Context: an optimization exercise on an open-source flow, tuned for small area. The choices shown serve that exercise and are no tape-out recipe.
Where RTL was checked, it was by simulation tests only, not by an equivalence proof against the original.
The series may have gaps, and a smaller design here may also do less where the tests do not look.
For run 6, only the layout was checked, not whether the RTL still works.

### I/O pins on the die edge, run 1

Pins as bars across the die edge, other pins in gray.
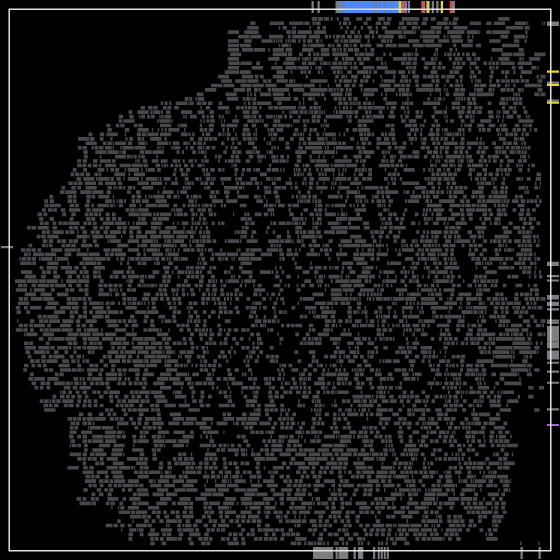
### Signal metal coverage by tile, run 1

The bar under the picture is 100 um long. 33 x 33 tiles, from white (low) to dark blue (high), scaled to the fullest tile. Values are wire area over tile area, all layers added.
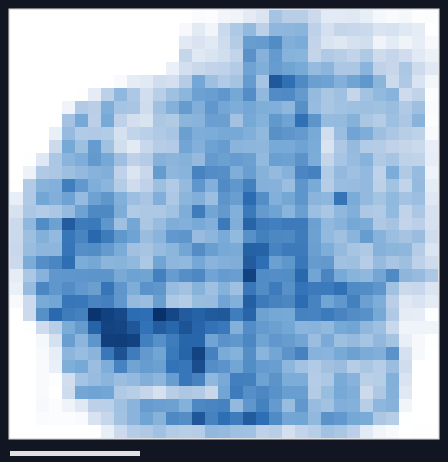
### Logic cells by family, run 1

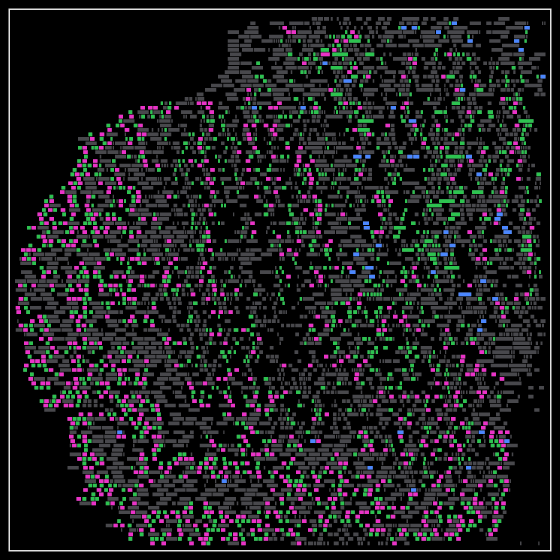
### design/flow/run.sh
#!/bin/bash
# synth_recipe.tcl (not shown) runs the flow's synth.tcl, then flattens the netlist and writes it again
# the make line also repeats each setting of config.mk as NAME=value (left out here)
make -C /OpenROAD-flow-scripts/flow DESIGN_CONFIG=/design/flow/config.mk WORK_HOME=/design/flow/orfs CLKGATE_MAP_FILE= SYNTH_SCRIPT=/design/flow/synth_recipe.tcl finish
### design/flow/config.mk
export PLATFORM = sky130hd
export DESIGN_NAME = int_alu_top
export DESIGN_NICKNAME = int_alu_top
export VERILOG_FILES = /design/flow/design.v
export SDC_FILE = /design/flow/constraint.sdc
export NUM_CORES = 4
export LEC_CHECK = 0
export CAP_MARGIN = 20
export CORE_MARGIN = 2
export CORE_UTILIZATION = 40
export SLEW_MARGIN = 20
### design/flow/constraint.sdc
create_clock -name core_clock -period 10.0 [get_ports {clk}]
set_input_delay 2.0000 -clock core_clock [delete_from_list [all_inputs] [get_ports {clk}]]
set_output_delay 2.0000 -clock core_clock [all_outputs]
set_load 0.01 [all_outputs]
### design/flow/design.v
typedef struct packed {
    logic          valid          ;
    logic          pending        ;
    logic          flushed        ;
    logic          valid_dest     ;
    logic [ 5 : 0] lreg           ;
    logic [ 5 : 0] preg           ;
    logic [ 5 : 0] ppreg          ;
    logic [ 4 : 0] microoperation ;
    logic          valid_exception;  
    logic [ 3 : 0] cause          ;  
    logic          is_store       ;
    logic [31 : 0] address        ;
} rob_entry;
typedef struct packed {
    logic         valid_request_1 ;
    logic         valid_dest_1    ;
    logic [5 : 0] lreg_1         ;
    logic [5 : 0] preg_1         ;
    logic [5 : 0] ppreg_1        ;
    logic [4 : 0] microoperation_1;
    logic         valid_request_2 ;
    logic         valid_dest_2    ;
    logic [5 : 0] lreg_2          ;
    logic [5 : 0] preg_2          ;
    logic [5 : 0] ppreg_2         ;
    logic [4 : 0] microoperation_2;
    } new_entries;
typedef struct packed {
    logic          valid_commit;
    logic          valid_write ;
    logic          flushed     ;
    logic [ 5 : 0] ldst        ;
    logic [ 5 : 0] pdst        ;
    logic [ 5 : 0] ppdst       ;
    logic [31 : 0] data        ;
    logic [ 2 : 0] ticket      ;
} writeback_toARF;
typedef struct packed {
    logic          valid          ;
    logic [ 5 : 0] destination    ;
    logic [ 2 : 0] ticket         ;
    logic [31 : 0] data           ;
    logic          valid_exception;
    logic [ 3 : 0] cause          ;
} ex_update;
typedef struct packed {
    logic         is_full  ;
    logic         two_empty;
    logic [2 : 0] ticket   ;
} to_issue;
typedef struct packed {
    logic [31 : 0] pc               ;
    logic [ 5 : 0] source1          ;
    logic          source1_pc       ;
    logic [ 5 : 0] source2          ;
    logic          source2_immediate;
    logic [31 : 0] immediate        ;
    logic [ 5 : 0] source3          ;
    logic [ 5 : 0] destination      ;
    logic [ 1 : 0] functional_unit  ;
    logic [ 4 : 0] microoperation   ;
    logic [ 2 : 0] rm               ;
    logic          is_branch        ;
    logic          is_valid         ;
} decoded_instr;
typedef struct packed {
    logic [31 : 0] pc               ;
    logic [ 5 : 0] source1          ;
    logic          source1_pc       ;
    logic [ 5 : 0] source2          ;
    logic          source2_immediate;
    logic [31 : 0] immediate        ;
    logic [ 5 : 0] source3          ;
    logic [ 5 : 0] destination      ;
    logic [ 1 : 0] functional_unit  ;
    logic [ 4 : 0] microoperation   ;
    logic [ 3 : 0] ticket           ;
    logic [ 2 : 0] rm               ;
    logic [ 1 : 0] rat_id           ;
    logic          is_valid         ;
} renamed_instr;
typedef struct packed {
    logic         pending;
    logic [1 : 0] fu     ;
    logic [2 : 0] ticket ;
    logic         in_rob ;
}scoreboard_entry;
typedef struct packed {
    logic busy;
}fu_entry;
typedef struct packed {
    logic          valid          ;
    logic [31 : 0] pc             ;
    logic [ 5 : 0] destination    ;
    logic [31 : 0] data1          ;
    logic [31 : 0] data2          ;
    logic [31 : 0] immediate      ;
    logic [ 1 : 0] functional_unit;
    logic [ 4 : 0] microoperation ;
    logic [ 2 : 0] rm             ;
    logic [ 1 : 0] rat_id         ;
    logic [ 2 : 0] ticket         ;
    }to_execution;
typedef struct packed {
    logic          valid_jump  ;
    logic          jump_taken  ;
    logic          is_comp     ;
    logic [ 1 : 0] rat_id      ;
    logic [31 : 0] orig_pc     ;
    logic [31 : 0] jump_address;
    logic [ 2 : 0] ticket      ;
} predictor_update;
module div_unit (
    input  logic        clk   ,
    input  logic        rst_n ,
    input  logic        start ,
    input  logic [ 4:0] op    ,
    input  logic [31:0] a     ,
    input  logic [31:0] b     ,
    input  logic [ 8:0] tag_in,
    output logic        done  ,
    output logic        busy  ,
    output logic [31:0] res   ,
    output logic [ 8:0] tag
);
    logic [ 3:0] cnt;
    logic        act;
    logic [31:0] rem_q, quo_q, dvs_q;
    logic        neg_q, sel_rem;
    logic        sgn;
    logic [31:0] r1, q1, r2, q2;
    logic [32:0] d1, d2;
    assign sgn  = ~op[0];
    assign done = act & (cnt == 4'd0);
    assign busy = act & (cnt != 4'd0);
    always_comb begin
        d1 = {rem_q, quo_q[31]} - {1'b0, dvs_q};
        r1 = d1[32] ? {rem_q[30:0], quo_q[31]} : d1[31:0];
        q1 = {quo_q[30:0], ~d1[32]};
        d2 = {r1, q1[31]} - {1'b0, dvs_q};
        r2 = d2[32] ? {r1[30:0], q1[31]} : d2[31:0];
        q2 = {q1[30:0], ~d2[32]};
    end
    logic [31:0] sel;
    assign sel = sel_rem ? r2 : q2;
    assign res = neg_q ? -sel : sel;
    always_ff @(posedge clk or negedge rst_n) begin
        if (!rst_n) begin
            act <= 1'b0;
            cnt <= 4'd0;
        end else if (start) begin
            act <= 1'b1;
            cnt <= 4'd15;
        end else if (act) begin
            act <= (cnt != 4'd0);
            cnt <= cnt - 4'd1;
        end
    end
    always_ff @(posedge clk) begin
        if (start) begin
            rem_q   <= 32'd0;
            quo_q   <= (sgn & a[31]) ? -a : a;
            dvs_q   <= (sgn & b[31]) ? -b : b;
            sel_rem <= op[3];
            neg_q   <= op[3] ? (sgn & a[31]) : (sgn & (a[31] ^ b[31]));
            tag     <= tag_in;
        end else begin
            rem_q   <= r2;
            quo_q   <= q2;
        end
    end
endmodule
module mul_unit (
    input  logic [ 4:0] op ,
    input  logic [31:0] a  ,
    input  logic [31:0] b  ,
    output logic [31:0] res
);
    logic        sa, sb;
    logic [63:0] s, c, p;
    assign sa  = op[0];
    assign sb  = op[0] & op[1];
    booth33 booth33 (
        .a ({sa & a[31], a}),
        .b ({sb & b[31], b}),
        .s (s),
        .c (c)
    );
    assign p   = s + c;
    assign res = (op[2:0] == 3'b010) ? p[31:0] : p[63:32];
endmodule
module booth33 (input logic [32:0] a, input logic [32:0] b,
    output logic [63:0] s, output logic [63:0] c);
    logic one0, two0, neg0;
    assign one0 = b[0] ^ 1'b0;
    assign two0 = (b[1] & ~b[0] & ~1'b0) | (~b[1] & b[0] & 1'b0);
    assign neg0 = b[1];
    logic [33:0] pp0;
    assign pp0[0] = ((a[0] & one0) | (1'b0 & two0)) ^ neg0;
    assign pp0[1] = ((a[1] & one0) | (a[0] & two0)) ^ neg0;
    assign pp0[2] = ((a[2] & one0) | (a[1] & two0)) ^ neg0;
    assign pp0[3] = ((a[3] & one0) | (a[2] & two0)) ^ neg0;
    assign pp0[4] = ((a[4] & one0) | (a[3] & two0)) ^ neg0;
    assign pp0[5] = ((a[5] & one0) | (a[4] & two0)) ^ neg0;
    assign pp0[6] = ((a[6] & one0) | (a[5] & two0)) ^ neg0;
    assign pp0[7] = ((a[7] & one0) | (a[6] & two0)) ^ neg0;
    assign pp0[8] = ((a[8] & one0) | (a[7] & two0)) ^ neg0;
    assign pp0[9] = ((a[9] & one0) | (a[8] & two0)) ^ neg0;
    assign pp0[10] = ((a[10] & one0) | (a[9] & two0)) ^ neg0;
    assign pp0[11] = ((a[11] & one0) | (a[10] & two0)) ^ neg0;
    assign pp0[12] = ((a[12] & one0) | (a[11] & two0)) ^ neg0;
    assign pp0[13] = ((a[13] & one0) | (a[12] & two0)) ^ neg0;
    assign pp0[14] = ((a[14] & one0) | (a[13] & two0)) ^ neg0;
    assign pp0[15] = ((a[15] & one0) | (a[14] & two0)) ^ neg0;
    assign pp0[16] = ((a[16] & one0) | (a[15] & two0)) ^ neg0;
    assign pp0[17] = ((a[17] & one0) | (a[16] & two0)) ^ neg0;
    assign pp0[18] = ((a[18] & one0) | (a[17] & two0)) ^ neg0;
    assign pp0[19] = ((a[19] & one0) | (a[18] & two0)) ^ neg0;
    assign pp0[20] = ((a[20] & one0) | (a[19] & two0)) ^ neg0;
    assign pp0[21] = ((a[21] & one0) | (a[20] & two0)) ^ neg0;
    assign pp0[22] = ((a[22] & one0) | (a[21] & two0)) ^ neg0;
    assign pp0[23] = ((a[23] & one0) | (a[22] & two0)) ^ neg0;
    assign pp0[24] = ((a[24] & one0) | (a[23] & two0)) ^ neg0;
    assign pp0[25] = ((a[25] & one0) | (a[24] & two0)) ^ neg0;
    assign pp0[26] = ((a[26] & one0) | (a[25] & two0)) ^ neg0;
    assign pp0[27] = ((a[27] & one0) | (a[26] & two0)) ^ neg0;
    assign pp0[28] = ((a[28] & one0) | (a[27] & two0)) ^ neg0;
    assign pp0[29] = ((a[29] & one0) | (a[28] & two0)) ^ neg0;
    assign pp0[30] = ((a[30] & one0) | (a[29] & two0)) ^ neg0;
    assign pp0[31] = ((a[31] & one0) | (a[30] & two0)) ^ neg0;
    assign pp0[32] = ((a[32] & one0) | (a[31] & two0)) ^ neg0;
    assign pp0[33] = ((a[32] & one0) | (a[32] & two0)) ^ neg0;
    logic one1, two1, neg1;
    assign one1 = b[2] ^ b[1];
    assign two1 = (b[3] & ~b[2] & ~b[1]) | (~b[3] & b[2] & b[1]);
    assign neg1 = b[3];
    logic [33:0] pp1;
    assign pp1[0] = ((a[0] & one1) | (1'b0 & two1)) ^ neg1;
    assign pp1[1] = ((a[1] & one1) | (a[0] & two1)) ^ neg1;
    assign pp1[2] = ((a[2] & one1) | (a[1] & two1)) ^ neg1;
    assign pp1[3] = ((a[3] & one1) | (a[2] & two1)) ^ neg1;
    assign pp1[4] = ((a[4] & one1) | (a[3] & two1)) ^ neg1;
    assign pp1[5] = ((a[5] & one1) | (a[4] & two1)) ^ neg1;
    assign pp1[6] = ((a[6] & one1) | (a[5] & two1)) ^ neg1;
    assign pp1[7] = ((a[7] & one1) | (a[6] & two1)) ^ neg1;
    assign pp1[8] = ((a[8] & one1) | (a[7] & two1)) ^ neg1;
    assign pp1[9] = ((a[9] & one1) | (a[8] & two1)) ^ neg1;
    assign pp1[10] = ((a[10] & one1) | (a[9] & two1)) ^ neg1;
    assign pp1[11] = ((a[11] & one1) | (a[10] & two1)) ^ neg1;
    assign pp1[12] = ((a[12] & one1) | (a[11] & two1)) ^ neg1;
    assign pp1[13] = ((a[13] & one1) | (a[12] & two1)) ^ neg1;
    assign pp1[14] = ((a[14] & one1) | (a[13] & two1)) ^ neg1;
    assign pp1[15] = ((a[15] & one1) | (a[14] & two1)) ^ neg1;
    assign pp1[16] = ((a[16] & one1) | (a[15] & two1)) ^ neg1;
    assign pp1[17] = ((a[17] & one1) | (a[16] & two1)) ^ neg1;
    assign pp1[18] = ((a[18] & one1) | (a[17] & two1)) ^ neg1;
    assign pp1[19] = ((a[19] & one1) | (a[18] & two1)) ^ neg1;
    assign pp1[20] = ((a[20] & one1) | (a[19] & two1)) ^ neg1;
    assign pp1[21] = ((a[21] & one1) | (a[20] & two1)) ^ neg1;
    assign pp1[22] = ((a[22] & one1) | (a[21] & two1)) ^ neg1;
    assign pp1[23] = ((a[23] & one1) | (a[22] & two1)) ^ neg1;
    assign pp1[24] = ((a[24] & one1) | (a[23] & two1)) ^ neg1;
    assign pp1[25] = ((a[25] & one1) | (a[24] & two1)) ^ neg1;
    assign pp1[26] = ((a[26] & one1) | (a[25] & two1)) ^ neg1;
    assign pp1[27] = ((a[27] & one1) | (a[26] & two1)) ^ neg1;
    assign pp1[28] = ((a[28] & one1) | (a[27] & two1)) ^ neg1;
    assign pp1[29] = ((a[29] & one1) | (a[28] & two1)) ^ neg1;
    assign pp1[30] = ((a[30] & one1) | (a[29] & two1)) ^ neg1;
    assign pp1[31] = ((a[31] & one1) | (a[30] & two1)) ^ neg1;
    assign pp1[32] = ((a[32] & one1) | (a[31] & two1)) ^ neg1;
    assign pp1[33] = ((a[32] & one1) | (a[32] & two1)) ^ neg1;
    logic one2, two2, neg2;
    assign one2 = b[4] ^ b[3];
    assign two2 = (b[5] & ~b[4] & ~b[3]) | (~b[5] & b[4] & b[3]);
    assign neg2 = b[5];
    logic [33:0] pp2;
    assign pp2[0] = ((a[0] & one2) | (1'b0 & two2)) ^ neg2;
    assign pp2[1] = ((a[1] & one2) | (a[0] & two2)) ^ neg2;
    assign pp2[2] = ((a[2] & one2) | (a[1] & two2)) ^ neg2;
    assign pp2[3] = ((a[3] & one2) | (a[2] & two2)) ^ neg2;
    assign pp2[4] = ((a[4] & one2) | (a[3] & two2)) ^ neg2;
    assign pp2[5] = ((a[5] & one2) | (a[4] & two2)) ^ neg2;
    assign pp2[6] = ((a[6] & one2) | (a[5] & two2)) ^ neg2;
    assign pp2[7] = ((a[7] & one2) | (a[6] & two2)) ^ neg2;
    assign pp2[8] = ((a[8] & one2) | (a[7] & two2)) ^ neg2;
    assign pp2[9] = ((a[9] & one2) | (a[8] & two2)) ^ neg2;
    assign pp2[10] = ((a[10] & one2) | (a[9] & two2)) ^ neg2;
    assign pp2[11] = ((a[11] & one2) | (a[10] & two2)) ^ neg2;
    assign pp2[12] = ((a[12] & one2) | (a[11] & two2)) ^ neg2;
    assign pp2[13] = ((a[13] & one2) | (a[12] & two2)) ^ neg2;
    assign pp2[14] = ((a[14] & one2) | (a[13] & two2)) ^ neg2;
    assign pp2[15] = ((a[15] & one2) | (a[14] & two2)) ^ neg2;
    assign pp2[16] = ((a[16] & one2) | (a[15] & two2)) ^ neg2;
    assign pp2[17] = ((a[17] & one2) | (a[16] & two2)) ^ neg2;
    assign pp2[18] = ((a[18] & one2) | (a[17] & two2)) ^ neg2;
    assign pp2[19] = ((a[19] & one2) | (a[18] & two2)) ^ neg2;
    assign pp2[20] = ((a[20] & one2) | (a[19] & two2)) ^ neg2;
    assign pp2[21] = ((a[21] & one2) | (a[20] & two2)) ^ neg2;
    assign pp2[22] = ((a[22] & one2) | (a[21] & two2)) ^ neg2;
    assign pp2[23] = ((a[23] & one2) | (a[22] & two2)) ^ neg2;
    assign pp2[24] = ((a[24] & one2) | (a[23] & two2)) ^ neg2;
    assign pp2[25] = ((a[25] & one2) | (a[24] & two2)) ^ neg2;
    assign pp2[26] = ((a[26] & one2) | (a[25] & two2)) ^ neg2;
    assign pp2[27] = ((a[27] & one2) | (a[26] & two2)) ^ neg2;
    assign pp2[28] = ((a[28] & one2) | (a[27] & two2)) ^ neg2;
    assign pp2[29] = ((a[29] & one2) | (a[28] & two2)) ^ neg2;
    assign pp2[30] = ((a[30] & one2) | (a[29] & two2)) ^ neg2;
    assign pp2[31] = ((a[31] & one2) | (a[30] & two2)) ^ neg2;
    assign pp2[32] = ((a[32] & one2) | (a[31] & two2)) ^ neg2;
    assign pp2[33] = ((a[32] & one2) | (a[32] & two2)) ^ neg2;
    logic one3, two3, neg3;
    assign one3 = b[6] ^ b[5];
    assign two3 = (b[7] & ~b[6] & ~b[5]) | (~b[7] & b[6] & b[5]);
    assign neg3 = b[7];
    logic [33:0] pp3;
    assign pp3[0] = ((a[0] & one3) | (1'b0 & two3)) ^ neg3;
    assign pp3[1] = ((a[1] & one3) | (a[0] & two3)) ^ neg3;
    assign pp3[2] = ((a[2] & one3) | (a[1] & two3)) ^ neg3;
    assign pp3[3] = ((a[3] & one3) | (a[2] & two3)) ^ neg3;
    assign pp3[4] = ((a[4] & one3) | (a[3] & two3)) ^ neg3;
    assign pp3[5] = ((a[5] & one3) | (a[4] & two3)) ^ neg3;
    assign pp3[6] = ((a[6] & one3) | (a[5] & two3)) ^ neg3;
    assign pp3[7] = ((a[7] & one3) | (a[6] & two3)) ^ neg3;
    assign pp3[8] = ((a[8] & one3) | (a[7] & two3)) ^ neg3;
    assign pp3[9] = ((a[9] & one3) | (a[8] & two3)) ^ neg3;
    assign pp3[10] = ((a[10] & one3) | (a[9] & two3)) ^ neg3;
    assign pp3[11] = ((a[11] & one3) | (a[10] & two3)) ^ neg3;
    assign pp3[12] = ((a[12] & one3) | (a[11] & two3)) ^ neg3;
    assign pp3[13] = ((a[13] & one3) | (a[12] & two3)) ^ neg3;
    assign pp3[14] = ((a[14] & one3) | (a[13] & two3)) ^ neg3;
    assign pp3[15] = ((a[15] & one3) | (a[14] & two3)) ^ neg3;
    assign pp3[16] = ((a[16] & one3) | (a[15] & two3)) ^ neg3;
    assign pp3[17] = ((a[17] & one3) | (a[16] & two3)) ^ neg3;
    assign pp3[18] = ((a[18] & one3) | (a[17] & two3)) ^ neg3;
    assign pp3[19] = ((a[19] & one3) | (a[18] & two3)) ^ neg3;
    assign pp3[20] = ((a[20] & one3) | (a[19] & two3)) ^ neg3;
    assign pp3[21] = ((a[21] & one3) | (a[20] & two3)) ^ neg3;
    assign pp3[22] = ((a[22] & one3) | (a[21] & two3)) ^ neg3;
    assign pp3[23] = ((a[23] & one3) | (a[22] & two3)) ^ neg3;
    assign pp3[24] = ((a[24] & one3) | (a[23] & two3)) ^ neg3;
    assign pp3[25] = ((a[25] & one3) | (a[24] & two3)) ^ neg3;
    assign pp3[26] = ((a[26] & one3) | (a[25] & two3)) ^ neg3;
    assign pp3[27] = ((a[27] & one3) | (a[26] & two3)) ^ neg3;
    assign pp3[28] = ((a[28] & one3) | (a[27] & two3)) ^ neg3;
    assign pp3[29] = ((a[29] & one3) | (a[28] & two3)) ^ neg3;
    assign pp3[30] = ((a[30] & one3) | (a[29] & two3)) ^ neg3;
    assign pp3[31] = ((a[31] & one3) | (a[30] & two3)) ^ neg3;
    assign pp3[32] = ((a[32] & one3) | (a[31] & two3)) ^ neg3;
    assign pp3[33] = ((a[32] & one3) | (a[32] & two3)) ^ neg3;
    logic one4, two4, neg4;
    assign one4 = b[8] ^ b[7];
    assign two4 = (b[9] & ~b[8] & ~b[7]) | (~b[9] & b[8] & b[7]);
    assign neg4 = b[9];
    logic [33:0] pp4;
    assign pp4[0] = ((a[0] & one4) | (1'b0 & two4)) ^ neg4;
    assign pp4[1] = ((a[1] & one4) | (a[0] & two4)) ^ neg4;
    assign pp4[2] = ((a[2] & one4) | (a[1] & two4)) ^ neg4;
    assign pp4[3] = ((a[3] & one4) | (a[2] & two4)) ^ neg4;
    assign pp4[4] = ((a[4] & one4) | (a[3] & two4)) ^ neg4;
    assign pp4[5] = ((a[5] & one4) | (a[4] & two4)) ^ neg4;
    assign pp4[6] = ((a[6] & one4) | (a[5] & two4)) ^ neg4;
    assign pp4[7] = ((a[7] & one4) | (a[6] & two4)) ^ neg4;
    assign pp4[8] = ((a[8] & one4) | (a[7] & two4)) ^ neg4;
    assign pp4[9] = ((a[9] & one4) | (a[8] & two4)) ^ neg4;
    assign pp4[10] = ((a[10] & one4) | (a[9] & two4)) ^ neg4;
    assign pp4[11] = ((a[11] & one4) | (a[10] & two4)) ^ neg4;
    assign pp4[12] = ((a[12] & one4) | (a[11] & two4)) ^ neg4;
    assign pp4[13] = ((a[13] & one4) | (a[12] & two4)) ^ neg4;
    assign pp4[14] = ((a[14] & one4) | (a[13] & two4)) ^ neg4;
    assign pp4[15] = ((a[15] & one4) | (a[14] & two4)) ^ neg4;
    assign pp4[16] = ((a[16] & one4) | (a[15] & two4)) ^ neg4;
    assign pp4[17] = ((a[17] & one4) | (a[16] & two4)) ^ neg4;
    assign pp4[18] = ((a[18] & one4) | (a[17] & two4)) ^ neg4;
    assign pp4[19] = ((a[19] & one4) | (a[18] & two4)) ^ neg4;
    assign pp4[20] = ((a[20] & one4) | (a[19] & two4)) ^ neg4;
    assign pp4[21] = ((a[21] & one4) | (a[20] & two4)) ^ neg4;
    assign pp4[22] = ((a[22] & one4) | (a[21] & two4)) ^ neg4;
    assign pp4[23] = ((a[23] & one4) | (a[22] & two4)) ^ neg4;
    assign pp4[24] = ((a[24] & one4) | (a[23] & two4)) ^ neg4;
    assign pp4[25] = ((a[25] & one4) | (a[24] & two4)) ^ neg4;
    assign pp4[26] = ((a[26] & one4) | (a[25] & two4)) ^ neg4;
    assign pp4[27] = ((a[27] & one4) | (a[26] & two4)) ^ neg4;
    assign pp4[28] = ((a[28] & one4) | (a[27] & two4)) ^ neg4;
    assign pp4[29] = ((a[29] & one4) | (a[28] & two4)) ^ neg4;
    assign pp4[30] = ((a[30] & one4) | (a[29] & two4)) ^ neg4;
    assign pp4[31] = ((a[31] & one4) | (a[30] & two4)) ^ neg4;
    assign pp4[32] = ((a[32] & one4) | (a[31] & two4)) ^ neg4;
    assign pp4[33] = ((a[32] & one4) | (a[32] & two4)) ^ neg4;
    logic one5, two5, neg5;
    assign one5 = b[10] ^ b[9];
    assign two5 = (b[11] & ~b[10] & ~b[9]) | (~b[11] & b[10] & b[9]);
    assign neg5 = b[11];
    logic [33:0] pp5;
    assign pp5[0] = ((a[0] & one5) | (1'b0 & two5)) ^ neg5;
    assign pp5[1] = ((a[1] & one5) | (a[0] & two5)) ^ neg5;
    assign pp5[2] = ((a[2] & one5) | (a[1] & two5)) ^ neg5;
    assign pp5[3] = ((a[3] & one5) | (a[2] & two5)) ^ neg5;
    assign pp5[4] = ((a[4] & one5) | (a[3] & two5)) ^ neg5;
    assign pp5[5] = ((a[5] & one5) | (a[4] & two5)) ^ neg5;
    assign pp5[6] = ((a[6] & one5) | (a[5] & two5)) ^ neg5;
    assign pp5[7] = ((a[7] & one5) | (a[6] & two5)) ^ neg5;
    assign pp5[8] = ((a[8] & one5) | (a[7] & two5)) ^ neg5;
    assign pp5[9] = ((a[9] & one5) | (a[8] & two5)) ^ neg5;
    assign pp5[10] = ((a[10] & one5) | (a[9] & two5)) ^ neg5;
    assign pp5[11] = ((a[11] & one5) | (a[10] & two5)) ^ neg5;
    assign pp5[12] = ((a[12] & one5) | (a[11] & two5)) ^ neg5;
    assign pp5[13] = ((a[13] & one5) | (a[12] & two5)) ^ neg5;
    assign pp5[14] = ((a[14] & one5) | (a[13] & two5)) ^ neg5;
    assign pp5[15] = ((a[15] & one5) | (a[14] & two5)) ^ neg5;
    assign pp5[16] = ((a[16] & one5) | (a[15] & two5)) ^ neg5;
    assign pp5[17] = ((a[17] & one5) | (a[16] & two5)) ^ neg5;
    assign pp5[18] = ((a[18] & one5) | (a[17] & two5)) ^ neg5;
    assign pp5[19] = ((a[19] & one5) | (a[18] & two5)) ^ neg5;
    assign pp5[20] = ((a[20] & one5) | (a[19] & two5)) ^ neg5;
    assign pp5[21] = ((a[21] & one5) | (a[20] & two5)) ^ neg5;
    assign pp5[22] = ((a[22] & one5) | (a[21] & two5)) ^ neg5;
    assign pp5[23] = ((a[23] & one5) | (a[22] & two5)) ^ neg5;
    assign pp5[24] = ((a[24] & one5) | (a[23] & two5)) ^ neg5;
    assign pp5[25] = ((a[25] & one5) | (a[24] & two5)) ^ neg5;
    assign pp5[26] = ((a[26] & one5) | (a[25] & two5)) ^ neg5;
    assign pp5[27] = ((a[27] & one5) | (a[26] & two5)) ^ neg5;
    assign pp5[28] = ((a[28] & one5) | (a[27] & two5)) ^ neg5;
    assign pp5[29] = ((a[29] & one5) | (a[28] & two5)) ^ neg5;
    assign pp5[30] = ((a[30] & one5) | (a[29] & two5)) ^ neg5;
    assign pp5[31] = ((a[31] & one5) | (a[30] & two5)) ^ neg5;
    assign pp5[32] = ((a[32] & one5) | (a[31] & two5)) ^ neg5;
    assign pp5[33] = ((a[32] & one5) | (a[32] & two5)) ^ neg5;
    logic one6, two6, neg6;
    assign one6 = b[12] ^ b[11];
    assign two6 = (b[13] & ~b[12] & ~b[11]) | (~b[13] & b[12] & b[11]);
    assign neg6 = b[13];
    logic [33:0] pp6;
    assign pp6[0] = ((a[0] & one6) | (1'b0 & two6)) ^ neg6;
    assign pp6[1] = ((a[1] & one6) | (a[0] & two6)) ^ neg6;
    assign pp6[2] = ((a[2] & one6) | (a[1] & two6)) ^ neg6;
    assign pp6[3] = ((a[3] & one6) | (a[2] & two6)) ^ neg6;
    assign pp6[4] = ((a[4] & one6) | (a[3] & two6)) ^ neg6;
    assign pp6[5] = ((a[5] & one6) | (a[4] & two6)) ^ neg6;
    assign pp6[6] = ((a[6] & one6) | (a[5] & two6)) ^ neg6;
    assign pp6[7] = ((a[7] & one6) | (a[6] & two6)) ^ neg6;
    assign pp6[8] = ((a[8] & one6) | (a[7] & two6)) ^ neg6;
    assign pp6[9] = ((a[9] & one6) | (a[8] & two6)) ^ neg6;
    assign pp6[10] = ((a[10] & one6) | (a[9] & two6)) ^ neg6;
    assign pp6[11] = ((a[11] & one6) | (a[10] & two6)) ^ neg6;
    assign pp6[12] = ((a[12] & one6) | (a[11] & two6)) ^ neg6;
    assign pp6[13] = ((a[13] & one6) | (a[12] & two6)) ^ neg6;
    assign pp6[14] = ((a[14] & one6) | (a[13] & two6)) ^ neg6;
    assign pp6[15] = ((a[15] & one6) | (a[14] & two6)) ^ neg6;
    assign pp6[16] = ((a[16] & one6) | (a[15] & two6)) ^ neg6;
    assign pp6[17] = ((a[17] & one6) | (a[16] & two6)) ^ neg6;
    assign pp6[18] = ((a[18] & one6) | (a[17] & two6)) ^ neg6;
    assign pp6[19] = ((a[19] & one6) | (a[18] & two6)) ^ neg6;
    assign pp6[20] = ((a[20] & one6) | (a[19] & two6)) ^ neg6;
    assign pp6[21] = ((a[21] & one6) | (a[20] & two6)) ^ neg6;
    assign pp6[22] = ((a[22] & one6) | (a[21] & two6)) ^ neg6;
    assign pp6[23] = ((a[23] & one6) | (a[22] & two6)) ^ neg6;
    assign pp6[24] = ((a[24] & one6) | (a[23] & two6)) ^ neg6;
    assign pp6[25] = ((a[25] & one6) | (a[24] & two6)) ^ neg6;
    assign pp6[26] = ((a[26] & one6) | (a[25] & two6)) ^ neg6;
    assign pp6[27] = ((a[27] & one6) | (a[26] & two6)) ^ neg6;
    assign pp6[28] = ((a[28] & one6) | (a[27] & two6)) ^ neg6;
    assign pp6[29] = ((a[29] & one6) | (a[28] & two6)) ^ neg6;
    assign pp6[30] = ((a[30] & one6) | (a[29] & two6)) ^ neg6;
    assign pp6[31] = ((a[31] & one6) | (a[30] & two6)) ^ neg6;
    assign pp6[32] = ((a[32] & one6) | (a[31] & two6)) ^ neg6;
    assign pp6[33] = ((a[32] & one6) | (a[32] & two6)) ^ neg6;
    logic one7, two7, neg7;
    assign one7 = b[14] ^ b[13];
    assign two7 = (b[15] & ~b[14] & ~b[13]) | (~b[15] & b[14] & b[13]);
    assign neg7 = b[15];
    logic [33:0] pp7;
    assign pp7[0] = ((a[0] & one7) | (1'b0 & two7)) ^ neg7;
    assign pp7[1] = ((a[1] & one7) | (a[0] & two7)) ^ neg7;
    assign pp7[2] = ((a[2] & one7) | (a[1] & two7)) ^ neg7;
    assign pp7[3] = ((a[3] & one7) | (a[2] & two7)) ^ neg7;
    assign pp7[4] = ((a[4] & one7) | (a[3] & two7)) ^ neg7;
    assign pp7[5] = ((a[5] & one7) | (a[4] & two7)) ^ neg7;
    assign pp7[6] = ((a[6] & one7) | (a[5] & two7)) ^ neg7;
    assign pp7[7] = ((a[7] & one7) | (a[6] & two7)) ^ neg7;
    assign pp7[8] = ((a[8] & one7) | (a[7] & two7)) ^ neg7;
    assign pp7[9] = ((a[9] & one7) | (a[8] & two7)) ^ neg7;
    assign pp7[10] = ((a[10] & one7) | (a[9] & two7)) ^ neg7;
    assign pp7[11] = ((a[11] & one7) | (a[10] & two7)) ^ neg7;
    assign pp7[12] = ((a[12] & one7) | (a[11] & two7)) ^ neg7;
    assign pp7[13] = ((a[13] & one7) | (a[12] & two7)) ^ neg7;
    assign pp7[14] = ((a[14] & one7) | (a[13] & two7)) ^ neg7;
    assign pp7[15] = ((a[15] & one7) | (a[14] & two7)) ^ neg7;
    assign pp7[16] = ((a[16] & one7) | (a[15] & two7)) ^ neg7;
    assign pp7[17] = ((a[17] & one7) | (a[16] & two7)) ^ neg7;
    assign pp7[18] = ((a[18] & one7) | (a[17] & two7)) ^ neg7;
    assign pp7[19] = ((a[19] & one7) | (a[18] & two7)) ^ neg7;
    assign pp7[20] = ((a[20] & one7) | (a[19] & two7)) ^ neg7;
    assign pp7[21] = ((a[21] & one7) | (a[20] & two7)) ^ neg7;
    assign pp7[22] = ((a[22] & one7) | (a[21] & two7)) ^ neg7;
    assign pp7[23] = ((a[23] & one7) | (a[22] & two7)) ^ neg7;
    assign pp7[24] = ((a[24] & one7) | (a[23] & two7)) ^ neg7;
    assign pp7[25] = ((a[25] & one7) | (a[24] & two7)) ^ neg7;
    assign pp7[26] = ((a[26] & one7) | (a[25] & two7)) ^ neg7;
    assign pp7[27] = ((a[27] & one7) | (a[26] & two7)) ^ neg7;
    assign pp7[28] = ((a[28] & one7) | (a[27] & two7)) ^ neg7;
    assign pp7[29] = ((a[29] & one7) | (a[28] & two7)) ^ neg7;
    assign pp7[30] = ((a[30] & one7) | (a[29] & two7)) ^ neg7;
    assign pp7[31] = ((a[31] & one7) | (a[30] & two7)) ^ neg7;
    assign pp7[32] = ((a[32] & one7) | (a[31] & two7)) ^ neg7;
    assign pp7[33] = ((a[32] & one7) | (a[32] & two7)) ^ neg7;
    logic one8, two8, neg8;
    assign one8 = b[16] ^ b[15];
    assign two8 = (b[17] & ~b[16] & ~b[15]) | (~b[17] & b[16] & b[15]);
    assign neg8 = b[17];
    logic [33:0] pp8;
    assign pp8[0] = ((a[0] & one8) | (1'b0 & two8)) ^ neg8;
    assign pp8[1] = ((a[1] & one8) | (a[0] & two8)) ^ neg8;
    assign pp8[2] = ((a[2] & one8) | (a[1] & two8)) ^ neg8;
    assign pp8[3] = ((a[3] & one8) | (a[2] & two8)) ^ neg8;
    assign pp8[4] = ((a[4] & one8) | (a[3] & two8)) ^ neg8;
    assign pp8[5] = ((a[5] & one8) | (a[4] & two8)) ^ neg8;
    assign pp8[6] = ((a[6] & one8) | (a[5] & two8)) ^ neg8;
    assign pp8[7] = ((a[7] & one8) | (a[6] & two8)) ^ neg8;
    assign pp8[8] = ((a[8] & one8) | (a[7] & two8)) ^ neg8;
    assign pp8[9] = ((a[9] & one8) | (a[8] & two8)) ^ neg8;
    assign pp8[10] = ((a[10] & one8) | (a[9] & two8)) ^ neg8;
    assign pp8[11] = ((a[11] & one8) | (a[10] & two8)) ^ neg8;
    assign pp8[12] = ((a[12] & one8) | (a[11] & two8)) ^ neg8;
    assign pp8[13] = ((a[13] & one8) | (a[12] & two8)) ^ neg8;
    assign pp8[14] = ((a[14] & one8) | (a[13] & two8)) ^ neg8;
    assign pp8[15] = ((a[15] & one8) | (a[14] & two8)) ^ neg8;
    assign pp8[16] = ((a[16] & one8) | (a[15] & two8)) ^ neg8;
    assign pp8[17] = ((a[17] & one8) | (a[16] & two8)) ^ neg8;
    assign pp8[18] = ((a[18] & one8) | (a[17] & two8)) ^ neg8;
    assign pp8[19] = ((a[19] & one8) | (a[18] & two8)) ^ neg8;
    assign pp8[20] = ((a[20] & one8) | (a[19] & two8)) ^ neg8;
    assign pp8[21] = ((a[21] & one8) | (a[20] & two8)) ^ neg8;
    assign pp8[22] = ((a[22] & one8) | (a[21] & two8)) ^ neg8;
    assign pp8[23] = ((a[23] & one8) | (a[22] & two8)) ^ neg8;
    assign pp8[24] = ((a[24] & one8) | (a[23] & two8)) ^ neg8;
    assign pp8[25] = ((a[25] & one8) | (a[24] & two8)) ^ neg8;
    assign pp8[26] = ((a[26] & one8) | (a[25] & two8)) ^ neg8;
    assign pp8[27] = ((a[27] & one8) | (a[26] & two8)) ^ neg8;
    assign pp8[28] = ((a[28] & one8) | (a[27] & two8)) ^ neg8;
    assign pp8[29] = ((a[29] & one8) | (a[28] & two8)) ^ neg8;
    assign pp8[30] = ((a[30] & one8) | (a[29] & two8)) ^ neg8;
    assign pp8[31] = ((a[31] & one8) | (a[30] & two8)) ^ neg8;
    assign pp8[32] = ((a[32] & one8) | (a[31] & two8)) ^ neg8;
    assign pp8[33] = ((a[32] & one8) | (a[32] & two8)) ^ neg8;
    logic one9, two9, neg9;
    assign one9 = b[18] ^ b[17];
    assign two9 = (b[19] & ~b[18] & ~b[17]) | (~b[19] & b[18] & b[17]);
    assign neg9 = b[19];
    logic [33:0] pp9;
    assign pp9[0] = ((a[0] & one9) | (1'b0 & two9)) ^ neg9;
    assign pp9[1] = ((a[1] & one9) | (a[0] & two9)) ^ neg9;
    assign pp9[2] = ((a[2] & one9) | (a[1] & two9)) ^ neg9;
    assign pp9[3] = ((a[3] & one9) | (a[2] & two9)) ^ neg9;
    assign pp9[4] = ((a[4] & one9) | (a[3] & two9)) ^ neg9;
    assign pp9[5] = ((a[5] & one9) | (a[4] & two9)) ^ neg9;
    assign pp9[6] = ((a[6] & one9) | (a[5] & two9)) ^ neg9;
    assign pp9[7] = ((a[7] & one9) | (a[6] & two9)) ^ neg9;
    assign pp9[8] = ((a[8] & one9) | (a[7] & two9)) ^ neg9;
    assign pp9[9] = ((a[9] & one9) | (a[8] & two9)) ^ neg9;
    assign pp9[10] = ((a[10] & one9) | (a[9] & two9)) ^ neg9;
    assign pp9[11] = ((a[11] & one9) | (a[10] & two9)) ^ neg9;
    assign pp9[12] = ((a[12] & one9) | (a[11] & two9)) ^ neg9;
    assign pp9[13] = ((a[13] & one9) | (a[12] & two9)) ^ neg9;
    assign pp9[14] = ((a[14] & one9) | (a[13] & two9)) ^ neg9;
    assign pp9[15] = ((a[15] & one9) | (a[14] & two9)) ^ neg9;
    assign pp9[16] = ((a[16] & one9) | (a[15] & two9)) ^ neg9;
    assign pp9[17] = ((a[17] & one9) | (a[16] & two9)) ^ neg9;
    assign pp9[18] = ((a[18] & one9) | (a[17] & two9)) ^ neg9;
    assign pp9[19] = ((a[19] & one9) | (a[18] & two9)) ^ neg9;
    assign pp9[20] = ((a[20] & one9) | (a[19] & two9)) ^ neg9;
    assign pp9[21] = ((a[21] & one9) | (a[20] & two9)) ^ neg9;
    assign pp9[22] = ((a[22] & one9) | (a[21] & two9)) ^ neg9;
    assign pp9[23] = ((a[23] & one9) | (a[22] & two9)) ^ neg9;
    assign pp9[24] = ((a[24] & one9) | (a[23] & two9)) ^ neg9;
    assign pp9[25] = ((a[25] & one9) | (a[24] & two9)) ^ neg9;
    assign pp9[26] = ((a[26] & one9) | (a[25] & two9)) ^ neg9;
    assign pp9[27] = ((a[27] & one9) | (a[26] & two9)) ^ neg9;
    assign pp9[28] = ((a[28] & one9) | (a[27] & two9)) ^ neg9;
    assign pp9[29] = ((a[29] & one9) | (a[28] & two9)) ^ neg9;
    assign pp9[30] = ((a[30] & one9) | (a[29] & two9)) ^ neg9;
    assign pp9[31] = ((a[31] & one9) | (a[30] & two9)) ^ neg9;
    assign pp9[32] = ((a[32] & one9) | (a[31] & two9)) ^ neg9;
    assign pp9[33] = ((a[32] & one9) | (a[32] & two9)) ^ neg9;
    logic one10, two10, neg10;
    assign one10 = b[20] ^ b[19];
    assign two10 = (b[21] & ~b[20] & ~b[19]) | (~b[21] & b[20] & b[19]);
    assign neg10 = b[21];
    logic [33:0] pp10;
    assign pp10[0] = ((a[0] & one10) | (1'b0 & two10)) ^ neg10;
    assign pp10[1] = ((a[1] & one10) | (a[0] & two10)) ^ neg10;
    assign pp10[2] = ((a[2] & one10) | (a[1] & two10)) ^ neg10;
    assign pp10[3] = ((a[3] & one10) | (a[2] & two10)) ^ neg10;
    assign pp10[4] = ((a[4] & one10) | (a[3] & two10)) ^ neg10;
    assign pp10[5] = ((a[5] & one10) | (a[4] & two10)) ^ neg10;
    assign pp10[6] = ((a[6] & one10) | (a[5] & two10)) ^ neg10;
    assign pp10[7] = ((a[7] & one10) | (a[6] & two10)) ^ neg10;
    assign pp10[8] = ((a[8] & one10) | (a[7] & two10)) ^ neg10;
    assign pp10[9] = ((a[9] & one10) | (a[8] & two10)) ^ neg10;
    assign pp10[10] = ((a[10] & one10) | (a[9] & two10)) ^ neg10;
    assign pp10[11] = ((a[11] & one10) | (a[10] & two10)) ^ neg10;
    assign pp10[12] = ((a[12] & one10) | (a[11] & two10)) ^ neg10;
    assign pp10[13] = ((a[13] & one10) | (a[12] & two10)) ^ neg10;
    assign pp10[14] = ((a[14] & one10) | (a[13] & two10)) ^ neg10;
    assign pp10[15] = ((a[15] & one10) | (a[14] & two10)) ^ neg10;
    assign pp10[16] = ((a[16] & one10) | (a[15] & two10)) ^ neg10;
    assign pp10[17] = ((a[17] & one10) | (a[16] & two10)) ^ neg10;
    assign pp10[18] = ((a[18] & one10) | (a[17] & two10)) ^ neg10;
    assign pp10[19] = ((a[19] & one10) | (a[18] & two10)) ^ neg10;
    assign pp10[20] = ((a[20] & one10) | (a[19] & two10)) ^ neg10;
    assign pp10[21] = ((a[21] & one10) | (a[20] & two10)) ^ neg10;
    assign pp10[22] = ((a[22] & one10) | (a[21] & two10)) ^ neg10;
    assign pp10[23] = ((a[23] & one10) | (a[22] & two10)) ^ neg10;
    assign pp10[24] = ((a[24] & one10) | (a[23] & two10)) ^ neg10;
    assign pp10[25] = ((a[25] & one10) | (a[24] & two10)) ^ neg10;
    assign pp10[26] = ((a[26] & one10) | (a[25] & two10)) ^ neg10;
    assign pp10[27] = ((a[27] & one10) | (a[26] & two10)) ^ neg10;
    assign pp10[28] = ((a[28] & one10) | (a[27] & two10)) ^ neg10;
    assign pp10[29] = ((a[29] & one10) | (a[28] & two10)) ^ neg10;
    assign pp10[30] = ((a[30] & one10) | (a[29] & two10)) ^ neg10;
    assign pp10[31] = ((a[31] & one10) | (a[30] & two10)) ^ neg10;
    assign pp10[32] = ((a[32] & one10) | (a[31] & two10)) ^ neg10;
    assign pp10[33] = ((a[32] & one10) | (a[32] & two10)) ^ neg10;
    logic one11, two11, neg11;
    assign one11 = b[22] ^ b[21];
    assign two11 = (b[23] & ~b[22] & ~b[21]) | (~b[23] & b[22] & b[21]);
    assign neg11 = b[23];
    logic [33:0] pp11;
    assign pp11[0] = ((a[0] & one11) | (1'b0 & two11)) ^ neg11;
    assign pp11[1] = ((a[1] & one11) | (a[0] & two11)) ^ neg11;
    assign pp11[2] = ((a[2] & one11) | (a[1] & two11)) ^ neg11;
    assign pp11[3] = ((a[3] & one11) | (a[2] & two11)) ^ neg11;
    assign pp11[4] = ((a[4] & one11) | (a[3] & two11)) ^ neg11;
    assign pp11[5] = ((a[5] & one11) | (a[4] & two11)) ^ neg11;
    assign pp11[6] = ((a[6] & one11) | (a[5] & two11)) ^ neg11;
    assign pp11[7] = ((a[7] & one11) | (a[6] & two11)) ^ neg11;
    assign pp11[8] = ((a[8] & one11) | (a[7] & two11)) ^ neg11;
    assign pp11[9] = ((a[9] & one11) | (a[8] & two11)) ^ neg11;
    assign pp11[10] = ((a[10] & one11) | (a[9] & two11)) ^ neg11;
    assign pp11[11] = ((a[11] & one11) | (a[10] & two11)) ^ neg11;
    assign pp11[12] = ((a[12] & one11) | (a[11] & two11)) ^ neg11;
    assign pp11[13] = ((a[13] & one11) | (a[12] & two11)) ^ neg11;
    assign pp11[14] = ((a[14] & one11) | (a[13] & two11)) ^ neg11;
    assign pp11[15] = ((a[15] & one11) | (a[14] & two11)) ^ neg11;
    assign pp11[16] = ((a[16] & one11) | (a[15] & two11)) ^ neg11;
    assign pp11[17] = ((a[17] & one11) | (a[16] & two11)) ^ neg11;
    assign pp11[18] = ((a[18] & one11) | (a[17] & two11)) ^ neg11;
    assign pp11[19] = ((a[19] & one11) | (a[18] & two11)) ^ neg11;
    assign pp11[20] = ((a[20] & one11) | (a[19] & two11)) ^ neg11;
    assign pp11[21] = ((a[21] & one11) | (a[20] & two11)) ^ neg11;
    assign pp11[22] = ((a[22] & one11) | (a[21] & two11)) ^ neg11;
    assign pp11[23] = ((a[23] & one11) | (a[22] & two11)) ^ neg11;
    assign pp11[24] = ((a[24] & one11) | (a[23] & two11)) ^ neg11;
    assign pp11[25] = ((a[25] & one11) | (a[24] & two11)) ^ neg11;
    assign pp11[26] = ((a[26] & one11) | (a[25] & two11)) ^ neg11;
    assign pp11[27] = ((a[27] & one11) | (a[26] & two11)) ^ neg11;
    assign pp11[28] = ((a[28] & one11) | (a[27] & two11)) ^ neg11;
    assign pp11[29] = ((a[29] & one11) | (a[28] & two11)) ^ neg11;
    assign pp11[30] = ((a[30] & one11) | (a[29] & two11)) ^ neg11;
    assign pp11[31] = ((a[31] & one11) | (a[30] & two11)) ^ neg11;
    assign pp11[32] = ((a[32] & one11) | (a[31] & two11)) ^ neg11;
    assign pp11[33] = ((a[32] & one11) | (a[32] & two11)) ^ neg11;
    logic one12, two12, neg12;
    assign one12 = b[24] ^ b[23];
    assign two12 = (b[25] & ~b[24] & ~b[23]) | (~b[25] & b[24] & b[23]);
    assign neg12 = b[25];
    logic [33:0] pp12;
    assign pp12[0] = ((a[0] & one12) | (1'b0 & two12)) ^ neg12;
    assign pp12[1] = ((a[1] & one12) | (a[0] & two12)) ^ neg12;
    assign pp12[2] = ((a[2] & one12) | (a[1] & two12)) ^ neg12;
    assign pp12[3] = ((a[3] & one12) | (a[2] & two12)) ^ neg12;
    assign pp12[4] = ((a[4] & one12) | (a[3] & two12)) ^ neg12;
    assign pp12[5] = ((a[5] & one12) | (a[4] & two12)) ^ neg12;
    assign pp12[6] = ((a[6] & one12) | (a[5] & two12)) ^ neg12;
    assign pp12[7] = ((a[7] & one12) | (a[6] & two12)) ^ neg12;
    assign pp12[8] = ((a[8] & one12) | (a[7] & two12)) ^ neg12;
    assign pp12[9] = ((a[9] & one12) | (a[8] & two12)) ^ neg12;
    assign pp12[10] = ((a[10] & one12) | (a[9] & two12)) ^ neg12;
    assign pp12[11] = ((a[11] & one12) | (a[10] & two12)) ^ neg12;
    assign pp12[12] = ((a[12] & one12) | (a[11] & two12)) ^ neg12;
    assign pp12[13] = ((a[13] & one12) | (a[12] & two12)) ^ neg12;
    assign pp12[14] = ((a[14] & one12) | (a[13] & two12)) ^ neg12;
    assign pp12[15] = ((a[15] & one12) | (a[14] & two12)) ^ neg12;
    assign pp12[16] = ((a[16] & one12) | (a[15] & two12)) ^ neg12;
    assign pp12[17] = ((a[17] & one12) | (a[16] & two12)) ^ neg12;
    assign pp12[18] = ((a[18] & one12) | (a[17] & two12)) ^ neg12;
    assign pp12[19] = ((a[19] & one12) | (a[18] & two12)) ^ neg12;
    assign pp12[20] = ((a[20] & one12) | (a[19] & two12)) ^ neg12;
    assign pp12[21] = ((a[21] & one12) | (a[20] & two12)) ^ neg12;
    assign pp12[22] = ((a[22] & one12) | (a[21] & two12)) ^ neg12;
    assign pp12[23] = ((a[23] & one12) | (a[22] & two12)) ^ neg12;
    assign pp12[24] = ((a[24] & one12) | (a[23] & two12)) ^ neg12;
    assign pp12[25] = ((a[25] & one12) | (a[24] & two12)) ^ neg12;
    assign pp12[26] = ((a[26] & one12) | (a[25] & two12)) ^ neg12;
    assign pp12[27] = ((a[27] & one12) | (a[26] & two12)) ^ neg12;
    assign pp12[28] = ((a[28] & one12) | (a[27] & two12)) ^ neg12;
    assign pp12[29] = ((a[29] & one12) | (a[28] & two12)) ^ neg12;
    assign pp12[30] = ((a[30] & one12) | (a[29] & two12)) ^ neg12;
    assign pp12[31] = ((a[31] & one12) | (a[30] & two12)) ^ neg12;
    assign pp12[32] = ((a[32] & one12) | (a[31] & two12)) ^ neg12;
    assign pp12[33] = ((a[32] & one12) | (a[32] & two12)) ^ neg12;
    logic one13, two13, neg13;
    assign one13 = b[26] ^ b[25];
    assign two13 = (b[27] & ~b[26] & ~b[25]) | (~b[27] & b[26] & b[25]);
    assign neg13 = b[27];
    logic [33:0] pp13;
    assign pp13[0] = ((a[0] & one13) | (1'b0 & two13)) ^ neg13;
    assign pp13[1] = ((a[1] & one13) | (a[0] & two13)) ^ neg13;
    assign pp13[2] = ((a[2] & one13) | (a[1] & two13)) ^ neg13;
    assign pp13[3] = ((a[3] & one13) | (a[2] & two13)) ^ neg13;
    assign pp13[4] = ((a[4] & one13) | (a[3] & two13)) ^ neg13;
    assign pp13[5] = ((a[5] & one13) | (a[4] & two13)) ^ neg13;
    assign pp13[6] = ((a[6] & one13) | (a[5] & two13)) ^ neg13;
    assign pp13[7] = ((a[7] & one13) | (a[6] & two13)) ^ neg13;
    assign pp13[8] = ((a[8] & one13) | (a[7] & two13)) ^ neg13;
    assign pp13[9] = ((a[9] & one13) | (a[8] & two13)) ^ neg13;
    assign pp13[10] = ((a[10] & one13) | (a[9] & two13)) ^ neg13;
    assign pp13[11] = ((a[11] & one13) | (a[10] & two13)) ^ neg13;
    assign pp13[12] = ((a[12] & one13) | (a[11] & two13)) ^ neg13;
    assign pp13[13] = ((a[13] & one13) | (a[12] & two13)) ^ neg13;
    assign pp13[14] = ((a[14] & one13) | (a[13] & two13)) ^ neg13;
    assign pp13[15] = ((a[15] & one13) | (a[14] & two13)) ^ neg13;
    assign pp13[16] = ((a[16] & one13) | (a[15] & two13)) ^ neg13;
    assign pp13[17] = ((a[17] & one13) | (a[16] & two13)) ^ neg13;
    assign pp13[18] = ((a[18] & one13) | (a[17] & two13)) ^ neg13;
    assign pp13[19] = ((a[19] & one13) | (a[18] & two13)) ^ neg13;
    assign pp13[20] = ((a[20] & one13) | (a[19] & two13)) ^ neg13;
    assign pp13[21] = ((a[21] & one13) | (a[20] & two13)) ^ neg13;
    assign pp13[22] = ((a[22] & one13) | (a[21] & two13)) ^ neg13;
    assign pp13[23] = ((a[23] & one13) | (a[22] & two13)) ^ neg13;
    assign pp13[24] = ((a[24] & one13) | (a[23] & two13)) ^ neg13;
    assign pp13[25] = ((a[25] & one13) | (a[24] & two13)) ^ neg13;
    assign pp13[26] = ((a[26] & one13) | (a[25] & two13)) ^ neg13;
    assign pp13[27] = ((a[27] & one13) | (a[26] & two13)) ^ neg13;
    assign pp13[28] = ((a[28] & one13) | (a[27] & two13)) ^ neg13;
    assign pp13[29] = ((a[29] & one13) | (a[28] & two13)) ^ neg13;
    assign pp13[30] = ((a[30] & one13) | (a[29] & two13)) ^ neg13;
    assign pp13[31] = ((a[31] & one13) | (a[30] & two13)) ^ neg13;
    assign pp13[32] = ((a[32] & one13) | (a[31] & two13)) ^ neg13;
    assign pp13[33] = ((a[32] & one13) | (a[32] & two13)) ^ neg13;
    logic one14, two14, neg14;
    assign one14 = b[28] ^ b[27];
    assign two14 = (b[29] & ~b[28] & ~b[27]) | (~b[29] & b[28] & b[27]);
    assign neg14 = b[29];
    logic [33:0] pp14;
    assign pp14[0] = ((a[0] & one14) | (1'b0 & two14)) ^ neg14;
    assign pp14[1] = ((a[1] & one14) | (a[0] & two14)) ^ neg14;
    assign pp14[2] = ((a[2] & one14) | (a[1] & two14)) ^ neg14;
    assign pp14[3] = ((a[3] & one14) | (a[2] & two14)) ^ neg14;
    assign pp14[4] = ((a[4] & one14) | (a[3] & two14)) ^ neg14;
    assign pp14[5] = ((a[5] & one14) | (a[4] & two14)) ^ neg14;
    assign pp14[6] = ((a[6] & one14) | (a[5] & two14)) ^ neg14;
    assign pp14[7] = ((a[7] & one14) | (a[6] & two14)) ^ neg14;
    assign pp14[8] = ((a[8] & one14) | (a[7] & two14)) ^ neg14;
    assign pp14[9] = ((a[9] & one14) | (a[8] & two14)) ^ neg14;
    assign pp14[10] = ((a[10] & one14) | (a[9] & two14)) ^ neg14;
    assign pp14[11] = ((a[11] & one14) | (a[10] & two14)) ^ neg14;
    assign pp14[12] = ((a[12] & one14) | (a[11] & two14)) ^ neg14;
    assign pp14[13] = ((a[13] & one14) | (a[12] & two14)) ^ neg14;
    assign pp14[14] = ((a[14] & one14) | (a[13] & two14)) ^ neg14;
    assign pp14[15] = ((a[15] & one14) | (a[14] & two14)) ^ neg14;
    assign pp14[16] = ((a[16] & one14) | (a[15] & two14)) ^ neg14;
    assign pp14[17] = ((a[17] & one14) | (a[16] & two14)) ^ neg14;
    assign pp14[18] = ((a[18] & one14) | (a[17] & two14)) ^ neg14;
    assign pp14[19] = ((a[19] & one14) | (a[18] & two14)) ^ neg14;
    assign pp14[20] = ((a[20] & one14) | (a[19] & two14)) ^ neg14;
    assign pp14[21] = ((a[21] & one14) | (a[20] & two14)) ^ neg14;
    assign pp14[22] = ((a[22] & one14) | (a[21] & two14)) ^ neg14;
    assign pp14[23] = ((a[23] & one14) | (a[22] & two14)) ^ neg14;
    assign pp14[24] = ((a[24] & one14) | (a[23] & two14)) ^ neg14;
    assign pp14[25] = ((a[25] & one14) | (a[24] & two14)) ^ neg14;
    assign pp14[26] = ((a[26] & one14) | (a[25] & two14)) ^ neg14;
    assign pp14[27] = ((a[27] & one14) | (a[26] & two14)) ^ neg14;
    assign pp14[28] = ((a[28] & one14) | (a[27] & two14)) ^ neg14;
    assign pp14[29] = ((a[29] & one14) | (a[28] & two14)) ^ neg14;
    assign pp14[30] = ((a[30] & one14) | (a[29] & two14)) ^ neg14;
    assign pp14[31] = ((a[31] & one14) | (a[30] & two14)) ^ neg14;
    assign pp14[32] = ((a[32] & one14) | (a[31] & two14)) ^ neg14;
    assign pp14[33] = ((a[32] & one14) | (a[32] & two14)) ^ neg14;
    logic one15, two15, neg15;
    assign one15 = b[30] ^ b[29];
    assign two15 = (b[31] & ~b[30] & ~b[29]) | (~b[31] & b[30] & b[29]);
    assign neg15 = b[31];
    logic [33:0] pp15;
    assign pp15[0] = ((a[0] & one15) | (1'b0 & two15)) ^ neg15;
    assign pp15[1] = ((a[1] & one15) | (a[0] & two15)) ^ neg15;
    assign pp15[2] = ((a[2] & one15) | (a[1] & two15)) ^ neg15;
    assign pp15[3] = ((a[3] & one15) | (a[2] & two15)) ^ neg15;
    assign pp15[4] = ((a[4] & one15) | (a[3] & two15)) ^ neg15;
    assign pp15[5] = ((a[5] & one15) | (a[4] & two15)) ^ neg15;
    assign pp15[6] = ((a[6] & one15) | (a[5] & two15)) ^ neg15;
    assign pp15[7] = ((a[7] & one15) | (a[6] & two15)) ^ neg15;
    assign pp15[8] = ((a[8] & one15) | (a[7] & two15)) ^ neg15;
    assign pp15[9] = ((a[9] & one15) | (a[8] & two15)) ^ neg15;
    assign pp15[10] = ((a[10] & one15) | (a[9] & two15)) ^ neg15;
    assign pp15[11] = ((a[11] & one15) | (a[10] & two15)) ^ neg15;
    assign pp15[12] = ((a[12] & one15) | (a[11] & two15)) ^ neg15;
    assign pp15[13] = ((a[13] & one15) | (a[12] & two15)) ^ neg15;
    assign pp15[14] = ((a[14] & one15) | (a[13] & two15)) ^ neg15;
    assign pp15[15] = ((a[15] & one15) | (a[14] & two15)) ^ neg15;
    assign pp15[16] = ((a[16] & one15) | (a[15] & two15)) ^ neg15;
    assign pp15[17] = ((a[17] & one15) | (a[16] & two15)) ^ neg15;
    assign pp15[18] = ((a[18] & one15) | (a[17] & two15)) ^ neg15;
    assign pp15[19] = ((a[19] & one15) | (a[18] & two15)) ^ neg15;
    assign pp15[20] = ((a[20] & one15) | (a[19] & two15)) ^ neg15;
    assign pp15[21] = ((a[21] & one15) | (a[20] & two15)) ^ neg15;
    assign pp15[22] = ((a[22] & one15) | (a[21] & two15)) ^ neg15;
    assign pp15[23] = ((a[23] & one15) | (a[22] & two15)) ^ neg15;
    assign pp15[24] = ((a[24] & one15) | (a[23] & two15)) ^ neg15;
    assign pp15[25] = ((a[25] & one15) | (a[24] & two15)) ^ neg15;
    assign pp15[26] = ((a[26] & one15) | (a[25] & two15)) ^ neg15;
    assign pp15[27] = ((a[27] & one15) | (a[26] & two15)) ^ neg15;
    assign pp15[28] = ((a[28] & one15) | (a[27] & two15)) ^ neg15;
    assign pp15[29] = ((a[29] & one15) | (a[28] & two15)) ^ neg15;
    assign pp15[30] = ((a[30] & one15) | (a[29] & two15)) ^ neg15;
    assign pp15[31] = ((a[31] & one15) | (a[30] & two15)) ^ neg15;
    assign pp15[32] = ((a[32] & one15) | (a[31] & two15)) ^ neg15;
    assign pp15[33] = ((a[32] & one15) | (a[32] & two15)) ^ neg15;
    logic one16, two16, neg16;
    assign one16 = b[32] ^ b[31];
    assign two16 = (b[32] & ~b[32] & ~b[31]) | (~b[32] & b[32] & b[31]);
    assign neg16 = b[32];
    logic [33:0] pp16;
    assign pp16[0] = ((a[0] & one16) | (1'b0 & two16)) ^ neg16;
    assign pp16[1] = ((a[1] & one16) | (a[0] & two16)) ^ neg16;
    assign pp16[2] = ((a[2] & one16) | (a[1] & two16)) ^ neg16;
    assign pp16[3] = ((a[3] & one16) | (a[2] & two16)) ^ neg16;
    assign pp16[4] = ((a[4] & one16) | (a[3] & two16)) ^ neg16;
    assign pp16[5] = ((a[5] & one16) | (a[4] & two16)) ^ neg16;
    assign pp16[6] = ((a[6] & one16) | (a[5] & two16)) ^ neg16;
    assign pp16[7] = ((a[7] & one16) | (a[6] & two16)) ^ neg16;
    assign pp16[8] = ((a[8] & one16) | (a[7] & two16)) ^ neg16;
    assign pp16[9] = ((a[9] & one16) | (a[8] & two16)) ^ neg16;
    assign pp16[10] = ((a[10] & one16) | (a[9] & two16)) ^ neg16;
    assign pp16[11] = ((a[11] & one16) | (a[10] & two16)) ^ neg16;
    assign pp16[12] = ((a[12] & one16) | (a[11] & two16)) ^ neg16;
    assign pp16[13] = ((a[13] & one16) | (a[12] & two16)) ^ neg16;
    assign pp16[14] = ((a[14] & one16) | (a[13] & two16)) ^ neg16;
    assign pp16[15] = ((a[15] & one16) | (a[14] & two16)) ^ neg16;
    assign pp16[16] = ((a[16] & one16) | (a[15] & two16)) ^ neg16;
    assign pp16[17] = ((a[17] & one16) | (a[16] & two16)) ^ neg16;
    assign pp16[18] = ((a[18] & one16) | (a[17] & two16)) ^ neg16;
    assign pp16[19] = ((a[19] & one16) | (a[18] & two16)) ^ neg16;
    assign pp16[20] = ((a[20] & one16) | (a[19] & two16)) ^ neg16;
    assign pp16[21] = ((a[21] & one16) | (a[20] & two16)) ^ neg16;
    assign pp16[22] = ((a[22] & one16) | (a[21] & two16)) ^ neg16;
    assign pp16[23] = ((a[23] & one16) | (a[22] & two16)) ^ neg16;
    assign pp16[24] = ((a[24] & one16) | (a[23] & two16)) ^ neg16;
    assign pp16[25] = ((a[25] & one16) | (a[24] & two16)) ^ neg16;
    assign pp16[26] = ((a[26] & one16) | (a[25] & two16)) ^ neg16;
    assign pp16[27] = ((a[27] & one16) | (a[26] & two16)) ^ neg16;
    assign pp16[28] = ((a[28] & one16) | (a[27] & two16)) ^ neg16;
    assign pp16[29] = ((a[29] & one16) | (a[28] & two16)) ^ neg16;
    assign pp16[30] = ((a[30] & one16) | (a[29] & two16)) ^ neg16;
    assign pp16[31] = ((a[31] & one16) | (a[30] & two16)) ^ neg16;
    assign pp16[32] = ((a[32] & one16) | (a[31] & two16)) ^ neg16;
    assign pp16[33] = ((a[32] & one16) | (a[32] & two16)) ^ neg16;
    logic hs0, hc0;
    assign hs0 = pp0[24] ^ pp1[22];
    assign hc0 = pp0[24] & pp1[22];
    logic hs1, hc1;
    assign hs1 = pp0[25] ^ pp1[23];
    assign hc1 = pp0[25] & pp1[23];
    logic fs2, fc2;
    logic ft2; assign ft2 = pp0[26] ^ pp1[24]; assign fs2 = ft2 ^ pp2[22];
    assign fc2 = (pp0[26] & pp1[24]) | (ft2 & pp2[22]);
    logic hs3, hc3;
    assign hs3 = pp3[20] ^ pp4[18];
    assign hc3 = pp3[20] & pp4[18];
    logic fs4, fc4;
    logic ft4; assign ft4 = pp0[27] ^ pp1[25]; assign fs4 = ft4 ^ pp2[23];
    assign fc4 = (pp0[27] & pp1[25]) | (ft4 & pp2[23]);
    logic hs5, hc5;
    assign hs5 = pp3[21] ^ pp4[19];
    assign hc5 = pp3[21] & pp4[19];
    logic fs6, fc6;
    logic ft6; assign ft6 = pp0[28] ^ pp1[26]; assign fs6 = ft6 ^ pp2[24];
    assign fc6 = (pp0[28] & pp1[26]) | (ft6 & pp2[24]);
    logic fs7, fc7;
    logic ft7; assign ft7 = pp3[22] ^ pp4[20]; assign fs7 = ft7 ^ pp5[18];
    assign fc7 = (pp3[22] & pp4[20]) | (ft7 & pp5[18]);
    logic hs8, hc8;
    assign hs8 = pp6[16] ^ pp7[14];
    assign hc8 = pp6[16] & pp7[14];
    logic fs9, fc9;
    logic ft9; assign ft9 = pp0[29] ^ pp1[27]; assign fs9 = ft9 ^ pp2[25];
    assign fc9 = (pp0[29] & pp1[27]) | (ft9 & pp2[25]);
    logic fs10, fc10;
    logic ft10; assign ft10 = pp3[23] ^ pp4[21]; assign fs10 = ft10 ^ pp5[19];
    assign fc10 = (pp3[23] & pp4[21]) | (ft10 & pp5[19]);
    logic hs11, hc11;
    assign hs11 = pp6[17] ^ pp7[15];
    assign hc11 = pp6[17] & pp7[15];
    logic fs12, fc12;
    logic ft12; assign ft12 = pp0[30] ^ pp1[28]; assign fs12 = ft12 ^ pp2[26];
    assign fc12 = (pp0[30] & pp1[28]) | (ft12 & pp2[26]);
    logic fs13, fc13;
    logic ft13; assign ft13 = pp3[24] ^ pp4[22]; assign fs13 = ft13 ^ pp5[20];
    assign fc13 = (pp3[24] & pp4[22]) | (ft13 & pp5[20]);
    logic fs14, fc14;
    logic ft14; assign ft14 = pp6[18] ^ pp7[16]; assign fs14 = ft14 ^ pp8[14];
    assign fc14 = (pp6[18] & pp7[16]) | (ft14 & pp8[14]);
    logic hs15, hc15;
    assign hs15 = pp9[12] ^ pp10[10];
    assign hc15 = pp9[12] & pp10[10];
    logic fs16, fc16;
    logic ft16; assign ft16 = pp0[31] ^ pp1[29]; assign fs16 = ft16 ^ pp2[27];
    assign fc16 = (pp0[31] & pp1[29]) | (ft16 & pp2[27]);
    logic fs17, fc17;
    logic ft17; assign ft17 = pp3[25] ^ pp4[23]; assign fs17 = ft17 ^ pp5[21];
    assign fc17 = (pp3[25] & pp4[23]) | (ft17 & pp5[21]);
    logic fs18, fc18;
    logic ft18; assign ft18 = pp6[19] ^ pp7[17]; assign fs18 = ft18 ^ pp8[15];
    assign fc18 = (pp6[19] & pp7[17]) | (ft18 & pp8[15]);
    logic hs19, hc19;
    assign hs19 = pp9[13] ^ pp10[11];
    assign hc19 = pp9[13] & pp10[11];
    logic fs20, fc20;
    logic ft20; assign ft20 = pp0[32] ^ pp1[30]; assign fs20 = ft20 ^ pp2[28];
    assign fc20 = (pp0[32] & pp1[30]) | (ft20 & pp2[28]);
    logic fs21, fc21;
    logic ft21; assign ft21 = pp3[26] ^ pp4[24]; assign fs21 = ft21 ^ pp5[22];
    assign fc21 = (pp3[26] & pp4[24]) | (ft21 & pp5[22]);
    logic fs22, fc22;
    logic ft22; assign ft22 = pp6[20] ^ pp7[18]; assign fs22 = ft22 ^ pp8[16];
    assign fc22 = (pp6[20] & pp7[18]) | (ft22 & pp8[16]);
    logic fs23, fc23;
    logic ft23; assign ft23 = pp9[14] ^ pp10[12]; assign fs23 = ft23 ^ pp11[10];
    assign fc23 = (pp9[14] & pp10[12]) | (ft23 & pp11[10]);
    logic hs24, hc24;
    assign hs24 = pp12[8] ^ pp13[6];
    assign hc24 = pp12[8] & pp13[6];
    logic fs25, fc25;
    logic ft25; assign ft25 = ~pp0[33] ^ pp1[31]; assign fs25 = ft25 ^ pp2[29];
    assign fc25 = (~pp0[33] & pp1[31]) | (ft25 & pp2[29]);
    logic fs26, fc26;
    logic ft26; assign ft26 = pp3[27] ^ pp4[25]; assign fs26 = ft26 ^ pp5[23];
    assign fc26 = (pp3[27] & pp4[25]) | (ft26 & pp5[23]);
    logic fs27, fc27;
    logic ft27; assign ft27 = pp6[21] ^ pp7[19]; assign fs27 = ft27 ^ pp8[17];
    assign fc27 = (pp6[21] & pp7[19]) | (ft27 & pp8[17]);
    logic fs28, fc28;
    logic ft28; assign ft28 = pp9[15] ^ pp10[13]; assign fs28 = ft28 ^ pp11[11];
    assign fc28 = (pp9[15] & pp10[13]) | (ft28 & pp11[11]);
    logic fs29, fc29;
    logic ft29; assign ft29 = pp12[9] ^ pp13[7]; assign fs29 = ft29 ^ pp14[5];
    assign fc29 = (pp12[9] & pp13[7]) | (ft29 & pp14[5]);
    logic fs30, fc30;
    logic ft30; assign ft30 = pp1[32] ^ pp2[30]; assign fs30 = ft30 ^ pp3[28];
    assign fc30 = (pp1[32] & pp2[30]) | (ft30 & pp3[28]);
    logic fs31, fc31;
    logic ft31; assign ft31 = pp4[26] ^ pp5[24]; assign fs31 = ft31 ^ pp6[22];
    assign fc31 = (pp4[26] & pp5[24]) | (ft31 & pp6[22]);
    logic fs32, fc32;
    logic ft32; assign ft32 = pp7[20] ^ pp8[18]; assign fs32 = ft32 ^ pp9[16];
    assign fc32 = (pp7[20] & pp8[18]) | (ft32 & pp9[16]);
    logic fs33, fc33;
    logic ft33; assign ft33 = pp10[14] ^ pp11[12]; assign fs33 = ft33 ^ pp12[10];
    assign fc33 = (pp10[14] & pp11[12]) | (ft33 & pp12[10]);
    logic hs34, hc34;
    assign hs34 = pp13[8] ^ pp14[6];
    assign hc34 = pp13[8] & pp14[6];
    logic fs35, fc35;
    logic ft35; assign ft35 = ~pp1[33] ^ pp2[31]; assign fs35 = ft35 ^ pp3[29];
    assign fc35 = (~pp1[33] & pp2[31]) | (ft35 & pp3[29]);
    logic fs36, fc36;
    logic ft36; assign ft36 = pp4[27] ^ pp5[25]; assign fs36 = ft36 ^ pp6[23];
    assign fc36 = (pp4[27] & pp5[25]) | (ft36 & pp6[23]);
    logic fs37, fc37;
    logic ft37; assign ft37 = pp7[21] ^ pp8[19]; assign fs37 = ft37 ^ pp9[17];
    assign fc37 = (pp7[21] & pp8[19]) | (ft37 & pp9[17]);
    logic fs38, fc38;
    logic ft38; assign ft38 = pp10[15] ^ pp11[13]; assign fs38 = ft38 ^ pp12[11];
    assign fc38 = (pp10[15] & pp11[13]) | (ft38 & pp12[11]);
    logic fs39, fc39;
    logic ft39; assign ft39 = pp2[32] ^ pp3[30]; assign fs39 = ft39 ^ pp4[28];
    assign fc39 = (pp2[32] & pp3[30]) | (ft39 & pp4[28]);
    logic fs40, fc40;
    logic ft40; assign ft40 = pp5[26] ^ pp6[24]; assign fs40 = ft40 ^ pp7[22];
    assign fc40 = (pp5[26] & pp6[24]) | (ft40 & pp7[22]);
    logic fs41, fc41;
    logic ft41; assign ft41 = pp8[20] ^ pp9[18]; assign fs41 = ft41 ^ pp10[16];
    assign fc41 = (pp8[20] & pp9[18]) | (ft41 & pp10[16]);
    logic hs42, hc42;
    assign hs42 = pp11[14] ^ pp12[12];
    assign hc42 = pp11[14] & pp12[12];
    logic fs43, fc43;
    logic ft43; assign ft43 = ~pp2[33] ^ pp3[31]; assign fs43 = ft43 ^ pp4[29];
    assign fc43 = (~pp2[33] & pp3[31]) | (ft43 & pp4[29]);
    logic fs44, fc44;
    logic ft44; assign ft44 = pp5[27] ^ pp6[25]; assign fs44 = ft44 ^ pp7[23];
    assign fc44 = (pp5[27] & pp6[25]) | (ft44 & pp7[23]);
    logic fs45, fc45;
    logic ft45; assign ft45 = pp8[21] ^ pp9[19]; assign fs45 = ft45 ^ pp10[17];
    assign fc45 = (pp8[21] & pp9[19]) | (ft45 & pp10[17]);
    logic fs46, fc46;
    logic ft46; assign ft46 = pp3[32] ^ pp4[30]; assign fs46 = ft46 ^ pp5[28];
    assign fc46 = (pp3[32] & pp4[30]) | (ft46 & pp5[28]);
    logic fs47, fc47;
    logic ft47; assign ft47 = pp6[26] ^ pp7[24]; assign fs47 = ft47 ^ pp8[22];
    assign fc47 = (pp6[26] & pp7[24]) | (ft47 & pp8[22]);
    logic hs48, hc48;
    assign hs48 = pp9[20] ^ pp10[18];
    assign hc48 = pp9[20] & pp10[18];
    logic fs49, fc49;
    logic ft49; assign ft49 = ~pp3[33] ^ pp4[31]; assign fs49 = ft49 ^ pp5[29];
    assign fc49 = (~pp3[33] & pp4[31]) | (ft49 & pp5[29]);
    logic fs50, fc50;
    logic ft50; assign ft50 = pp6[27] ^ pp7[25]; assign fs50 = ft50 ^ pp8[23];
    assign fc50 = (pp6[27] & pp7[25]) | (ft50 & pp8[23]);
    logic fs51, fc51;
    logic ft51; assign ft51 = pp4[32] ^ pp5[30]; assign fs51 = ft51 ^ pp6[28];
    assign fc51 = (pp4[32] & pp5[30]) | (ft51 & pp6[28]);
    logic hs52, hc52;
    assign hs52 = pp7[26] ^ pp8[24];
    assign hc52 = pp7[26] & pp8[24];
    logic fs53, fc53;
    logic ft53; assign ft53 = ~pp4[33] ^ pp5[31]; assign fs53 = ft53 ^ pp6[29];
    assign fc53 = (~pp4[33] & pp5[31]) | (ft53 & pp6[29]);
    logic hs54, hc54;
    assign hs54 = pp5[32] ^ pp6[30];
    assign hc54 = pp5[32] & pp6[30];
    logic hs55, hc55;
    assign hs55 = pp0[16] ^ pp1[14];
    assign hc55 = pp0[16] & pp1[14];
    logic hs56, hc56;
    assign hs56 = pp0[17] ^ pp1[15];
    assign hc56 = pp0[17] & pp1[15];
    logic fs57, fc57;
    logic ft57; assign ft57 = pp0[18] ^ pp1[16]; assign fs57 = ft57 ^ pp2[14];
    assign fc57 = (pp0[18] & pp1[16]) | (ft57 & pp2[14]);
    logic hs58, hc58;
    assign hs58 = pp3[12] ^ pp4[10];
    assign hc58 = pp3[12] & pp4[10];
    logic fs59, fc59;
    logic ft59; assign ft59 = pp0[19] ^ pp1[17]; assign fs59 = ft59 ^ pp2[15];
    assign fc59 = (pp0[19] & pp1[17]) | (ft59 & pp2[15]);
    logic hs60, hc60;
    assign hs60 = pp3[13] ^ pp4[11];
    assign hc60 = pp3[13] & pp4[11];
    logic fs61, fc61;
    logic ft61; assign ft61 = pp0[20] ^ pp1[18]; assign fs61 = ft61 ^ pp2[16];
    assign fc61 = (pp0[20] & pp1[18]) | (ft61 & pp2[16]);
    logic fs62, fc62;
    logic ft62; assign ft62 = pp3[14] ^ pp4[12]; assign fs62 = ft62 ^ pp5[10];
    assign fc62 = (pp3[14] & pp4[12]) | (ft62 & pp5[10]);
    logic hs63, hc63;
    assign hs63 = pp6[8] ^ pp7[6];
    assign hc63 = pp6[8] & pp7[6];
    logic fs64, fc64;
    logic ft64; assign ft64 = pp0[21] ^ pp1[19]; assign fs64 = ft64 ^ pp2[17];
    assign fc64 = (pp0[21] & pp1[19]) | (ft64 & pp2[17]);
    logic fs65, fc65;
    logic ft65; assign ft65 = pp3[15] ^ pp4[13]; assign fs65 = ft65 ^ pp5[11];
    assign fc65 = (pp3[15] & pp4[13]) | (ft65 & pp5[11]);
    logic hs66, hc66;
    assign hs66 = pp6[9] ^ pp7[7];
    assign hc66 = pp6[9] & pp7[7];
    logic fs67, fc67;
    logic ft67; assign ft67 = pp0[22] ^ pp1[20]; assign fs67 = ft67 ^ pp2[18];
    assign fc67 = (pp0[22] & pp1[20]) | (ft67 & pp2[18]);
    logic fs68, fc68;
    logic ft68; assign ft68 = pp3[16] ^ pp4[14]; assign fs68 = ft68 ^ pp5[12];
    assign fc68 = (pp3[16] & pp4[14]) | (ft68 & pp5[12]);
    logic fs69, fc69;
    logic ft69; assign ft69 = pp6[10] ^ pp7[8]; assign fs69 = ft69 ^ pp8[6];
    assign fc69 = (pp6[10] & pp7[8]) | (ft69 & pp8[6]);
    logic hs70, hc70;
    assign hs70 = pp9[4] ^ pp10[2];
    assign hc70 = pp9[4] & pp10[2];
    logic fs71, fc71;
    logic ft71; assign ft71 = pp0[23] ^ pp1[21]; assign fs71 = ft71 ^ pp2[19];
    assign fc71 = (pp0[23] & pp1[21]) | (ft71 & pp2[19]);
    logic fs72, fc72;
    logic ft72; assign ft72 = pp3[17] ^ pp4[15]; assign fs72 = ft72 ^ pp5[13];
    assign fc72 = (pp3[17] & pp4[15]) | (ft72 & pp5[13]);
    logic fs73, fc73;
    logic ft73; assign ft73 = pp6[11] ^ pp7[9]; assign fs73 = ft73 ^ pp8[7];
    assign fc73 = (pp6[11] & pp7[9]) | (ft73 & pp8[7]);
    logic hs74, hc74;
    assign hs74 = pp9[5] ^ pp10[3];
    assign hc74 = pp9[5] & pp10[3];
    logic fs75, fc75;
    logic ft75; assign ft75 = pp2[20] ^ pp3[18]; assign fs75 = ft75 ^ pp4[16];
    assign fc75 = (pp2[20] & pp3[18]) | (ft75 & pp4[16]);
    logic fs76, fc76;
    logic ft76; assign ft76 = pp5[14] ^ pp6[12]; assign fs76 = ft76 ^ pp7[10];
    assign fc76 = (pp5[14] & pp6[12]) | (ft76 & pp7[10]);
    logic fs77, fc77;
    logic ft77; assign ft77 = pp8[8] ^ pp9[6]; assign fs77 = ft77 ^ pp10[4];
    assign fc77 = (pp8[8] & pp9[6]) | (ft77 & pp10[4]);
    logic fs78, fc78;
    logic ft78; assign ft78 = pp11[2] ^ pp12[0]; assign fs78 = ft78 ^ neg12;
    assign fc78 = (pp11[2] & pp12[0]) | (ft78 & neg12);
    logic fs79, fc79;
    logic ft79; assign ft79 = pp2[21] ^ pp3[19]; assign fs79 = ft79 ^ pp4[17];
    assign fc79 = (pp2[21] & pp3[19]) | (ft79 & pp4[17]);
    logic fs80, fc80;
    logic ft80; assign ft80 = pp5[15] ^ pp6[13]; assign fs80 = ft80 ^ pp7[11];
    assign fc80 = (pp5[15] & pp6[13]) | (ft80 & pp7[11]);
    logic fs81, fc81;
    logic ft81; assign ft81 = pp8[9] ^ pp9[7]; assign fs81 = ft81 ^ pp10[5];
    assign fc81 = (pp8[9] & pp9[7]) | (ft81 & pp10[5]);
    logic fs82, fc82;
    logic ft82; assign ft82 = pp11[3] ^ pp12[1]; assign fs82 = ft82 ^ hc0;
    assign fc82 = (pp11[3] & pp12[1]) | (ft82 & hc0);
    logic fs83, fc83;
    logic ft83; assign ft83 = pp5[16] ^ pp6[14]; assign fs83 = ft83 ^ pp7[12];
    assign fc83 = (pp5[16] & pp6[14]) | (ft83 & pp7[12]);
    logic fs84, fc84;
    logic ft84; assign ft84 = pp8[10] ^ pp9[8]; assign fs84 = ft84 ^ pp10[6];
    assign fc84 = (pp8[10] & pp9[8]) | (ft84 & pp10[6]);
    logic fs85, fc85;
    logic ft85; assign ft85 = pp11[4] ^ pp12[2]; assign fs85 = ft85 ^ pp13[0];
    assign fc85 = (pp11[4] & pp12[2]) | (ft85 & pp13[0]);
    logic fs86, fc86;
    logic ft86; assign ft86 = neg13 ^ hc1; assign fs86 = ft86 ^ fs2;
    assign fc86 = (neg13 & hc1) | (ft86 & fs2);
    logic fs87, fc87;
    logic ft87; assign ft87 = pp5[17] ^ pp6[15]; assign fs87 = ft87 ^ pp7[13];
    assign fc87 = (pp5[17] & pp6[15]) | (ft87 & pp7[13]);
    logic fs88, fc88;
    logic ft88; assign ft88 = pp8[11] ^ pp9[9]; assign fs88 = ft88 ^ pp10[7];
    assign fc88 = (pp8[11] & pp9[9]) | (ft88 & pp10[7]);
    logic fs89, fc89;
    logic ft89; assign ft89 = pp11[5] ^ pp12[3]; assign fs89 = ft89 ^ pp13[1];
    assign fc89 = (pp11[5] & pp12[3]) | (ft89 & pp13[1]);
    logic fs90, fc90;
    logic ft90; assign ft90 = fc2 ^ hc3; assign fs90 = ft90 ^ fs4;
    assign fc90 = (fc2 & hc3) | (ft90 & fs4);
    logic fs91, fc91;
    logic ft91; assign ft91 = pp8[12] ^ pp9[10]; assign fs91 = ft91 ^ pp10[8];
    assign fc91 = (pp8[12] & pp9[10]) | (ft91 & pp10[8]);
    logic fs92, fc92;
    logic ft92; assign ft92 = pp11[6] ^ pp12[4]; assign fs92 = ft92 ^ pp13[2];
    assign fc92 = (pp11[6] & pp12[4]) | (ft92 & pp13[2]);
    logic fs93, fc93;
    logic ft93; assign ft93 = pp14[0] ^ neg14; assign fs93 = ft93 ^ fc4;
    assign fc93 = (pp14[0] & neg14) | (ft93 & fc4);
    logic fs94, fc94;
    logic ft94; assign ft94 = hc5 ^ fs6; assign fs94 = ft94 ^ fs7;
    assign fc94 = (hc5 & fs6) | (ft94 & fs7);
    logic fs95, fc95;
    logic ft95; assign ft95 = pp8[13] ^ pp9[11]; assign fs95 = ft95 ^ pp10[9];
    assign fc95 = (pp8[13] & pp9[11]) | (ft95 & pp10[9]);
    logic fs96, fc96;
    logic ft96; assign ft96 = pp11[7] ^ pp12[5]; assign fs96 = ft96 ^ pp13[3];
    assign fc96 = (pp11[7] & pp12[5]) | (ft96 & pp13[3]);
    logic fs97, fc97;
    logic ft97; assign ft97 = pp14[1] ^ fc6; assign fs97 = ft97 ^ fc7;
    assign fc97 = (pp14[1] & fc6) | (ft97 & fc7);
    logic fs98, fc98;
    logic ft98; assign ft98 = hc8 ^ fs9; assign fs98 = ft98 ^ fs10;
    assign fc98 = (hc8 & fs9) | (ft98 & fs10);
    logic fs99, fc99;
    logic ft99; assign ft99 = pp11[8] ^ pp12[6]; assign fs99 = ft99 ^ pp13[4];
    assign fc99 = (pp11[8] & pp12[6]) | (ft99 & pp13[4]);
    logic fs100, fc100;
    logic ft100; assign ft100 = pp14[2] ^ pp15[0]; assign fs100 = ft100 ^ neg15;
    assign fc100 = (pp14[2] & pp15[0]) | (ft100 & neg15);
    logic fs101, fc101;
    logic ft101; assign ft101 = fc9 ^ fc10; assign fs101 = ft101 ^ hc11;
    assign fc101 = (fc9 & fc10) | (ft101 & hc11);
    logic fs102, fc102;
    logic ft102; assign ft102 = fs12 ^ fs13; assign fs102 = ft102 ^ fs14;
    assign fc102 = (fs12 & fs13) | (ft102 & fs14);
    logic fs103, fc103;
    logic ft103; assign ft103 = pp11[9] ^ pp12[7]; assign fs103 = ft103 ^ pp13[5];
    assign fc103 = (pp11[9] & pp12[7]) | (ft103 & pp13[5]);
    logic fs104, fc104;
    logic ft104; assign ft104 = pp14[3] ^ pp15[1]; assign fs104 = ft104 ^ fc12;
    assign fc104 = (pp14[3] & pp15[1]) | (ft104 & fc12);
    logic fs105, fc105;
    logic ft105; assign ft105 = fc13 ^ fc14; assign fs105 = ft105 ^ hc15;
    assign fc105 = (fc13 & fc14) | (ft105 & hc15);
    logic fs106, fc106;
    logic ft106; assign ft106 = fs16 ^ fs17; assign fs106 = ft106 ^ fs18;
    assign fc106 = (fs16 & fs17) | (ft106 & fs18);
    logic fs107, fc107;
    logic ft107; assign ft107 = pp14[4] ^ pp15[2]; assign fs107 = ft107 ^ pp16[0];
    assign fc107 = (pp14[4] & pp15[2]) | (ft107 & pp16[0]);
    logic fs108, fc108;
    logic ft108; assign ft108 = neg16 ^ fc16; assign fs108 = ft108 ^ fc17;
    assign fc108 = (neg16 & fc16) | (ft108 & fc17);
    logic fs109, fc109;
    logic ft109; assign ft109 = fc18 ^ hc19; assign fs109 = ft109 ^ fs20;
    assign fc109 = (fc18 & hc19) | (ft109 & fs20);
    logic fs110, fc110;
    logic ft110; assign ft110 = fs21 ^ fs22; assign fs110 = ft110 ^ fs23;
    assign fc110 = (fs21 & fs22) | (ft110 & fs23);
    logic fs111, fc111;
    logic ft111; assign ft111 = pp15[3] ^ pp16[1]; assign fs111 = ft111 ^ 1'b1;
    assign fc111 = (pp15[3] & pp16[1]) | (ft111 & 1'b1);
    logic fs112, fc112;
    logic ft112; assign ft112 = fc20 ^ fc21; assign fs112 = ft112 ^ fc22;
    assign fc112 = (fc20 & fc21) | (ft112 & fc22);
    logic fs113, fc113;
    logic ft113; assign ft113 = fc23 ^ hc24; assign fs113 = ft113 ^ fs25;
    assign fc113 = (fc23 & hc24) | (ft113 & fs25);
    logic fs114, fc114;
    logic ft114; assign ft114 = fs26 ^ fs27; assign fs114 = ft114 ^ fs28;
    assign fc114 = (fs26 & fs27) | (ft114 & fs28);
    logic fs115, fc115;
    logic ft115; assign ft115 = pp15[4] ^ pp16[2]; assign fs115 = ft115 ^ 1'b1;
    assign fc115 = (pp15[4] & pp16[2]) | (ft115 & 1'b1);
    logic fs116, fc116;
    logic ft116; assign ft116 = fc25 ^ fc26; assign fs116 = ft116 ^ fc27;
    assign fc116 = (fc25 & fc26) | (ft116 & fc27);
    logic fs117, fc117;
    logic ft117; assign ft117 = fc28 ^ fc29; assign fs117 = ft117 ^ fs30;
    assign fc117 = (fc28 & fc29) | (ft117 & fs30);
    logic fs118, fc118;
    logic ft118; assign ft118 = fs31 ^ fs32; assign fs118 = ft118 ^ fs33;
    assign fc118 = (fs31 & fs32) | (ft118 & fs33);
    logic fs119, fc119;
    logic ft119; assign ft119 = pp13[9] ^ pp14[7]; assign fs119 = ft119 ^ pp15[5];
    assign fc119 = (pp13[9] & pp14[7]) | (ft119 & pp15[5]);
    logic fs120, fc120;
    logic ft120; assign ft120 = pp16[3] ^ fc30; assign fs120 = ft120 ^ fc31;
    assign fc120 = (pp16[3] & fc30) | (ft120 & fc31);
    logic fs121, fc121;
    logic ft121; assign ft121 = fc32 ^ fc33; assign fs121 = ft121 ^ hc34;
    assign fc121 = (fc32 & fc33) | (ft121 & hc34);
    logic fs122, fc122;
    logic ft122; assign ft122 = fs35 ^ fs36; assign fs122 = ft122 ^ fs37;
    assign fc122 = (fs35 & fs36) | (ft122 & fs37);
    logic fs123, fc123;
    logic ft123; assign ft123 = pp13[10] ^ pp14[8]; assign fs123 = ft123 ^ pp15[6];
    assign fc123 = (pp13[10] & pp14[8]) | (ft123 & pp15[6]);
    logic fs124, fc124;
    logic ft124; assign ft124 = pp16[4] ^ 1'b1; assign fs124 = ft124 ^ fc35;
    assign fc124 = (pp16[4] & 1'b1) | (ft124 & fc35);
    logic fs125, fc125;
    logic ft125; assign ft125 = fc36 ^ fc37; assign fs125 = ft125 ^ fc38;
    assign fc125 = (fc36 & fc37) | (ft125 & fc38);
    logic fs126, fc126;
    logic ft126; assign ft126 = fs39 ^ fs40; assign fs126 = ft126 ^ fs41;
    assign fc126 = (fs39 & fs40) | (ft126 & fs41);
    logic fs127, fc127;
    logic ft127; assign ft127 = pp11[15] ^ pp12[13]; assign fs127 = ft127 ^ pp13[11];
    assign fc127 = (pp11[15] & pp12[13]) | (ft127 & pp13[11]);
    logic fs128, fc128;
    logic ft128; assign ft128 = pp14[9] ^ pp15[7]; assign fs128 = ft128 ^ pp16[5];
    assign fc128 = (pp14[9] & pp15[7]) | (ft128 & pp16[5]);
    logic fs129, fc129;
    logic ft129; assign ft129 = fc39 ^ fc40; assign fs129 = ft129 ^ fc41;
    assign fc129 = (fc39 & fc40) | (ft129 & fc41);
    logic fs130, fc130;
    logic ft130; assign ft130 = hc42 ^ fs43; assign fs130 = ft130 ^ fs44;
    assign fc130 = (hc42 & fs43) | (ft130 & fs44);
    logic fs131, fc131;
    logic ft131; assign ft131 = pp11[16] ^ pp12[14]; assign fs131 = ft131 ^ pp13[12];
    assign fc131 = (pp11[16] & pp12[14]) | (ft131 & pp13[12]);
    logic fs132, fc132;
    logic ft132; assign ft132 = pp14[10] ^ pp15[8]; assign fs132 = ft132 ^ pp16[6];
    assign fc132 = (pp14[10] & pp15[8]) | (ft132 & pp16[6]);
    logic fs133, fc133;
    logic ft133; assign ft133 = 1'b1 ^ fc43; assign fs133 = ft133 ^ fc44;
    assign fc133 = (1'b1 & fc43) | (ft133 & fc44);
    logic fs134, fc134;
    logic ft134; assign ft134 = fc45 ^ fs46; assign fs134 = ft134 ^ fs47;
    assign fc134 = (fc45 & fs46) | (ft134 & fs47);
    logic fs135, fc135;
    logic ft135; assign ft135 = pp9[21] ^ pp10[19]; assign fs135 = ft135 ^ pp11[17];
    assign fc135 = (pp9[21] & pp10[19]) | (ft135 & pp11[17]);
    logic fs136, fc136;
    logic ft136; assign ft136 = pp12[15] ^ pp13[13]; assign fs136 = ft136 ^ pp14[11];
    assign fc136 = (pp12[15] & pp13[13]) | (ft136 & pp14[11]);
    logic fs137, fc137;
    logic ft137; assign ft137 = pp15[9] ^ pp16[7]; assign fs137 = ft137 ^ fc46;
    assign fc137 = (pp15[9] & pp16[7]) | (ft137 & fc46);
    logic fs138, fc138;
    logic ft138; assign ft138 = fc47 ^ hc48; assign fs138 = ft138 ^ fs49;
    assign fc138 = (fc47 & hc48) | (ft138 & fs49);
    logic fs139, fc139;
    logic ft139; assign ft139 = pp9[22] ^ pp10[20]; assign fs139 = ft139 ^ pp11[18];
    assign fc139 = (pp9[22] & pp10[20]) | (ft139 & pp11[18]);
    logic fs140, fc140;
    logic ft140; assign ft140 = pp12[16] ^ pp13[14]; assign fs140 = ft140 ^ pp14[12];
    assign fc140 = (pp12[16] & pp13[14]) | (ft140 & pp14[12]);
    logic fs141, fc141;
    logic ft141; assign ft141 = pp15[10] ^ pp16[8]; assign fs141 = ft141 ^ 1'b1;
    assign fc141 = (pp15[10] & pp16[8]) | (ft141 & 1'b1);
    logic fs142, fc142;
    logic ft142; assign ft142 = fc49 ^ fc50; assign fs142 = ft142 ^ fs51;
    assign fc142 = (fc49 & fc50) | (ft142 & fs51);
    logic fs143, fc143;
    logic ft143; assign ft143 = pp7[27] ^ pp8[25]; assign fs143 = ft143 ^ pp9[23];
    assign fc143 = (pp7[27] & pp8[25]) | (ft143 & pp9[23]);
    logic fs144, fc144;
    logic ft144; assign ft144 = pp10[21] ^ pp11[19]; assign fs144 = ft144 ^ pp12[17];
    assign fc144 = (pp10[21] & pp11[19]) | (ft144 & pp12[17]);
    logic fs145, fc145;
    logic ft145; assign ft145 = pp13[15] ^ pp14[13]; assign fs145 = ft145 ^ pp15[11];
    assign fc145 = (pp13[15] & pp14[13]) | (ft145 & pp15[11]);
    logic fs146, fc146;
    logic ft146; assign ft146 = pp16[9] ^ fc51; assign fs146 = ft146 ^ hc52;
    assign fc146 = (pp16[9] & fc51) | (ft146 & hc52);
    logic fs147, fc147;
    logic ft147; assign ft147 = pp7[28] ^ pp8[26]; assign fs147 = ft147 ^ pp9[24];
    assign fc147 = (pp7[28] & pp8[26]) | (ft147 & pp9[24]);
    logic fs148, fc148;
    logic ft148; assign ft148 = pp10[22] ^ pp11[20]; assign fs148 = ft148 ^ pp12[18];
    assign fc148 = (pp10[22] & pp11[20]) | (ft148 & pp12[18]);
    logic fs149, fc149;
    logic ft149; assign ft149 = pp13[16] ^ pp14[14]; assign fs149 = ft149 ^ pp15[12];
    assign fc149 = (pp13[16] & pp14[14]) | (ft149 & pp15[12]);
    logic fs150, fc150;
    logic ft150; assign ft150 = pp16[10] ^ 1'b1; assign fs150 = ft150 ^ fc53;
    assign fc150 = (pp16[10] & 1'b1) | (ft150 & fc53);
    logic fs151, fc151;
    logic ft151; assign ft151 = ~pp5[33] ^ pp6[31]; assign fs151 = ft151 ^ pp7[29];
    assign fc151 = (~pp5[33] & pp6[31]) | (ft151 & pp7[29]);
    logic fs152, fc152;
    logic ft152; assign ft152 = pp8[27] ^ pp9[25]; assign fs152 = ft152 ^ pp10[23];
    assign fc152 = (pp8[27] & pp9[25]) | (ft152 & pp10[23]);
    logic fs153, fc153;
    logic ft153; assign ft153 = pp11[21] ^ pp12[19]; assign fs153 = ft153 ^ pp13[17];
    assign fc153 = (pp11[21] & pp12[19]) | (ft153 & pp13[17]);
    logic fs154, fc154;
    logic ft154; assign ft154 = pp14[15] ^ pp15[13]; assign fs154 = ft154 ^ pp16[11];
    assign fc154 = (pp14[15] & pp15[13]) | (ft154 & pp16[11]);
    logic fs155, fc155;
    logic ft155; assign ft155 = pp6[32] ^ pp7[30]; assign fs155 = ft155 ^ pp8[28];
    assign fc155 = (pp6[32] & pp7[30]) | (ft155 & pp8[28]);
    logic fs156, fc156;
    logic ft156; assign ft156 = pp9[26] ^ pp10[24]; assign fs156 = ft156 ^ pp11[22];
    assign fc156 = (pp9[26] & pp10[24]) | (ft156 & pp11[22]);
    logic fs157, fc157;
    logic ft157; assign ft157 = pp12[20] ^ pp13[18]; assign fs157 = ft157 ^ pp14[16];
    assign fc157 = (pp12[20] & pp13[18]) | (ft157 & pp14[16]);
    logic hs158, hc158;
    assign hs158 = pp15[14] ^ pp16[12];
    assign hc158 = pp15[14] & pp16[12];
    logic fs159, fc159;
    logic ft159; assign ft159 = ~pp6[33] ^ pp7[31]; assign fs159 = ft159 ^ pp8[29];
    assign fc159 = (~pp6[33] & pp7[31]) | (ft159 & pp8[29]);
    logic fs160, fc160;
    logic ft160; assign ft160 = pp9[27] ^ pp10[25]; assign fs160 = ft160 ^ pp11[23];
    assign fc160 = (pp9[27] & pp10[25]) | (ft160 & pp11[23]);
    logic fs161, fc161;
    logic ft161; assign ft161 = pp12[21] ^ pp13[19]; assign fs161 = ft161 ^ pp14[17];
    assign fc161 = (pp12[21] & pp13[19]) | (ft161 & pp14[17]);
    logic fs162, fc162;
    logic ft162; assign ft162 = pp7[32] ^ pp8[30]; assign fs162 = ft162 ^ pp9[28];
    assign fc162 = (pp7[32] & pp8[30]) | (ft162 & pp9[28]);
    logic fs163, fc163;
    logic ft163; assign ft163 = pp10[26] ^ pp11[24]; assign fs163 = ft163 ^ pp12[22];
    assign fc163 = (pp10[26] & pp11[24]) | (ft163 & pp12[22]);
    logic hs164, hc164;
    assign hs164 = pp13[20] ^ pp14[18];
    assign hc164 = pp13[20] & pp14[18];
    logic fs165, fc165;
    logic ft165; assign ft165 = ~pp7[33] ^ pp8[31]; assign fs165 = ft165 ^ pp9[29];
    assign fc165 = (~pp7[33] & pp8[31]) | (ft165 & pp9[29]);
    logic fs166, fc166;
    logic ft166; assign ft166 = pp10[27] ^ pp11[25]; assign fs166 = ft166 ^ pp12[23];
    assign fc166 = (pp10[27] & pp11[25]) | (ft166 & pp12[23]);
    logic fs167, fc167;
    logic ft167; assign ft167 = pp8[32] ^ pp9[30]; assign fs167 = ft167 ^ pp10[28];
    assign fc167 = (pp8[32] & pp9[30]) | (ft167 & pp10[28]);
    logic hs168, hc168;
    assign hs168 = pp11[26] ^ pp12[24];
    assign hc168 = pp11[26] & pp12[24];
    logic fs169, fc169;
    logic ft169; assign ft169 = ~pp8[33] ^ pp9[31]; assign fs169 = ft169 ^ pp10[29];
    assign fc169 = (~pp8[33] & pp9[31]) | (ft169 & pp10[29]);
    logic hs170, hc170;
    assign hs170 = pp9[32] ^ pp10[30];
    assign hc170 = pp9[32] & pp10[30];
    logic hs171, hc171;
    assign hs171 = pp0[10] ^ pp1[8];
    assign hc171 = pp0[10] & pp1[8];
    logic hs172, hc172;
    assign hs172 = pp0[11] ^ pp1[9];
    assign hc172 = pp0[11] & pp1[9];
    logic fs173, fc173;
    logic ft173; assign ft173 = pp0[12] ^ pp1[10]; assign fs173 = ft173 ^ pp2[8];
    assign fc173 = (pp0[12] & pp1[10]) | (ft173 & pp2[8]);
    logic hs174, hc174;
    assign hs174 = pp3[6] ^ pp4[4];
    assign hc174 = pp3[6] & pp4[4];
    logic fs175, fc175;
    logic ft175; assign ft175 = pp0[13] ^ pp1[11]; assign fs175 = ft175 ^ pp2[9];
    assign fc175 = (pp0[13] & pp1[11]) | (ft175 & pp2[9]);
    logic hs176, hc176;
    assign hs176 = pp3[7] ^ pp4[5];
    assign hc176 = pp3[7] & pp4[5];
    logic fs177, fc177;
    logic ft177; assign ft177 = pp0[14] ^ pp1[12]; assign fs177 = ft177 ^ pp2[10];
    assign fc177 = (pp0[14] & pp1[12]) | (ft177 & pp2[10]);
    logic fs178, fc178;
    logic ft178; assign ft178 = pp3[8] ^ pp4[6]; assign fs178 = ft178 ^ pp5[4];
    assign fc178 = (pp3[8] & pp4[6]) | (ft178 & pp5[4]);
    logic hs179, hc179;
    assign hs179 = pp6[2] ^ pp7[0];
    assign hc179 = pp6[2] & pp7[0];
    logic fs180, fc180;
    logic ft180; assign ft180 = pp0[15] ^ pp1[13]; assign fs180 = ft180 ^ pp2[11];
    assign fc180 = (pp0[15] & pp1[13]) | (ft180 & pp2[11]);
    logic fs181, fc181;
    logic ft181; assign ft181 = pp3[9] ^ pp4[7]; assign fs181 = ft181 ^ pp5[5];
    assign fc181 = (pp3[9] & pp4[7]) | (ft181 & pp5[5]);
    logic hs182, hc182;
    assign hs182 = pp6[3] ^ pp7[1];
    assign hc182 = pp6[3] & pp7[1];
    logic fs183, fc183;
    logic ft183; assign ft183 = pp2[12] ^ pp3[10]; assign fs183 = ft183 ^ pp4[8];
    assign fc183 = (pp2[12] & pp3[10]) | (ft183 & pp4[8]);
    logic fs184, fc184;
    logic ft184; assign ft184 = pp5[6] ^ pp6[4]; assign fs184 = ft184 ^ pp7[2];
    assign fc184 = (pp5[6] & pp6[4]) | (ft184 & pp7[2]);
    logic fs185, fc185;
    logic ft185; assign ft185 = pp8[0] ^ neg8; assign fs185 = ft185 ^ hs55;
    assign fc185 = (pp8[0] & neg8) | (ft185 & hs55);
    logic fs186, fc186;
    logic ft186; assign ft186 = pp2[13] ^ pp3[11]; assign fs186 = ft186 ^ pp4[9];
    assign fc186 = (pp2[13] & pp3[11]) | (ft186 & pp4[9]);
    logic fs187, fc187;
    logic ft187; assign ft187 = pp5[7] ^ pp6[5]; assign fs187 = ft187 ^ pp7[3];
    assign fc187 = (pp5[7] & pp6[5]) | (ft187 & pp7[3]);
    logic fs188, fc188;
    logic ft188; assign ft188 = pp8[1] ^ hc55; assign fs188 = ft188 ^ hs56;
    assign fc188 = (pp8[1] & hc55) | (ft188 & hs56);
    logic fs189, fc189;
    logic ft189; assign ft189 = pp5[8] ^ pp6[6]; assign fs189 = ft189 ^ pp7[4];
    assign fc189 = (pp5[8] & pp6[6]) | (ft189 & pp7[4]);
    logic fs190, fc190;
    logic ft190; assign ft190 = pp8[2] ^ pp9[0]; assign fs190 = ft190 ^ neg9;
    assign fc190 = (pp8[2] & pp9[0]) | (ft190 & neg9);
    logic fs191, fc191;
    logic ft191; assign ft191 = hc56 ^ fs57; assign fs191 = ft191 ^ hs58;
    assign fc191 = (hc56 & fs57) | (ft191 & hs58);
    logic fs192, fc192;
    logic ft192; assign ft192 = pp5[9] ^ pp6[7]; assign fs192 = ft192 ^ pp7[5];
    assign fc192 = (pp5[9] & pp6[7]) | (ft192 & pp7[5]);
    logic fs193, fc193;
    logic ft193; assign ft193 = pp8[3] ^ pp9[1]; assign fs193 = ft193 ^ fc57;
    assign fc193 = (pp8[3] & pp9[1]) | (ft193 & fc57);
    logic fs194, fc194;
    logic ft194; assign ft194 = hc58 ^ fs59; assign fs194 = ft194 ^ hs60;
    assign fc194 = (hc58 & fs59) | (ft194 & hs60);
    logic fs195, fc195;
    logic ft195; assign ft195 = pp8[4] ^ pp9[2]; assign fs195 = ft195 ^ pp10[0];
    assign fc195 = (pp8[4] & pp9[2]) | (ft195 & pp10[0]);
    logic fs196, fc196;
    logic ft196; assign ft196 = neg10 ^ fc59; assign fs196 = ft196 ^ hc60;
    assign fc196 = (neg10 & fc59) | (ft196 & hc60);
    logic fs197, fc197;
    logic ft197; assign ft197 = fs61 ^ fs62; assign fs197 = ft197 ^ hs63;
    assign fc197 = (fs61 & fs62) | (ft197 & hs63);
    logic fs198, fc198;
    logic ft198; assign ft198 = pp8[5] ^ pp9[3]; assign fs198 = ft198 ^ pp10[1];
    assign fc198 = (pp8[5] & pp9[3]) | (ft198 & pp10[1]);
    logic fs199, fc199;
    logic ft199; assign ft199 = fc61 ^ fc62; assign fs199 = ft199 ^ hc63;
    assign fc199 = (fc61 & fc62) | (ft199 & hc63);
    logic fs200, fc200;
    logic ft200; assign ft200 = fs64 ^ fs65; assign fs200 = ft200 ^ hs66;
    assign fc200 = (fs64 & fs65) | (ft200 & hs66);
    logic fs201, fc201;
    logic ft201; assign ft201 = pp11[0] ^ neg11; assign fs201 = ft201 ^ fc64;
    assign fc201 = (pp11[0] & neg11) | (ft201 & fc64);
    logic fs202, fc202;
    logic ft202; assign ft202 = fc65 ^ hc66; assign fs202 = ft202 ^ fs67;
    assign fc202 = (fc65 & hc66) | (ft202 & fs67);
    logic fs203, fc203;
    logic ft203; assign ft203 = fs68 ^ fs69; assign fs203 = ft203 ^ hs70;
    assign fc203 = (fs68 & fs69) | (ft203 & hs70);
    logic fs204, fc204;
    logic ft204; assign ft204 = pp11[1] ^ fc67; assign fs204 = ft204 ^ fc68;
    assign fc204 = (pp11[1] & fc67) | (ft204 & fc68);
    logic fs205, fc205;
    logic ft205; assign ft205 = fc69 ^ hc70; assign fs205 = ft205 ^ fs71;
    assign fc205 = (fc69 & hc70) | (ft205 & fs71);
    logic fs206, fc206;
    logic ft206; assign ft206 = fs72 ^ fs73; assign fs206 = ft206 ^ hs74;
    assign fc206 = (fs72 & fs73) | (ft206 & hs74);
    logic fs207, fc207;
    logic ft207; assign ft207 = hs0 ^ fc71; assign fs207 = ft207 ^ fc72;
    assign fc207 = (hs0 & fc71) | (ft207 & fc72);
    logic fs208, fc208;
    logic ft208; assign ft208 = fc73 ^ hc74; assign fs208 = ft208 ^ fs75;
    assign fc208 = (fc73 & hc74) | (ft208 & fs75);
    logic fs209, fc209;
    logic ft209; assign ft209 = fs76 ^ fs77; assign fs209 = ft209 ^ fs78;
    assign fc209 = (fs76 & fs77) | (ft209 & fs78);
    logic fs210, fc210;
    logic ft210; assign ft210 = hs1 ^ fc75; assign fs210 = ft210 ^ fc76;
    assign fc210 = (hs1 & fc75) | (ft210 & fc76);
    logic fs211, fc211;
    logic ft211; assign ft211 = fc77 ^ fc78; assign fs211 = ft211 ^ fs79;
    assign fc211 = (fc77 & fc78) | (ft211 & fs79);
    logic fs212, fc212;
    logic ft212; assign ft212 = fs80 ^ fs81; assign fs212 = ft212 ^ fs82;
    assign fc212 = (fs80 & fs81) | (ft212 & fs82);
    logic fs213, fc213;
    logic ft213; assign ft213 = hs3 ^ fc79; assign fs213 = ft213 ^ fc80;
    assign fc213 = (hs3 & fc79) | (ft213 & fc80);
    logic fs214, fc214;
    logic ft214; assign ft214 = fc81 ^ fc82; assign fs214 = ft214 ^ fs83;
    assign fc214 = (fc81 & fc82) | (ft214 & fs83);
    logic fs215, fc215;
    logic ft215; assign ft215 = fs84 ^ fs85; assign fs215 = ft215 ^ fs86;
    assign fc215 = (fs84 & fs85) | (ft215 & fs86);
    logic fs216, fc216;
    logic ft216; assign ft216 = hs5 ^ fc83; assign fs216 = ft216 ^ fc84;
    assign fc216 = (hs5 & fc83) | (ft216 & fc84);
    logic fs217, fc217;
    logic ft217; assign ft217 = fc85 ^ fc86; assign fs217 = ft217 ^ fs87;
    assign fc217 = (fc85 & fc86) | (ft217 & fs87);
    logic fs218, fc218;
    logic ft218; assign ft218 = fs88 ^ fs89; assign fs218 = ft218 ^ fs90;
    assign fc218 = (fs88 & fs89) | (ft218 & fs90);
    logic fs219, fc219;
    logic ft219; assign ft219 = hs8 ^ fc87; assign fs219 = ft219 ^ fc88;
    assign fc219 = (hs8 & fc87) | (ft219 & fc88);
    logic fs220, fc220;
    logic ft220; assign ft220 = fc89 ^ fc90; assign fs220 = ft220 ^ fs91;
    assign fc220 = (fc89 & fc90) | (ft220 & fs91);
    logic fs221, fc221;
    logic ft221; assign ft221 = fs92 ^ fs93; assign fs221 = ft221 ^ fs94;
    assign fc221 = (fs92 & fs93) | (ft221 & fs94);
    logic fs222, fc222;
    logic ft222; assign ft222 = hs11 ^ fc91; assign fs222 = ft222 ^ fc92;
    assign fc222 = (hs11 & fc91) | (ft222 & fc92);
    logic fs223, fc223;
    logic ft223; assign ft223 = fc93 ^ fc94; assign fs223 = ft223 ^ fs95;
    assign fc223 = (fc93 & fc94) | (ft223 & fs95);
    logic fs224, fc224;
    logic ft224; assign ft224 = fs96 ^ fs97; assign fs224 = ft224 ^ fs98;
    assign fc224 = (fs96 & fs97) | (ft224 & fs98);
    logic fs225, fc225;
    logic ft225; assign ft225 = hs15 ^ fc95; assign fs225 = ft225 ^ fc96;
    assign fc225 = (hs15 & fc95) | (ft225 & fc96);
    logic fs226, fc226;
    logic ft226; assign ft226 = fc97 ^ fc98; assign fs226 = ft226 ^ fs99;
    assign fc226 = (fc97 & fc98) | (ft226 & fs99);
    logic fs227, fc227;
    logic ft227; assign ft227 = fs100 ^ fs101; assign fs227 = ft227 ^ fs102;
    assign fc227 = (fs100 & fs101) | (ft227 & fs102);
    logic fs228, fc228;
    logic ft228; assign ft228 = hs19 ^ fc99; assign fs228 = ft228 ^ fc100;
    assign fc228 = (hs19 & fc99) | (ft228 & fc100);
    logic fs229, fc229;
    logic ft229; assign ft229 = fc101 ^ fc102; assign fs229 = ft229 ^ fs103;
    assign fc229 = (fc101 & fc102) | (ft229 & fs103);
    logic fs230, fc230;
    logic ft230; assign ft230 = fs104 ^ fs105; assign fs230 = ft230 ^ fs106;
    assign fc230 = (fs104 & fs105) | (ft230 & fs106);
    logic fs231, fc231;
    logic ft231; assign ft231 = hs24 ^ fc103; assign fs231 = ft231 ^ fc104;
    assign fc231 = (hs24 & fc103) | (ft231 & fc104);
    logic fs232, fc232;
    logic ft232; assign ft232 = fc105 ^ fc106; assign fs232 = ft232 ^ fs107;
    assign fc232 = (fc105 & fc106) | (ft232 & fs107);
    logic fs233, fc233;
    logic ft233; assign ft233 = fs108 ^ fs109; assign fs233 = ft233 ^ fs110;
    assign fc233 = (fs108 & fs109) | (ft233 & fs110);
    logic fs234, fc234;
    logic ft234; assign ft234 = fs29 ^ fc107; assign fs234 = ft234 ^ fc108;
    assign fc234 = (fs29 & fc107) | (ft234 & fc108);
    logic fs235, fc235;
    logic ft235; assign ft235 = fc109 ^ fc110; assign fs235 = ft235 ^ fs111;
    assign fc235 = (fc109 & fc110) | (ft235 & fs111);
    logic fs236, fc236;
    logic ft236; assign ft236 = fs112 ^ fs113; assign fs236 = ft236 ^ fs114;
    assign fc236 = (fs112 & fs113) | (ft236 & fs114);
    logic fs237, fc237;
    logic ft237; assign ft237 = hs34 ^ fc111; assign fs237 = ft237 ^ fc112;
    assign fc237 = (hs34 & fc111) | (ft237 & fc112);
    logic fs238, fc238;
    logic ft238; assign ft238 = fc113 ^ fc114; assign fs238 = ft238 ^ fs115;
    assign fc238 = (fc113 & fc114) | (ft238 & fs115);
    logic fs239, fc239;
    logic ft239; assign ft239 = fs116 ^ fs117; assign fs239 = ft239 ^ fs118;
    assign fc239 = (fs116 & fs117) | (ft239 & fs118);
    logic fs240, fc240;
    logic ft240; assign ft240 = fs38 ^ fc115; assign fs240 = ft240 ^ fc116;
    assign fc240 = (fs38 & fc115) | (ft240 & fc116);
    logic fs241, fc241;
    logic ft241; assign ft241 = fc117 ^ fc118; assign fs241 = ft241 ^ fs119;
    assign fc241 = (fc117 & fc118) | (ft241 & fs119);
    logic fs242, fc242;
    logic ft242; assign ft242 = fs120 ^ fs121; assign fs242 = ft242 ^ fs122;
    assign fc242 = (fs120 & fs121) | (ft242 & fs122);
    logic fs243, fc243;
    logic ft243; assign ft243 = hs42 ^ fc119; assign fs243 = ft243 ^ fc120;
    assign fc243 = (hs42 & fc119) | (ft243 & fc120);
    logic fs244, fc244;
    logic ft244; assign ft244 = fc121 ^ fc122; assign fs244 = ft244 ^ fs123;
    assign fc244 = (fc121 & fc122) | (ft244 & fs123);
    logic fs245, fc245;
    logic ft245; assign ft245 = fs124 ^ fs125; assign fs245 = ft245 ^ fs126;
    assign fc245 = (fs124 & fs125) | (ft245 & fs126);
    logic fs246, fc246;
    logic ft246; assign ft246 = fs45 ^ fc123; assign fs246 = ft246 ^ fc124;
    assign fc246 = (fs45 & fc123) | (ft246 & fc124);
    logic fs247, fc247;
    logic ft247; assign ft247 = fc125 ^ fc126; assign fs247 = ft247 ^ fs127;
    assign fc247 = (fc125 & fc126) | (ft247 & fs127);
    logic fs248, fc248;
    logic ft248; assign ft248 = fs128 ^ fs129; assign fs248 = ft248 ^ fs130;
    assign fc248 = (fs128 & fs129) | (ft248 & fs130);
    logic fs249, fc249;
    logic ft249; assign ft249 = hs48 ^ fc127; assign fs249 = ft249 ^ fc128;
    assign fc249 = (hs48 & fc127) | (ft249 & fc128);
    logic fs250, fc250;
    logic ft250; assign ft250 = fc129 ^ fc130; assign fs250 = ft250 ^ fs131;
    assign fc250 = (fc129 & fc130) | (ft250 & fs131);
    logic fs251, fc251;
    logic ft251; assign ft251 = fs132 ^ fs133; assign fs251 = ft251 ^ fs134;
    assign fc251 = (fs132 & fs133) | (ft251 & fs134);
    logic fs252, fc252;
    logic ft252; assign ft252 = fs50 ^ fc131; assign fs252 = ft252 ^ fc132;
    assign fc252 = (fs50 & fc131) | (ft252 & fc132);
    logic fs253, fc253;
    logic ft253; assign ft253 = fc133 ^ fc134; assign fs253 = ft253 ^ fs135;
    assign fc253 = (fc133 & fc134) | (ft253 & fs135);
    logic fs254, fc254;
    logic ft254; assign ft254 = fs136 ^ fs137; assign fs254 = ft254 ^ fs138;
    assign fc254 = (fs136 & fs137) | (ft254 & fs138);
    logic fs255, fc255;
    logic ft255; assign ft255 = hs52 ^ fc135; assign fs255 = ft255 ^ fc136;
    assign fc255 = (hs52 & fc135) | (ft255 & fc136);
    logic fs256, fc256;
    logic ft256; assign ft256 = fc137 ^ fc138; assign fs256 = ft256 ^ fs139;
    assign fc256 = (fc137 & fc138) | (ft256 & fs139);
    logic fs257, fc257;
    logic ft257; assign ft257 = fs140 ^ fs141; assign fs257 = ft257 ^ fs142;
    assign fc257 = (fs140 & fs141) | (ft257 & fs142);
    logic fs258, fc258;
    logic ft258; assign ft258 = fs53 ^ fc139; assign fs258 = ft258 ^ fc140;
    assign fc258 = (fs53 & fc139) | (ft258 & fc140);
    logic fs259, fc259;
    logic ft259; assign ft259 = fc141 ^ fc142; assign fs259 = ft259 ^ fs143;
    assign fc259 = (fc141 & fc142) | (ft259 & fs143);
    logic fs260, fc260;
    logic ft260; assign ft260 = fs144 ^ fs145; assign fs260 = ft260 ^ fs146;
    assign fc260 = (fs144 & fs145) | (ft260 & fs146);
    logic fs261, fc261;
    logic ft261; assign ft261 = hs54 ^ fc143; assign fs261 = ft261 ^ fc144;
    assign fc261 = (hs54 & fc143) | (ft261 & fc144);
    logic fs262, fc262;
    logic ft262; assign ft262 = fc145 ^ fc146; assign fs262 = ft262 ^ fs147;
    assign fc262 = (fc145 & fc146) | (ft262 & fs147);
    logic fs263, fc263;
    logic ft263; assign ft263 = fs148 ^ fs149; assign fs263 = ft263 ^ fs150;
    assign fc263 = (fs148 & fs149) | (ft263 & fs150);
    logic fs264, fc264;
    logic ft264; assign ft264 = hc54 ^ fc147; assign fs264 = ft264 ^ fc148;
    assign fc264 = (hc54 & fc147) | (ft264 & fc148);
    logic fs265, fc265;
    logic ft265; assign ft265 = fc149 ^ fc150; assign fs265 = ft265 ^ fs151;
    assign fc265 = (fc149 & fc150) | (ft265 & fs151);
    logic fs266, fc266;
    logic ft266; assign ft266 = fs152 ^ fs153; assign fs266 = ft266 ^ fs154;
    assign fc266 = (fs152 & fs153) | (ft266 & fs154);
    logic fs267, fc267;
    logic ft267; assign ft267 = 1'b1 ^ fc151; assign fs267 = ft267 ^ fc152;
    assign fc267 = (1'b1 & fc151) | (ft267 & fc152);
    logic fs268, fc268;
    logic ft268; assign ft268 = fc153 ^ fc154; assign fs268 = ft268 ^ fs155;
    assign fc268 = (fc153 & fc154) | (ft268 & fs155);
    logic fs269, fc269;
    logic ft269; assign ft269 = fs156 ^ fs157; assign fs269 = ft269 ^ hs158;
    assign fc269 = (fs156 & fs157) | (ft269 & hs158);
    logic fs270, fc270;
    logic ft270; assign ft270 = pp15[15] ^ pp16[13]; assign fs270 = ft270 ^ fc155;
    assign fc270 = (pp15[15] & pp16[13]) | (ft270 & fc155);
    logic fs271, fc271;
    logic ft271; assign ft271 = fc156 ^ fc157; assign fs271 = ft271 ^ hc158;
    assign fc271 = (fc156 & fc157) | (ft271 & hc158);
    logic fs272, fc272;
    logic ft272; assign ft272 = fs159 ^ fs160; assign fs272 = ft272 ^ fs161;
    assign fc272 = (fs159 & fs160) | (ft272 & fs161);
    logic fs273, fc273;
    logic ft273; assign ft273 = pp15[16] ^ pp16[14]; assign fs273 = ft273 ^ 1'b1;
    assign fc273 = (pp15[16] & pp16[14]) | (ft273 & 1'b1);
    logic fs274, fc274;
    logic ft274; assign ft274 = fc159 ^ fc160; assign fs274 = ft274 ^ fc161;
    assign fc274 = (fc159 & fc160) | (ft274 & fc161);
    logic fs275, fc275;
    logic ft275; assign ft275 = fs162 ^ fs163; assign fs275 = ft275 ^ hs164;
    assign fc275 = (fs162 & fs163) | (ft275 & hs164);
    logic fs276, fc276;
    logic ft276; assign ft276 = pp13[21] ^ pp14[19]; assign fs276 = ft276 ^ pp15[17];
    assign fc276 = (pp13[21] & pp14[19]) | (ft276 & pp15[17]);
    logic fs277, fc277;
    logic ft277; assign ft277 = pp16[15] ^ fc162; assign fs277 = ft277 ^ fc163;
    assign fc277 = (pp16[15] & fc162) | (ft277 & fc163);
    logic fs278, fc278;
    logic ft278; assign ft278 = hc164 ^ fs165; assign fs278 = ft278 ^ fs166;
    assign fc278 = (hc164 & fs165) | (ft278 & fs166);
    logic fs279, fc279;
    logic ft279; assign ft279 = pp13[22] ^ pp14[20]; assign fs279 = ft279 ^ pp15[18];
    assign fc279 = (pp13[22] & pp14[20]) | (ft279 & pp15[18]);
    logic fs280, fc280;
    logic ft280; assign ft280 = pp16[16] ^ 1'b1; assign fs280 = ft280 ^ fc165;
    assign fc280 = (pp16[16] & 1'b1) | (ft280 & fc165);
    logic fs281, fc281;
    logic ft281; assign ft281 = fc166 ^ fs167; assign fs281 = ft281 ^ hs168;
    assign fc281 = (fc166 & fs167) | (ft281 & hs168);
    logic fs282, fc282;
    logic ft282; assign ft282 = pp11[27] ^ pp12[25]; assign fs282 = ft282 ^ pp13[23];
    assign fc282 = (pp11[27] & pp12[25]) | (ft282 & pp13[23]);
    logic fs283, fc283;
    logic ft283; assign ft283 = pp14[21] ^ pp15[19]; assign fs283 = ft283 ^ pp16[17];
    assign fc283 = (pp14[21] & pp15[19]) | (ft283 & pp16[17]);
    logic fs284, fc284;
    logic ft284; assign ft284 = fc167 ^ hc168; assign fs284 = ft284 ^ fs169;
    assign fc284 = (fc167 & hc168) | (ft284 & fs169);
    logic fs285, fc285;
    logic ft285; assign ft285 = pp11[28] ^ pp12[26]; assign fs285 = ft285 ^ pp13[24];
    assign fc285 = (pp11[28] & pp12[26]) | (ft285 & pp13[24]);
    logic fs286, fc286;
    logic ft286; assign ft286 = pp14[22] ^ pp15[20]; assign fs286 = ft286 ^ pp16[18];
    assign fc286 = (pp14[22] & pp15[20]) | (ft286 & pp16[18]);
    logic fs287, fc287;
    logic ft287; assign ft287 = 1'b1 ^ fc169; assign fs287 = ft287 ^ hs170;
    assign fc287 = (1'b1 & fc169) | (ft287 & hs170);
    logic fs288, fc288;
    logic ft288; assign ft288 = ~pp9[33] ^ pp10[31]; assign fs288 = ft288 ^ pp11[29];
    assign fc288 = (~pp9[33] & pp10[31]) | (ft288 & pp11[29]);
    logic fs289, fc289;
    logic ft289; assign ft289 = pp12[27] ^ pp13[25]; assign fs289 = ft289 ^ pp14[23];
    assign fc289 = (pp12[27] & pp13[25]) | (ft289 & pp14[23]);
    logic fs290, fc290;
    logic ft290; assign ft290 = pp15[21] ^ pp16[19]; assign fs290 = ft290 ^ hc170;
    assign fc290 = (pp15[21] & pp16[19]) | (ft290 & hc170);
    logic fs291, fc291;
    logic ft291; assign ft291 = pp10[32] ^ pp11[30]; assign fs291 = ft291 ^ pp12[28];
    assign fc291 = (pp10[32] & pp11[30]) | (ft291 & pp12[28]);
    logic fs292, fc292;
    logic ft292; assign ft292 = pp13[26] ^ pp14[24]; assign fs292 = ft292 ^ pp15[22];
    assign fc292 = (pp13[26] & pp14[24]) | (ft292 & pp15[22]);
    logic hs293, hc293;
    assign hs293 = pp16[20] ^ 1'b1;
    assign hc293 = pp16[20] & 1'b1;
    logic fs294, fc294;
    logic ft294; assign ft294 = ~pp10[33] ^ pp11[31]; assign fs294 = ft294 ^ pp12[29];
    assign fc294 = (~pp10[33] & pp11[31]) | (ft294 & pp12[29]);
    logic fs295, fc295;
    logic ft295; assign ft295 = pp13[27] ^ pp14[25]; assign fs295 = ft295 ^ pp15[23];
    assign fc295 = (pp13[27] & pp14[25]) | (ft295 & pp15[23]);
    logic fs296, fc296;
    logic ft296; assign ft296 = pp11[32] ^ pp12[30]; assign fs296 = ft296 ^ pp13[28];
    assign fc296 = (pp11[32] & pp12[30]) | (ft296 & pp13[28]);
    logic hs297, hc297;
    assign hs297 = pp14[26] ^ pp15[24];
    assign hc297 = pp14[26] & pp15[24];
    logic fs298, fc298;
    logic ft298; assign ft298 = ~pp11[33] ^ pp12[31]; assign fs298 = ft298 ^ pp13[29];
    assign fc298 = (~pp11[33] & pp12[31]) | (ft298 & pp13[29]);
    logic hs299, hc299;
    assign hs299 = pp12[32] ^ pp13[30];
    assign hc299 = pp12[32] & pp13[30];
    logic hs300, hc300;
    assign hs300 = pp0[6] ^ pp1[4];
    assign hc300 = pp0[6] & pp1[4];
    logic hs301, hc301;
    assign hs301 = pp0[7] ^ pp1[5];
    assign hc301 = pp0[7] & pp1[5];
    logic fs302, fc302;
    logic ft302; assign ft302 = pp0[8] ^ pp1[6]; assign fs302 = ft302 ^ pp2[4];
    assign fc302 = (pp0[8] & pp1[6]) | (ft302 & pp2[4]);
    logic hs303, hc303;
    assign hs303 = pp3[2] ^ pp4[0];
    assign hc303 = pp3[2] & pp4[0];
    logic fs304, fc304;
    logic ft304; assign ft304 = pp0[9] ^ pp1[7]; assign fs304 = ft304 ^ pp2[5];
    assign fc304 = (pp0[9] & pp1[7]) | (ft304 & pp2[5]);
    logic hs305, hc305;
    assign hs305 = pp3[3] ^ pp4[1];
    assign hc305 = pp3[3] & pp4[1];
    logic fs306, fc306;
    logic ft306; assign ft306 = pp2[6] ^ pp3[4]; assign fs306 = ft306 ^ pp4[2];
    assign fc306 = (pp2[6] & pp3[4]) | (ft306 & pp4[2]);
    logic fs307, fc307;
    logic ft307; assign ft307 = pp5[0] ^ neg5; assign fs307 = ft307 ^ hs171;
    assign fc307 = (pp5[0] & neg5) | (ft307 & hs171);
    logic fs308, fc308;
    logic ft308; assign ft308 = pp2[7] ^ pp3[5]; assign fs308 = ft308 ^ pp4[3];
    assign fc308 = (pp2[7] & pp3[5]) | (ft308 & pp4[3]);
    logic fs309, fc309;
    logic ft309; assign ft309 = pp5[1] ^ hc171; assign fs309 = ft309 ^ hs172;
    assign fc309 = (pp5[1] & hc171) | (ft309 & hs172);
    logic fs310, fc310;
    logic ft310; assign ft310 = pp5[2] ^ pp6[0]; assign fs310 = ft310 ^ neg6;
    assign fc310 = (pp5[2] & pp6[0]) | (ft310 & neg6);
    logic fs311, fc311;
    logic ft311; assign ft311 = hc172 ^ fs173; assign fs311 = ft311 ^ hs174;
    assign fc311 = (hc172 & fs173) | (ft311 & hs174);
    logic fs312, fc312;
    logic ft312; assign ft312 = pp5[3] ^ pp6[1]; assign fs312 = ft312 ^ fc173;
    assign fc312 = (pp5[3] & pp6[1]) | (ft312 & fc173);
    logic fs313, fc313;
    logic ft313; assign ft313 = hc174 ^ fs175; assign fs313 = ft313 ^ hs176;
    assign fc313 = (hc174 & fs175) | (ft313 & hs176);
    logic fs314, fc314;
    logic ft314; assign ft314 = neg7 ^ fc175; assign fs314 = ft314 ^ hc176;
    assign fc314 = (neg7 & fc175) | (ft314 & hc176);
    logic fs315, fc315;
    logic ft315; assign ft315 = fs177 ^ fs178; assign fs315 = ft315 ^ hs179;
    assign fc315 = (fs177 & fs178) | (ft315 & hs179);
    logic fs316, fc316;
    logic ft316; assign ft316 = fc177 ^ fc178; assign fs316 = ft316 ^ hc179;
    assign fc316 = (fc177 & fc178) | (ft316 & hc179);
    logic fs317, fc317;
    logic ft317; assign ft317 = fs180 ^ fs181; assign fs317 = ft317 ^ hs182;
    assign fc317 = (fs180 & fs181) | (ft317 & hs182);
    logic fs318, fc318;
    logic ft318; assign ft318 = fc180 ^ fc181; assign fs318 = ft318 ^ hc182;
    assign fc318 = (fc180 & fc181) | (ft318 & hc182);
    logic fs319, fc319;
    logic ft319; assign ft319 = fs183 ^ fs184; assign fs319 = ft319 ^ fs185;
    assign fc319 = (fs183 & fs184) | (ft319 & fs185);
    logic fs320, fc320;
    logic ft320; assign ft320 = fc183 ^ fc184; assign fs320 = ft320 ^ fc185;
    assign fc320 = (fc183 & fc184) | (ft320 & fc185);
    logic fs321, fc321;
    logic ft321; assign ft321 = fs186 ^ fs187; assign fs321 = ft321 ^ fs188;
    assign fc321 = (fs186 & fs187) | (ft321 & fs188);
    logic fs322, fc322;
    logic ft322; assign ft322 = fc186 ^ fc187; assign fs322 = ft322 ^ fc188;
    assign fc322 = (fc186 & fc187) | (ft322 & fc188);
    logic fs323, fc323;
    logic ft323; assign ft323 = fs189 ^ fs190; assign fs323 = ft323 ^ fs191;
    assign fc323 = (fs189 & fs190) | (ft323 & fs191);
    logic fs324, fc324;
    logic ft324; assign ft324 = fc189 ^ fc190; assign fs324 = ft324 ^ fc191;
    assign fc324 = (fc189 & fc190) | (ft324 & fc191);
    logic fs325, fc325;
    logic ft325; assign ft325 = fs192 ^ fs193; assign fs325 = ft325 ^ fs194;
    assign fc325 = (fs192 & fs193) | (ft325 & fs194);
    logic fs326, fc326;
    logic ft326; assign ft326 = fc192 ^ fc193; assign fs326 = ft326 ^ fc194;
    assign fc326 = (fc192 & fc193) | (ft326 & fc194);
    logic fs327, fc327;
    logic ft327; assign ft327 = fs195 ^ fs196; assign fs327 = ft327 ^ fs197;
    assign fc327 = (fs195 & fs196) | (ft327 & fs197);
    logic fs328, fc328;
    logic ft328; assign ft328 = fc195 ^ fc196; assign fs328 = ft328 ^ fc197;
    assign fc328 = (fc195 & fc196) | (ft328 & fc197);
    logic fs329, fc329;
    logic ft329; assign ft329 = fs198 ^ fs199; assign fs329 = ft329 ^ fs200;
    assign fc329 = (fs198 & fs199) | (ft329 & fs200);
    logic fs330, fc330;
    logic ft330; assign ft330 = fc198 ^ fc199; assign fs330 = ft330 ^ fc200;
    assign fc330 = (fc198 & fc199) | (ft330 & fc200);
    logic fs331, fc331;
    logic ft331; assign ft331 = fs201 ^ fs202; assign fs331 = ft331 ^ fs203;
    assign fc331 = (fs201 & fs202) | (ft331 & fs203);
    logic fs332, fc332;
    logic ft332; assign ft332 = fc201 ^ fc202; assign fs332 = ft332 ^ fc203;
    assign fc332 = (fc201 & fc202) | (ft332 & fc203);
    logic fs333, fc333;
    logic ft333; assign ft333 = fs204 ^ fs205; assign fs333 = ft333 ^ fs206;
    assign fc333 = (fs204 & fs205) | (ft333 & fs206);
    logic fs334, fc334;
    logic ft334; assign ft334 = fc204 ^ fc205; assign fs334 = ft334 ^ fc206;
    assign fc334 = (fc204 & fc205) | (ft334 & fc206);
    logic fs335, fc335;
    logic ft335; assign ft335 = fs207 ^ fs208; assign fs335 = ft335 ^ fs209;
    assign fc335 = (fs207 & fs208) | (ft335 & fs209);
    logic fs336, fc336;
    logic ft336; assign ft336 = fc207 ^ fc208; assign fs336 = ft336 ^ fc209;
    assign fc336 = (fc207 & fc208) | (ft336 & fc209);
    logic fs337, fc337;
    logic ft337; assign ft337 = fs210 ^ fs211; assign fs337 = ft337 ^ fs212;
    assign fc337 = (fs210 & fs211) | (ft337 & fs212);
    logic fs338, fc338;
    logic ft338; assign ft338 = fc210 ^ fc211; assign fs338 = ft338 ^ fc212;
    assign fc338 = (fc210 & fc211) | (ft338 & fc212);
    logic fs339, fc339;
    logic ft339; assign ft339 = fs213 ^ fs214; assign fs339 = ft339 ^ fs215;
    assign fc339 = (fs213 & fs214) | (ft339 & fs215);
    logic fs340, fc340;
    logic ft340; assign ft340 = fc213 ^ fc214; assign fs340 = ft340 ^ fc215;
    assign fc340 = (fc213 & fc214) | (ft340 & fc215);
    logic fs341, fc341;
    logic ft341; assign ft341 = fs216 ^ fs217; assign fs341 = ft341 ^ fs218;
    assign fc341 = (fs216 & fs217) | (ft341 & fs218);
    logic fs342, fc342;
    logic ft342; assign ft342 = fc216 ^ fc217; assign fs342 = ft342 ^ fc218;
    assign fc342 = (fc216 & fc217) | (ft342 & fc218);
    logic fs343, fc343;
    logic ft343; assign ft343 = fs219 ^ fs220; assign fs343 = ft343 ^ fs221;
    assign fc343 = (fs219 & fs220) | (ft343 & fs221);
    logic fs344, fc344;
    logic ft344; assign ft344 = fc219 ^ fc220; assign fs344 = ft344 ^ fc221;
    assign fc344 = (fc219 & fc220) | (ft344 & fc221);
    logic fs345, fc345;
    logic ft345; assign ft345 = fs222 ^ fs223; assign fs345 = ft345 ^ fs224;
    assign fc345 = (fs222 & fs223) | (ft345 & fs224);
    logic fs346, fc346;
    logic ft346; assign ft346 = fc222 ^ fc223; assign fs346 = ft346 ^ fc224;
    assign fc346 = (fc222 & fc223) | (ft346 & fc224);
    logic fs347, fc347;
    logic ft347; assign ft347 = fs225 ^ fs226; assign fs347 = ft347 ^ fs227;
    assign fc347 = (fs225 & fs226) | (ft347 & fs227);
    logic fs348, fc348;
    logic ft348; assign ft348 = fc225 ^ fc226; assign fs348 = ft348 ^ fc227;
    assign fc348 = (fc225 & fc226) | (ft348 & fc227);
    logic fs349, fc349;
    logic ft349; assign ft349 = fs228 ^ fs229; assign fs349 = ft349 ^ fs230;
    assign fc349 = (fs228 & fs229) | (ft349 & fs230);
    logic fs350, fc350;
    logic ft350; assign ft350 = fc228 ^ fc229; assign fs350 = ft350 ^ fc230;
    assign fc350 = (fc228 & fc229) | (ft350 & fc230);
    logic fs351, fc351;
    logic ft351; assign ft351 = fs231 ^ fs232; assign fs351 = ft351 ^ fs233;
    assign fc351 = (fs231 & fs232) | (ft351 & fs233);
    logic fs352, fc352;
    logic ft352; assign ft352 = fc231 ^ fc232; assign fs352 = ft352 ^ fc233;
    assign fc352 = (fc231 & fc232) | (ft352 & fc233);
    logic fs353, fc353;
    logic ft353; assign ft353 = fs234 ^ fs235; assign fs353 = ft353 ^ fs236;
    assign fc353 = (fs234 & fs235) | (ft353 & fs236);
    logic fs354, fc354;
    logic ft354; assign ft354 = fc234 ^ fc235; assign fs354 = ft354 ^ fc236;
    assign fc354 = (fc234 & fc235) | (ft354 & fc236);
    logic fs355, fc355;
    logic ft355; assign ft355 = fs237 ^ fs238; assign fs355 = ft355 ^ fs239;
    assign fc355 = (fs237 & fs238) | (ft355 & fs239);
    logic fs356, fc356;
    logic ft356; assign ft356 = fc237 ^ fc238; assign fs356 = ft356 ^ fc239;
    assign fc356 = (fc237 & fc238) | (ft356 & fc239);
    logic fs357, fc357;
    logic ft357; assign ft357 = fs240 ^ fs241; assign fs357 = ft357 ^ fs242;
    assign fc357 = (fs240 & fs241) | (ft357 & fs242);
    logic fs358, fc358;
    logic ft358; assign ft358 = fc240 ^ fc241; assign fs358 = ft358 ^ fc242;
    assign fc358 = (fc240 & fc241) | (ft358 & fc242);
    logic fs359, fc359;
    logic ft359; assign ft359 = fs243 ^ fs244; assign fs359 = ft359 ^ fs245;
    assign fc359 = (fs243 & fs244) | (ft359 & fs245);
    logic fs360, fc360;
    logic ft360; assign ft360 = fc243 ^ fc244; assign fs360 = ft360 ^ fc245;
    assign fc360 = (fc243 & fc244) | (ft360 & fc245);
    logic fs361, fc361;
    logic ft361; assign ft361 = fs246 ^ fs247; assign fs361 = ft361 ^ fs248;
    assign fc361 = (fs246 & fs247) | (ft361 & fs248);
    logic fs362, fc362;
    logic ft362; assign ft362 = fc246 ^ fc247; assign fs362 = ft362 ^ fc248;
    assign fc362 = (fc246 & fc247) | (ft362 & fc248);
    logic fs363, fc363;
    logic ft363; assign ft363 = fs249 ^ fs250; assign fs363 = ft363 ^ fs251;
    assign fc363 = (fs249 & fs250) | (ft363 & fs251);
    logic fs364, fc364;
    logic ft364; assign ft364 = fc249 ^ fc250; assign fs364 = ft364 ^ fc251;
    assign fc364 = (fc249 & fc250) | (ft364 & fc251);
    logic fs365, fc365;
    logic ft365; assign ft365 = fs252 ^ fs253; assign fs365 = ft365 ^ fs254;
    assign fc365 = (fs252 & fs253) | (ft365 & fs254);
    logic fs366, fc366;
    logic ft366; assign ft366 = fc252 ^ fc253; assign fs366 = ft366 ^ fc254;
    assign fc366 = (fc252 & fc253) | (ft366 & fc254);
    logic fs367, fc367;
    logic ft367; assign ft367 = fs255 ^ fs256; assign fs367 = ft367 ^ fs257;
    assign fc367 = (fs255 & fs256) | (ft367 & fs257);
    logic fs368, fc368;
    logic ft368; assign ft368 = fc255 ^ fc256; assign fs368 = ft368 ^ fc257;
    assign fc368 = (fc255 & fc256) | (ft368 & fc257);
    logic fs369, fc369;
    logic ft369; assign ft369 = fs258 ^ fs259; assign fs369 = ft369 ^ fs260;
    assign fc369 = (fs258 & fs259) | (ft369 & fs260);
    logic fs370, fc370;
    logic ft370; assign ft370 = fc258 ^ fc259; assign fs370 = ft370 ^ fc260;
    assign fc370 = (fc258 & fc259) | (ft370 & fc260);
    logic fs371, fc371;
    logic ft371; assign ft371 = fs261 ^ fs262; assign fs371 = ft371 ^ fs263;
    assign fc371 = (fs261 & fs262) | (ft371 & fs263);
    logic fs372, fc372;
    logic ft372; assign ft372 = fc261 ^ fc262; assign fs372 = ft372 ^ fc263;
    assign fc372 = (fc261 & fc262) | (ft372 & fc263);
    logic fs373, fc373;
    logic ft373; assign ft373 = fs264 ^ fs265; assign fs373 = ft373 ^ fs266;
    assign fc373 = (fs264 & fs265) | (ft373 & fs266);
    logic fs374, fc374;
    logic ft374; assign ft374 = fc264 ^ fc265; assign fs374 = ft374 ^ fc266;
    assign fc374 = (fc264 & fc265) | (ft374 & fc266);
    logic fs375, fc375;
    logic ft375; assign ft375 = fs267 ^ fs268; assign fs375 = ft375 ^ fs269;
    assign fc375 = (fs267 & fs268) | (ft375 & fs269);
    logic fs376, fc376;
    logic ft376; assign ft376 = fc267 ^ fc268; assign fs376 = ft376 ^ fc269;
    assign fc376 = (fc267 & fc268) | (ft376 & fc269);
    logic fs377, fc377;
    logic ft377; assign ft377 = fs270 ^ fs271; assign fs377 = ft377 ^ fs272;
    assign fc377 = (fs270 & fs271) | (ft377 & fs272);
    logic fs378, fc378;
    logic ft378; assign ft378 = fc270 ^ fc271; assign fs378 = ft378 ^ fc272;
    assign fc378 = (fc270 & fc271) | (ft378 & fc272);
    logic fs379, fc379;
    logic ft379; assign ft379 = fs273 ^ fs274; assign fs379 = ft379 ^ fs275;
    assign fc379 = (fs273 & fs274) | (ft379 & fs275);
    logic fs380, fc380;
    logic ft380; assign ft380 = fc273 ^ fc274; assign fs380 = ft380 ^ fc275;
    assign fc380 = (fc273 & fc274) | (ft380 & fc275);
    logic fs381, fc381;
    logic ft381; assign ft381 = fs276 ^ fs277; assign fs381 = ft381 ^ fs278;
    assign fc381 = (fs276 & fs277) | (ft381 & fs278);
    logic fs382, fc382;
    logic ft382; assign ft382 = fc276 ^ fc277; assign fs382 = ft382 ^ fc278;
    assign fc382 = (fc276 & fc277) | (ft382 & fc278);
    logic fs383, fc383;
    logic ft383; assign ft383 = fs279 ^ fs280; assign fs383 = ft383 ^ fs281;
    assign fc383 = (fs279 & fs280) | (ft383 & fs281);
    logic fs384, fc384;
    logic ft384; assign ft384 = fc279 ^ fc280; assign fs384 = ft384 ^ fc281;
    assign fc384 = (fc279 & fc280) | (ft384 & fc281);
    logic fs385, fc385;
    logic ft385; assign ft385 = fs282 ^ fs283; assign fs385 = ft385 ^ fs284;
    assign fc385 = (fs282 & fs283) | (ft385 & fs284);
    logic fs386, fc386;
    logic ft386; assign ft386 = fc282 ^ fc283; assign fs386 = ft386 ^ fc284;
    assign fc386 = (fc282 & fc283) | (ft386 & fc284);
    logic fs387, fc387;
    logic ft387; assign ft387 = fs285 ^ fs286; assign fs387 = ft387 ^ fs287;
    assign fc387 = (fs285 & fs286) | (ft387 & fs287);
    logic fs388, fc388;
    logic ft388; assign ft388 = fc285 ^ fc286; assign fs388 = ft388 ^ fc287;
    assign fc388 = (fc285 & fc286) | (ft388 & fc287);
    logic fs389, fc389;
    logic ft389; assign ft389 = fs288 ^ fs289; assign fs389 = ft389 ^ fs290;
    assign fc389 = (fs288 & fs289) | (ft389 & fs290);
    logic fs390, fc390;
    logic ft390; assign ft390 = fc288 ^ fc289; assign fs390 = ft390 ^ fc290;
    assign fc390 = (fc288 & fc289) | (ft390 & fc290);
    logic fs391, fc391;
    logic ft391; assign ft391 = fs291 ^ fs292; assign fs391 = ft391 ^ hs293;
    assign fc391 = (fs291 & fs292) | (ft391 & hs293);
    logic fs392, fc392;
    logic ft392; assign ft392 = pp16[21] ^ fc291; assign fs392 = ft392 ^ fc292;
    assign fc392 = (pp16[21] & fc291) | (ft392 & fc292);
    logic fs393, fc393;
    logic ft393; assign ft393 = hc293 ^ fs294; assign fs393 = ft393 ^ fs295;
    assign fc393 = (hc293 & fs294) | (ft393 & fs295);
    logic fs394, fc394;
    logic ft394; assign ft394 = pp16[22] ^ 1'b1; assign fs394 = ft394 ^ fc294;
    assign fc394 = (pp16[22] & 1'b1) | (ft394 & fc294);
    logic fs395, fc395;
    logic ft395; assign ft395 = fc295 ^ fs296; assign fs395 = ft395 ^ hs297;
    assign fc395 = (fc295 & fs296) | (ft395 & hs297);
    logic fs396, fc396;
    logic ft396; assign ft396 = pp14[27] ^ pp15[25]; assign fs396 = ft396 ^ pp16[23];
    assign fc396 = (pp14[27] & pp15[25]) | (ft396 & pp16[23]);
    logic fs397, fc397;
    logic ft397; assign ft397 = fc296 ^ hc297; assign fs397 = ft397 ^ fs298;
    assign fc397 = (fc296 & hc297) | (ft397 & fs298);
    logic fs398, fc398;
    logic ft398; assign ft398 = pp14[28] ^ pp15[26]; assign fs398 = ft398 ^ pp16[24];
    assign fc398 = (pp14[28] & pp15[26]) | (ft398 & pp16[24]);
    logic fs399, fc399;
    logic ft399; assign ft399 = 1'b1 ^ fc298; assign fs399 = ft399 ^ hs299;
    assign fc399 = (1'b1 & fc298) | (ft399 & hs299);
    logic fs400, fc400;
    logic ft400; assign ft400 = ~pp12[33] ^ pp13[31]; assign fs400 = ft400 ^ pp14[29];
    assign fc400 = (~pp12[33] & pp13[31]) | (ft400 & pp14[29]);
    logic fs401, fc401;
    logic ft401; assign ft401 = pp15[27] ^ pp16[25]; assign fs401 = ft401 ^ hc299;
    assign fc401 = (pp15[27] & pp16[25]) | (ft401 & hc299);
    logic fs402, fc402;
    logic ft402; assign ft402 = pp13[32] ^ pp14[30]; assign fs402 = ft402 ^ pp15[28];
    assign fc402 = (pp13[32] & pp14[30]) | (ft402 & pp15[28]);
    logic hs403, hc403;
    assign hs403 = pp16[26] ^ 1'b1;
    assign hc403 = pp16[26] & 1'b1;
    logic fs404, fc404;
    logic ft404; assign ft404 = ~pp13[33] ^ pp14[31]; assign fs404 = ft404 ^ pp15[29];
    assign fc404 = (~pp13[33] & pp14[31]) | (ft404 & pp15[29]);
    logic hs405, hc405;
    assign hs405 = pp14[32] ^ pp15[30];
    assign hc405 = pp14[32] & pp15[30];
    logic hs406, hc406;
    assign hs406 = pp0[4] ^ pp1[2];
    assign hc406 = pp0[4] & pp1[2];
    logic hs407, hc407;
    assign hs407 = pp0[5] ^ pp1[3];
    assign hc407 = pp0[5] & pp1[3];
    logic fs408, fc408;
    logic ft408; assign ft408 = pp2[2] ^ pp3[0]; assign fs408 = ft408 ^ neg3;
    assign fc408 = (pp2[2] & pp3[0]) | (ft408 & neg3);
    logic fs409, fc409;
    logic ft409; assign ft409 = pp2[3] ^ pp3[1]; assign fs409 = ft409 ^ hc300;
    assign fc409 = (pp2[3] & pp3[1]) | (ft409 & hc300);
    logic fs410, fc410;
    logic ft410; assign ft410 = neg4 ^ hc301; assign fs410 = ft410 ^ fs302;
    assign fc410 = (neg4 & hc301) | (ft410 & fs302);
    logic fs411, fc411;
    logic ft411; assign ft411 = fc302 ^ hc303; assign fs411 = ft411 ^ fs304;
    assign fc411 = (fc302 & hc303) | (ft411 & fs304);
    logic fs412, fc412;
    logic ft412; assign ft412 = fc304 ^ hc305; assign fs412 = ft412 ^ fs306;
    assign fc412 = (fc304 & hc305) | (ft412 & fs306);
    logic fs413, fc413;
    logic ft413; assign ft413 = fc306 ^ fc307; assign fs413 = ft413 ^ fs308;
    assign fc413 = (fc306 & fc307) | (ft413 & fs308);
    logic fs414, fc414;
    logic ft414; assign ft414 = fc308 ^ fc309; assign fs414 = ft414 ^ fs310;
    assign fc414 = (fc308 & fc309) | (ft414 & fs310);
    logic fs415, fc415;
    logic ft415; assign ft415 = fc310 ^ fc311; assign fs415 = ft415 ^ fs312;
    assign fc415 = (fc310 & fc311) | (ft415 & fs312);
    logic fs416, fc416;
    logic ft416; assign ft416 = fc312 ^ fc313; assign fs416 = ft416 ^ fs314;
    assign fc416 = (fc312 & fc313) | (ft416 & fs314);
    logic fs417, fc417;
    logic ft417; assign ft417 = fc314 ^ fc315; assign fs417 = ft417 ^ fs316;
    assign fc417 = (fc314 & fc315) | (ft417 & fs316);
    logic fs418, fc418;
    logic ft418; assign ft418 = fc316 ^ fc317; assign fs418 = ft418 ^ fs318;
    assign fc418 = (fc316 & fc317) | (ft418 & fs318);
    logic fs419, fc419;
    logic ft419; assign ft419 = fc318 ^ fc319; assign fs419 = ft419 ^ fs320;
    assign fc419 = (fc318 & fc319) | (ft419 & fs320);
    logic fs420, fc420;
    logic ft420; assign ft420 = fc320 ^ fc321; assign fs420 = ft420 ^ fs322;
    assign fc420 = (fc320 & fc321) | (ft420 & fs322);
    logic fs421, fc421;
    logic ft421; assign ft421 = fc322 ^ fc323; assign fs421 = ft421 ^ fs324;
    assign fc421 = (fc322 & fc323) | (ft421 & fs324);
    logic fs422, fc422;
    logic ft422; assign ft422 = fc324 ^ fc325; assign fs422 = ft422 ^ fs326;
    assign fc422 = (fc324 & fc325) | (ft422 & fs326);
    logic fs423, fc423;
    logic ft423; assign ft423 = fc326 ^ fc327; assign fs423 = ft423 ^ fs328;
    assign fc423 = (fc326 & fc327) | (ft423 & fs328);
    logic fs424, fc424;
    logic ft424; assign ft424 = fc328 ^ fc329; assign fs424 = ft424 ^ fs330;
    assign fc424 = (fc328 & fc329) | (ft424 & fs330);
    logic fs425, fc425;
    logic ft425; assign ft425 = fc330 ^ fc331; assign fs425 = ft425 ^ fs332;
    assign fc425 = (fc330 & fc331) | (ft425 & fs332);
    logic fs426, fc426;
    logic ft426; assign ft426 = fc332 ^ fc333; assign fs426 = ft426 ^ fs334;
    assign fc426 = (fc332 & fc333) | (ft426 & fs334);
    logic fs427, fc427;
    logic ft427; assign ft427 = fc334 ^ fc335; assign fs427 = ft427 ^ fs336;
    assign fc427 = (fc334 & fc335) | (ft427 & fs336);
    logic fs428, fc428;
    logic ft428; assign ft428 = fc336 ^ fc337; assign fs428 = ft428 ^ fs338;
    assign fc428 = (fc336 & fc337) | (ft428 & fs338);
    logic fs429, fc429;
    logic ft429; assign ft429 = fc338 ^ fc339; assign fs429 = ft429 ^ fs340;
    assign fc429 = (fc338 & fc339) | (ft429 & fs340);
    logic fs430, fc430;
    logic ft430; assign ft430 = fc340 ^ fc341; assign fs430 = ft430 ^ fs342;
    assign fc430 = (fc340 & fc341) | (ft430 & fs342);
    logic fs431, fc431;
    logic ft431; assign ft431 = fc342 ^ fc343; assign fs431 = ft431 ^ fs344;
    assign fc431 = (fc342 & fc343) | (ft431 & fs344);
    logic fs432, fc432;
    logic ft432; assign ft432 = fc344 ^ fc345; assign fs432 = ft432 ^ fs346;
    assign fc432 = (fc344 & fc345) | (ft432 & fs346);
    logic fs433, fc433;
    logic ft433; assign ft433 = fc346 ^ fc347; assign fs433 = ft433 ^ fs348;
    assign fc433 = (fc346 & fc347) | (ft433 & fs348);
    logic fs434, fc434;
    logic ft434; assign ft434 = fc348 ^ fc349; assign fs434 = ft434 ^ fs350;
    assign fc434 = (fc348 & fc349) | (ft434 & fs350);
    logic fs435, fc435;
    logic ft435; assign ft435 = fc350 ^ fc351; assign fs435 = ft435 ^ fs352;
    assign fc435 = (fc350 & fc351) | (ft435 & fs352);
    logic fs436, fc436;
    logic ft436; assign ft436 = fc352 ^ fc353; assign fs436 = ft436 ^ fs354;
    assign fc436 = (fc352 & fc353) | (ft436 & fs354);
    logic fs437, fc437;
    logic ft437; assign ft437 = fc354 ^ fc355; assign fs437 = ft437 ^ fs356;
    assign fc437 = (fc354 & fc355) | (ft437 & fs356);
    logic fs438, fc438;
    logic ft438; assign ft438 = fc356 ^ fc357; assign fs438 = ft438 ^ fs358;
    assign fc438 = (fc356 & fc357) | (ft438 & fs358);
    logic fs439, fc439;
    logic ft439; assign ft439 = fc358 ^ fc359; assign fs439 = ft439 ^ fs360;
    assign fc439 = (fc358 & fc359) | (ft439 & fs360);
    logic fs440, fc440;
    logic ft440; assign ft440 = fc360 ^ fc361; assign fs440 = ft440 ^ fs362;
    assign fc440 = (fc360 & fc361) | (ft440 & fs362);
    logic fs441, fc441;
    logic ft441; assign ft441 = fc362 ^ fc363; assign fs441 = ft441 ^ fs364;
    assign fc441 = (fc362 & fc363) | (ft441 & fs364);
    logic fs442, fc442;
    logic ft442; assign ft442 = fc364 ^ fc365; assign fs442 = ft442 ^ fs366;
    assign fc442 = (fc364 & fc365) | (ft442 & fs366);
    logic fs443, fc443;
    logic ft443; assign ft443 = fc366 ^ fc367; assign fs443 = ft443 ^ fs368;
    assign fc443 = (fc366 & fc367) | (ft443 & fs368);
    logic fs444, fc444;
    logic ft444; assign ft444 = fc368 ^ fc369; assign fs444 = ft444 ^ fs370;
    assign fc444 = (fc368 & fc369) | (ft444 & fs370);
    logic fs445, fc445;
    logic ft445; assign ft445 = fc370 ^ fc371; assign fs445 = ft445 ^ fs372;
    assign fc445 = (fc370 & fc371) | (ft445 & fs372);
    logic fs446, fc446;
    logic ft446; assign ft446 = fc372 ^ fc373; assign fs446 = ft446 ^ fs374;
    assign fc446 = (fc372 & fc373) | (ft446 & fs374);
    logic fs447, fc447;
    logic ft447; assign ft447 = fc374 ^ fc375; assign fs447 = ft447 ^ fs376;
    assign fc447 = (fc374 & fc375) | (ft447 & fs376);
    logic fs448, fc448;
    logic ft448; assign ft448 = fc376 ^ fc377; assign fs448 = ft448 ^ fs378;
    assign fc448 = (fc376 & fc377) | (ft448 & fs378);
    logic fs449, fc449;
    logic ft449; assign ft449 = fc378 ^ fc379; assign fs449 = ft449 ^ fs380;
    assign fc449 = (fc378 & fc379) | (ft449 & fs380);
    logic fs450, fc450;
    logic ft450; assign ft450 = fc380 ^ fc381; assign fs450 = ft450 ^ fs382;
    assign fc450 = (fc380 & fc381) | (ft450 & fs382);
    logic fs451, fc451;
    logic ft451; assign ft451 = fc382 ^ fc383; assign fs451 = ft451 ^ fs384;
    assign fc451 = (fc382 & fc383) | (ft451 & fs384);
    logic fs452, fc452;
    logic ft452; assign ft452 = fc384 ^ fc385; assign fs452 = ft452 ^ fs386;
    assign fc452 = (fc384 & fc385) | (ft452 & fs386);
    logic fs453, fc453;
    logic ft453; assign ft453 = fc386 ^ fc387; assign fs453 = ft453 ^ fs388;
    assign fc453 = (fc386 & fc387) | (ft453 & fs388);
    logic fs454, fc454;
    logic ft454; assign ft454 = fc388 ^ fc389; assign fs454 = ft454 ^ fs390;
    assign fc454 = (fc388 & fc389) | (ft454 & fs390);
    logic fs455, fc455;
    logic ft455; assign ft455 = fc390 ^ fc391; assign fs455 = ft455 ^ fs392;
    assign fc455 = (fc390 & fc391) | (ft455 & fs392);
    logic fs456, fc456;
    logic ft456; assign ft456 = fc392 ^ fc393; assign fs456 = ft456 ^ fs394;
    assign fc456 = (fc392 & fc393) | (ft456 & fs394);
    logic fs457, fc457;
    logic ft457; assign ft457 = fc394 ^ fc395; assign fs457 = ft457 ^ fs396;
    assign fc457 = (fc394 & fc395) | (ft457 & fs396);
    logic fs458, fc458;
    logic ft458; assign ft458 = fc396 ^ fc397; assign fs458 = ft458 ^ fs398;
    assign fc458 = (fc396 & fc397) | (ft458 & fs398);
    logic fs459, fc459;
    logic ft459; assign ft459 = fc398 ^ fc399; assign fs459 = ft459 ^ fs400;
    assign fc459 = (fc398 & fc399) | (ft459 & fs400);
    logic fs460, fc460;
    logic ft460; assign ft460 = fc400 ^ fc401; assign fs460 = ft460 ^ fs402;
    assign fc460 = (fc400 & fc401) | (ft460 & fs402);
    logic fs461, fc461;
    logic ft461; assign ft461 = pp16[27] ^ fc402; assign fs461 = ft461 ^ hc403;
    assign fc461 = (pp16[27] & fc402) | (ft461 & hc403);
    logic fs462, fc462;
    logic ft462; assign ft462 = pp16[28] ^ 1'b1; assign fs462 = ft462 ^ fc404;
    assign fc462 = (pp16[28] & 1'b1) | (ft462 & fc404);
    logic fs463, fc463;
    logic ft463; assign ft463 = ~pp14[33] ^ pp15[31]; assign fs463 = ft463 ^ pp16[29];
    assign fc463 = (~pp14[33] & pp15[31]) | (ft463 & pp16[29]);
    logic hs464, hc464;
    assign hs464 = pp15[32] ^ pp16[30];
    assign hc464 = pp15[32] & pp16[30];
    logic hs465, hc465;
    assign hs465 = pp0[2] ^ pp1[0];
    assign hc465 = pp0[2] & pp1[0];
    logic hs466, hc466;
    assign hs466 = pp0[3] ^ pp1[1];
    assign hc466 = pp0[3] & pp1[1];
    logic fs467, fc467;
    logic ft467; assign ft467 = pp2[0] ^ neg2; assign fs467 = ft467 ^ hs406;
    assign fc467 = (pp2[0] & neg2) | (ft467 & hs406);
    logic fs468, fc468;
    logic ft468; assign ft468 = pp2[1] ^ hc406; assign fs468 = ft468 ^ hs407;
    assign fc468 = (pp2[1] & hc406) | (ft468 & hs407);
    logic fs469, fc469;
    logic ft469; assign ft469 = hs300 ^ hc407; assign fs469 = ft469 ^ fs408;
    assign fc469 = (hs300 & hc407) | (ft469 & fs408);
    logic fs470, fc470;
    logic ft470; assign ft470 = hs301 ^ fc408; assign fs470 = ft470 ^ fs409;
    assign fc470 = (hs301 & fc408) | (ft470 & fs409);
    logic fs471, fc471;
    logic ft471; assign ft471 = hs303 ^ fc409; assign fs471 = ft471 ^ fs410;
    assign fc471 = (hs303 & fc409) | (ft471 & fs410);
    logic fs472, fc472;
    logic ft472; assign ft472 = hs305 ^ fc410; assign fs472 = ft472 ^ fs411;
    assign fc472 = (hs305 & fc410) | (ft472 & fs411);
    logic fs473, fc473;
    logic ft473; assign ft473 = fs307 ^ fc411; assign fs473 = ft473 ^ fs412;
    assign fc473 = (fs307 & fc411) | (ft473 & fs412);
    logic fs474, fc474;
    logic ft474; assign ft474 = fs309 ^ fc412; assign fs474 = ft474 ^ fs413;
    assign fc474 = (fs309 & fc412) | (ft474 & fs413);
    logic fs475, fc475;
    logic ft475; assign ft475 = fs311 ^ fc413; assign fs475 = ft475 ^ fs414;
    assign fc475 = (fs311 & fc413) | (ft475 & fs414);
    logic fs476, fc476;
    logic ft476; assign ft476 = fs313 ^ fc414; assign fs476 = ft476 ^ fs415;
    assign fc476 = (fs313 & fc414) | (ft476 & fs415);
    logic fs477, fc477;
    logic ft477; assign ft477 = fs315 ^ fc415; assign fs477 = ft477 ^ fs416;
    assign fc477 = (fs315 & fc415) | (ft477 & fs416);
    logic fs478, fc478;
    logic ft478; assign ft478 = fs317 ^ fc416; assign fs478 = ft478 ^ fs417;
    assign fc478 = (fs317 & fc416) | (ft478 & fs417);
    logic fs479, fc479;
    logic ft479; assign ft479 = fs319 ^ fc417; assign fs479 = ft479 ^ fs418;
    assign fc479 = (fs319 & fc417) | (ft479 & fs418);
    logic fs480, fc480;
    logic ft480; assign ft480 = fs321 ^ fc418; assign fs480 = ft480 ^ fs419;
    assign fc480 = (fs321 & fc418) | (ft480 & fs419);
    logic fs481, fc481;
    logic ft481; assign ft481 = fs323 ^ fc419; assign fs481 = ft481 ^ fs420;
    assign fc481 = (fs323 & fc419) | (ft481 & fs420);
    logic fs482, fc482;
    logic ft482; assign ft482 = fs325 ^ fc420; assign fs482 = ft482 ^ fs421;
    assign fc482 = (fs325 & fc420) | (ft482 & fs421);
    logic fs483, fc483;
    logic ft483; assign ft483 = fs327 ^ fc421; assign fs483 = ft483 ^ fs422;
    assign fc483 = (fs327 & fc421) | (ft483 & fs422);
    logic fs484, fc484;
    logic ft484; assign ft484 = fs329 ^ fc422; assign fs484 = ft484 ^ fs423;
    assign fc484 = (fs329 & fc422) | (ft484 & fs423);
    logic fs485, fc485;
    logic ft485; assign ft485 = fs331 ^ fc423; assign fs485 = ft485 ^ fs424;
    assign fc485 = (fs331 & fc423) | (ft485 & fs424);
    logic fs486, fc486;
    logic ft486; assign ft486 = fs333 ^ fc424; assign fs486 = ft486 ^ fs425;
    assign fc486 = (fs333 & fc424) | (ft486 & fs425);
    logic fs487, fc487;
    logic ft487; assign ft487 = fs335 ^ fc425; assign fs487 = ft487 ^ fs426;
    assign fc487 = (fs335 & fc425) | (ft487 & fs426);
    logic fs488, fc488;
    logic ft488; assign ft488 = fs337 ^ fc426; assign fs488 = ft488 ^ fs427;
    assign fc488 = (fs337 & fc426) | (ft488 & fs427);
    logic fs489, fc489;
    logic ft489; assign ft489 = fs339 ^ fc427; assign fs489 = ft489 ^ fs428;
    assign fc489 = (fs339 & fc427) | (ft489 & fs428);
    logic fs490, fc490;
    logic ft490; assign ft490 = fs341 ^ fc428; assign fs490 = ft490 ^ fs429;
    assign fc490 = (fs341 & fc428) | (ft490 & fs429);
    logic fs491, fc491;
    logic ft491; assign ft491 = fs343 ^ fc429; assign fs491 = ft491 ^ fs430;
    assign fc491 = (fs343 & fc429) | (ft491 & fs430);
    logic fs492, fc492;
    logic ft492; assign ft492 = fs345 ^ fc430; assign fs492 = ft492 ^ fs431;
    assign fc492 = (fs345 & fc430) | (ft492 & fs431);
    logic fs493, fc493;
    logic ft493; assign ft493 = fs347 ^ fc431; assign fs493 = ft493 ^ fs432;
    assign fc493 = (fs347 & fc431) | (ft493 & fs432);
    logic fs494, fc494;
    logic ft494; assign ft494 = fs349 ^ fc432; assign fs494 = ft494 ^ fs433;
    assign fc494 = (fs349 & fc432) | (ft494 & fs433);
    logic fs495, fc495;
    logic ft495; assign ft495 = fs351 ^ fc433; assign fs495 = ft495 ^ fs434;
    assign fc495 = (fs351 & fc433) | (ft495 & fs434);
    logic fs496, fc496;
    logic ft496; assign ft496 = fs353 ^ fc434; assign fs496 = ft496 ^ fs435;
    assign fc496 = (fs353 & fc434) | (ft496 & fs435);
    logic fs497, fc497;
    logic ft497; assign ft497 = fs355 ^ fc435; assign fs497 = ft497 ^ fs436;
    assign fc497 = (fs355 & fc435) | (ft497 & fs436);
    logic fs498, fc498;
    logic ft498; assign ft498 = fs357 ^ fc436; assign fs498 = ft498 ^ fs437;
    assign fc498 = (fs357 & fc436) | (ft498 & fs437);
    logic fs499, fc499;
    logic ft499; assign ft499 = fs359 ^ fc437; assign fs499 = ft499 ^ fs438;
    assign fc499 = (fs359 & fc437) | (ft499 & fs438);
    logic fs500, fc500;
    logic ft500; assign ft500 = fs361 ^ fc438; assign fs500 = ft500 ^ fs439;
    assign fc500 = (fs361 & fc438) | (ft500 & fs439);
    logic fs501, fc501;
    logic ft501; assign ft501 = fs363 ^ fc439; assign fs501 = ft501 ^ fs440;
    assign fc501 = (fs363 & fc439) | (ft501 & fs440);
    logic fs502, fc502;
    logic ft502; assign ft502 = fs365 ^ fc440; assign fs502 = ft502 ^ fs441;
    assign fc502 = (fs365 & fc440) | (ft502 & fs441);
    logic fs503, fc503;
    logic ft503; assign ft503 = fs367 ^ fc441; assign fs503 = ft503 ^ fs442;
    assign fc503 = (fs367 & fc441) | (ft503 & fs442);
    logic fs504, fc504;
    logic ft504; assign ft504 = fs369 ^ fc442; assign fs504 = ft504 ^ fs443;
    assign fc504 = (fs369 & fc442) | (ft504 & fs443);
    logic fs505, fc505;
    logic ft505; assign ft505 = fs371 ^ fc443; assign fs505 = ft505 ^ fs444;
    assign fc505 = (fs371 & fc443) | (ft505 & fs444);
    logic fs506, fc506;
    logic ft506; assign ft506 = fs373 ^ fc444; assign fs506 = ft506 ^ fs445;
    assign fc506 = (fs373 & fc444) | (ft506 & fs445);
    logic fs507, fc507;
    logic ft507; assign ft507 = fs375 ^ fc445; assign fs507 = ft507 ^ fs446;
    assign fc507 = (fs375 & fc445) | (ft507 & fs446);
    logic fs508, fc508;
    logic ft508; assign ft508 = fs377 ^ fc446; assign fs508 = ft508 ^ fs447;
    assign fc508 = (fs377 & fc446) | (ft508 & fs447);
    logic fs509, fc509;
    logic ft509; assign ft509 = fs379 ^ fc447; assign fs509 = ft509 ^ fs448;
    assign fc509 = (fs379 & fc447) | (ft509 & fs448);
    logic fs510, fc510;
    logic ft510; assign ft510 = fs381 ^ fc448; assign fs510 = ft510 ^ fs449;
    assign fc510 = (fs381 & fc448) | (ft510 & fs449);
    logic fs511, fc511;
    logic ft511; assign ft511 = fs383 ^ fc449; assign fs511 = ft511 ^ fs450;
    assign fc511 = (fs383 & fc449) | (ft511 & fs450);
    logic fs512, fc512;
    logic ft512; assign ft512 = fs385 ^ fc450; assign fs512 = ft512 ^ fs451;
    assign fc512 = (fs385 & fc450) | (ft512 & fs451);
    logic fs513, fc513;
    logic ft513; assign ft513 = fs387 ^ fc451; assign fs513 = ft513 ^ fs452;
    assign fc513 = (fs387 & fc451) | (ft513 & fs452);
    logic fs514, fc514;
    logic ft514; assign ft514 = fs389 ^ fc452; assign fs514 = ft514 ^ fs453;
    assign fc514 = (fs389 & fc452) | (ft514 & fs453);
    logic fs515, fc515;
    logic ft515; assign ft515 = fs391 ^ fc453; assign fs515 = ft515 ^ fs454;
    assign fc515 = (fs391 & fc453) | (ft515 & fs454);
    logic fs516, fc516;
    logic ft516; assign ft516 = fs393 ^ fc454; assign fs516 = ft516 ^ fs455;
    assign fc516 = (fs393 & fc454) | (ft516 & fs455);
    logic fs517, fc517;
    logic ft517; assign ft517 = fs395 ^ fc455; assign fs517 = ft517 ^ fs456;
    assign fc517 = (fs395 & fc455) | (ft517 & fs456);
    logic fs518, fc518;
    logic ft518; assign ft518 = fs397 ^ fc456; assign fs518 = ft518 ^ fs457;
    assign fc518 = (fs397 & fc456) | (ft518 & fs457);
    logic fs519, fc519;
    logic ft519; assign ft519 = fs399 ^ fc457; assign fs519 = ft519 ^ fs458;
    assign fc519 = (fs399 & fc457) | (ft519 & fs458);
    logic fs520, fc520;
    logic ft520; assign ft520 = fs401 ^ fc458; assign fs520 = ft520 ^ fs459;
    assign fc520 = (fs401 & fc458) | (ft520 & fs459);
    logic fs521, fc521;
    logic ft521; assign ft521 = hs403 ^ fc459; assign fs521 = ft521 ^ fs460;
    assign fc521 = (hs403 & fc459) | (ft521 & fs460);
    logic fs522, fc522;
    logic ft522; assign ft522 = fs404 ^ fc460; assign fs522 = ft522 ^ fs461;
    assign fc522 = (fs404 & fc460) | (ft522 & fs461);
    logic fs523, fc523;
    logic ft523; assign ft523 = hs405 ^ fc461; assign fs523 = ft523 ^ fs462;
    assign fc523 = (hs405 & fc461) | (ft523 & fs462);
    logic fs524, fc524;
    logic ft524; assign ft524 = hc405 ^ fc462; assign fs524 = ft524 ^ fs463;
    assign fc524 = (hc405 & fc462) | (ft524 & fs463);
    logic fs525, fc525;
    logic ft525; assign ft525 = 1'b1 ^ fc463; assign fs525 = ft525 ^ hs464;
    assign fc525 = (1'b1 & fc463) | (ft525 & hs464);
    logic fs526, fc526;
    logic ft526; assign ft526 = ~pp15[33] ^ pp16[31]; assign fs526 = ft526 ^ hc464;
    assign fc526 = (~pp15[33] & pp16[31]) | (ft526 & hc464);
    assign s[0] = pp0[0];
    assign c[0] = neg0;
    assign s[1] = pp0[1];
    assign c[1] = 1'b0;
    assign s[2] = neg1;
    assign c[2] = hs465;
    assign s[3] = hc465;
    assign c[3] = hs466;
    assign s[4] = hc466;
    assign c[4] = fs467;
    assign s[5] = fc467;
    assign c[5] = fs468;
    assign s[6] = fc468;
    assign c[6] = fs469;
    assign s[7] = fc469;
    assign c[7] = fs470;
    assign s[8] = fc470;
    assign c[8] = fs471;
    assign s[9] = fc471;
    assign c[9] = fs472;
    assign s[10] = fc472;
    assign c[10] = fs473;
    assign s[11] = fc473;
    assign c[11] = fs474;
    assign s[12] = fc474;
    assign c[12] = fs475;
    assign s[13] = fc475;
    assign c[13] = fs476;
    assign s[14] = fc476;
    assign c[14] = fs477;
    assign s[15] = fc477;
    assign c[15] = fs478;
    assign s[16] = fc478;
    assign c[16] = fs479;
    assign s[17] = fc479;
    assign c[17] = fs480;
    assign s[18] = fc480;
    assign c[18] = fs481;
    assign s[19] = fc481;
    assign c[19] = fs482;
    assign s[20] = fc482;
    assign c[20] = fs483;
    assign s[21] = fc483;
    assign c[21] = fs484;
    assign s[22] = fc484;
    assign c[22] = fs485;
    assign s[23] = fc485;
    assign c[23] = fs486;
    assign s[24] = fc486;
    assign c[24] = fs487;
    assign s[25] = fc487;
    assign c[25] = fs488;
    assign s[26] = fc488;
    assign c[26] = fs489;
    assign s[27] = fc489;
    assign c[27] = fs490;
    assign s[28] = fc490;
    assign c[28] = fs491;
    assign s[29] = fc491;
    assign c[29] = fs492;
    assign s[30] = fc492;
    assign c[30] = fs493;
    assign s[31] = fc493;
    assign c[31] = fs494;
    assign s[32] = fc494;
    assign c[32] = fs495;
    assign s[33] = fc495;
    assign c[33] = fs496;
    assign s[34] = fc496;
    assign c[34] = fs497;
    assign s[35] = fc497;
    assign c[35] = fs498;
    assign s[36] = fc498;
    assign c[36] = fs499;
    assign s[37] = fc499;
    assign c[37] = fs500;
    assign s[38] = fc500;
    assign c[38] = fs501;
    assign s[39] = fc501;
    assign c[39] = fs502;
    assign s[40] = fc502;
    assign c[40] = fs503;
    assign s[41] = fc503;
    assign c[41] = fs504;
    assign s[42] = fc504;
    assign c[42] = fs505;
    assign s[43] = fc505;
    assign c[43] = fs506;
    assign s[44] = fc506;
    assign c[44] = fs507;
    assign s[45] = fc507;
    assign c[45] = fs508;
    assign s[46] = fc508;
    assign c[46] = fs509;
    assign s[47] = fc509;
    assign c[47] = fs510;
    assign s[48] = fc510;
    assign c[48] = fs511;
    assign s[49] = fc511;
    assign c[49] = fs512;
    assign s[50] = fc512;
    assign c[50] = fs513;
    assign s[51] = fc513;
    assign c[51] = fs514;
    assign s[52] = fc514;
    assign c[52] = fs515;
    assign s[53] = fc515;
    assign c[53] = fs516;
    assign s[54] = fc516;
    assign c[54] = fs517;
    assign s[55] = fc517;
    assign c[55] = fs518;
    assign s[56] = fc518;
    assign c[56] = fs519;
    assign s[57] = fc519;
    assign c[57] = fs520;
    assign s[58] = fc520;
    assign c[58] = fs521;
    assign s[59] = fc521;
    assign c[59] = fs522;
    assign s[60] = fc522;
    assign c[60] = fs523;
    assign s[61] = fc523;
    assign c[61] = fs524;
    assign s[62] = fc524;
    assign c[62] = fs525;
    assign s[63] = fc525;
    assign c[63] = fs526;
endmodule
module int_alu_top (
    input  logic        clk          ,
    input  logic        rst_n        ,
    input  logic        in_valid     ,
    input  logic [ 4:0] in_microop   ,
    input  logic [31:0] in_data1     ,
    input  logic [31:0] in_data2     ,
    input  logic [ 5:0] in_dest      ,
    input  logic [ 2:0] in_ticket    ,
    output logic        out_valid    ,
    output logic [ 5:0] out_dest     ,
    output logic [ 2:0] out_ticket   ,
    output logic [31:0] out_data     ,
    output logic        out_exception,
    output logic [ 3:0] out_cause    ,
    output logic        busy
);
    logic [4:0] op;
    assign op = in_microop;
    logic is_mul, is_div, d2zero, ovf, div_triv, div_start, mul_start;
    assign is_mul    = (op == 5'd2) | (op == 5'd3) | (op == 5'd4) | (op == 5'd5);
    assign is_div    = (op == 5'd6) | (op == 5'd7) | (op == 5'd8) | (op == 5'd9);
    assign d2zero    = (in_data2 == 32'd0);
    assign ovf       = (in_data1 == 32'h8000_0000) & (in_data2 == 32'hffff_ffff) & ~op[0];
    assign div_triv  = d2zero | ovf;
    assign div_start = in_valid & is_div & ~div_triv;
    assign mul_start = in_valid & is_mul;
    logic [31:0] comb;
    always_comb begin
        case (op)
            5'd0:    comb = in_data1 + in_data2;
            5'd1:    comb = in_data1 - in_data2;
            5'd6:    comb = d2zero ? 32'hffff_ffff : 32'h8000_0000;
            5'd7:    comb = 32'hffff_ffff;
            5'd8:    comb = d2zero ? in_data1 : 32'd0;
            5'd9:    comb = in_data1;
            5'd10:   comb = in_data1 & in_data2;
            5'd11:   comb = in_data1 | in_data2;
            5'd12:   comb = in_data1 ^ in_data2;
            default: comb = 32'd0;
        endcase
    end
    logic        m_hi;
    logic [31:0] mres;
    mul_unit mul_unit (
        .op  (op      ),
        .a   (in_data1),
        .b   (in_data2),
        .res (mres    )
    );
    logic        mv1, mv2, mv3;
    logic [31:0] ms1, ms2, ms3;
    logic [ 8:0] mt1, mt2, mt3;
    always_ff @(posedge clk) begin
        mv1 <= mul_start;
        mv2 <= mv1;
        mv3 <= mv2;
        ms1 <= mres;
        ms2 <= ms1;
        ms3 <= ms2;
        mt1 <= {in_dest, in_ticket};
        mt2 <= mt1;
        mt3 <= mt2;
    end
    logic        d_done, d_busy;
    logic [31:0] dres;
    logic [ 8:0] dtag;
    div_unit div_unit (
        .clk    (clk      ),
        .rst_n  (rst_n    ),
        .start  (div_start),
        .op     (op       ),
        .a      (in_data1 ),
        .b      (in_data2 ),
        .tag_in ({in_dest, in_ticket}),
        .done   (d_done   ),
        .busy   (d_busy   ),
        .res    (dres     ),
        .tag    (dtag     )
    );
    assign busy      = mv2 | div_start | d_busy;
    assign out_valid = (in_valid & ~is_mul & ~(is_div & ~div_triv)) | mv3 | d_done;
    assign out_cause = 4'd2;
    always_comb begin
        if (mv3) begin
            {out_dest, out_ticket} = mt3;
            out_data               = ms3;
            out_exception          = 1'b0;
        end else if (d_done) begin
            {out_dest, out_ticket} = dtag;
            out_data               = dres;
            out_exception          = 1'b0;
        end else begin
            {out_dest, out_ticket} = {in_dest, in_ticket};
            out_data               = comb;
            out_exception          = (op > 5'd12);
        end
    end
endmodule
==> results.py, run 1 <==
metrics = {
    "run_status": {
        "status": "failed layout checks",
        "so_faults": "setup timing",
    },
    "sta": {
        "final-setup-viol-count": 1,
        "fin_ws_ns": -0.0598,
        "worstMarginPinSlew_ns": 1.16,
        "hold_violations": 0,
        "report.final.slew_viol_count": 0,
        "clock_skew_ns": 0.0257,
        "max_freq_mhz": 99.4,
        "rsz0062_at_grt": "true",
        "period_needed_ns": 10.06,
    },
    "final_layout": {
        "nets": 6362,
        "syn2layout_area_growth_pct": 21.5,
        "drive_gt1_frac": 0.193,
    },
    "worst_setup_path": {
        "cp_common_cell": "buf_4",
        "startpoint_type": "flop",
        "critical_path.max_fanout": 6,
        "crit_required_ns": 8.00,
        "reg2reg_from": "div_unit.dvs_q[25]",
        "cp.arrival_ns": 8.06,
        "setup.worst_path.end_class": "primary output",
        "cp_top_family": "compound AO/OA/AOI/OAI gates",
        "max_stage_delay_ns": 0.42,
        "reg2reg_depth": 26,
        "path_buf_inv": 8,
        "crit_type": "flop to primary output",
    },
    "placement": {
        "placedCellCount": 6848,
        "place_congestion": 1.03,
        "port_buffers": 124,
    },
    "global_route": {
        "gr-total-overflow": 0,
        "grt_pass1_vias": 42349,
        "grt_max_degree": 74,
    },
    "synth": {
        "synth.avg_cell_area_um2": 8.53,
        "synth.largest_area_cell": "fa_1",
        "ys.flop_type": "dfxtp_1",
        "synth_edf_count": 43,
        "synth-seq-cells": 238,
        "synth_area_leaders": "fa_1, xnor2_1, a22oi_1",
    },
    "cts": {
        "cts-root-buf": "clkbuf_16",
        "path_clk_slew_ns": 0.07,
        "clkLatencyLatePin_ns": 0.59,
    },
    "min_path": {
        "hold_path.class": "flop to flop",
        "whs_endpoint": "ms3[23]",
    },
    "floorplanning": {
        "initial_core_util": 0.404,
    },
    "detailed_routing": {
        "ant_nets": 0,
        "first_pass_iters": 13,
    },
    "run": {
        "drv_cap": 0,
    },
}
## Picture notes: 'I/O pins on the die edge'
[`in_ticket`] red | pins: 3 | direction: input | edge: north
[`clk`] purple | pins: 1 | direction: input | edge: east
[`out_data`] blue | pins: 32 | direction: output | edge: north
[`out_dest`] yellow | pins: 6 | direction: output | edge: 3 north, 3 east
all pins by edge: 60 north, 37 east, 31 south, 1 west
Die W: 330 um
chip height: 330 um

## Picture notes: 'Signal metal coverage by tile'
mean over tiles: 0.31
densest ninth of the die: south
fullest tile: 0.82
Routed WL: 197 mm
Via Count: 42,122
WL/cell: 28.4 um
Total Routing Usage GR: 0.356

## Picture notes: 'Logic cells by family'
[mux cells] blue | cells: 51
[xor and xnor cells] magenta | cells: 798 | where: widely spread
[aoi and oai cells] green | cells: 1,256 | where: widely spread
multi-input logic portion of the cell area: 0.673
most common cell after layout, fill and taps aside: buf_4
final cell count without fillers: 6,935

## run 1: metal layers
layer / vias to the layer above / wire length, um / global-route usage / share of wire
met1: 20625 / 77000 / 0.457 / 0.39
met4: 16 / 13300 / 0.196 / 0.068
met5: - / 119 / 0 / 0.00060
met3: 606 / 19900 / 0.0727 / 0.10
met2: 2562 / 86800 / 0.561 / 0.44
li1: 18313 / - / - / -
## run 1: logic make-up after synthesis
kind of cell               count (synthesis)  share of synthesized area
AOI/OAI and AO/OA                       1422                      0.226
and+or+nand+nor                          875                     0.0950
adders and majority gates                761                      0.304
buffers and inverters                    850                     0.0759
xor gates and xnor gates                 798                      0.164
DFF                                      238                      0.122
other                                      2                   0.000176
muxes                                     51                     0.0126
## run 1: worst max-delay path by stage
stage | from | to | slack [ns] | cells past startpoint
CTS | div_unit.dvs_q[0] | out_data[20] | -0.02 | 36
detailed placement | div_unit.quo_q[31] | out_data[16] | -0.81 | 36
global placement | div_unit.quo_q[31] | out_data[16] | -0.73 | 36
finish | div_unit.dvs_q[25] | out_data[27] | -0.06 | 32
global route | div_unit.dvs_q[25] | out_data[27] | -0.36 | 34
floorplan | in_data2[3] | ms1[31] | 0.03 | 31
## run 1: synth_stat cells, drive strengths merged, types with 30 or more instances
| cell type | n |
|---|---|
| xnor2 | 734 |
| a22oi | 516 |
| fa | 459 |
| inv | 413 |
| clkbuf | 333 |
| nand2 | 311 |
| ha | 302 |
| a21oi | 271 |
| nor2 | 245 |
| o21ai | 227 |
| dfxtp | 190 |
| buf | 101 |
| a21o | 99 |
| nand3 | 67 |
| xor2 | 64 |
| a31oi | 43 |
| edfxtp | 43 |
| nor3 | 43 |
| a221oi | 36 |
| a211oi | 34 |
| nand4 | 34 |
| mux2i | 31 |
| nand2b | 30 |
## run 1: state kept, by name, summed over array words and instances (netlist names)
name and cells:
mt2 9, mt1 9, mv2 1, div_unit.tag 9, ms3 32, mt3 9
div_unit.cnt 4, div_unit.neg_q 1, div_unit.sel_rem 1, mv1 1, div_unit.rem_q 32, mv3 1
div_unit.quo_q 32, div_unit.act 1, ms2 32, div_unit.dvs_q 32, ms1 32
## run 1: through the flow
stage	setup WS, ns	hold WS [ns]	util	area (um^2)
2_1_floorplan	0.0309	0.310	-	42600
3_3_place_gp	-0.729	0.310	0.475	50000
3_5_place_dp	-0.808	0.312	0.475	50000
4_1_cts	-0.0224	0.325	0.487	51400
5_1_grt	-0.359	0.326	0.491	51800
6_report	-0.0598	0.322	0.491	51800
## run 1: layout make-up
type / count / area (um^2)
Fill cell: 10169 / 53600
Multi-Input combinational cell: 3911 / 34900
Timing Repair Buffer: 925 / 7470
Sequential cell: 238 / 5220
Tap cell: 1391 / 1740
Inverter: 416 / 1560
Clock buffer: 36 / 771
Clock inverter: 16 / 148
Antenna cell: 2 / 5.00
## run 1: worst reg2reg max path, delay by kind of cell, from the launching register on
kind / cells / cell delay (ns)
adder cells (fa/ha/maj): 2 / 0.55
flip-flops: 1 / 0.38
multiplexers: 2 / 0.68
AND/OR/NAND/NOR: 7 / 1.13
AO/OA/AOI/OAI: 7 / 2.08
buffers and inverters: 8 / 1.21
## run 1: repair_timing
action                                 in CTS  in global routing
buffers inserted                           20                 15
resized for setup                         129                 97
pin swaps                                  44                 59
endpoints found under the hold margin       0                  0
hold buffers                                0                  0
setup endpoints to repair                  31                 30
### Routed metal, one color a layer, run 1

The bar under the picture is 100 um long. Two of the layers only.
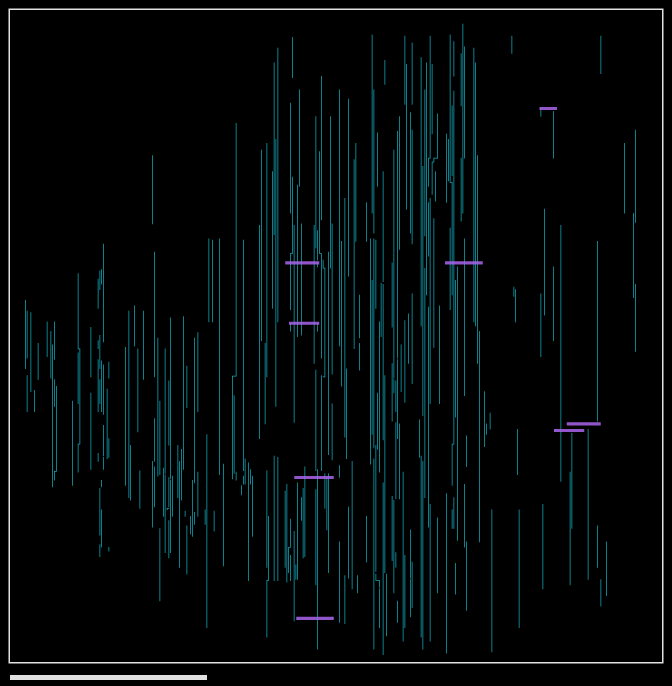

==> run 2, diff against run 1 <==
--- a/design/flow/design.v
+++ b/design/flow/design.v
@@ -126,25 +126,41 @@
 );
     logic [ 3:0] cnt;
     logic        act;
-    logic [31:0] rem_q, quo_q, dvs_q;
-    logic        neg_q, sel_rem;
-    logic        sgn;
-    logic [31:0] r1, q1, r2, q2;
-    logic [32:0] d1, d2;
-    assign sgn  = ~op[0];
+    logic [31:0] rem_q, quo_q, dx_q;
+    logic        cin_q, neg_q, sel_rem;
     assign done = act & (cnt == 4'd0);
     assign busy = act & (cnt != 4'd0);
+    logic        sgn, an, bn;
+    logic [31:0] neg_in, neg_out, amag;
+    assign sgn     = ~op[0];
+    assign an      = sgn & a[31];
+    assign bn      = sgn & b[31];
+    assign neg_in  = done ? (sel_rem ? rem_q : quo_q) : a;
+    assign neg_out = (done ? neg_q : an) ? (32'd0 - neg_in) : neg_in;
+    assign amag    = neg_out;
+    assign res     = neg_out;
+    logic       dsmall;
+    logic [1:0] dlow, r1, r2;
+    logic       q1, q0;
+    assign dsmall = bn ? ((&b[31:2]) & (b[1:0] != 2'd0)) : (b[31:2] == 30'd0);
+    assign dlow  = bn ? (2'd0 - b[1:0]) : b[1:0];
     always_comb begin
-        d1 = {rem_q, quo_q[31]} - {1'b0, dvs_q};
-        r1 = d1[32] ? {rem_q[30:0], quo_q[31]} : d1[31:0];
-        q1 = {quo_q[30:0], ~d1[32]};
-        d2 = {r1, q1[31]} - {1'b0, dvs_q};
-        r2 = d2[32] ? {r1[30:0], q1[31]} : d2[31:0];
-        q2 = {q1[30:0], ~d2[32]};
+        q1 = amag[31] & dsmall & (dlow == 2'd1);
+        r1 = {1'b0, amag[31] & ~q1};
+        r2 = {r1[0], amag[30]};
+        q0 = dsmall & (dlow <= r2);
+        if (q0) r2 = r2 - dlow;
+    end
+    logic [33:0] d1, d2;
+    logic [31:0] r1s, q1s, r2s, q2s;
+    always_comb begin
+        d1  = {rem_q, quo_q[31], 1'b1} + {1'b1, dx_q, cin_q};
+        r1s = d1[33] ? {rem_q[30:0], quo_q[31]} : d1[32:1];
+        q1s = {quo_q[30:0], ~d1[33]};
+        d2  = {r1s, q1s[31], 1'b1} + {1'b1, dx_q, cin_q};
+        r2s = d2[33] ? {r1s[30:0], q1s[31]} : d2[32:1];
+        q2s = {q1s[30:0], ~d2[33]};
     end
-    logic [31:0] sel;
-    assign sel = sel_rem ? r2 : q2;
-    assign res = neg_q ? -sel : sel;
     always_ff @(posedge clk or negedge rst_n) begin
         if (!rst_n) begin
             act <= 1'b0;
@@ -158,16 +174,17 @@
         end
     end
     always_ff @(posedge clk) begin
-        if (start) begin
-            rem_q   <= 32'd0;
-            quo_q   <= (sgn & a[31]) ? -a : a;
-            dvs_q   <= (sgn & b[31]) ? -b : b;
+        if (act) begin
+            rem_q   <= r2s;
+            quo_q   <= q2s;
+        end else begin
+            rem_q   <= {30'd0, r2};
+            quo_q   <= {amag[29:0], q1, q0};
+            dx_q    <= bn ? b : ~b;
+            cin_q   <= ~bn;
             sel_rem <= op[3];
-            neg_q   <= op[3] ? (sgn & a[31]) : (sgn & (a[31] ^ b[31]));
+            neg_q   <= op[3] ? an : (an ^ bn);
             tag     <= tag_in;
-        end else begin
-            rem_q   <= r2;
-            quo_q   <= q2;
         end
     end
 endmodule
--- a/design/flow/config.mk
+++ b/design/flow/config.mk
@@ -5,6 +5,7 @@
 export SDC_FILE = /design/flow/constraint.sdc
 export NUM_CORES = 4
 export LEC_CHECK = 0
+export ABC_AREA = 1
 export CAP_MARGIN = 20
 export CORE_MARGIN = 2
 export CORE_UTILIZATION = 40
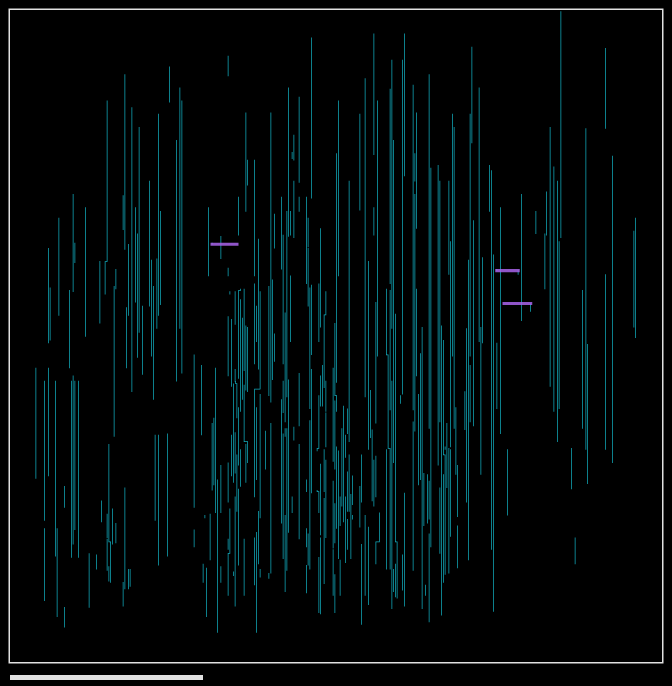
*Routed metal, one color a layer, run 2*
The bar under the picture is 100 um long. Two of the layers only.
[M5] purple | wire length: 37.7 um
[M4] cyan | wire length: 15,700 um
WL/cell: 27.8 um
Total Routing Usage GR: 0.367

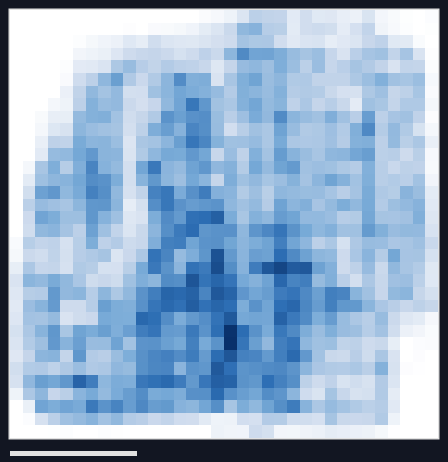
*Signal metal coverage by tile, run 2*
The bar under the picture is 100 um long. 34 x 34 tiles, from white (low) to dark blue (high), scaled to the fullest tile. Values are wire area over tile area, all layers added.
Via Count: 45,036
Routed WL: 211 mm

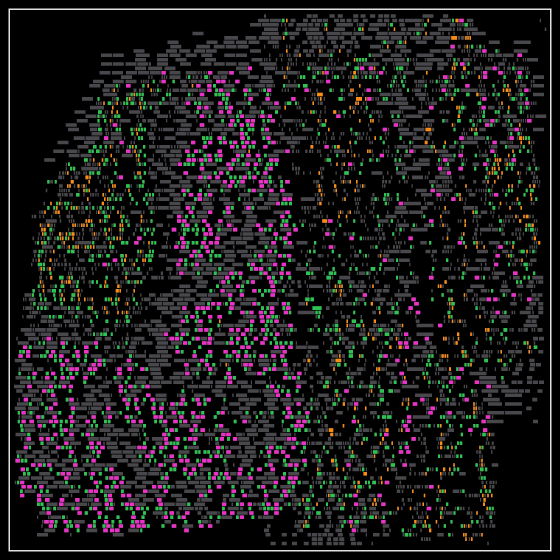
*Logic cells by family, run 2*
[xor and xnor cells] magenta | cells: 685 | where: widely spread
[nor cells] orange | cells: 466 | where: widely spread
[aoi and oai cells] green | cells: 1,285 | where: widely spread
most common cell after layout, fill and taps aside: nand2_1
final cell count without fillers: 7,611
multi-input logic portion of the cell area: 0.717

==> run 2 against run 1 <==
Effect of this change: global-route usage rose by 1.1 points; critical path type is now primary input to primary output; maximum frequency rose by 3.0%; setup slack improved by 0.30 ns; final cell count rose by 9.7%; area after synthesis rose by 4.1%; utilization fell by 5.1 points; now clean on timing, DRC and antenna; register-to-register slack got worse by 0.24 ns.
==> results.py, run 2 <==
metrics = {
    "global_route": {
        "gr-total-overflow": 0,
    },
    "worst_setup_path": {
        "setup.worst_path.end_class": "primary output",
        "cp_common_cell": "nand2_1",
        "max_stage_delay_ns": 0.74,
        "cp.arrival_ns": 7.76,
        "crit_type": "primary input to primary output",
    },
    "floorplanning": {
        "initial_core_util": 0.402,
        "die_h_um": 337,
    },
    "synth": {
        "synth_area_leaders": "fa_1, xor2_1, nand2_1",
        "synth-seq-cells": 239,
        "synthAdderAreaFrac": 0.293,
        "ys.flop_type": "dfxtp_1",
        "synth-compound-area-share": 0.173,
    },
    "cts": {
        "path_clk_slew_ns": 0.06,
        "cts-root-buf": "clkbuf_16",
        "cts-resized-gates": 0,
    },
    "final_layout": {
        "nets": 6941,
    },
    "sta": {
        "hold_violations": 0,
        "max_freq_mhz": 102,
        "clock_skew_ns": 0.0330,
        "final-setup-viol-count": 0,
        "timing.hold.ws_ns": 0.323,
    },
    "run_status": {
        "status": "finished clean",
    },
    "detailed_routing": {
        "ant_nets": 0,
        "first_pass_iters": 6,
    },
    "min_path": {
        "hold_path.class": "flop to flop",
    },
    "placement": {
        "dp_slack_ns": 0.256,
        "port_buffers": 124,
    },
}
==> run 2: cell types whose count changed after synthesis, moves of 149 or more <==
cell | before | now
nor2_1 | 243 | 392
a22oi_1 | 516 | 2
o22ai_1 | 16 | 514
xor2_1 | 64 | 653
nand2_1 | 310 | 1227
inv_1 | 406 | 704
xnor2_1 | 734 | 32
==> run 2: layer usage <==
| layer | GRT usage | up-vias | part of all wire |
|---|---|---|---|
| met3 | 0.0797 | 648 | 0.095 |
| met2 | 0.578 | 2691 | 0.44 |
| li1 | - | 20062 | - |
| met1 | 0.459 | 21629 | 0.39 |
| met5 | 0 | - | 0.00018 |
| met4 | 0.227 | 6 | 0.074 |
==> run 2: kinds of logic (layout without fill, tap and decap cells) <==
| logic type | after synthesis | in the layout |
|---|---|---|
| buffers and inverters | 1114 | 1126 |
| AND/OR/NAND/NOR | 1988 | 1988 |
| flip-flops | 239 | 239 |
| AO/OA/AOI/OAI | 1316 | 1316 |
| other | 2 | 7 |
| adder cells (fa/ha/maj) | 761 | 761 |
| XOR/XNOR | 685 | 685 |
| multiplexers | 1 | 1 |
==> run 2: critical path, delay by kind of cell <==
family / cells / cell delay [ns]
compound gates: 4 / 1.68
fa+ha+maj: 1 / 0.30
buf+inv: 5 / 2.07
simple gates: 10 / 1.71
==> run 2: through the flow <==
stage                     instances  area [um^2]
final                          7611        48600
after global routing           7609        48600
after CTS                      7608        48600
after detailed placement       7556        47600
after global placement         7556        47600
after floorplan                6108        44400
==> run 2: area by class of cell <==
| type | count | area, um^2 |
|---|---|---|
| Fill cell | 11540 | 61700 |
| Timing Repair Buffer | 314 | 2760 |
| Inverter | 760 | 2850 |
| Clock buffer | 38 | 846 |
| Sequential cell | 239 | 5250 |
| Multi-Input combinational cell | 4755 | 34800 |
| Tap cell | 1488 | 1860 |
| Clock inverter | 14 | 199 |
| Antenna cell | 3 | 7.51 |
==> run 2: path summary, 6_finish.rpt <==
| path | end | slack [ns] | start | cells after the start |
|---|---|---|---|---|
| max in group asynchronous | div_unit.cnt[3] | 8.18 | rst_n | 1 |
| worst min-delay path | mt3[3] | 0.32 | mt2[3] | 0 |
| min in group asynchronous | div_unit.cnt[2] | 1.62 | rst_n | 1 |
| worst max register to register | div_unit.rem_q[18] | 3.56 | div_unit.dx_q[14] | 26 |
| worst max-delay path | out_data[21] | 0.24 | in_microop[0] | 20 |
| worst min register to register | mt3[3] | 0.32 | mt2[3] | 0 |
### I/O pins on the die edge, run 2

Pins as bars across the die edge, other pins in gray.
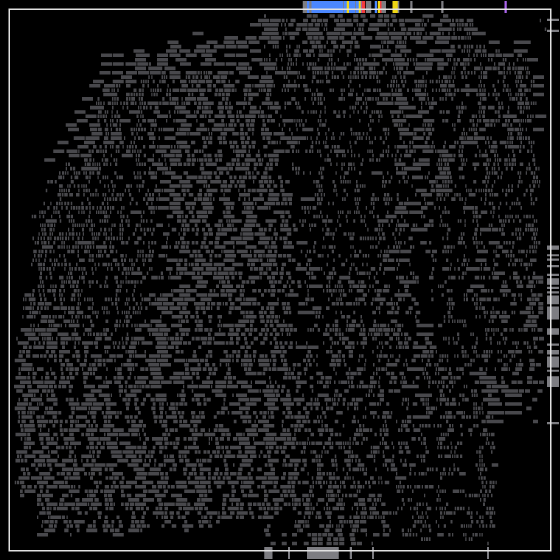

==> run 3: too many edits to list; what changed since run 2 <==
design/flow/design.v: 2683 -> 3567 lines; modules unchanged: 1
  div_unit: edited, 77 -> 98 lines
  add_bk32: new, 207 lines
  add_bk33: new, 214 lines
  mul_unit: edited, 19 -> 26 lines
  add_bk64: new, 427 lines
  int_alu_top: edited, 99 -> 107 lines
==> module div_unit as of run 3 <==
module div_unit (
    input  logic        clk   ,
    input  logic        rst_n ,
    input  logic        start ,
    input  logic [ 4:0] op    ,
    input  logic [31:0] a     ,
    input  logic [31:0] b     ,
    input  logic [ 8:0] tag_in,
    output logic        done  ,
    output logic        busy  ,
    output logic [31:0] res   ,
    output logic [ 8:0] tag
);
    logic [ 3:0] cnt;
    logic        act;
    logic [31:0] rem_q, quo_q, dx_q;
    logic        cin_q, neg_q, sel_rem;
    assign done = act & (cnt == 4'd0);
    assign busy = act & (cnt != 4'd0);
    logic        sgn, an, bn;
    logic [31:0] neg_in, neg_out, amag;
    assign sgn     = ~op[0];
    assign an      = sgn & a[31];
    assign bn      = sgn & b[31];
    assign neg_in  = done ? (sel_rem ? rem_q : quo_q) : a;
    logic        ngate, nco;
    assign ngate   = done ? neg_q : an;
    add_bk32 negator (
        .a    (neg_in ^ {32{ngate}}),
        .b    (32'd0  ),
        .cin  (ngate  ),
        .s    (neg_out),
        .cout (nco    )
    );
    assign amag    = neg_out;
    assign res     = neg_out;
    logic       dsmall;
    logic [1:0] dlow, r1, r2;
    logic       q1, q0;
    assign dsmall = bn ? ((&b[31:2]) & (b[1:0] != 2'd0)) : (b[31:2] == 30'd0);
    assign dlow  = bn ? (2'd0 - b[1:0]) : b[1:0];
    always_comb begin
        q1 = amag[31] & dsmall & (dlow == 2'd1);
        r1 = {1'b0, amag[31] & ~q1};
        r2 = {r1[0], amag[30]};
        q0 = dsmall & (dlow <= r2);
        if (q0) r2 = r2 - dlow;
    end
    logic [32:0] d1, d2;
    logic        c1, c2;
    add_bk33 step1 (
        .a    ({rem_q, quo_q[31]}),
        .b    ({1'b1, dx_q}),
        .cin  (cin_q),
        .s    (d1   ),
        .cout (c1   )
    );
    add_bk33 step2 (
        .a    ({r1s, q1s[31]}),
        .b    ({1'b1, dx_q}),
        .cin  (cin_q),
        .s    (d2   ),
        .cout (c2   )
    );
    logic [31:0] r1s, q1s, r2s, q2s;
    always_comb begin
        r1s = d1[32] ? {rem_q[30:0], quo_q[31]} : d1[31:0];
        q1s = {quo_q[30:0], ~d1[32]};
        r2s = d2[32] ? {r1s[30:0], q1s[31]} : d2[31:0];
        q2s = {q1s[30:0], ~d2[32]};
    end
    always_ff @(posedge clk or negedge rst_n) begin
        if (!rst_n) begin
            act <= 1'b0;
            cnt <= 4'd0;
        end else if (start) begin
            act <= 1'b1;
            cnt <= 4'd15;
        end else if (act) begin
            act <= (cnt != 4'd0);
            cnt <= cnt - 4'd1;
        end
    end
    always_ff @(posedge clk) begin
        if (act) begin
            rem_q   <= r2s;
            quo_q   <= q2s;
        end else begin
            rem_q   <= {30'd0, r2};
            quo_q   <= {amag[29:0], q1, q0};
            dx_q    <= bn ? b : ~b;
            cin_q   <= ~bn;
            sel_rem <= op[3];
            neg_q   <= op[3] ? an : (an ^ bn);
            tag     <= tag_in;
        end
    end
endmodule
==> module int_alu_top as of run 3 <==
module int_alu_top (
    input  logic        clk          ,
    input  logic        rst_n        ,
    input  logic        in_valid     ,
    input  logic [ 4:0] in_microop   ,
    input  logic [31:0] in_data1     ,
    input  logic [31:0] in_data2     ,
    input  logic [ 5:0] in_dest      ,
    input  logic [ 2:0] in_ticket    ,
    output logic        out_valid    ,
    output logic [ 5:0] out_dest     ,
    output logic [ 2:0] out_ticket   ,
    output logic [31:0] out_data     ,
    output logic        out_exception,
    output logic [ 3:0] out_cause    ,
    output logic        busy
);
    logic [4:0] op;
    assign op = in_microop;
    logic is_mul, is_div, d2zero, ovf, div_triv, div_start, mul_start;
    assign is_mul    = (op == 5'd2) | (op == 5'd3) | (op == 5'd4) | (op == 5'd5);
    assign is_div    = (op == 5'd6) | (op == 5'd7) | (op == 5'd8) | (op == 5'd9);
    assign d2zero    = (in_data2 == 32'd0);
    assign ovf       = (in_data1 == 32'h8000_0000) & (in_data2 == 32'hffff_ffff) & ~op[0];
    assign div_triv  = d2zero | ovf;
    assign div_start = in_valid & is_div & ~div_triv;
    assign mul_start = in_valid & is_mul;
    logic [31:0] comb, addsub;
    logic        asco;
    add_bk32 alu_add (
        .a    (in_data1),
        .b    (in_data2 ^ {32{op[0]}}),
        .cin  (op[0]   ),
        .s    (addsub  ),
        .cout (asco    )
    );
    always_comb begin
        case (op)
            5'd0:    comb = addsub;
            5'd1:    comb = addsub;
            5'd6:    comb = d2zero ? 32'hffff_ffff : 32'h8000_0000;
            5'd7:    comb = 32'hffff_ffff;
            5'd8:    comb = d2zero ? in_data1 : 32'd0;
            5'd9:    comb = in_data1;
            5'd10:   comb = in_data1 & in_data2;
            5'd11:   comb = in_data1 | in_data2;
            5'd12:   comb = in_data1 ^ in_data2;
            default: comb = 32'd0;
        endcase
    end
    logic        m_hi;
    logic [31:0] mres;
    mul_unit mul_unit (
        .op  (op      ),
        .a   (in_data1),
        .b   (in_data2),
        .res (mres    )
    );
    logic        mv1, mv2, mv3;
    logic [31:0] ms1, ms2, ms3;
    logic [ 8:0] mt1, mt2, mt3;
    always_ff @(posedge clk) begin
        mv1 <= mul_start;
        mv2 <= mv1;
        mv3 <= mv2;
        ms1 <= mres;
        ms2 <= ms1;
        ms3 <= ms2;
        mt1 <= {in_dest, in_ticket};
        mt2 <= mt1;
        mt3 <= mt2;
    end
    logic        d_done, d_busy;
    logic [31:0] dres;
    logic [ 8:0] dtag;
    div_unit div_unit (
        .clk    (clk      ),
        .rst_n  (rst_n    ),
        .start  (div_start),
        .op     (op       ),
        .a      (in_data1 ),
        .b      (in_data2 ),
        .tag_in ({in_dest, in_ticket}),
        .done   (d_done   ),
        .busy   (d_busy   ),
        .res    (dres     ),
        .tag    (dtag     )
    );
    assign busy      = mv2 | div_start | d_busy;
    assign out_valid = (in_valid & ~is_mul & ~(is_div & ~div_triv)) | mv3 | d_done;
    assign out_cause = 4'd2;
    always_comb begin
        if (mv3) begin
            {out_dest, out_ticket} = mt3;
            out_data               = ms3;
            out_exception          = 1'b0;
        end else if (d_done) begin
            {out_dest, out_ticket} = dtag;
            out_data               = dres;
            out_exception          = 1'b0;
        end else begin
            {out_dest, out_ticket} = {in_dest, in_ticket};
            out_data               = comb;
            out_exception          = (op > 5'd12);
        end
    end
endmodule
==> module add_bk32 as of run 3 <==
module add_bk32 (input logic [31:0] a, input logic [31:0] b, input logic cin,
    output logic [31:0] s, output logic cout);
    logic [31:0] p, g;
    assign p = a ^ b;
    assign g = a & b;
    logic gg0;
    assign gg0 = g[0] | (p[0] & cin);
    logic gg1;
    assign gg1 = g[2] | (p[2] & g[1]);
    logic pp1;
    assign pp1 = p[2] & p[1];
    logic gg2;
    assign gg2 = g[4] | (p[4] & g[3]);
    logic pp2;
    assign pp2 = p[4] & p[3];
    logic gg3;
    assign gg3 = g[6] | (p[6] & g[5]);
    logic pp3;
    assign pp3 = p[6] & p[5];
    logic gg4;
    assign gg4 = g[8] | (p[8] & g[7]);
    logic pp4;
    assign pp4 = p[8] & p[7];
    logic gg5;
    assign gg5 = g[10] | (p[10] & g[9]);
    logic pp5;
    assign pp5 = p[10] & p[9];
    logic gg6;
    assign gg6 = g[12] | (p[12] & g[11]);
    logic pp6;
    assign pp6 = p[12] & p[11];
    logic gg7;
    assign gg7 = g[14] | (p[14] & g[13]);
    logic pp7;
    assign pp7 = p[14] & p[13];
    logic gg8;
    assign gg8 = g[16] | (p[16] & g[15]);
    logic pp8;
    assign pp8 = p[16] & p[15];
    logic gg9;
    assign gg9 = g[18] | (p[18] & g[17]);
    logic pp9;
    assign pp9 = p[18] & p[17];
    logic gg10;
    assign gg10 = g[20] | (p[20] & g[19]);
    logic pp10;
    assign pp10 = p[20] & p[19];
    logic gg11;
    assign gg11 = g[22] | (p[22] & g[21]);
    logic pp11;
    assign pp11 = p[22] & p[21];
    logic gg12;
    assign gg12 = g[24] | (p[24] & g[23]);
    logic pp12;
    assign pp12 = p[24] & p[23];
    logic gg13;
    assign gg13 = g[26] | (p[26] & g[25]);
    logic pp13;
    assign pp13 = p[26] & p[25];
    logic gg14;
    assign gg14 = g[28] | (p[28] & g[27]);
    logic pp14;
    assign pp14 = p[28] & p[27];
    logic gg15;
    assign gg15 = g[30] | (p[30] & g[29]);
    logic pp15;
    assign pp15 = p[30] & p[29];
    logic gg16;
    assign gg16 = gg1 | (pp1 & gg0);
    logic gg17;
    assign gg17 = gg3 | (pp3 & gg2);
    logic pp17;
    assign pp17 = pp3 & pp2;
    logic gg18;
    assign gg18 = gg5 | (pp5 & gg4);
    logic pp18;
    assign pp18 = pp5 & pp4;
    logic gg19;
    assign gg19 = gg7 | (pp7 & gg6);
    logic pp19;
    assign pp19 = pp7 & pp6;
    logic gg20;
    assign gg20 = gg9 | (pp9 & gg8);
    logic pp20;
    assign pp20 = pp9 & pp8;
    logic gg21;
    assign gg21 = gg11 | (pp11 & gg10);
    logic pp21;
    assign pp21 = pp11 & pp10;
    logic gg22;
    assign gg22 = gg13 | (pp13 & gg12);
    logic pp22;
    assign pp22 = pp13 & pp12;
    logic gg23;
    assign gg23 = gg15 | (pp15 & gg14);
    logic pp23;
    assign pp23 = pp15 & pp14;
    logic gg24;
    assign gg24 = gg17 | (pp17 & gg16);
    logic gg25;
    assign gg25 = gg19 | (pp19 & gg18);
    logic pp25;
    assign pp25 = pp19 & pp18;
    logic gg26;
    assign gg26 = gg21 | (pp21 & gg20);
    logic pp26;
    assign pp26 = pp21 & pp20;
    logic gg27;
    assign gg27 = gg23 | (pp23 & gg22);
    logic pp27;
    assign pp27 = pp23 & pp22;
    logic gg28;
    assign gg28 = gg25 | (pp25 & gg24);
    logic gg29;
    assign gg29 = gg27 | (pp27 & gg26);
    logic pp29;
    assign pp29 = pp27 & pp26;
    logic gg30;
    assign gg30 = gg29 | (pp29 & gg28);
    logic gg31;
    assign gg31 = gg26 | (pp26 & gg28);
    logic gg32;
    assign gg32 = gg18 | (pp18 & gg24);
    logic gg33;
    assign gg33 = gg20 | (pp20 & gg28);
    logic gg34;
    assign gg34 = gg22 | (pp22 & gg31);
    logic gg35;
    assign gg35 = gg2 | (pp2 & gg16);
    logic gg36;
    assign gg36 = gg4 | (pp4 & gg24);
    logic gg37;
    assign gg37 = gg6 | (pp6 & gg32);
    logic gg38;
    assign gg38 = gg8 | (pp8 & gg28);
    logic gg39;
    assign gg39 = gg10 | (pp10 & gg33);
    logic gg40;
    assign gg40 = gg12 | (pp12 & gg31);
    logic gg41;
    assign gg41 = gg14 | (pp14 & gg34);
    logic gg42;
    assign gg42 = g[1] | (p[1] & gg0);
    logic gg43;
    assign gg43 = g[3] | (p[3] & gg16);
    logic gg44;
    assign gg44 = g[5] | (p[5] & gg35);
    logic gg45;
    assign gg45 = g[7] | (p[7] & gg24);
    logic gg46;
    assign gg46 = g[9] | (p[9] & gg36);
    logic gg47;
    assign gg47 = g[11] | (p[11] & gg32);
    logic gg48;
    assign gg48 = g[13] | (p[13] & gg37);
    logic gg49;
    assign gg49 = g[15] | (p[15] & gg28);
    logic gg50;
    assign gg50 = g[17] | (p[17] & gg38);
    logic gg51;
    assign gg51 = g[19] | (p[19] & gg33);
    logic gg52;
    assign gg52 = g[21] | (p[21] & gg39);
    logic gg53;
    assign gg53 = g[23] | (p[23] & gg31);
    logic gg54;
    assign gg54 = g[25] | (p[25] & gg40);
    logic gg55;
    assign gg55 = g[27] | (p[27] & gg34);
    logic gg56;
    assign gg56 = g[29] | (p[29] & gg41);
    logic gg57;
    assign gg57 = g[31] | (p[31] & gg30);
    assign s[0] = p[0] ^ cin;
    assign s[1] = p[1] ^ gg0;
    assign s[2] = p[2] ^ gg42;
    assign s[3] = p[3] ^ gg16;
    assign s[4] = p[4] ^ gg43;
    assign s[5] = p[5] ^ gg35;
    assign s[6] = p[6] ^ gg44;
    assign s[7] = p[7] ^ gg24;
    assign s[8] = p[8] ^ gg45;
    assign s[9] = p[9] ^ gg36;
    assign s[10] = p[10] ^ gg46;
    assign s[11] = p[11] ^ gg32;
    assign s[12] = p[12] ^ gg47;
    assign s[13] = p[13] ^ gg37;
    assign s[14] = p[14] ^ gg48;
    assign s[15] = p[15] ^ gg28;
    assign s[16] = p[16] ^ gg49;
    assign s[17] = p[17] ^ gg38;
    assign s[18] = p[18] ^ gg50;
    assign s[19] = p[19] ^ gg33;
    assign s[20] = p[20] ^ gg51;
    assign s[21] = p[21] ^ gg39;
    assign s[22] = p[22] ^ gg52;
    assign s[23] = p[23] ^ gg31;
    assign s[24] = p[24] ^ gg53;
    assign s[25] = p[25] ^ gg40;
    assign s[26] = p[26] ^ gg54;
    assign s[27] = p[27] ^ gg34;
    assign s[28] = p[28] ^ gg55;
    assign s[29] = p[29] ^ gg41;
    assign s[30] = p[30] ^ gg56;
    assign s[31] = p[31] ^ gg30;
    assign cout = gg57;
endmodule
==> module mul_unit as of run 3 <==
module mul_unit (
    input  logic [ 4:0] op ,
    input  logic [31:0] a  ,
    input  logic [31:0] b  ,
    output logic [31:0] res
);
    logic        sa, sb;
    logic [63:0] s, c, p;
    assign sa  = op[0];
    assign sb  = op[0] & op[1];
    booth33 booth33 (
        .a ({sa & a[31], a}),
        .b ({sb & b[31], b}),
        .s (s),
        .c (c)
    );
    logic pco;
    add_bk64 cpa (
        .a    (s   ),
        .b    (c   ),
        .cin  (1'b0),
        .s    (p   ),
        .cout (pco )
    );
    assign res = (op[2:0] == 3'b010) ? p[31:0] : p[63:32];
endmodule
--- a/design/flow/config.mk
+++ b/design/flow/config.mk
@@ -9,4 +9,4 @@
 export CAP_MARGIN = 20
 export CORE_MARGIN = 2
-export CORE_UTILIZATION = 40
+export CORE_UTILIZATION = 70
 export SLEW_MARGIN = 20
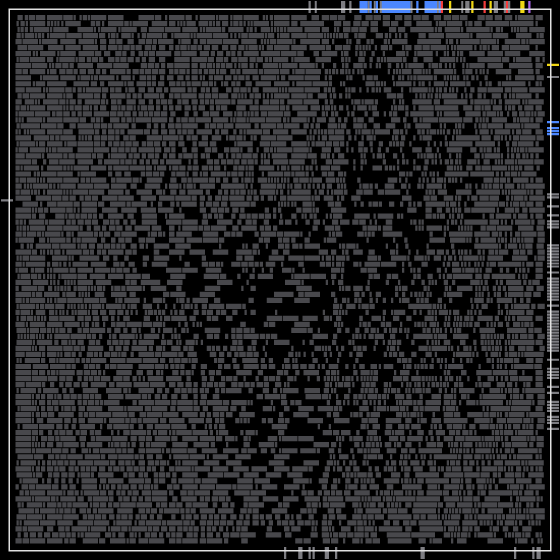
*I/O pins on the die edge, run 3*
Pins as bars across the die edge, other pins in gray.
port buffer count: 124
chip height: 244 um
Die W: 244 um

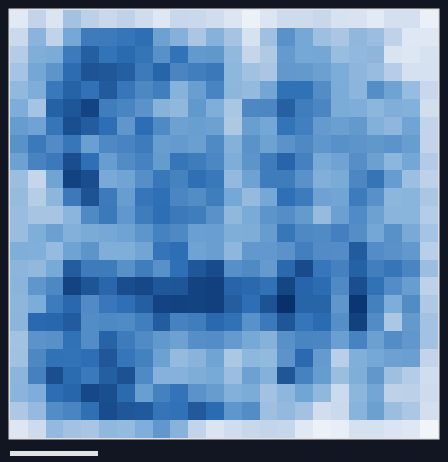
*Signal metal coverage by tile, run 3*
The bar under the picture is 50 um long. 24 x 24 tiles, from white (low) to dark blue (high), scaled to the fullest tile. Values are wire area over tile area, all layers added.
tiles over half the peak: 63%
mean over tiles: 0.54
fullest tile: 0.98
Via Count: 39,595
WL/cell: 29.7 um
Routed WL: 167 mm
Total Routing Usage GR: 0.562

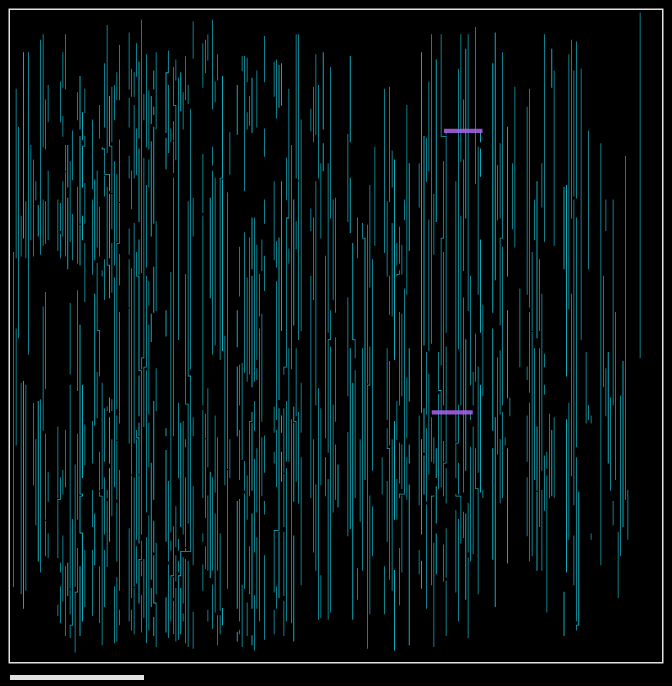
*Routed metal, one color a layer, run 3*
The bar under the picture is 50 um long. Two of the layers only.
[M5] purple | wire length: 26.7 um
[M4] cyan | wire length: 21.0 mm

==> run 3 against run 2 <==
Effect of this change: synthesized cell count shrank 20%; global-route usage grew 19 points; area after synthesis shrank 9.0%; first-iteration DRC count grew 34%; sequential share of layout area grew 1.2 points; die area shrank 48%; final cell count shrank 26%; count of clock-buffer cells in the layout is the same; non-clock buffer count grew 23; critical endpoint is now ms1[30].
==> results.py, run 3 <==
metrics = {
    "synth": {
        "synth_edf_count": 44,
        "ys_seq_area_frac": 0.130,
        "synth_area_leaders": "fa_1, xor2_1, dfxtp_1",
        "synthArstFlopShare": 0.0209,
        "ys.flop_type": "dfxtp_1",
        "synth_top_cell_area_share": 0.266,
        "synth_top_cells_by_count": "nand2_1, xor2_1, inv_1, fa_1, o22ai_1",
        "synth-seq-cells": 239,
    },
    "worst_setup_path": {
        "setup.worst_path.end_class": "flop",
        "reg2reg_from": "div_unit.dx_q[2]",
        "crit_start": "in_data2[10]",
        "crit_type": "primary input to flop",
        "cp.arrival_ns": 10.14,
        "max_stage_delay_ns": 0.67,
        "worst_r2r_endpoint": "div_unit.rem_q[8]",
        "reg2reg_slack_ns": 1.09,
        "cp_common_cell": "nand2_1",
        "reg2reg_depth": 35,
    },
    "sta": {
        "final-setup-viol-count": 0,
        "slew_headroom": 0.172,
        "max_freq_mhz": 103,
        "hold_violations": 0,
        "clock_skew_ns": 0.0151,
        "report.final.slew_viol_count": 0,
    },
    "final_layout": {
        "final_cell_mix": "nand2_1, xor2_1, inv_1, fa_1, o22ai_1",
        "finalNonFillerCells": 5629,
        "multi_input_area_um2": 31500,
        "nets": 5755,
        "final_cell_area_um2": 43700,
        "drive_gt1_frac": 0.0708,
        "final-seq-area_um2": 5250,
        "nFillCells": 4070,
        "layout_commonest_cell": "nand2_1",
    },
    "detailed_routing": {
        "first_pass_iters": 10,
        "ant_nets": 0,
        "drc": 0,
    },
    "cts": {
        "cts-resized-gates": 0,
        "cts-root-buf": "clkbuf_16",
        "cts_tree": "done",
        "path_clk_slew_ns": 0.06,
        "ctsLongestPathBuffers": 3,
    },
    "global_route": {
        "gr-total-overflow": 0,
        "antenna_found_initial": 6,
    },
    "min_path": {
        "hold_path.class": "flop to flop",
        "min_path_cells": 0,
        "whs_endpoint": "mt2[1]",
        "min_from": "mt1[1]",
    },
    "floorplanning": {
        "dieArea_um2": 59600,
        "boundaryPins": 129,
        "initial_core_util": 0.704,
    },
    "placement": {
        "placedCellCount": 5574,
        "placed_area_um2": 42700,
        "dp_slack_ns": 0.300,
    },
    "run_status": {
        "status": "finished clean",
    },
}
run 3: cell count changes in the layout (fill, tap and decap cells not counted), moves of 24 or more:
cell,delta
o21ai_0,-90
fa_1,+76
xnor2_1,+50
nor3_1,-25
nor2_1,-231
xor2_1,-51
inv_1,-159
buf_4,+24
a21oi_1,-128
nand2_1,-563
nand3_1,-96
run 3: cells by family (layout without fill, tap and decap cells):
| logic type | after synthesis | after routing | synth area share |
|---|---|---|---|
| mux | 4 | 4 | 0.000992 |
| flops | 239 | 239 | 0.130 |
| compound gates | 1089 | 1089 | 0.160 |
| other cells | 2 | 6 | 0.000186 |
| xor+xnor | 684 | 684 | 0.148 |
| fa+ha+maj | 834 | 834 | 0.358 |
| buf+inv | 969 | 961 | 0.0923 |
| simple gates | 1047 | 1047 | 0.109 |
run 3: worst max-delay path: cells and delay by family:
family / cells / cell delay (ns)
AO/OA/AOI/OAI: 4 / 0.67
XOR/XNOR: 2 / 0.34
adder cells (fa/ha/maj): 7 / 3.31
buffers and inverters: 4 / 1.69
AND/OR/NAND/NOR: 16 / 2.08
run 3: per-layer routing:
| metal | vias up | routed length (um) | GRT usage |
|---|---|---|---|
| met4 | 4 | 21000 | 0.508 |
| met2 | 3770 | 67200 | 0.806 |
| met3 | 1405 | 26100 | 0.213 |
| li1 | 16030 | - | - |
| met1 | 18386 | 52800 | 0.652 |
| met5 | - | 26 | 0 |
run 3: stage by stage:
| stage | utilization | hold slack [ns] |
|---|---|---|
| floorplan | - | 0.310 |
| global placement | 0.745 | 0.310 |
| detailed placement | 0.745 | 0.312 |
| CTS | 0.762 | 0.324 |
| global route | 0.762 | 0.326 |
| finish | 0.762 | 0.324 |
run 3: final cells by class:
class	count	share of cell area
clock buffers	38	0.0181
well taps	765	0.0219
repair buffers	337	0.0666
inverters	572	0.0492
clock inverters	14	0.00438
multi-input cells	3662	0.720
flip-flops and latches	239	0.120
diodes	2	0.000114
run 3: worst max-delay path by stage:
stage	slack, ns	endpoint	cells past startpoint
5_1_grt	0.16	ms1[30]	33
3_3_place_gp	0.39	ms1[30]	32
3_5_place_dp	0.30	ms1[30]	33
6_report	0.32	ms1[30]	33
2_1_floorplan	1.63	ms1[30]	33
4_1_cts	0.71	ms1[30]	33
### Logic cells by family, run 3

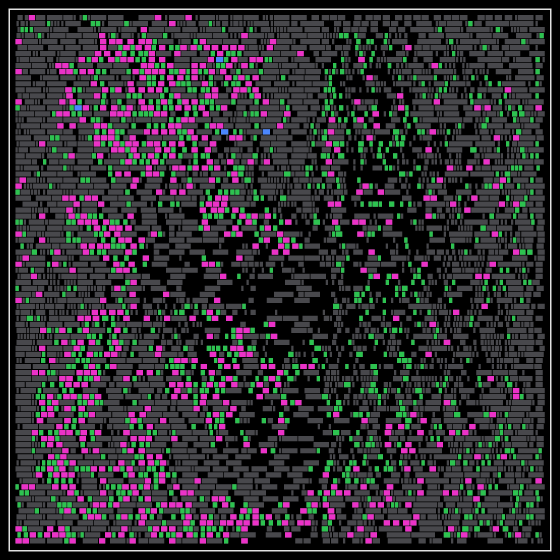

==> run 4, diff against run 3 <==
--- a/design/flow/config.mk
+++ b/design/flow/config.mk
@@ -8,5 +8,5 @@
 export ABC_AREA = 1
 export CAP_MARGIN = 20
 export CORE_MARGIN = 2
-export CORE_UTILIZATION = 70
+export CORE_UTILIZATION = 40
 export SLEW_MARGIN = 20
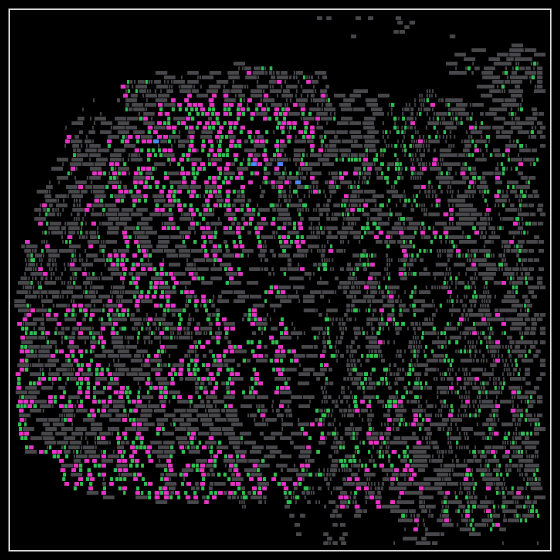
*Logic cells by family, run 4*
[mux cells] blue | cells: 4
[xor and xnor cells] magenta | cells: 684 | where: widely spread
[aoi and oai cells] green | cells: 1,047 | where: widely spread
multi-input logic portion of the cell area: 0.702
final cell count without fillers: 6,208

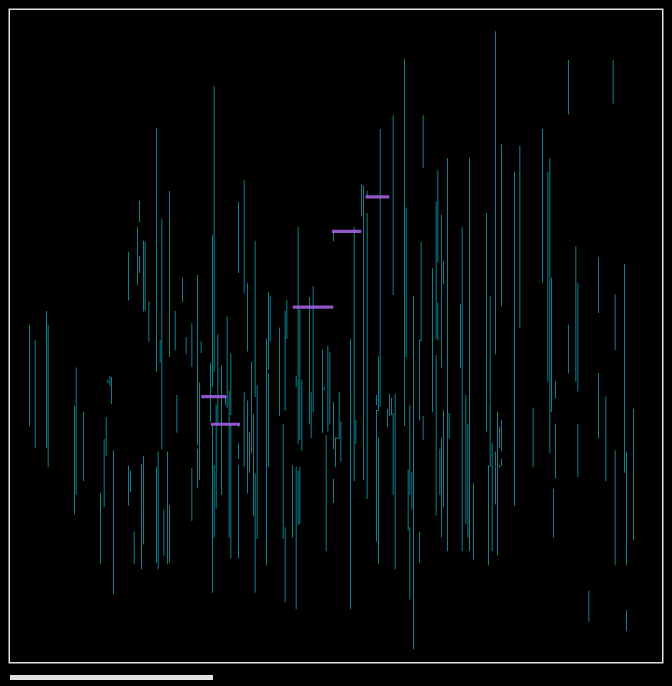
*Routed metal, one color a layer, run 4*
The bar under the picture is 100 um long. Two of the layers only.
[M4] cyan | wire length: 9,280 um
[M5] purple | wire length: 65.1 um
Routed WL: 168 mm
Total Routing Usage GR: 0.326
WL/cell: 27.1 um
Via Count: 36,829

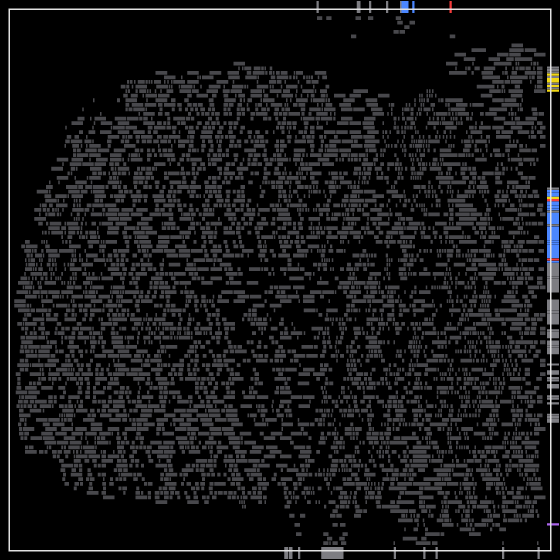
*I/O pins on the die edge, run 4*
Pins as bars across the die edge, other pins in gray.
[`out_dest`] yellow | pins: 6 | direction: output | edge: east
[`clk`] purple | pins: 1 | direction: input | edge: east
[`in_ticket`] red | pins: 3 | direction: input | edge: 2 east, 1 north
[`out_data`] blue | pins: 32 | direction: output | edge: 27 east, 5 north
all pins by edge: 93 east, 24 south, 12 north
Die W: 322 um
chip height: 322 um

==> run 4 against run 3 <==
Effect of this change: area after synthesis unchanged; highest routed layer unchanged; routed wire length up 0.59%; sequential share of layout area down 0.29 points; clock skew about the same; still clean on timing, DRC and antenna.
==> results.py, run 4 <==
metrics = {
    "sta": {
        "max_freq_mhz": 107,
        "clock_skew_ns": 0.0153,
        "timing.hold.ws_ns": 0.317,
        "report.final.slew_viol_count": 0,
        "final-setup-viol-count": 0,
        "slew_headroom": 0.257,
    },
    "placement": {
        "port_buffers": 124,
        "placedCellCount": 6145,
        "placed_area_um2": 43700,
    },
    "synth": {
        "synth_edf_count": 44,
        "synth_top_cell_area_share": 0.266,
        "ys_seq_area_frac": 0.130,
        "ys.flop_type": "dfxtp_1",
        "synth-seq-cells": 239,
        "synth_area_leaders": "fa_1, xor2_1, dfxtp_1",
    },
    "final_layout": {
        "final_cell_mix": "nand2_1, xor2_1, inv_1, fa_1, o22ai_1",
        "nFillCells": 9971,
        "nets": 5795,
        "drive_gt1_frac": 0.0795,
        "layout_commonest_cell": "nand2_1",
        "final_cell_area_um2": 44800,
    },
    "floorplanning": {
        "initial_core_util": 0.404,
        "boundaryPins": 129,
    },
    "min_path": {
        "min_path_cells": 0,
        "hold_path.class": "flop to flop",
    },
    "cts": {
        "cts-root-buf": "clkbuf_16",
        "cts-resized-gates": 0,
    },
    "detailed_routing": {
        "first_pass_iters": 6,
        "ant_nets": 0,
    },
    "run_status": {
        "status": "finished clean",
    },
    "worst_setup_path": {
        "cp.arrival_ns": 9.83,
        "crit_type": "primary input to flop",
        "startpoint_type": "primary input",
        "setup.worst_path.end_class": "flop",
        "reg2reg_depth": 37,
    },
    "global_route": {
        "gr-total-overflow": 0,
        "grt_max_degree": 75,
    },
}
## run 4: cell types whose count changed in the layout (fill, tap and decap cells not counted), moves of 3 or more
cell	change
buf_12	+4
buf_4	+32
clkbuf_16	+5
clkinv_2	-4
clkinv_4	+3
clkinvlp_4	+4
diode_2	+3
## run 4: final cells by class
cell class,instances,area (um^2),area share
multi-input combinational,3662,31500,0.702
sequential,239,5250,0.117
timing repair buffer,374,3230,0.0721
inverter,572,2150,0.0480
tap,1298,1620,0.0362
clock buffer,43,935,0.0209
clock inverter,15,149,0.00332
antenna,5,12.5,0.000279
## run 4: stage by stage
stage | setup WS (ns) | util
final | 0.649 | 0.448
after global routing | 0.416 | 0.448
after CTS | 0.660 | 0.448
after detailed placement | 0.301 | 0.437
after global placement | 0.238 | 0.437
after floorplan | 1.63 | -
## run 4: path summary, 6_finish.rpt
path                                  startpoint           endpoint  slack (ns)
worst max register to register  div_unit.dx_q[2]  div_unit.rem_q[8]        1.24
max in group asynchronous                  rst_n    div_unit.cnt[2]        8.19
worst min-delay path                     ms2[30]            ms3[30]        0.32
min in group asynchronous                  rst_n       div_unit.act        1.60
worst max-delay path                in_data2[23]            ms1[12]        0.65
worst min register to register           ms2[30]            ms3[30]        0.32
## run 4: kinds of logic (layout without fill, tap and decap cells)
family                     count (synthesis)  after routing  share of synthesized area
xor gates and xnor gates                 684            684                      0.148
and+or+nand+nor                         1047           1047                      0.109
muxes                                      4              4                   0.000992
other                                      2              9                   0.000186
DFF                                      239            239                      0.130
adders and majority gates                834            834                      0.358
buffers and inverters                    969           1004                     0.0923
AOI/OAI and AO/OA                       1089           1089                      0.160
## run 4: layer usage
metal | vias to the layer above | track usage | part of all wire | routed length, um
met5 | - | 0 | 0.00039 | 65
met4 | 10 | 0.154 | 0.055 | 9280
met3 | 404 | 0.0731 | 0.11 | 18100
met2 | 2143 | 0.507 | 0.44 | 74200
met1 | 18148 | 0.428 | 0.40 | 66500
li1 | 16124 | - | - | -
## run 4: critical path: stages
cell             delay [ns]
clkdlybuf4s50_1        0.58
inv_1                  0.47
nand2_1                0.22
nand2_1                0.11
nand2_1                0.28
buf_4                  0.34
o22ai_1                0.24
xor2_1                 0.24
ha_1                   0.27
fa_1                   0.43
inv_1                  0.08
fa_1                   0.44
fa_1                   0.40
fa_1                   0.52
fa_1                   0.51
inv_1                  0.04
ha_1                   0.33
a21oi_1                0.16
nand2_1                0.12
a21oi_1                0.26
buf_4                  0.17
a21boi_0               0.46
o21bai_1               0.18
fa_1                   0.40
xor2_1                 0.16
buf_4                  0.16
nand2_1                0.06
o21ai_0                0.13
### Signal metal coverage by tile, run 4

The bar under the picture is 100 um long. 32 x 32 tiles, from white (low) to dark blue (high), scaled to the fullest tile. Values are wire area over tile area, all layers added.
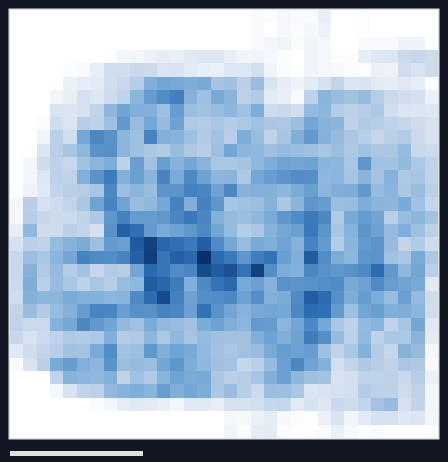

==> run 5, diff against run 4 <==
--- a/design/flow/design.v
+++ b/design/flow/design.v
@@ -118,17 +118,18 @@
     input  logic [ 4:0] op    ,
     input  logic [31:0] a     ,
     input  logic [31:0] b     ,
-    input  logic [ 8:0] tag_in,
+    input  logic [31:0] dx_q  ,    
+    output logic        act   ,
+    output logic [31:0] dx_new,    
     output logic        done  ,
     output logic        busy  ,
-    output logic [31:0] res   ,
-    output logic [ 8:0] tag
+    output logic [31:0] res
 );
     logic [ 3:0] cnt;
-    logic        act;
-    logic [31:0] rem_q, quo_q, dx_q;
+    logic [31:0] rem_q, quo_q;
     logic        cin_q, neg_q, sel_rem;
-    assign done = act & (cnt == 4'd0);
+    assign done   = act & (cnt == 4'd0);
+    assign dx_new = bn ? b : ~b;
     assign busy = act & (cnt != 4'd0);
     logic        sgn, an, bn;
     logic [31:0] neg_in, neg_out, amag;
@@ -201,11 +202,9 @@
         end else begin
             rem_q   <= {30'd0, r2};
             quo_q   <= {amag[29:0], q1, q0};
-            dx_q    <= bn ? b : ~b;
             cin_q   <= ~bn;
             sel_rem <= op[3];
             neg_q   <= op[3] ? an : (an ^ bn);
-            tag     <= tag_in;
         end
     end
 endmodule
@@ -3508,7 +3507,8 @@
             default: comb = 32'd0;
         endcase
     end
-    logic        m_hi;
+    logic        d_act;
+    logic [31:0] dx_new;
     logic [31:0] mres;
     mul_unit mul_unit (
         .op  (op      ),
@@ -3523,16 +3523,17 @@
         mv1 <= mul_start;
         mv2 <= mv1;
         mv3 <= mv2;
-        ms1 <= mres;
+        if (!d_act) begin
+            ms1 <= is_mul ? mres : dx_new;
+            mt1 <= {in_dest, in_ticket};
+        end
         ms2 <= ms1;
         ms3 <= ms2;
-        mt1 <= {in_dest, in_ticket};
         mt2 <= mt1;
         mt3 <= mt2;
     end
     logic        d_done, d_busy;
     logic [31:0] dres;
-    logic [ 8:0] dtag;
     div_unit div_unit (
         .clk    (clk      ),
         .rst_n  (rst_n    ),
@@ -3540,11 +3541,12 @@
         .op     (op       ),
         .a      (in_data1 ),
         .b      (in_data2 ),
-        .tag_in ({in_dest, in_ticket}),
+        .dx_q   (ms1      ),
+        .act    (d_act    ),
+        .dx_new (dx_new   ),
         .done   (d_done   ),
         .busy   (d_busy   ),
-        .res    (dres     ),
-        .tag    (dtag     )
+        .res    (dres     )
     );
     assign busy      = mv2 | div_start | d_busy;
     assign out_valid = (in_valid & ~is_mul & ~(is_div & ~div_triv)) | mv3 | d_done;
@@ -3555,7 +3557,7 @@
             out_data               = ms3;
             out_exception          = 1'b0;
         end else if (d_done) begin
-            {out_dest, out_ticket} = dtag;
+            {out_dest, out_ticket} = mt1;
             out_data               = dres;
             out_exception          = 1'b0;
         end else begin
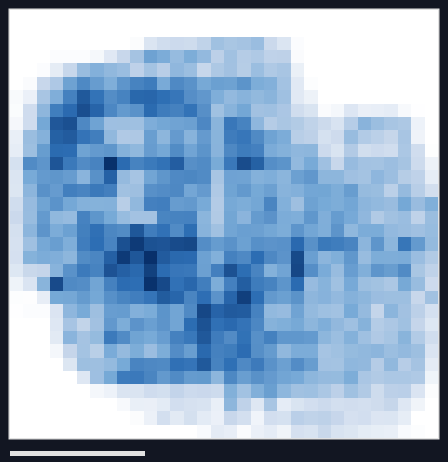
*Signal metal coverage by tile, run 5*
The bar under the picture is 100 um long. 32 x 32 tiles, from white (low) to dark blue (high), scaled to the fullest tile. Values are wire area over tile area, all layers added.
tiles over half the peak: 34%
mean over tiles: 0.30
fullest tile: 0.81
Total Routing Usage GR: 0.339
WL/cell: 28.4 um
Routed WL: 174 mm

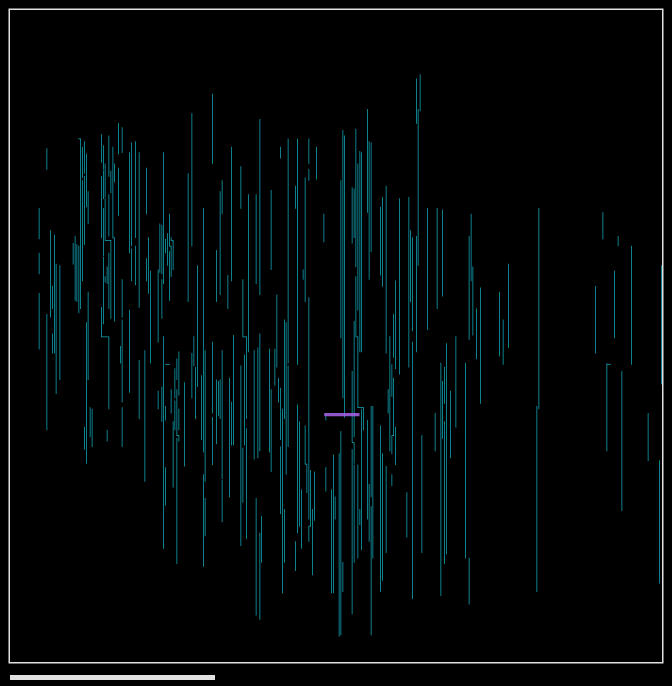
*Routed metal, one color a layer, run 5*
The bar under the picture is 100 um long. Two of the layers only.
[M4] cyan | wire length: 10,400 um
[M5] purple | wire length: 15.6 um
Via Count: 37,281

==> run 5 against run 4 <==
Effect of this change: still clean; non-clock buffer count is 22 higher; synthesized cell count is 1.7% lower; register-to-register slack better by 0.51 ns; final cell count decreased by 1.3%; clock skew is 0.0077 ns higher; sequential cell count fell by 41.
==> results.py, run 5 <==
metrics = {
    "run_status": {
        "status": "finished clean",
    },
    "worst_setup_path": {
        "crit_start": "in_data2[18]",
        "max_stage_delay_ns": 0.60,
        "crit_type": "primary input to flop",
        "setup.worst_path.end_class": "flop",
        "reg2reg_from": "ms1[2]",
        "cp_common_cell": "nand2_1",
        "cp_top_family": "adder cells",
    },
    "cts": {
        "cts-root-buf": "clkbuf_16",
        "cts-resized-gates": 0,
    },
    "synth": {
        "synth_edf_count": 44,
        "synth-seq-cells": 198,
        "ys.flop_type": "dfxtp_1",
        "synth_top_cell_area_share": 0.272,
        "ys_seq_area_frac": 0.112,
    },
    "min_path": {
        "min_from": "mt2[1]",
        "hold_path.class": "flop to flop",
    },
    "sta": {
        "final-setup-viol-count": 0,
        "clock_skew_ns": 0.0230,
        "fin_ws_ns": 0.484,
        "max_freq_mhz": 105,
    },
    "final_layout": {
        "num_antenna_cells": 0,
        "drive_gt1_frac": 0.0804,
        "final-seq-area_um2": 4430,
        "multi_input_area_um2": 31400,
        "nets": 5744,
        "finalNonFillerCells": 6128,
    },
    "placement": {
        "dp_slack_ns": 0.141,
        "placed_area_um2": 43400,
    },
    "global_route": {
        "grt_max_degree": 74,
        "gr-total-overflow": 0,
    },
    "detailed_routing": {
        "first_pass_iters": 6,
    },
}
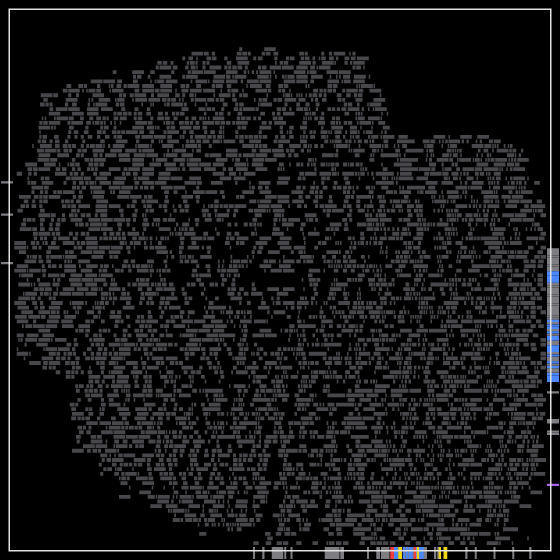
*I/O pins on the die edge, run 5*
Pins as bars across the die edge, other pins in gray.
[`out_dest`] yellow | pins: 6 | direction: output | edge: south
[`clk`] purple | pins: 1 | direction: input | edge: east
[`out_data`] blue | pins: 32 | direction: output | edge: 21 east, 11 south
[`in_ticket`] red | pins: 3 | direction: input | edge: south
all pins by edge: 64 east, 62 south, 3 west
chip height: 318 um
Die W: 318 um

[run 5: cell count changes in the layout (fill, tap and decap cells not counted), sizes merged, moves of 30 or more]
| cell | delta |
|---|---|
| a21oi | +30 |
| xor2 | +35 |
| nand2 | -38 |
| xnor2 | -43 |
| o21ai | -45 |
| dfxtp | -41 |
[run 5: path summary, 6_finish.rpt]
check | to | slack (ns) | cells past startpoint
max in group asynchronous | div_unit.act | 8.04 | 1
worst min-delay path | mt3[1] | 0.33 | 0
min in group asynchronous | div_unit.cnt[0] | 1.74 | 1
worst max-delay path | ms1[30] | 0.48 | 33
worst min register to register | mt3[1] | 0.33 | 0
worst max register to register | div_unit.rem_q[10] | 1.75 | 32
[run 5: metrics by stage]
step                      TNS (ns)  utilization
after floorplan                  0            -
after global placement       -1.90        0.442
after detailed placement         0        0.442
after CTS                        0        0.448
after global routing             0        0.448
final                            0        0.448
[run 5: final cells by class]
class | instances | share of cell area
clock inverters | 13 | 0.00313
clock buffers | 19 | 0.00985
repair buffers | 396 | 0.0847
inverters | 584 | 0.0499
flip-flops and latches | 198 | 0.101
well taps | 1287 | 0.0366
multi-input cells | 3631 | 0.715
[run 5: logic make-up (layout without fill, tap and decap cells)]
| kind of cell | count (synthesis) | in the layout | share of synthesized area |
|---|---|---|---|
| AOI/OAI and AO/OA | 1101 | 1101 | 0.169 |
| and+or+nand+nor | 1007 | 1007 | 0.107 |
| buffers and inverters | 956 | 1012 | 0.0930 |
| adders and majority gates | 835 | 835 | 0.367 |
| xor gates and xnor gates | 676 | 676 | 0.150 |
| DFF | 198 | 198 | 0.112 |
| muxes | 8 | 8 | 0.00216 |
| other | 2 | 4 | 0.000190 |
[run 5: worst register-to-register path: cells and delay by family, from the launching register on]
kind                       cells  cell delay (ns)
buffers and inverters          3             1.02
and+or+nand+nor               15             2.39
adders and majority gates      4             1.54
xor gates and xnor gates       1             0.27
AOI/OAI and AO/OA              9             2.43
DFF                            1             0.45
[run 5: metal layers]
| metal | GRT usage | vias up | part of all wire |
|---|---|---|---|
| met4 | 0.166 | 2 | 0.060 |
| met3 | 0.0853 | 558 | 0.12 |
| met1 | 0.455 | 18377 | 0.40 |
| met5 | 0 | - | 0.000086 |
| li1 | - | 15959 | - |
| met2 | 0.510 | 2385 | 0.43 |
### Logic cells by family, run 5

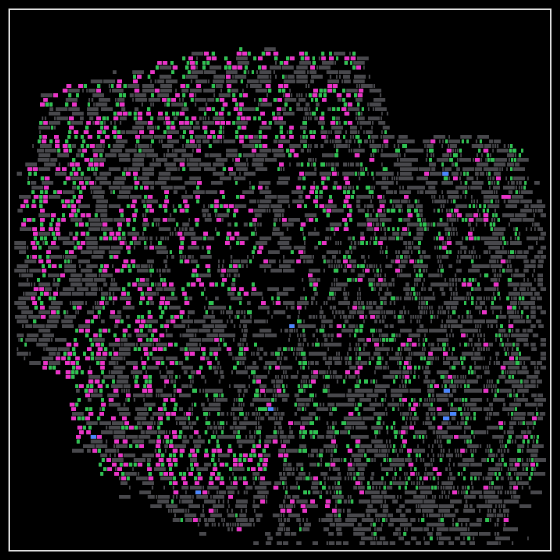

## Run 6: files that changed since run 5, shown whole
==> design/flow/design.v <==
typedef struct packed {
    logic          valid          ;
    logic          pending        ;
    logic          flushed        ;
    logic          valid_dest     ;
    logic [ 5 : 0] lreg           ;
    logic [ 5 : 0] preg           ;
    logic [ 5 : 0] ppreg          ;
    logic [ 4 : 0] microoperation ;
    logic          valid_exception;  
    logic [ 3 : 0] cause          ;  
    logic          is_store       ;
    logic [31 : 0] address        ;
} rob_entry;
typedef struct packed {
    logic         valid_request_1 ;
    logic         valid_dest_1    ;
    logic [5 : 0] lreg_1         ;
    logic [5 : 0] preg_1         ;
    logic [5 : 0] ppreg_1        ;
    logic [4 : 0] microoperation_1;
    logic         valid_request_2 ;
    logic         valid_dest_2    ;
    logic [5 : 0] lreg_2          ;
    logic [5 : 0] preg_2          ;
    logic [5 : 0] ppreg_2         ;
    logic [4 : 0] microoperation_2;
    } new_entries;
typedef struct packed {
    logic          valid_commit;
    logic          valid_write ;
    logic          flushed     ;
    logic [ 5 : 0] ldst        ;
    logic [ 5 : 0] pdst        ;
    logic [ 5 : 0] ppdst       ;
    logic [31 : 0] data        ;
    logic [ 2 : 0] ticket      ;
} writeback_toARF;
typedef struct packed {
    logic          valid          ;
    logic [ 5 : 0] destination    ;
    logic [ 2 : 0] ticket         ;
    logic [31 : 0] data           ;
    logic          valid_exception;
    logic [ 3 : 0] cause          ;
} ex_update;
typedef struct packed {
    logic         is_full  ;
    logic         two_empty;
    logic [2 : 0] ticket   ;
} to_issue;
typedef struct packed {
    logic [31 : 0] pc               ;
    logic [ 5 : 0] source1          ;
    logic          source1_pc       ;
    logic [ 5 : 0] source2          ;
    logic          source2_immediate;
    logic [31 : 0] immediate        ;
    logic [ 5 : 0] source3          ;
    logic [ 5 : 0] destination      ;
    logic [ 1 : 0] functional_unit  ;
    logic [ 4 : 0] microoperation   ;
    logic [ 2 : 0] rm               ;
    logic          is_branch        ;
    logic          is_valid         ;
} decoded_instr;
typedef struct packed {
    logic [31 : 0] pc               ;
    logic [ 5 : 0] source1          ;
    logic          source1_pc       ;
    logic [ 5 : 0] source2          ;
    logic          source2_immediate;
    logic [31 : 0] immediate        ;
    logic [ 5 : 0] source3          ;
    logic [ 5 : 0] destination      ;
    logic [ 1 : 0] functional_unit  ;
    logic [ 4 : 0] microoperation   ;
    logic [ 3 : 0] ticket           ;
    logic [ 2 : 0] rm               ;
    logic [ 1 : 0] rat_id           ;
    logic          is_valid         ;
} renamed_instr;
typedef struct packed {
    logic         pending;
    logic [1 : 0] fu     ;
    logic [2 : 0] ticket ;
    logic         in_rob ;
}scoreboard_entry;
typedef struct packed {
    logic busy;
}fu_entry;
typedef struct packed {
    logic          valid          ;
    logic [31 : 0] pc             ;
    logic [ 5 : 0] destination    ;
    logic [31 : 0] data1          ;
    logic [31 : 0] data2          ;
    logic [31 : 0] immediate      ;
    logic [ 1 : 0] functional_unit;
    logic [ 4 : 0] microoperation ;
    logic [ 2 : 0] rm             ;
    logic [ 1 : 0] rat_id         ;
    logic [ 2 : 0] ticket         ;
    }to_execution;
typedef struct packed {
    logic          valid_jump  ;
    logic          jump_taken  ;
    logic          is_comp     ;
    logic [ 1 : 0] rat_id      ;
    logic [31 : 0] orig_pc     ;
    logic [31 : 0] jump_address;
    logic [ 2 : 0] ticket      ;
} predictor_update;
module division #(
    parameter DATA_WIDTH  = 32,
    parameter CALC_CYCLES = 4
) (
    input  logic                    clk          ,
    input  logic                    rst_n        ,
    input  logic                    enable       ,
    input  logic                    sign         ,
    input  logic [  DATA_WIDTH-1:0] dividend     ,
    input  logic [  DATA_WIDTH-1:0] divider      ,
    output logic                    ready        ,
    output logic [2*DATA_WIDTH-1:0] result       ,
    output logic [  DATA_WIDTH-1:0] remainder_out
);
    localparam BIT_GROUPS = DATA_WIDTH/CALC_CYCLES;
    logic [$clog2(CALC_CYCLES)-1:0] counter        ;
    logic [         DATA_WIDTH-1:0] remainder_saved, quotient_saved;
    logic [         DATA_WIDTH-1:0] quotient,divider_copy, remainder;
    logic [           DATA_WIDTH:0] diff           ;
    logic                           result_sign, saved_sign;
    always_comb begin : Division
        remainder = {remainder_saved[DATA_WIDTH-2:0],quotient_saved[DATA_WIDTH-1]};
        quotient  = quotient_saved << 1 ;
        diff      = remainder - divider_copy;
        if(diff[DATA_WIDTH]) begin
            quotient[0] = 1'b0;
        end else begin
            quotient[0] = 1'b1;
            remainder   = remainder - divider_copy;
        end
        for(int i = 0; i < BIT_GROUPS-1; i++)    begin
            remainder = {remainder[DATA_WIDTH-2:0],quotient[DATA_WIDTH-1]};
            quotient  = quotient << 1 ;
            diff      = remainder - divider_copy;
            if(diff[DATA_WIDTH]) begin
                quotient[0] = 1'b0;
            end else begin
                quotient[0] = 1'b1;
                remainder   = remainder - divider_copy;
            end
        end
    end
    always_ff @(posedge clk or negedge rst_n) begin : CaptureData
        if(!rst_n) begin
            counter <= 0;
        end else begin
            if(enable && counter==0) begin
                counter        <= CALC_CYCLES-1;
                result_sign    <= sign & (dividend[31]^divider[31]);
                saved_sign     <= sign & dividend[31];
                quotient_saved <= (!sign || !dividend[31]) ? dividend : ~dividend + 1'b1;
                divider_copy   <= (!sign || !divider[31]) ? divider : ~divider + 1'b1;
                remainder_saved    <= 0;
            end else if(counter!=0) begin
                counter         <= counter -1;
                remainder_saved <= remainder;
                quotient_saved  <= quotient;
            end
        end
    end
    always_ff @(posedge clk or negedge rst_n) begin : Ready
        if(!rst_n) begin
            ready <= 0;
        end else begin
            if(counter==1 && !ready) begin
                ready <= 1;
            end else if(ready) begin
                ready <= 0;
            end
        end
    end
    assign remainder_out = (!saved_sign) ? remainder : ~remainder + 1'b1;
    assign result        = (!result_sign) ? quotient : ~quotient + 1'b1;
endmodule
module multiply #(parameter DATA_SIZE=32) (
    input  logic                   clk      ,
    input  logic                   rst_n    ,
    input  logic                   enable   ,
    input  logic                   sign     ,
    input  logic                   diff_type,
    input  logic [  DATA_SIZE-1:0] data_1   ,
    input  logic [  DATA_SIZE-1:0] data_2   ,
    output logic                   ready    ,
    output logic [2*DATA_SIZE-1:0] result
);
    logic [DATA_SIZE-1+8:0] part_1, part_2, part_3, part_4;
    logic [2*DATA_SIZE-1:0] extended_1,extended_2,extended_3,extended_4;
    logic [2*DATA_SIZE-1:0] result_i   ;
    logic [  DATA_SIZE-1:0] data_1_i, data_2_i;
    logic [            2:0] saved_ready, saved_sign;
    logic [  DATA_SIZE-1:0] saved_data_1, saved_data_2;
	assign ready = saved_ready[2];
	always_comb begin : data
		data_1_i = (!sign || !data_1[31]) ?  data_1 : ~data_1 + 1'b1;
        data_2_i = (!sign || diff_type || !data_2[31]) ?  data_2 : ~data_2 + 1'b1;
	end
	always_ff @(posedge clk) begin : Multiplication
        saved_data_1 <= data_1_i;
        saved_data_2 <= data_2_i;
		part_1 <= saved_data_1 * saved_data_2[7:0];
		part_2 <= saved_data_1 * saved_data_2[15:8];
		part_3 <= saved_data_1 * saved_data_2[23:16];
		part_4 <= saved_data_1 * saved_data_2[31:24];
		result_i <= extended_1+extended_2+extended_3+extended_4;
	end    
    assign extended_1 = {24'b0,part_1};
    assign extended_2 = {16'b0,part_2,8'b0};
    assign extended_3 = {8'b0,part_3,16'b0};
    assign extended_4 = {part_4,24'b0};
	assign result   = !saved_sign[2] ? result_i : ~result_i + 1'b1;
	always_ff @(posedge clk) begin : TempStorage
        saved_ready[2] <= saved_ready[1];
		saved_ready[1] <= saved_ready[0];
		saved_ready[0] <= enable;
        saved_sign[2]  <= saved_sign[1];
		saved_sign[1]  <= saved_sign[0];
		saved_sign[0]  <= diff_type? data_1[31] : sign && data_1[31]^data_2[31];
	end
endmodule
module int_alu #(
    parameter INSTR_BITS     = 32,
    parameter DATA_WIDTH     = 32,
    parameter R_ADDR         = 6 ,
    parameter ROB_INDEX_BITS = 3
) (
    input  logic        clk       ,
    input  logic        rst_n     ,
    input  logic        valid     ,
    input  to_execution input_data,
    output ex_update    fu_update ,
    output logic        busy_fu
);
    localparam DIV_CYCLES = 16;
    typedef enum logic[1:0] {NORMAL, MUL, DIV} alu_state;
    logic unsigned [DATA_WIDTH-1 : 0] data_1_u,data_2_u;
    logic signed [DATA_WIDTH-1 : 0]   data_1_s,data_2_s;
    logic [DIV_CYCLES-1:0][ROB_INDEX_BITS-1:0]  storage_ticket;
    logic [DATA_WIDTH-1 : 0]          result_comb;
    logic [DIV_CYCLES-1:0][R_ADDR-1:0]          storage_destination;
    logic [DIV_CYCLES-1:0][4 : 0]               storage_microop;
	logic [4 : 0]                     microoperation;
    logic [DIV_CYCLES:0]                      busy_vector;
    alu_state                         next_state;
    logic                             operation_enable;
    logic [2*DATA_WIDTH-1 : 0] result_div, result_mul;
    logic [DATA_WIDTH-1 : 0]   remainder;
    logic                      sign, diff_type, enable_div, enable_mul;
    logic                      div_ready, mul_ready, exc_valid;
    division #(DATA_WIDTH,DIV_CYCLES)
    division(.clk      (clk),
             .rst_n    (rst_n),
             .enable   (enable_div),
             .sign     (sign),
             .dividend (input_data.data1),
             .divider  (input_data.data2),
             .ready         (div_ready),
             .result        (result_div),
             .remainder_out (remainder));
    multiply #(DATA_WIDTH)
    multiply(.clk      (clk),
             .rst_n    (rst_n),
             .enable   (enable_mul),
             .sign     (sign),
             .diff_type(diff_type),
             .data_1   (input_data.data1),
             .data_2   (input_data.data2),
             .ready     (mul_ready),
             .result    (result_mul));
	assign microoperation = input_data.microoperation;
    assign data_1_u = $unsigned(input_data.data1);
    assign data_2_u = $unsigned(input_data.data2);
    assign data_1_s = $signed(input_data.data1);
    assign data_2_s = $signed(input_data.data2);
    assign operation_enable = valid & input_data.valid;
	assign fu_update.valid_exception = (mul_ready | div_ready)? 1'b0 : exc_valid;			 
	assign fu_update.cause           = 2;					 
    assign fu_update.valid           = (valid & input_data.valid & (next_state==NORMAL)) | mul_ready | div_ready;
    always_comb begin : Outputs
        if(mul_ready) begin
            fu_update.destination = storage_destination[2];
            fu_update.ticket      = storage_ticket[2];
            if(storage_microop[2]==5'b00010) begin
                fu_update.data        = result_mul[DATA_WIDTH-1:0];
            end else begin
                fu_update.data        = result_mul[2*DATA_WIDTH-1:DATA_WIDTH];
            end
        end else if(div_ready) begin
            fu_update.destination = storage_destination[DIV_CYCLES-1];
            fu_update.ticket      = storage_ticket[DIV_CYCLES-1];
            if(storage_microop[DIV_CYCLES-1]==5'b00110 || storage_microop[DIV_CYCLES-1]==5'b00111) begin
                fu_update.data        = result_div[DATA_WIDTH-1:0];
            end else if(storage_microop[DIV_CYCLES-1]==5'b01000 || storage_microop[DIV_CYCLES-1]==5'b01001) begin
                fu_update.data        = remainder[DATA_WIDTH-1:0];
            end else begin
                fu_update.data        = result_div[DATA_WIDTH-1:0];
            end
        end else begin
            fu_update.destination = input_data.destination;
            fu_update.ticket      = input_data.ticket;
            fu_update.data        = result_comb;
        end
    end
always_comb begin : Operations
    case (microoperation)
        5'b00000: begin
            enable_mul = 0;
            enable_div = 0;
            sign       = 0;
            diff_type  = 0;
            next_state = NORMAL;
            result_comb = data_1_u + data_2_u;
            exc_valid  = 0;
        end
        5'b00001: begin
            enable_mul = 0;
            enable_div = 0;
            sign       = 0;
            diff_type  = 0;
            next_state = NORMAL;
            result_comb = data_1_u - data_2_u;
            exc_valid  = 0;
        end
        5'b00010: begin
            sign       = 1;
            enable_mul = operation_enable;
            enable_div = 0;
            diff_type  = 0;
            next_state = MUL;
            result_comb = 0;
            exc_valid  = 0;
        end
        5'b00011: begin
            sign       = 1;
            enable_mul = operation_enable;
            enable_div = 0;
            diff_type  = 0;
            next_state = MUL;
            result_comb = 0;
            exc_valid  = 0;
        end
        5'b00100: begin
            sign       = 0;
            enable_mul = operation_enable;
            enable_div = 0;
            diff_type  = 0;
            next_state = MUL;
            result_comb = 0;
            exc_valid  = 0;
        end
        5'b00101: begin
            sign       = 1;
            enable_mul = operation_enable;
            enable_div = 0;
            diff_type  = 1;
            next_state = MUL;
            result_comb = 0;
            exc_valid  = 0;
        end
        5'b00110: begin
            if(input_data.data2==0) begin             
                next_state = NORMAL;
                result_comb = -1;
                enable_div = 0;
            end else if(input_data.data1==32'h80000000 && input_data.data2==32'hffffffff) begin  
                next_state = NORMAL;
                result_comb = input_data.data1;
                enable_div = 0;
            end else begin
                next_state = DIV;
                enable_div = operation_enable;
                result_comb = 0;
            end
            sign       = 1;
            enable_mul = 0;
            diff_type  = 0;
            exc_valid  = 0;
        end
        5'b00111: begin
            if(input_data.data2==0) begin             
                next_state = NORMAL;
                enable_div = 0;
                result_comb = '1;
            end else begin
                next_state = DIV;
                enable_div = operation_enable;
                result_comb = 0;
            end
            sign       = 0;
            enable_mul = 0;
            diff_type  = 0;
            exc_valid  = 0;
        end
        5'b01000: begin
            if(input_data.data2==0) begin             
                next_state = NORMAL;
                enable_div = 0;
                result_comb = input_data.data1;
            end else if(input_data.data1==32'h80000000 && input_data.data2==32'hffffffff) begin  
                next_state = NORMAL;
                result_comb = 'b0;
                enable_div = 0;
            end else begin
                next_state = DIV;
                enable_div = operation_enable;
                result_comb = 0;
            end
            sign       = 1;
            enable_mul = 0;
            diff_type  = 0;
            exc_valid  = 0;
        end
        5'b01001: begin
            if(input_data.data2==0) begin             
                next_state = NORMAL;
                enable_div = 0;
                result_comb = input_data.data1;
            end else begin
                next_state = DIV;
                enable_div = operation_enable;
                result_comb = 0;
            end
            sign       = 0;
            enable_mul = 0;
            diff_type  = 0;
            exc_valid  = 0;
        end
        5'b01010: begin
            enable_mul = 0;
            enable_div = 0;
            sign       = 0;
            diff_type  = 0;
            next_state = NORMAL;
            result_comb = data_1_u & data_2_u;
            exc_valid  = 0;
        end
        5'b01011: begin
            enable_mul = 0;
            enable_div = 0;
            sign       = 0;
            diff_type  = 0;
            next_state = NORMAL;
            result_comb = data_1_u | data_2_u;
            exc_valid  = 0;
        end
        5'b01100: begin
            enable_mul = 0;
            enable_div = 0;
            sign       = 0;
            diff_type  = 0;
            next_state = NORMAL;
            result_comb = data_1_u ^ data_2_u;
            exc_valid  = 0;
        end
        default: begin
            sign       = 0;
            enable_mul = 0;
            enable_div = 0;
            result_comb = 0;
            diff_type  = 0;
            next_state = NORMAL;
            exc_valid  = 1;
        end
    endcase
end
logic [DIV_CYCLES:0] busy_vector_shifted;
assign busy_vector_shifted = busy_vector <<1;
always_ff @(posedge clk or negedge rst_n) begin : BusyVector
    if(!rst_n) begin
        busy_vector <= 'b0;
    end else begin
        if(next_state==MUL & operation_enable) begin
            busy_vector <= busy_vector_shifted | 17'b00100000000000000;
        end else if(next_state==DIV & operation_enable) begin
            busy_vector <= busy_vector_shifted | 17'b01111111111111110;
        end else begin
            busy_vector <= busy_vector_shifted;
        end
    end
end
assign busy_fu = busy_vector[DIV_CYCLES-1] | (next_state == DIV & operation_enable);
always_ff @(posedge clk) begin : Storage
    for (int i = DIV_CYCLES-1; i > 0; i--) begin
        storage_destination[i] <= storage_destination[i-1];
        storage_ticket[i]      <= storage_ticket[i-1];
        storage_microop[i]     <= storage_microop[i-1];
    end
    storage_destination[0] <= input_data.destination;
    storage_ticket[0]      <= input_data.ticket;
    storage_microop[0]     <= input_data.microoperation;
end
endmodule
module int_alu_top (
    input  logic        clk          ,
    input  logic        rst_n        ,
    input  logic        in_valid     ,
    input  logic [ 4:0] in_microop   ,
    input  logic [31:0] in_data1     ,
    input  logic [31:0] in_data2     ,
    input  logic [ 5:0] in_dest      ,
    input  logic [ 2:0] in_ticket    ,
    output logic        out_valid    ,
    output logic [ 5:0] out_dest     ,
    output logic [ 2:0] out_ticket   ,
    output logic [31:0] out_data     ,
    output logic        out_exception,
    output logic [ 3:0] out_cause    ,
    output logic        busy
);
    logic [149:0] input_data;
    logic [ 46:0] fu_update;
    assign input_data = {in_valid, 32'b0, in_dest, in_data1, in_data2,
                         32'b0, 2'b10, in_microop, 3'b0, 2'b0, in_ticket};
    int_alu #(
        .INSTR_BITS    (32),
        .DATA_WIDTH    (32),
        .R_ADDR        (6 ),
        .ROB_INDEX_BITS(3 )
    ) int_alu (
        .clk       (clk       ),
        .rst_n     (rst_n     ),
        .valid     (in_valid  ),
        .input_data(input_data),
        .fu_update (fu_update ),
        .busy_fu   (busy      )
    );
    assign {out_valid, out_dest, out_ticket, out_data, out_exception, out_cause} = fu_update;
endmodule
==> design/flow/config.mk <==
export PLATFORM = sky130hd
export DESIGN_NAME = int_alu_top
export DESIGN_NICKNAME = int_alu_top
export VERILOG_FILES = /design/flow/design.v
export SDC_FILE = /design/flow/constraint.sdc
export NUM_CORES = 4
export LEC_CHECK = 0
export CAP_MARGIN = 20
export CORE_MARGIN = 2
export CORE_UTILIZATION = 40
export SLEW_MARGIN = 20
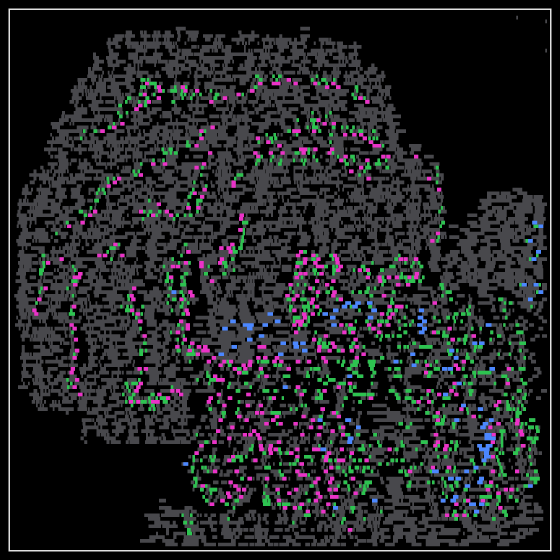
*Logic cells by family, run 6*
multi-input logic portion of the cell area: 0.645
final cell count without fillers: 9,331

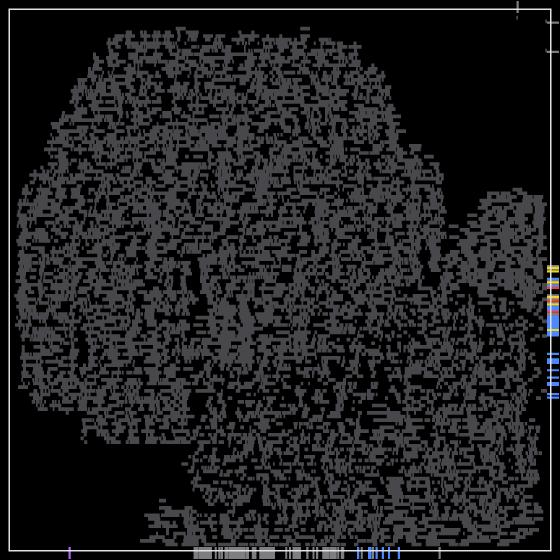
*I/O pins on the die edge, run 6*
Pins as bars across the die edge, other pins in gray.
[`in_ticket`] red | pins: 3 | direction: input | edge: east
[`out_dest`] yellow | pins: 6 | direction: output | edge: east
[`clk`] purple | pins: 1 | direction: input | edge: south
[`out_data`] blue | pins: 32 | direction: output | edge: 25 east, 7 south
all pins by edge: 83 south, 45 east, 1 north
chip height: 401 um
Die W: 401 um

==> run 6 against run 5 <==
Effect of this change: hold slack got worse by 0.023 ns; first-iteration DRC count increased by 1.3%; via count grew 39%; still clean.
==> results.py, run 6 <==
metrics = {
    "run_status": {
        "status": "finished clean",
    },
    "synth": {
        "synth_edf_count": 97,
        "synth.avg_cell_area_um2": 9.02,
        "synth_top_cells_by_count": "nand2_1, fa_1, inv_1, dfxtp_1, ha_1",
        "ys.flop_type": "dfxtp_1",
        "synth_top_cell_area_share": 0.245,
        "ys_seq_area_frac": 0.214,
        "synth.largest_area_cell": "fa_1",
    },
    "worst_setup_path": {
        "setup.worst_path.end_class": "primary output",
        "worst_r2r_endpoint": "int_alu.multiply.part_2[39]",
        "max_stage_delay_ns": 0.49,
        "reg2reg_slack_ns": 2.91,
        "reg2reg_depth": 20,
        "reg2reg_from": "int_alu.multiply.saved_data_1[3]",
        "cp_top_family": "simple AND/OR/NAND/NOR gates",
        "cp_common_cell": "buf_4",
        "crit_type": "primary input to primary output",
    },
    "min_path": {
        "whs_endpoint": "int_alu.storage_microop[7]",
        "min_path_cells": 0,
        "hold_path.class": "flop to flop",
    },
    "detailed_routing": {
        "first_iter_violations": 4647,
        "first_pass_iters": 6,
    },
    "global_route": {
        "grt_max_degree": 75,
        "gr-total-overflow": 0,
    },
    "final_layout": {
        "drive_gt1_frac": 0.0894,
        "nets": 8567,
        "final-seq-area_um2": 13500,
        "utilization": 0.456,
    },
    "placement": {
        "dp_slack_ns": -0.822,
    },
    "sta": {
        "fin_ws_ns": 0.224,
        "max_freq_mhz": 102,
        "clock_skew_ns": 0.0421,
        "final-setup-viol-count": 0,
    },
    "cts": {
        "ctsLongestPathBuffers": 3,
    },
}
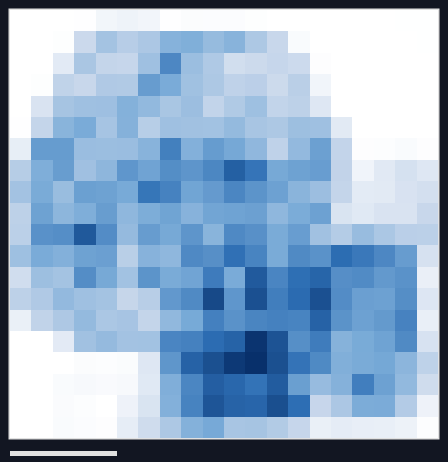
*Signal metal coverage by tile, run 6*
The bar under the picture is 100 um long. 20 x 20 tiles, from white (low) to dark blue (high), scaled to the fullest tile. Values are wire area over tile area, all layers added.
densest ninth of the die: south
tiles over half the peak: 32%
emptiest ninth of the die: north-east
Total Routing Usage GR: 0.260
Routed WL: 210 mm
WL/cell: 22.5 um

-- run 6: final cells by class --
cell class / instances / share of cell area
multi-input cells: 5288 / 0.645
flip-flops and latches: 622 / 0.190
repair buffers: 453 / 0.0529
inverters: 774 / 0.0407
well taps: 2058 / 0.0361
clock buffers: 91 / 0.0282
clock inverters: 42 / 0.00726
diodes: 3 / 0.000105
-- run 6: worst max path at each step --
stage / startpoint / endpoint / slack (ns) / cells past startpoint
after global placement: in_data2[0] / out_data[29] / -0.84 / 25
after detailed placement: in_data2[0] / out_data[29] / -0.82 / 25
after global routing: int_alu.division.quotient_saved[31] / out_data[8] / 0.004 / 33
after floorplan: int_alu.division.quotient_saved[31] / out_data[30] / 0.28 / 36
after CTS: int_alu.division.quotient_saved[31] / out_data[24] / 0.003 / 30
final: in_data2[1] / out_data[25] / 0.22 / 27
-- run 6: kinds of logic after synthesis --
family	count (synthesis)	share of synthesized area
simple gates	2251	0.171
fa+ha+maj	1275	0.344
compound gates	1192	0.123
buf+inv	1100	0.0657
flops	622	0.214
xor+xnor	467	0.0647
mux	99	0.0167
other cells	2	0.000119
-- run 6: per-layer routing --
layer	part of all wire	GRT usage	vias up
met4	0.047	0.106	6
met2	0.45	0.416	1933
met5	0.00023	0	-
li1	-	-	23483
met3	0.072	0.0419	431
met1	0.43	0.351	25969
-- run 6: through the flow --
step / area, um^2 / TNS [ns]
3_5_place_dp: 68300 / -4.45
3_3_place_gp: 68300 / -4.57
6_report: 71400 / 0
5_1_grt: 71400 / 0
4_1_cts: 71100 / 0
2_1_floorplan: 63200 / 0
-- run 6: what timing repair did --
item | CTS | global route
gates resized for setup | 63 | 52
endpoints found under the hold margin | 0 | 0
setup buffers | 4 | 4
setup endpoints to repair | 30 | 30
pin swaps | 20 | 17
### Routed metal, one color a layer, run 6

The bar under the picture is 100 um long. Two of the layers only.
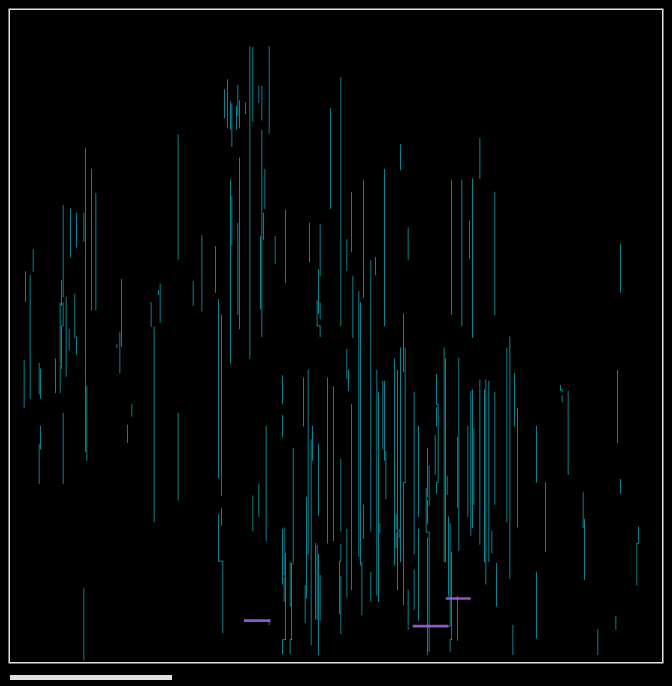

## Run 7: large edit since run 6, in outline
design/flow/design.v: 540 -> 2167 lines; modules unchanged: 0
  div_unit: new, 60 lines
  mul_unit: new, 40 lines
  mulhalf: new, 1857 lines
  int_alu_top: edited, 36 -> 97 lines
  removed: division, multiply, int_alu
==> module div_unit as of run 7 <==
module div_unit (
    input  logic        clk   ,
    input  logic        rst_n ,
    input  logic        start ,
    input  logic [ 4:0] op    ,
    input  logic [31:0] a     ,
    input  logic [31:0] b     ,
    input  logic [ 8:0] tag_in,
    output logic        done  ,
    output logic        busy  ,
    output logic [31:0] res   ,
    output logic [ 8:0] tag
);
    logic [ 3:0] cnt;
    logic        act;
    logic [31:0] rem_q, quo_q, dvs_q;
    logic        neg_q, sel_rem;
    logic        sgn;
    logic [31:0] r1, q1, r2, q2;
    logic [32:0] d1, d2;
    assign sgn  = ~op[0];
    assign done = act & (cnt == 4'd0);
    assign busy = act & (cnt != 4'd0);
    always_comb begin
        d1 = {rem_q, quo_q[31]} - {1'b0, dvs_q};
        r1 = d1[32] ? {rem_q[30:0], quo_q[31]} : d1[31:0];
        q1 = {quo_q[30:0], ~d1[32]};
        d2 = {r1, q1[31]} - {1'b0, dvs_q};
        r2 = d2[32] ? {r1[30:0], q1[31]} : d2[31:0];
        q2 = {q1[30:0], ~d2[32]};
    end
    logic [31:0] sel;
    assign sel = sel_rem ? r2 : q2;
    assign res = neg_q ? -sel : sel;
    always_ff @(posedge clk or negedge rst_n) begin
        if (!rst_n) begin
            act <= 1'b0;
            cnt <= 4'd0;
        end else if (start) begin
            act <= 1'b1;
            cnt <= 4'd15;
        end else if (act) begin
            act <= (cnt != 4'd0);
            cnt <= cnt - 4'd1;
        end
    end
    always_ff @(posedge clk) begin
        if (start) begin
            rem_q   <= 32'd0;
            quo_q   <= (sgn & a[31]) ? -a : a;
            dvs_q   <= (sgn & b[31]) ? -b : b;
            sel_rem <= op[3];
            neg_q   <= op[3] ? (sgn & a[31]) : (sgn & (a[31] ^ b[31]));
            tag     <= tag_in;
        end else begin
            rem_q   <= r2;
            quo_q   <= q2;
        end
    end
endmodule
==> module mul_unit as of run 7 <==
module mul_unit (
    input  logic        clk     ,
    input  logic        out_pass,    
    input  logic [ 4:0] op      ,
    input  logic [31:0] a       ,
    input  logic [31:0] b       ,
    output logic [31:0] res
);
    logic        sa, sb, lo;
    assign sa = op[0];
    assign sb = op[0] & op[1];
    assign lo = (op[2:0] == 3'b010);
    logic [32:0] w1, w2, w3;
    logic [32:0] x1, x2, x3;
    logic [16:0] y1, y2, y3;
    logic        l1, l2, l3;
    logic [32:0] xa, acc;
    logic [16:0] yb;
    logic [48:0] s, c, r;
    assign xa  = out_pass ? x3 : {sa & a[31], a};
    assign yb  = out_pass ? y3 : {1'b0, b[15:0]};
    assign acc = out_pass ? w3 : 33'd0;
    mulhalf mulhalf (
        .a   (xa ),
        .b   (yb ),
        .acc (acc),
        .s   (s  ),
        .c   (c  )
    );
    assign r = s + c;
    always_ff @(posedge clk) begin
        w1 <= {(lo ? {1'b0, r[15:0]} : r[48:32]), r[31:16]};
        x1 <= {sa & a[31], a};
        y1 <= {sb & b[31], b[31:16]};
        l1 <= lo;
        w2 <= w1; x2 <= x1; y2 <= y1; l2 <= l1;
        w3 <= w2; x3 <= x2; y3 <= y2; l3 <= l2;
    end
    assign res = l3 ? {r[15:0], w3[31:16]} : r[47:16];
endmodule
--- a/design/flow/config.mk
+++ b/design/flow/config.mk
@@ -6,4 +6,5 @@
 export NUM_CORES = 4
 export LEC_CHECK = 0
+export ABC_AREA = 1
 export CAP_MARGIN = 20
 export CORE_MARGIN = 2
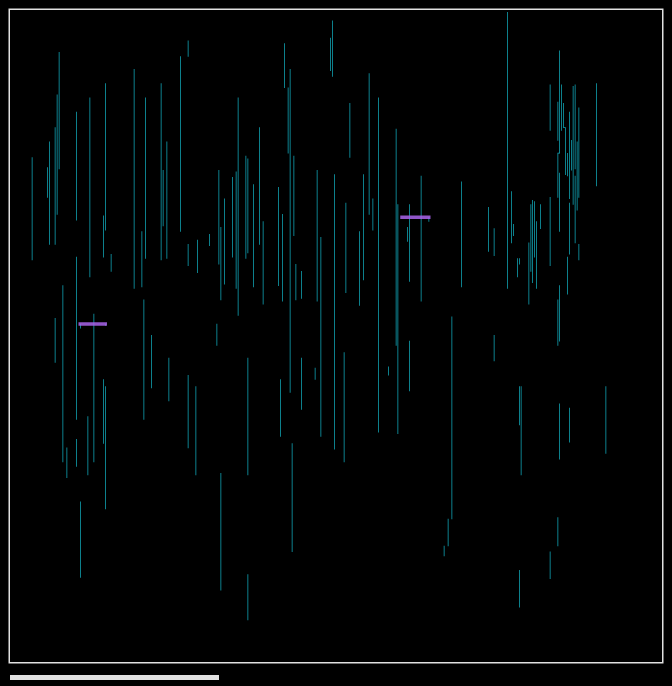
*Routed metal, one color a layer, run 7*
The bar under the picture is 100 um long. Two of the layers only.
[M4] cyan | wire length: 5,310 um
[M5] purple | wire length: 24.8 um
Total Routing Usage GR: 0.336
Via Count: 39,088
WL/cell: 23.7 um
Routed WL: 168 mm

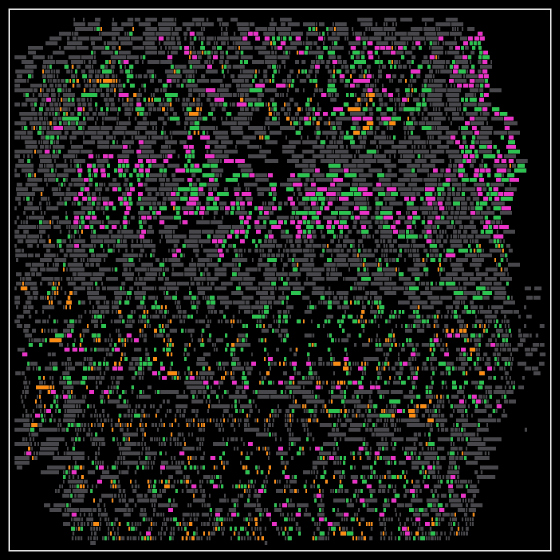
*Logic cells by family, run 7*
final cell count without fillers: 7,103
multi-input logic portion of the cell area: 0.573

==> run 7 against run 6 <==
Effect of this change: the layout now fails its checks (setup timing); critical path depth rose by 8; clock skew shrank 0.0030 ns; routed wire length fell by 20%; sequential cell count down 228; via count down 25%; global-route usage rose by 7.5 points; first-iteration DRC count down 8.0%; die area down 40%; maximum frequency is 5.0% lower.
==> results.py, run 7 <==
metrics = {
    "floorplanning": {
        "die_w_um": 312,
        "die_h_um": 312,
    },
    "run_status": {
        "status": "failed layout checks",
        "so_faults": "setup timing",
    },
    "final_layout": {
        "drive_gt1_frac": 0.262,
        "nets": 6397,
    },
    "worst_setup_path": {
        "setup.worst_path.end_class": "primary output",
        "max_stage_delay_ns": 0.51,
        "reg2reg_slack_ns": 0.14,
        "crit_type": "primary input to primary output",
        "worst_r2r_endpoint": "mul_unit.w1[29]",
        "cp_common_cell": "buf_6",
        "cp.depth": 35,
        "reg2reg_from": "mv3",
        "reg2reg_depth": 54,
    },
    "placement": {
        "dp_slack_ns": -1.49,
    },
    "synth": {
        "synth_edf_count": 43,
        "synth_top_cells_by_count": "nand2_1, inv_1, xor2_1, dfxtp_1, nor2_1",
        "synth_top_cell_area_share": 0.183,
        "ys.flop_type": "dfxtp_1",
    },
    "sta": {
        "max_freq_mhz": 97.1,
        "fin_ws_ns": -0.295,
        "setup-tns-final_ns": -1.24,
        "final-setup-viol-count": 9,
        "clock_skew_ns": 0.0391,
    },
    "global_route": {
        "gr-total-overflow": 0,
    },
    "min_path": {
        "hold_path.class": "flop to flop",
    },
}
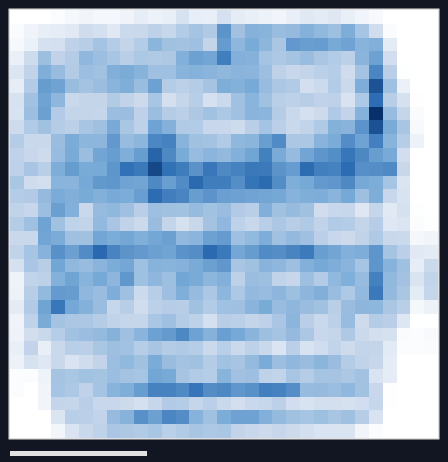
*Signal metal coverage by tile, run 7*
The bar under the picture is 100 um long. 31 x 31 tiles, from white (low) to dark blue (high), scaled to the fullest tile. Values are wire area over tile area, all layers added.
densest ninth of the die: center
emptiest ninth of the die: south-east
tiles over half the peak: 18%
mean over tiles: 0.29
nearly empty tiles: 8.0%
fullest tile: 0.85

-- run 7: cell count changes after synthesis, sizes merged, moves of 239 or more --
cell and change:
xnor2 -306, fa -519, o22ai +252, and2 -455
ha -247, nand2 +239, xor2 +243
-- run 7: area by class of cell --
| cell class | instances | area, um^2 |
|---|---|---|
| Fill cell | 8956 | 43300 |
| Antenna cell | 4 | 10.0 |
| Clock buffer | 65 | 1420 |
| Inverter | 612 | 2340 |
| Sequential cell | 394 | 8350 |
| Multi-Input combinational cell | 3869 | 28800 |
| Tap cell | 1254 | 1570 |
| Timing Repair Buffer | 884 | 7500 |
| Clock inverter | 21 | 249 |
-- run 7: worst min path at each step --
stage          slack [ns]  depth (start not counted)               to
2_1_floorplan        0.31                          0           mt2[0]
3_3_place_gp         0.31                          0  mul_unit.w2[21]
3_5_place_dp         0.31                          0           mt2[7]
6_report             0.31                          0  mul_unit.x3[15]
5_1_grt              0.32                          0   mul_unit.w2[0]
4_1_cts              0.31                          0   mul_unit.w2[0]
-- run 7: kinds of logic after synthesis --
group	share of synthesized area
AOI/OAI and AO/OA	0.166
xor gates and xnor gates	0.0935
adders and majority gates	0.219
and+or+nand+nor	0.213
muxes	0.000265
other	0.000199
buffers and inverters	0.0871
DFF	0.221
-- run 7: per-layer routing --
metal / up-vias / GRT usage / part of all wire
met5: - / 0 / 0.00014
met4: 4 / 0.0901 / 0.032
met3: 286 / 0.0918 / 0.11
met2: 1922 / 0.465 / 0.39
met1: 18685 / 0.505 / 0.46
li1: 18191 / - / -
-- run 7: what timing repair did --
action,CTS,global route
gates resized for setup,390,474
buffers inserted,53,41
cloned,1,2
pin swaps,89,199
endpoints found under the setup margin,32,33
-- run 7: worst reg2reg max path: cells and delay by family (launching register included) --
kind                     cells  cell delay (ns)
adder cells (fa/ha/maj)      6             2.58
AND/OR/NAND/NOR              2             0.13
flip-flops                   1             0.37
AO/OA/AOI/OAI               11             1.50
XOR/XNOR                     2             0.43
buffers and inverters       33             4.71
-- run 7: through the flow --
stage | util | area (um^2)
3_3_place_gp | 0.482 | 45100
2_1_floorplan | - | 37800
6_report | 0.537 | 50200
3_5_place_dp | 0.482 | 45100
4_1_cts | 0.515 | 48100
5_1_grt | 0.537 | 50200

==> static timing again, ports no longer ideal <==
How much do the figures lean on ideal ports? The routed layouts below were timed once more, with nothing changed but the port constraints.
Step 1: set_driving_cell puts a clkbuf_16 on clk and a buf_2 on each other input, an assumption about the parent block.
Step 2 also shifts input and output timing later by t, the mid clock arrival at the registers, as if the neighbouring blocks saw the same clock.
Slacks: ideal ports / drivers / drivers and shift; pairs: ideal ports / drivers.
run	t (ns)	slack for setup (ns)	worst setup path after step 2	worst register clock-pin slew, ns
run 1	0.643	-0.060 / -0.126 / -0.278	input to register	0.07 / 0.07
run 2	0.659	0.236 / 0.083 / -0.130	input to register	0.07 / 0.07
run 3	0.671	0.319 / 0.316 / -0.356	input to register	0.07 / 0.07
run 4	0.704	0.649 / 0.688 / -0.016	input to register	0.08 / 0.08
run 5	0.551	0.484 / 0.516 / -0.035	input to register	0.10 / 0.10
run 6	0.766	0.224 / 0.202 / 0.202	input to output	0.07 / 0.07
run 7	0.671	-0.295 / -0.356 / -0.920	input to register	0.07 / 0.07
With both steps, setup timing fails in run 2, run 3, run 4 and run 5, where it was met with ideal ports. For run 3, which loses most, drivers alone change the setup slack by -0.003 ns; drivers and shift together by -0.675 ns.
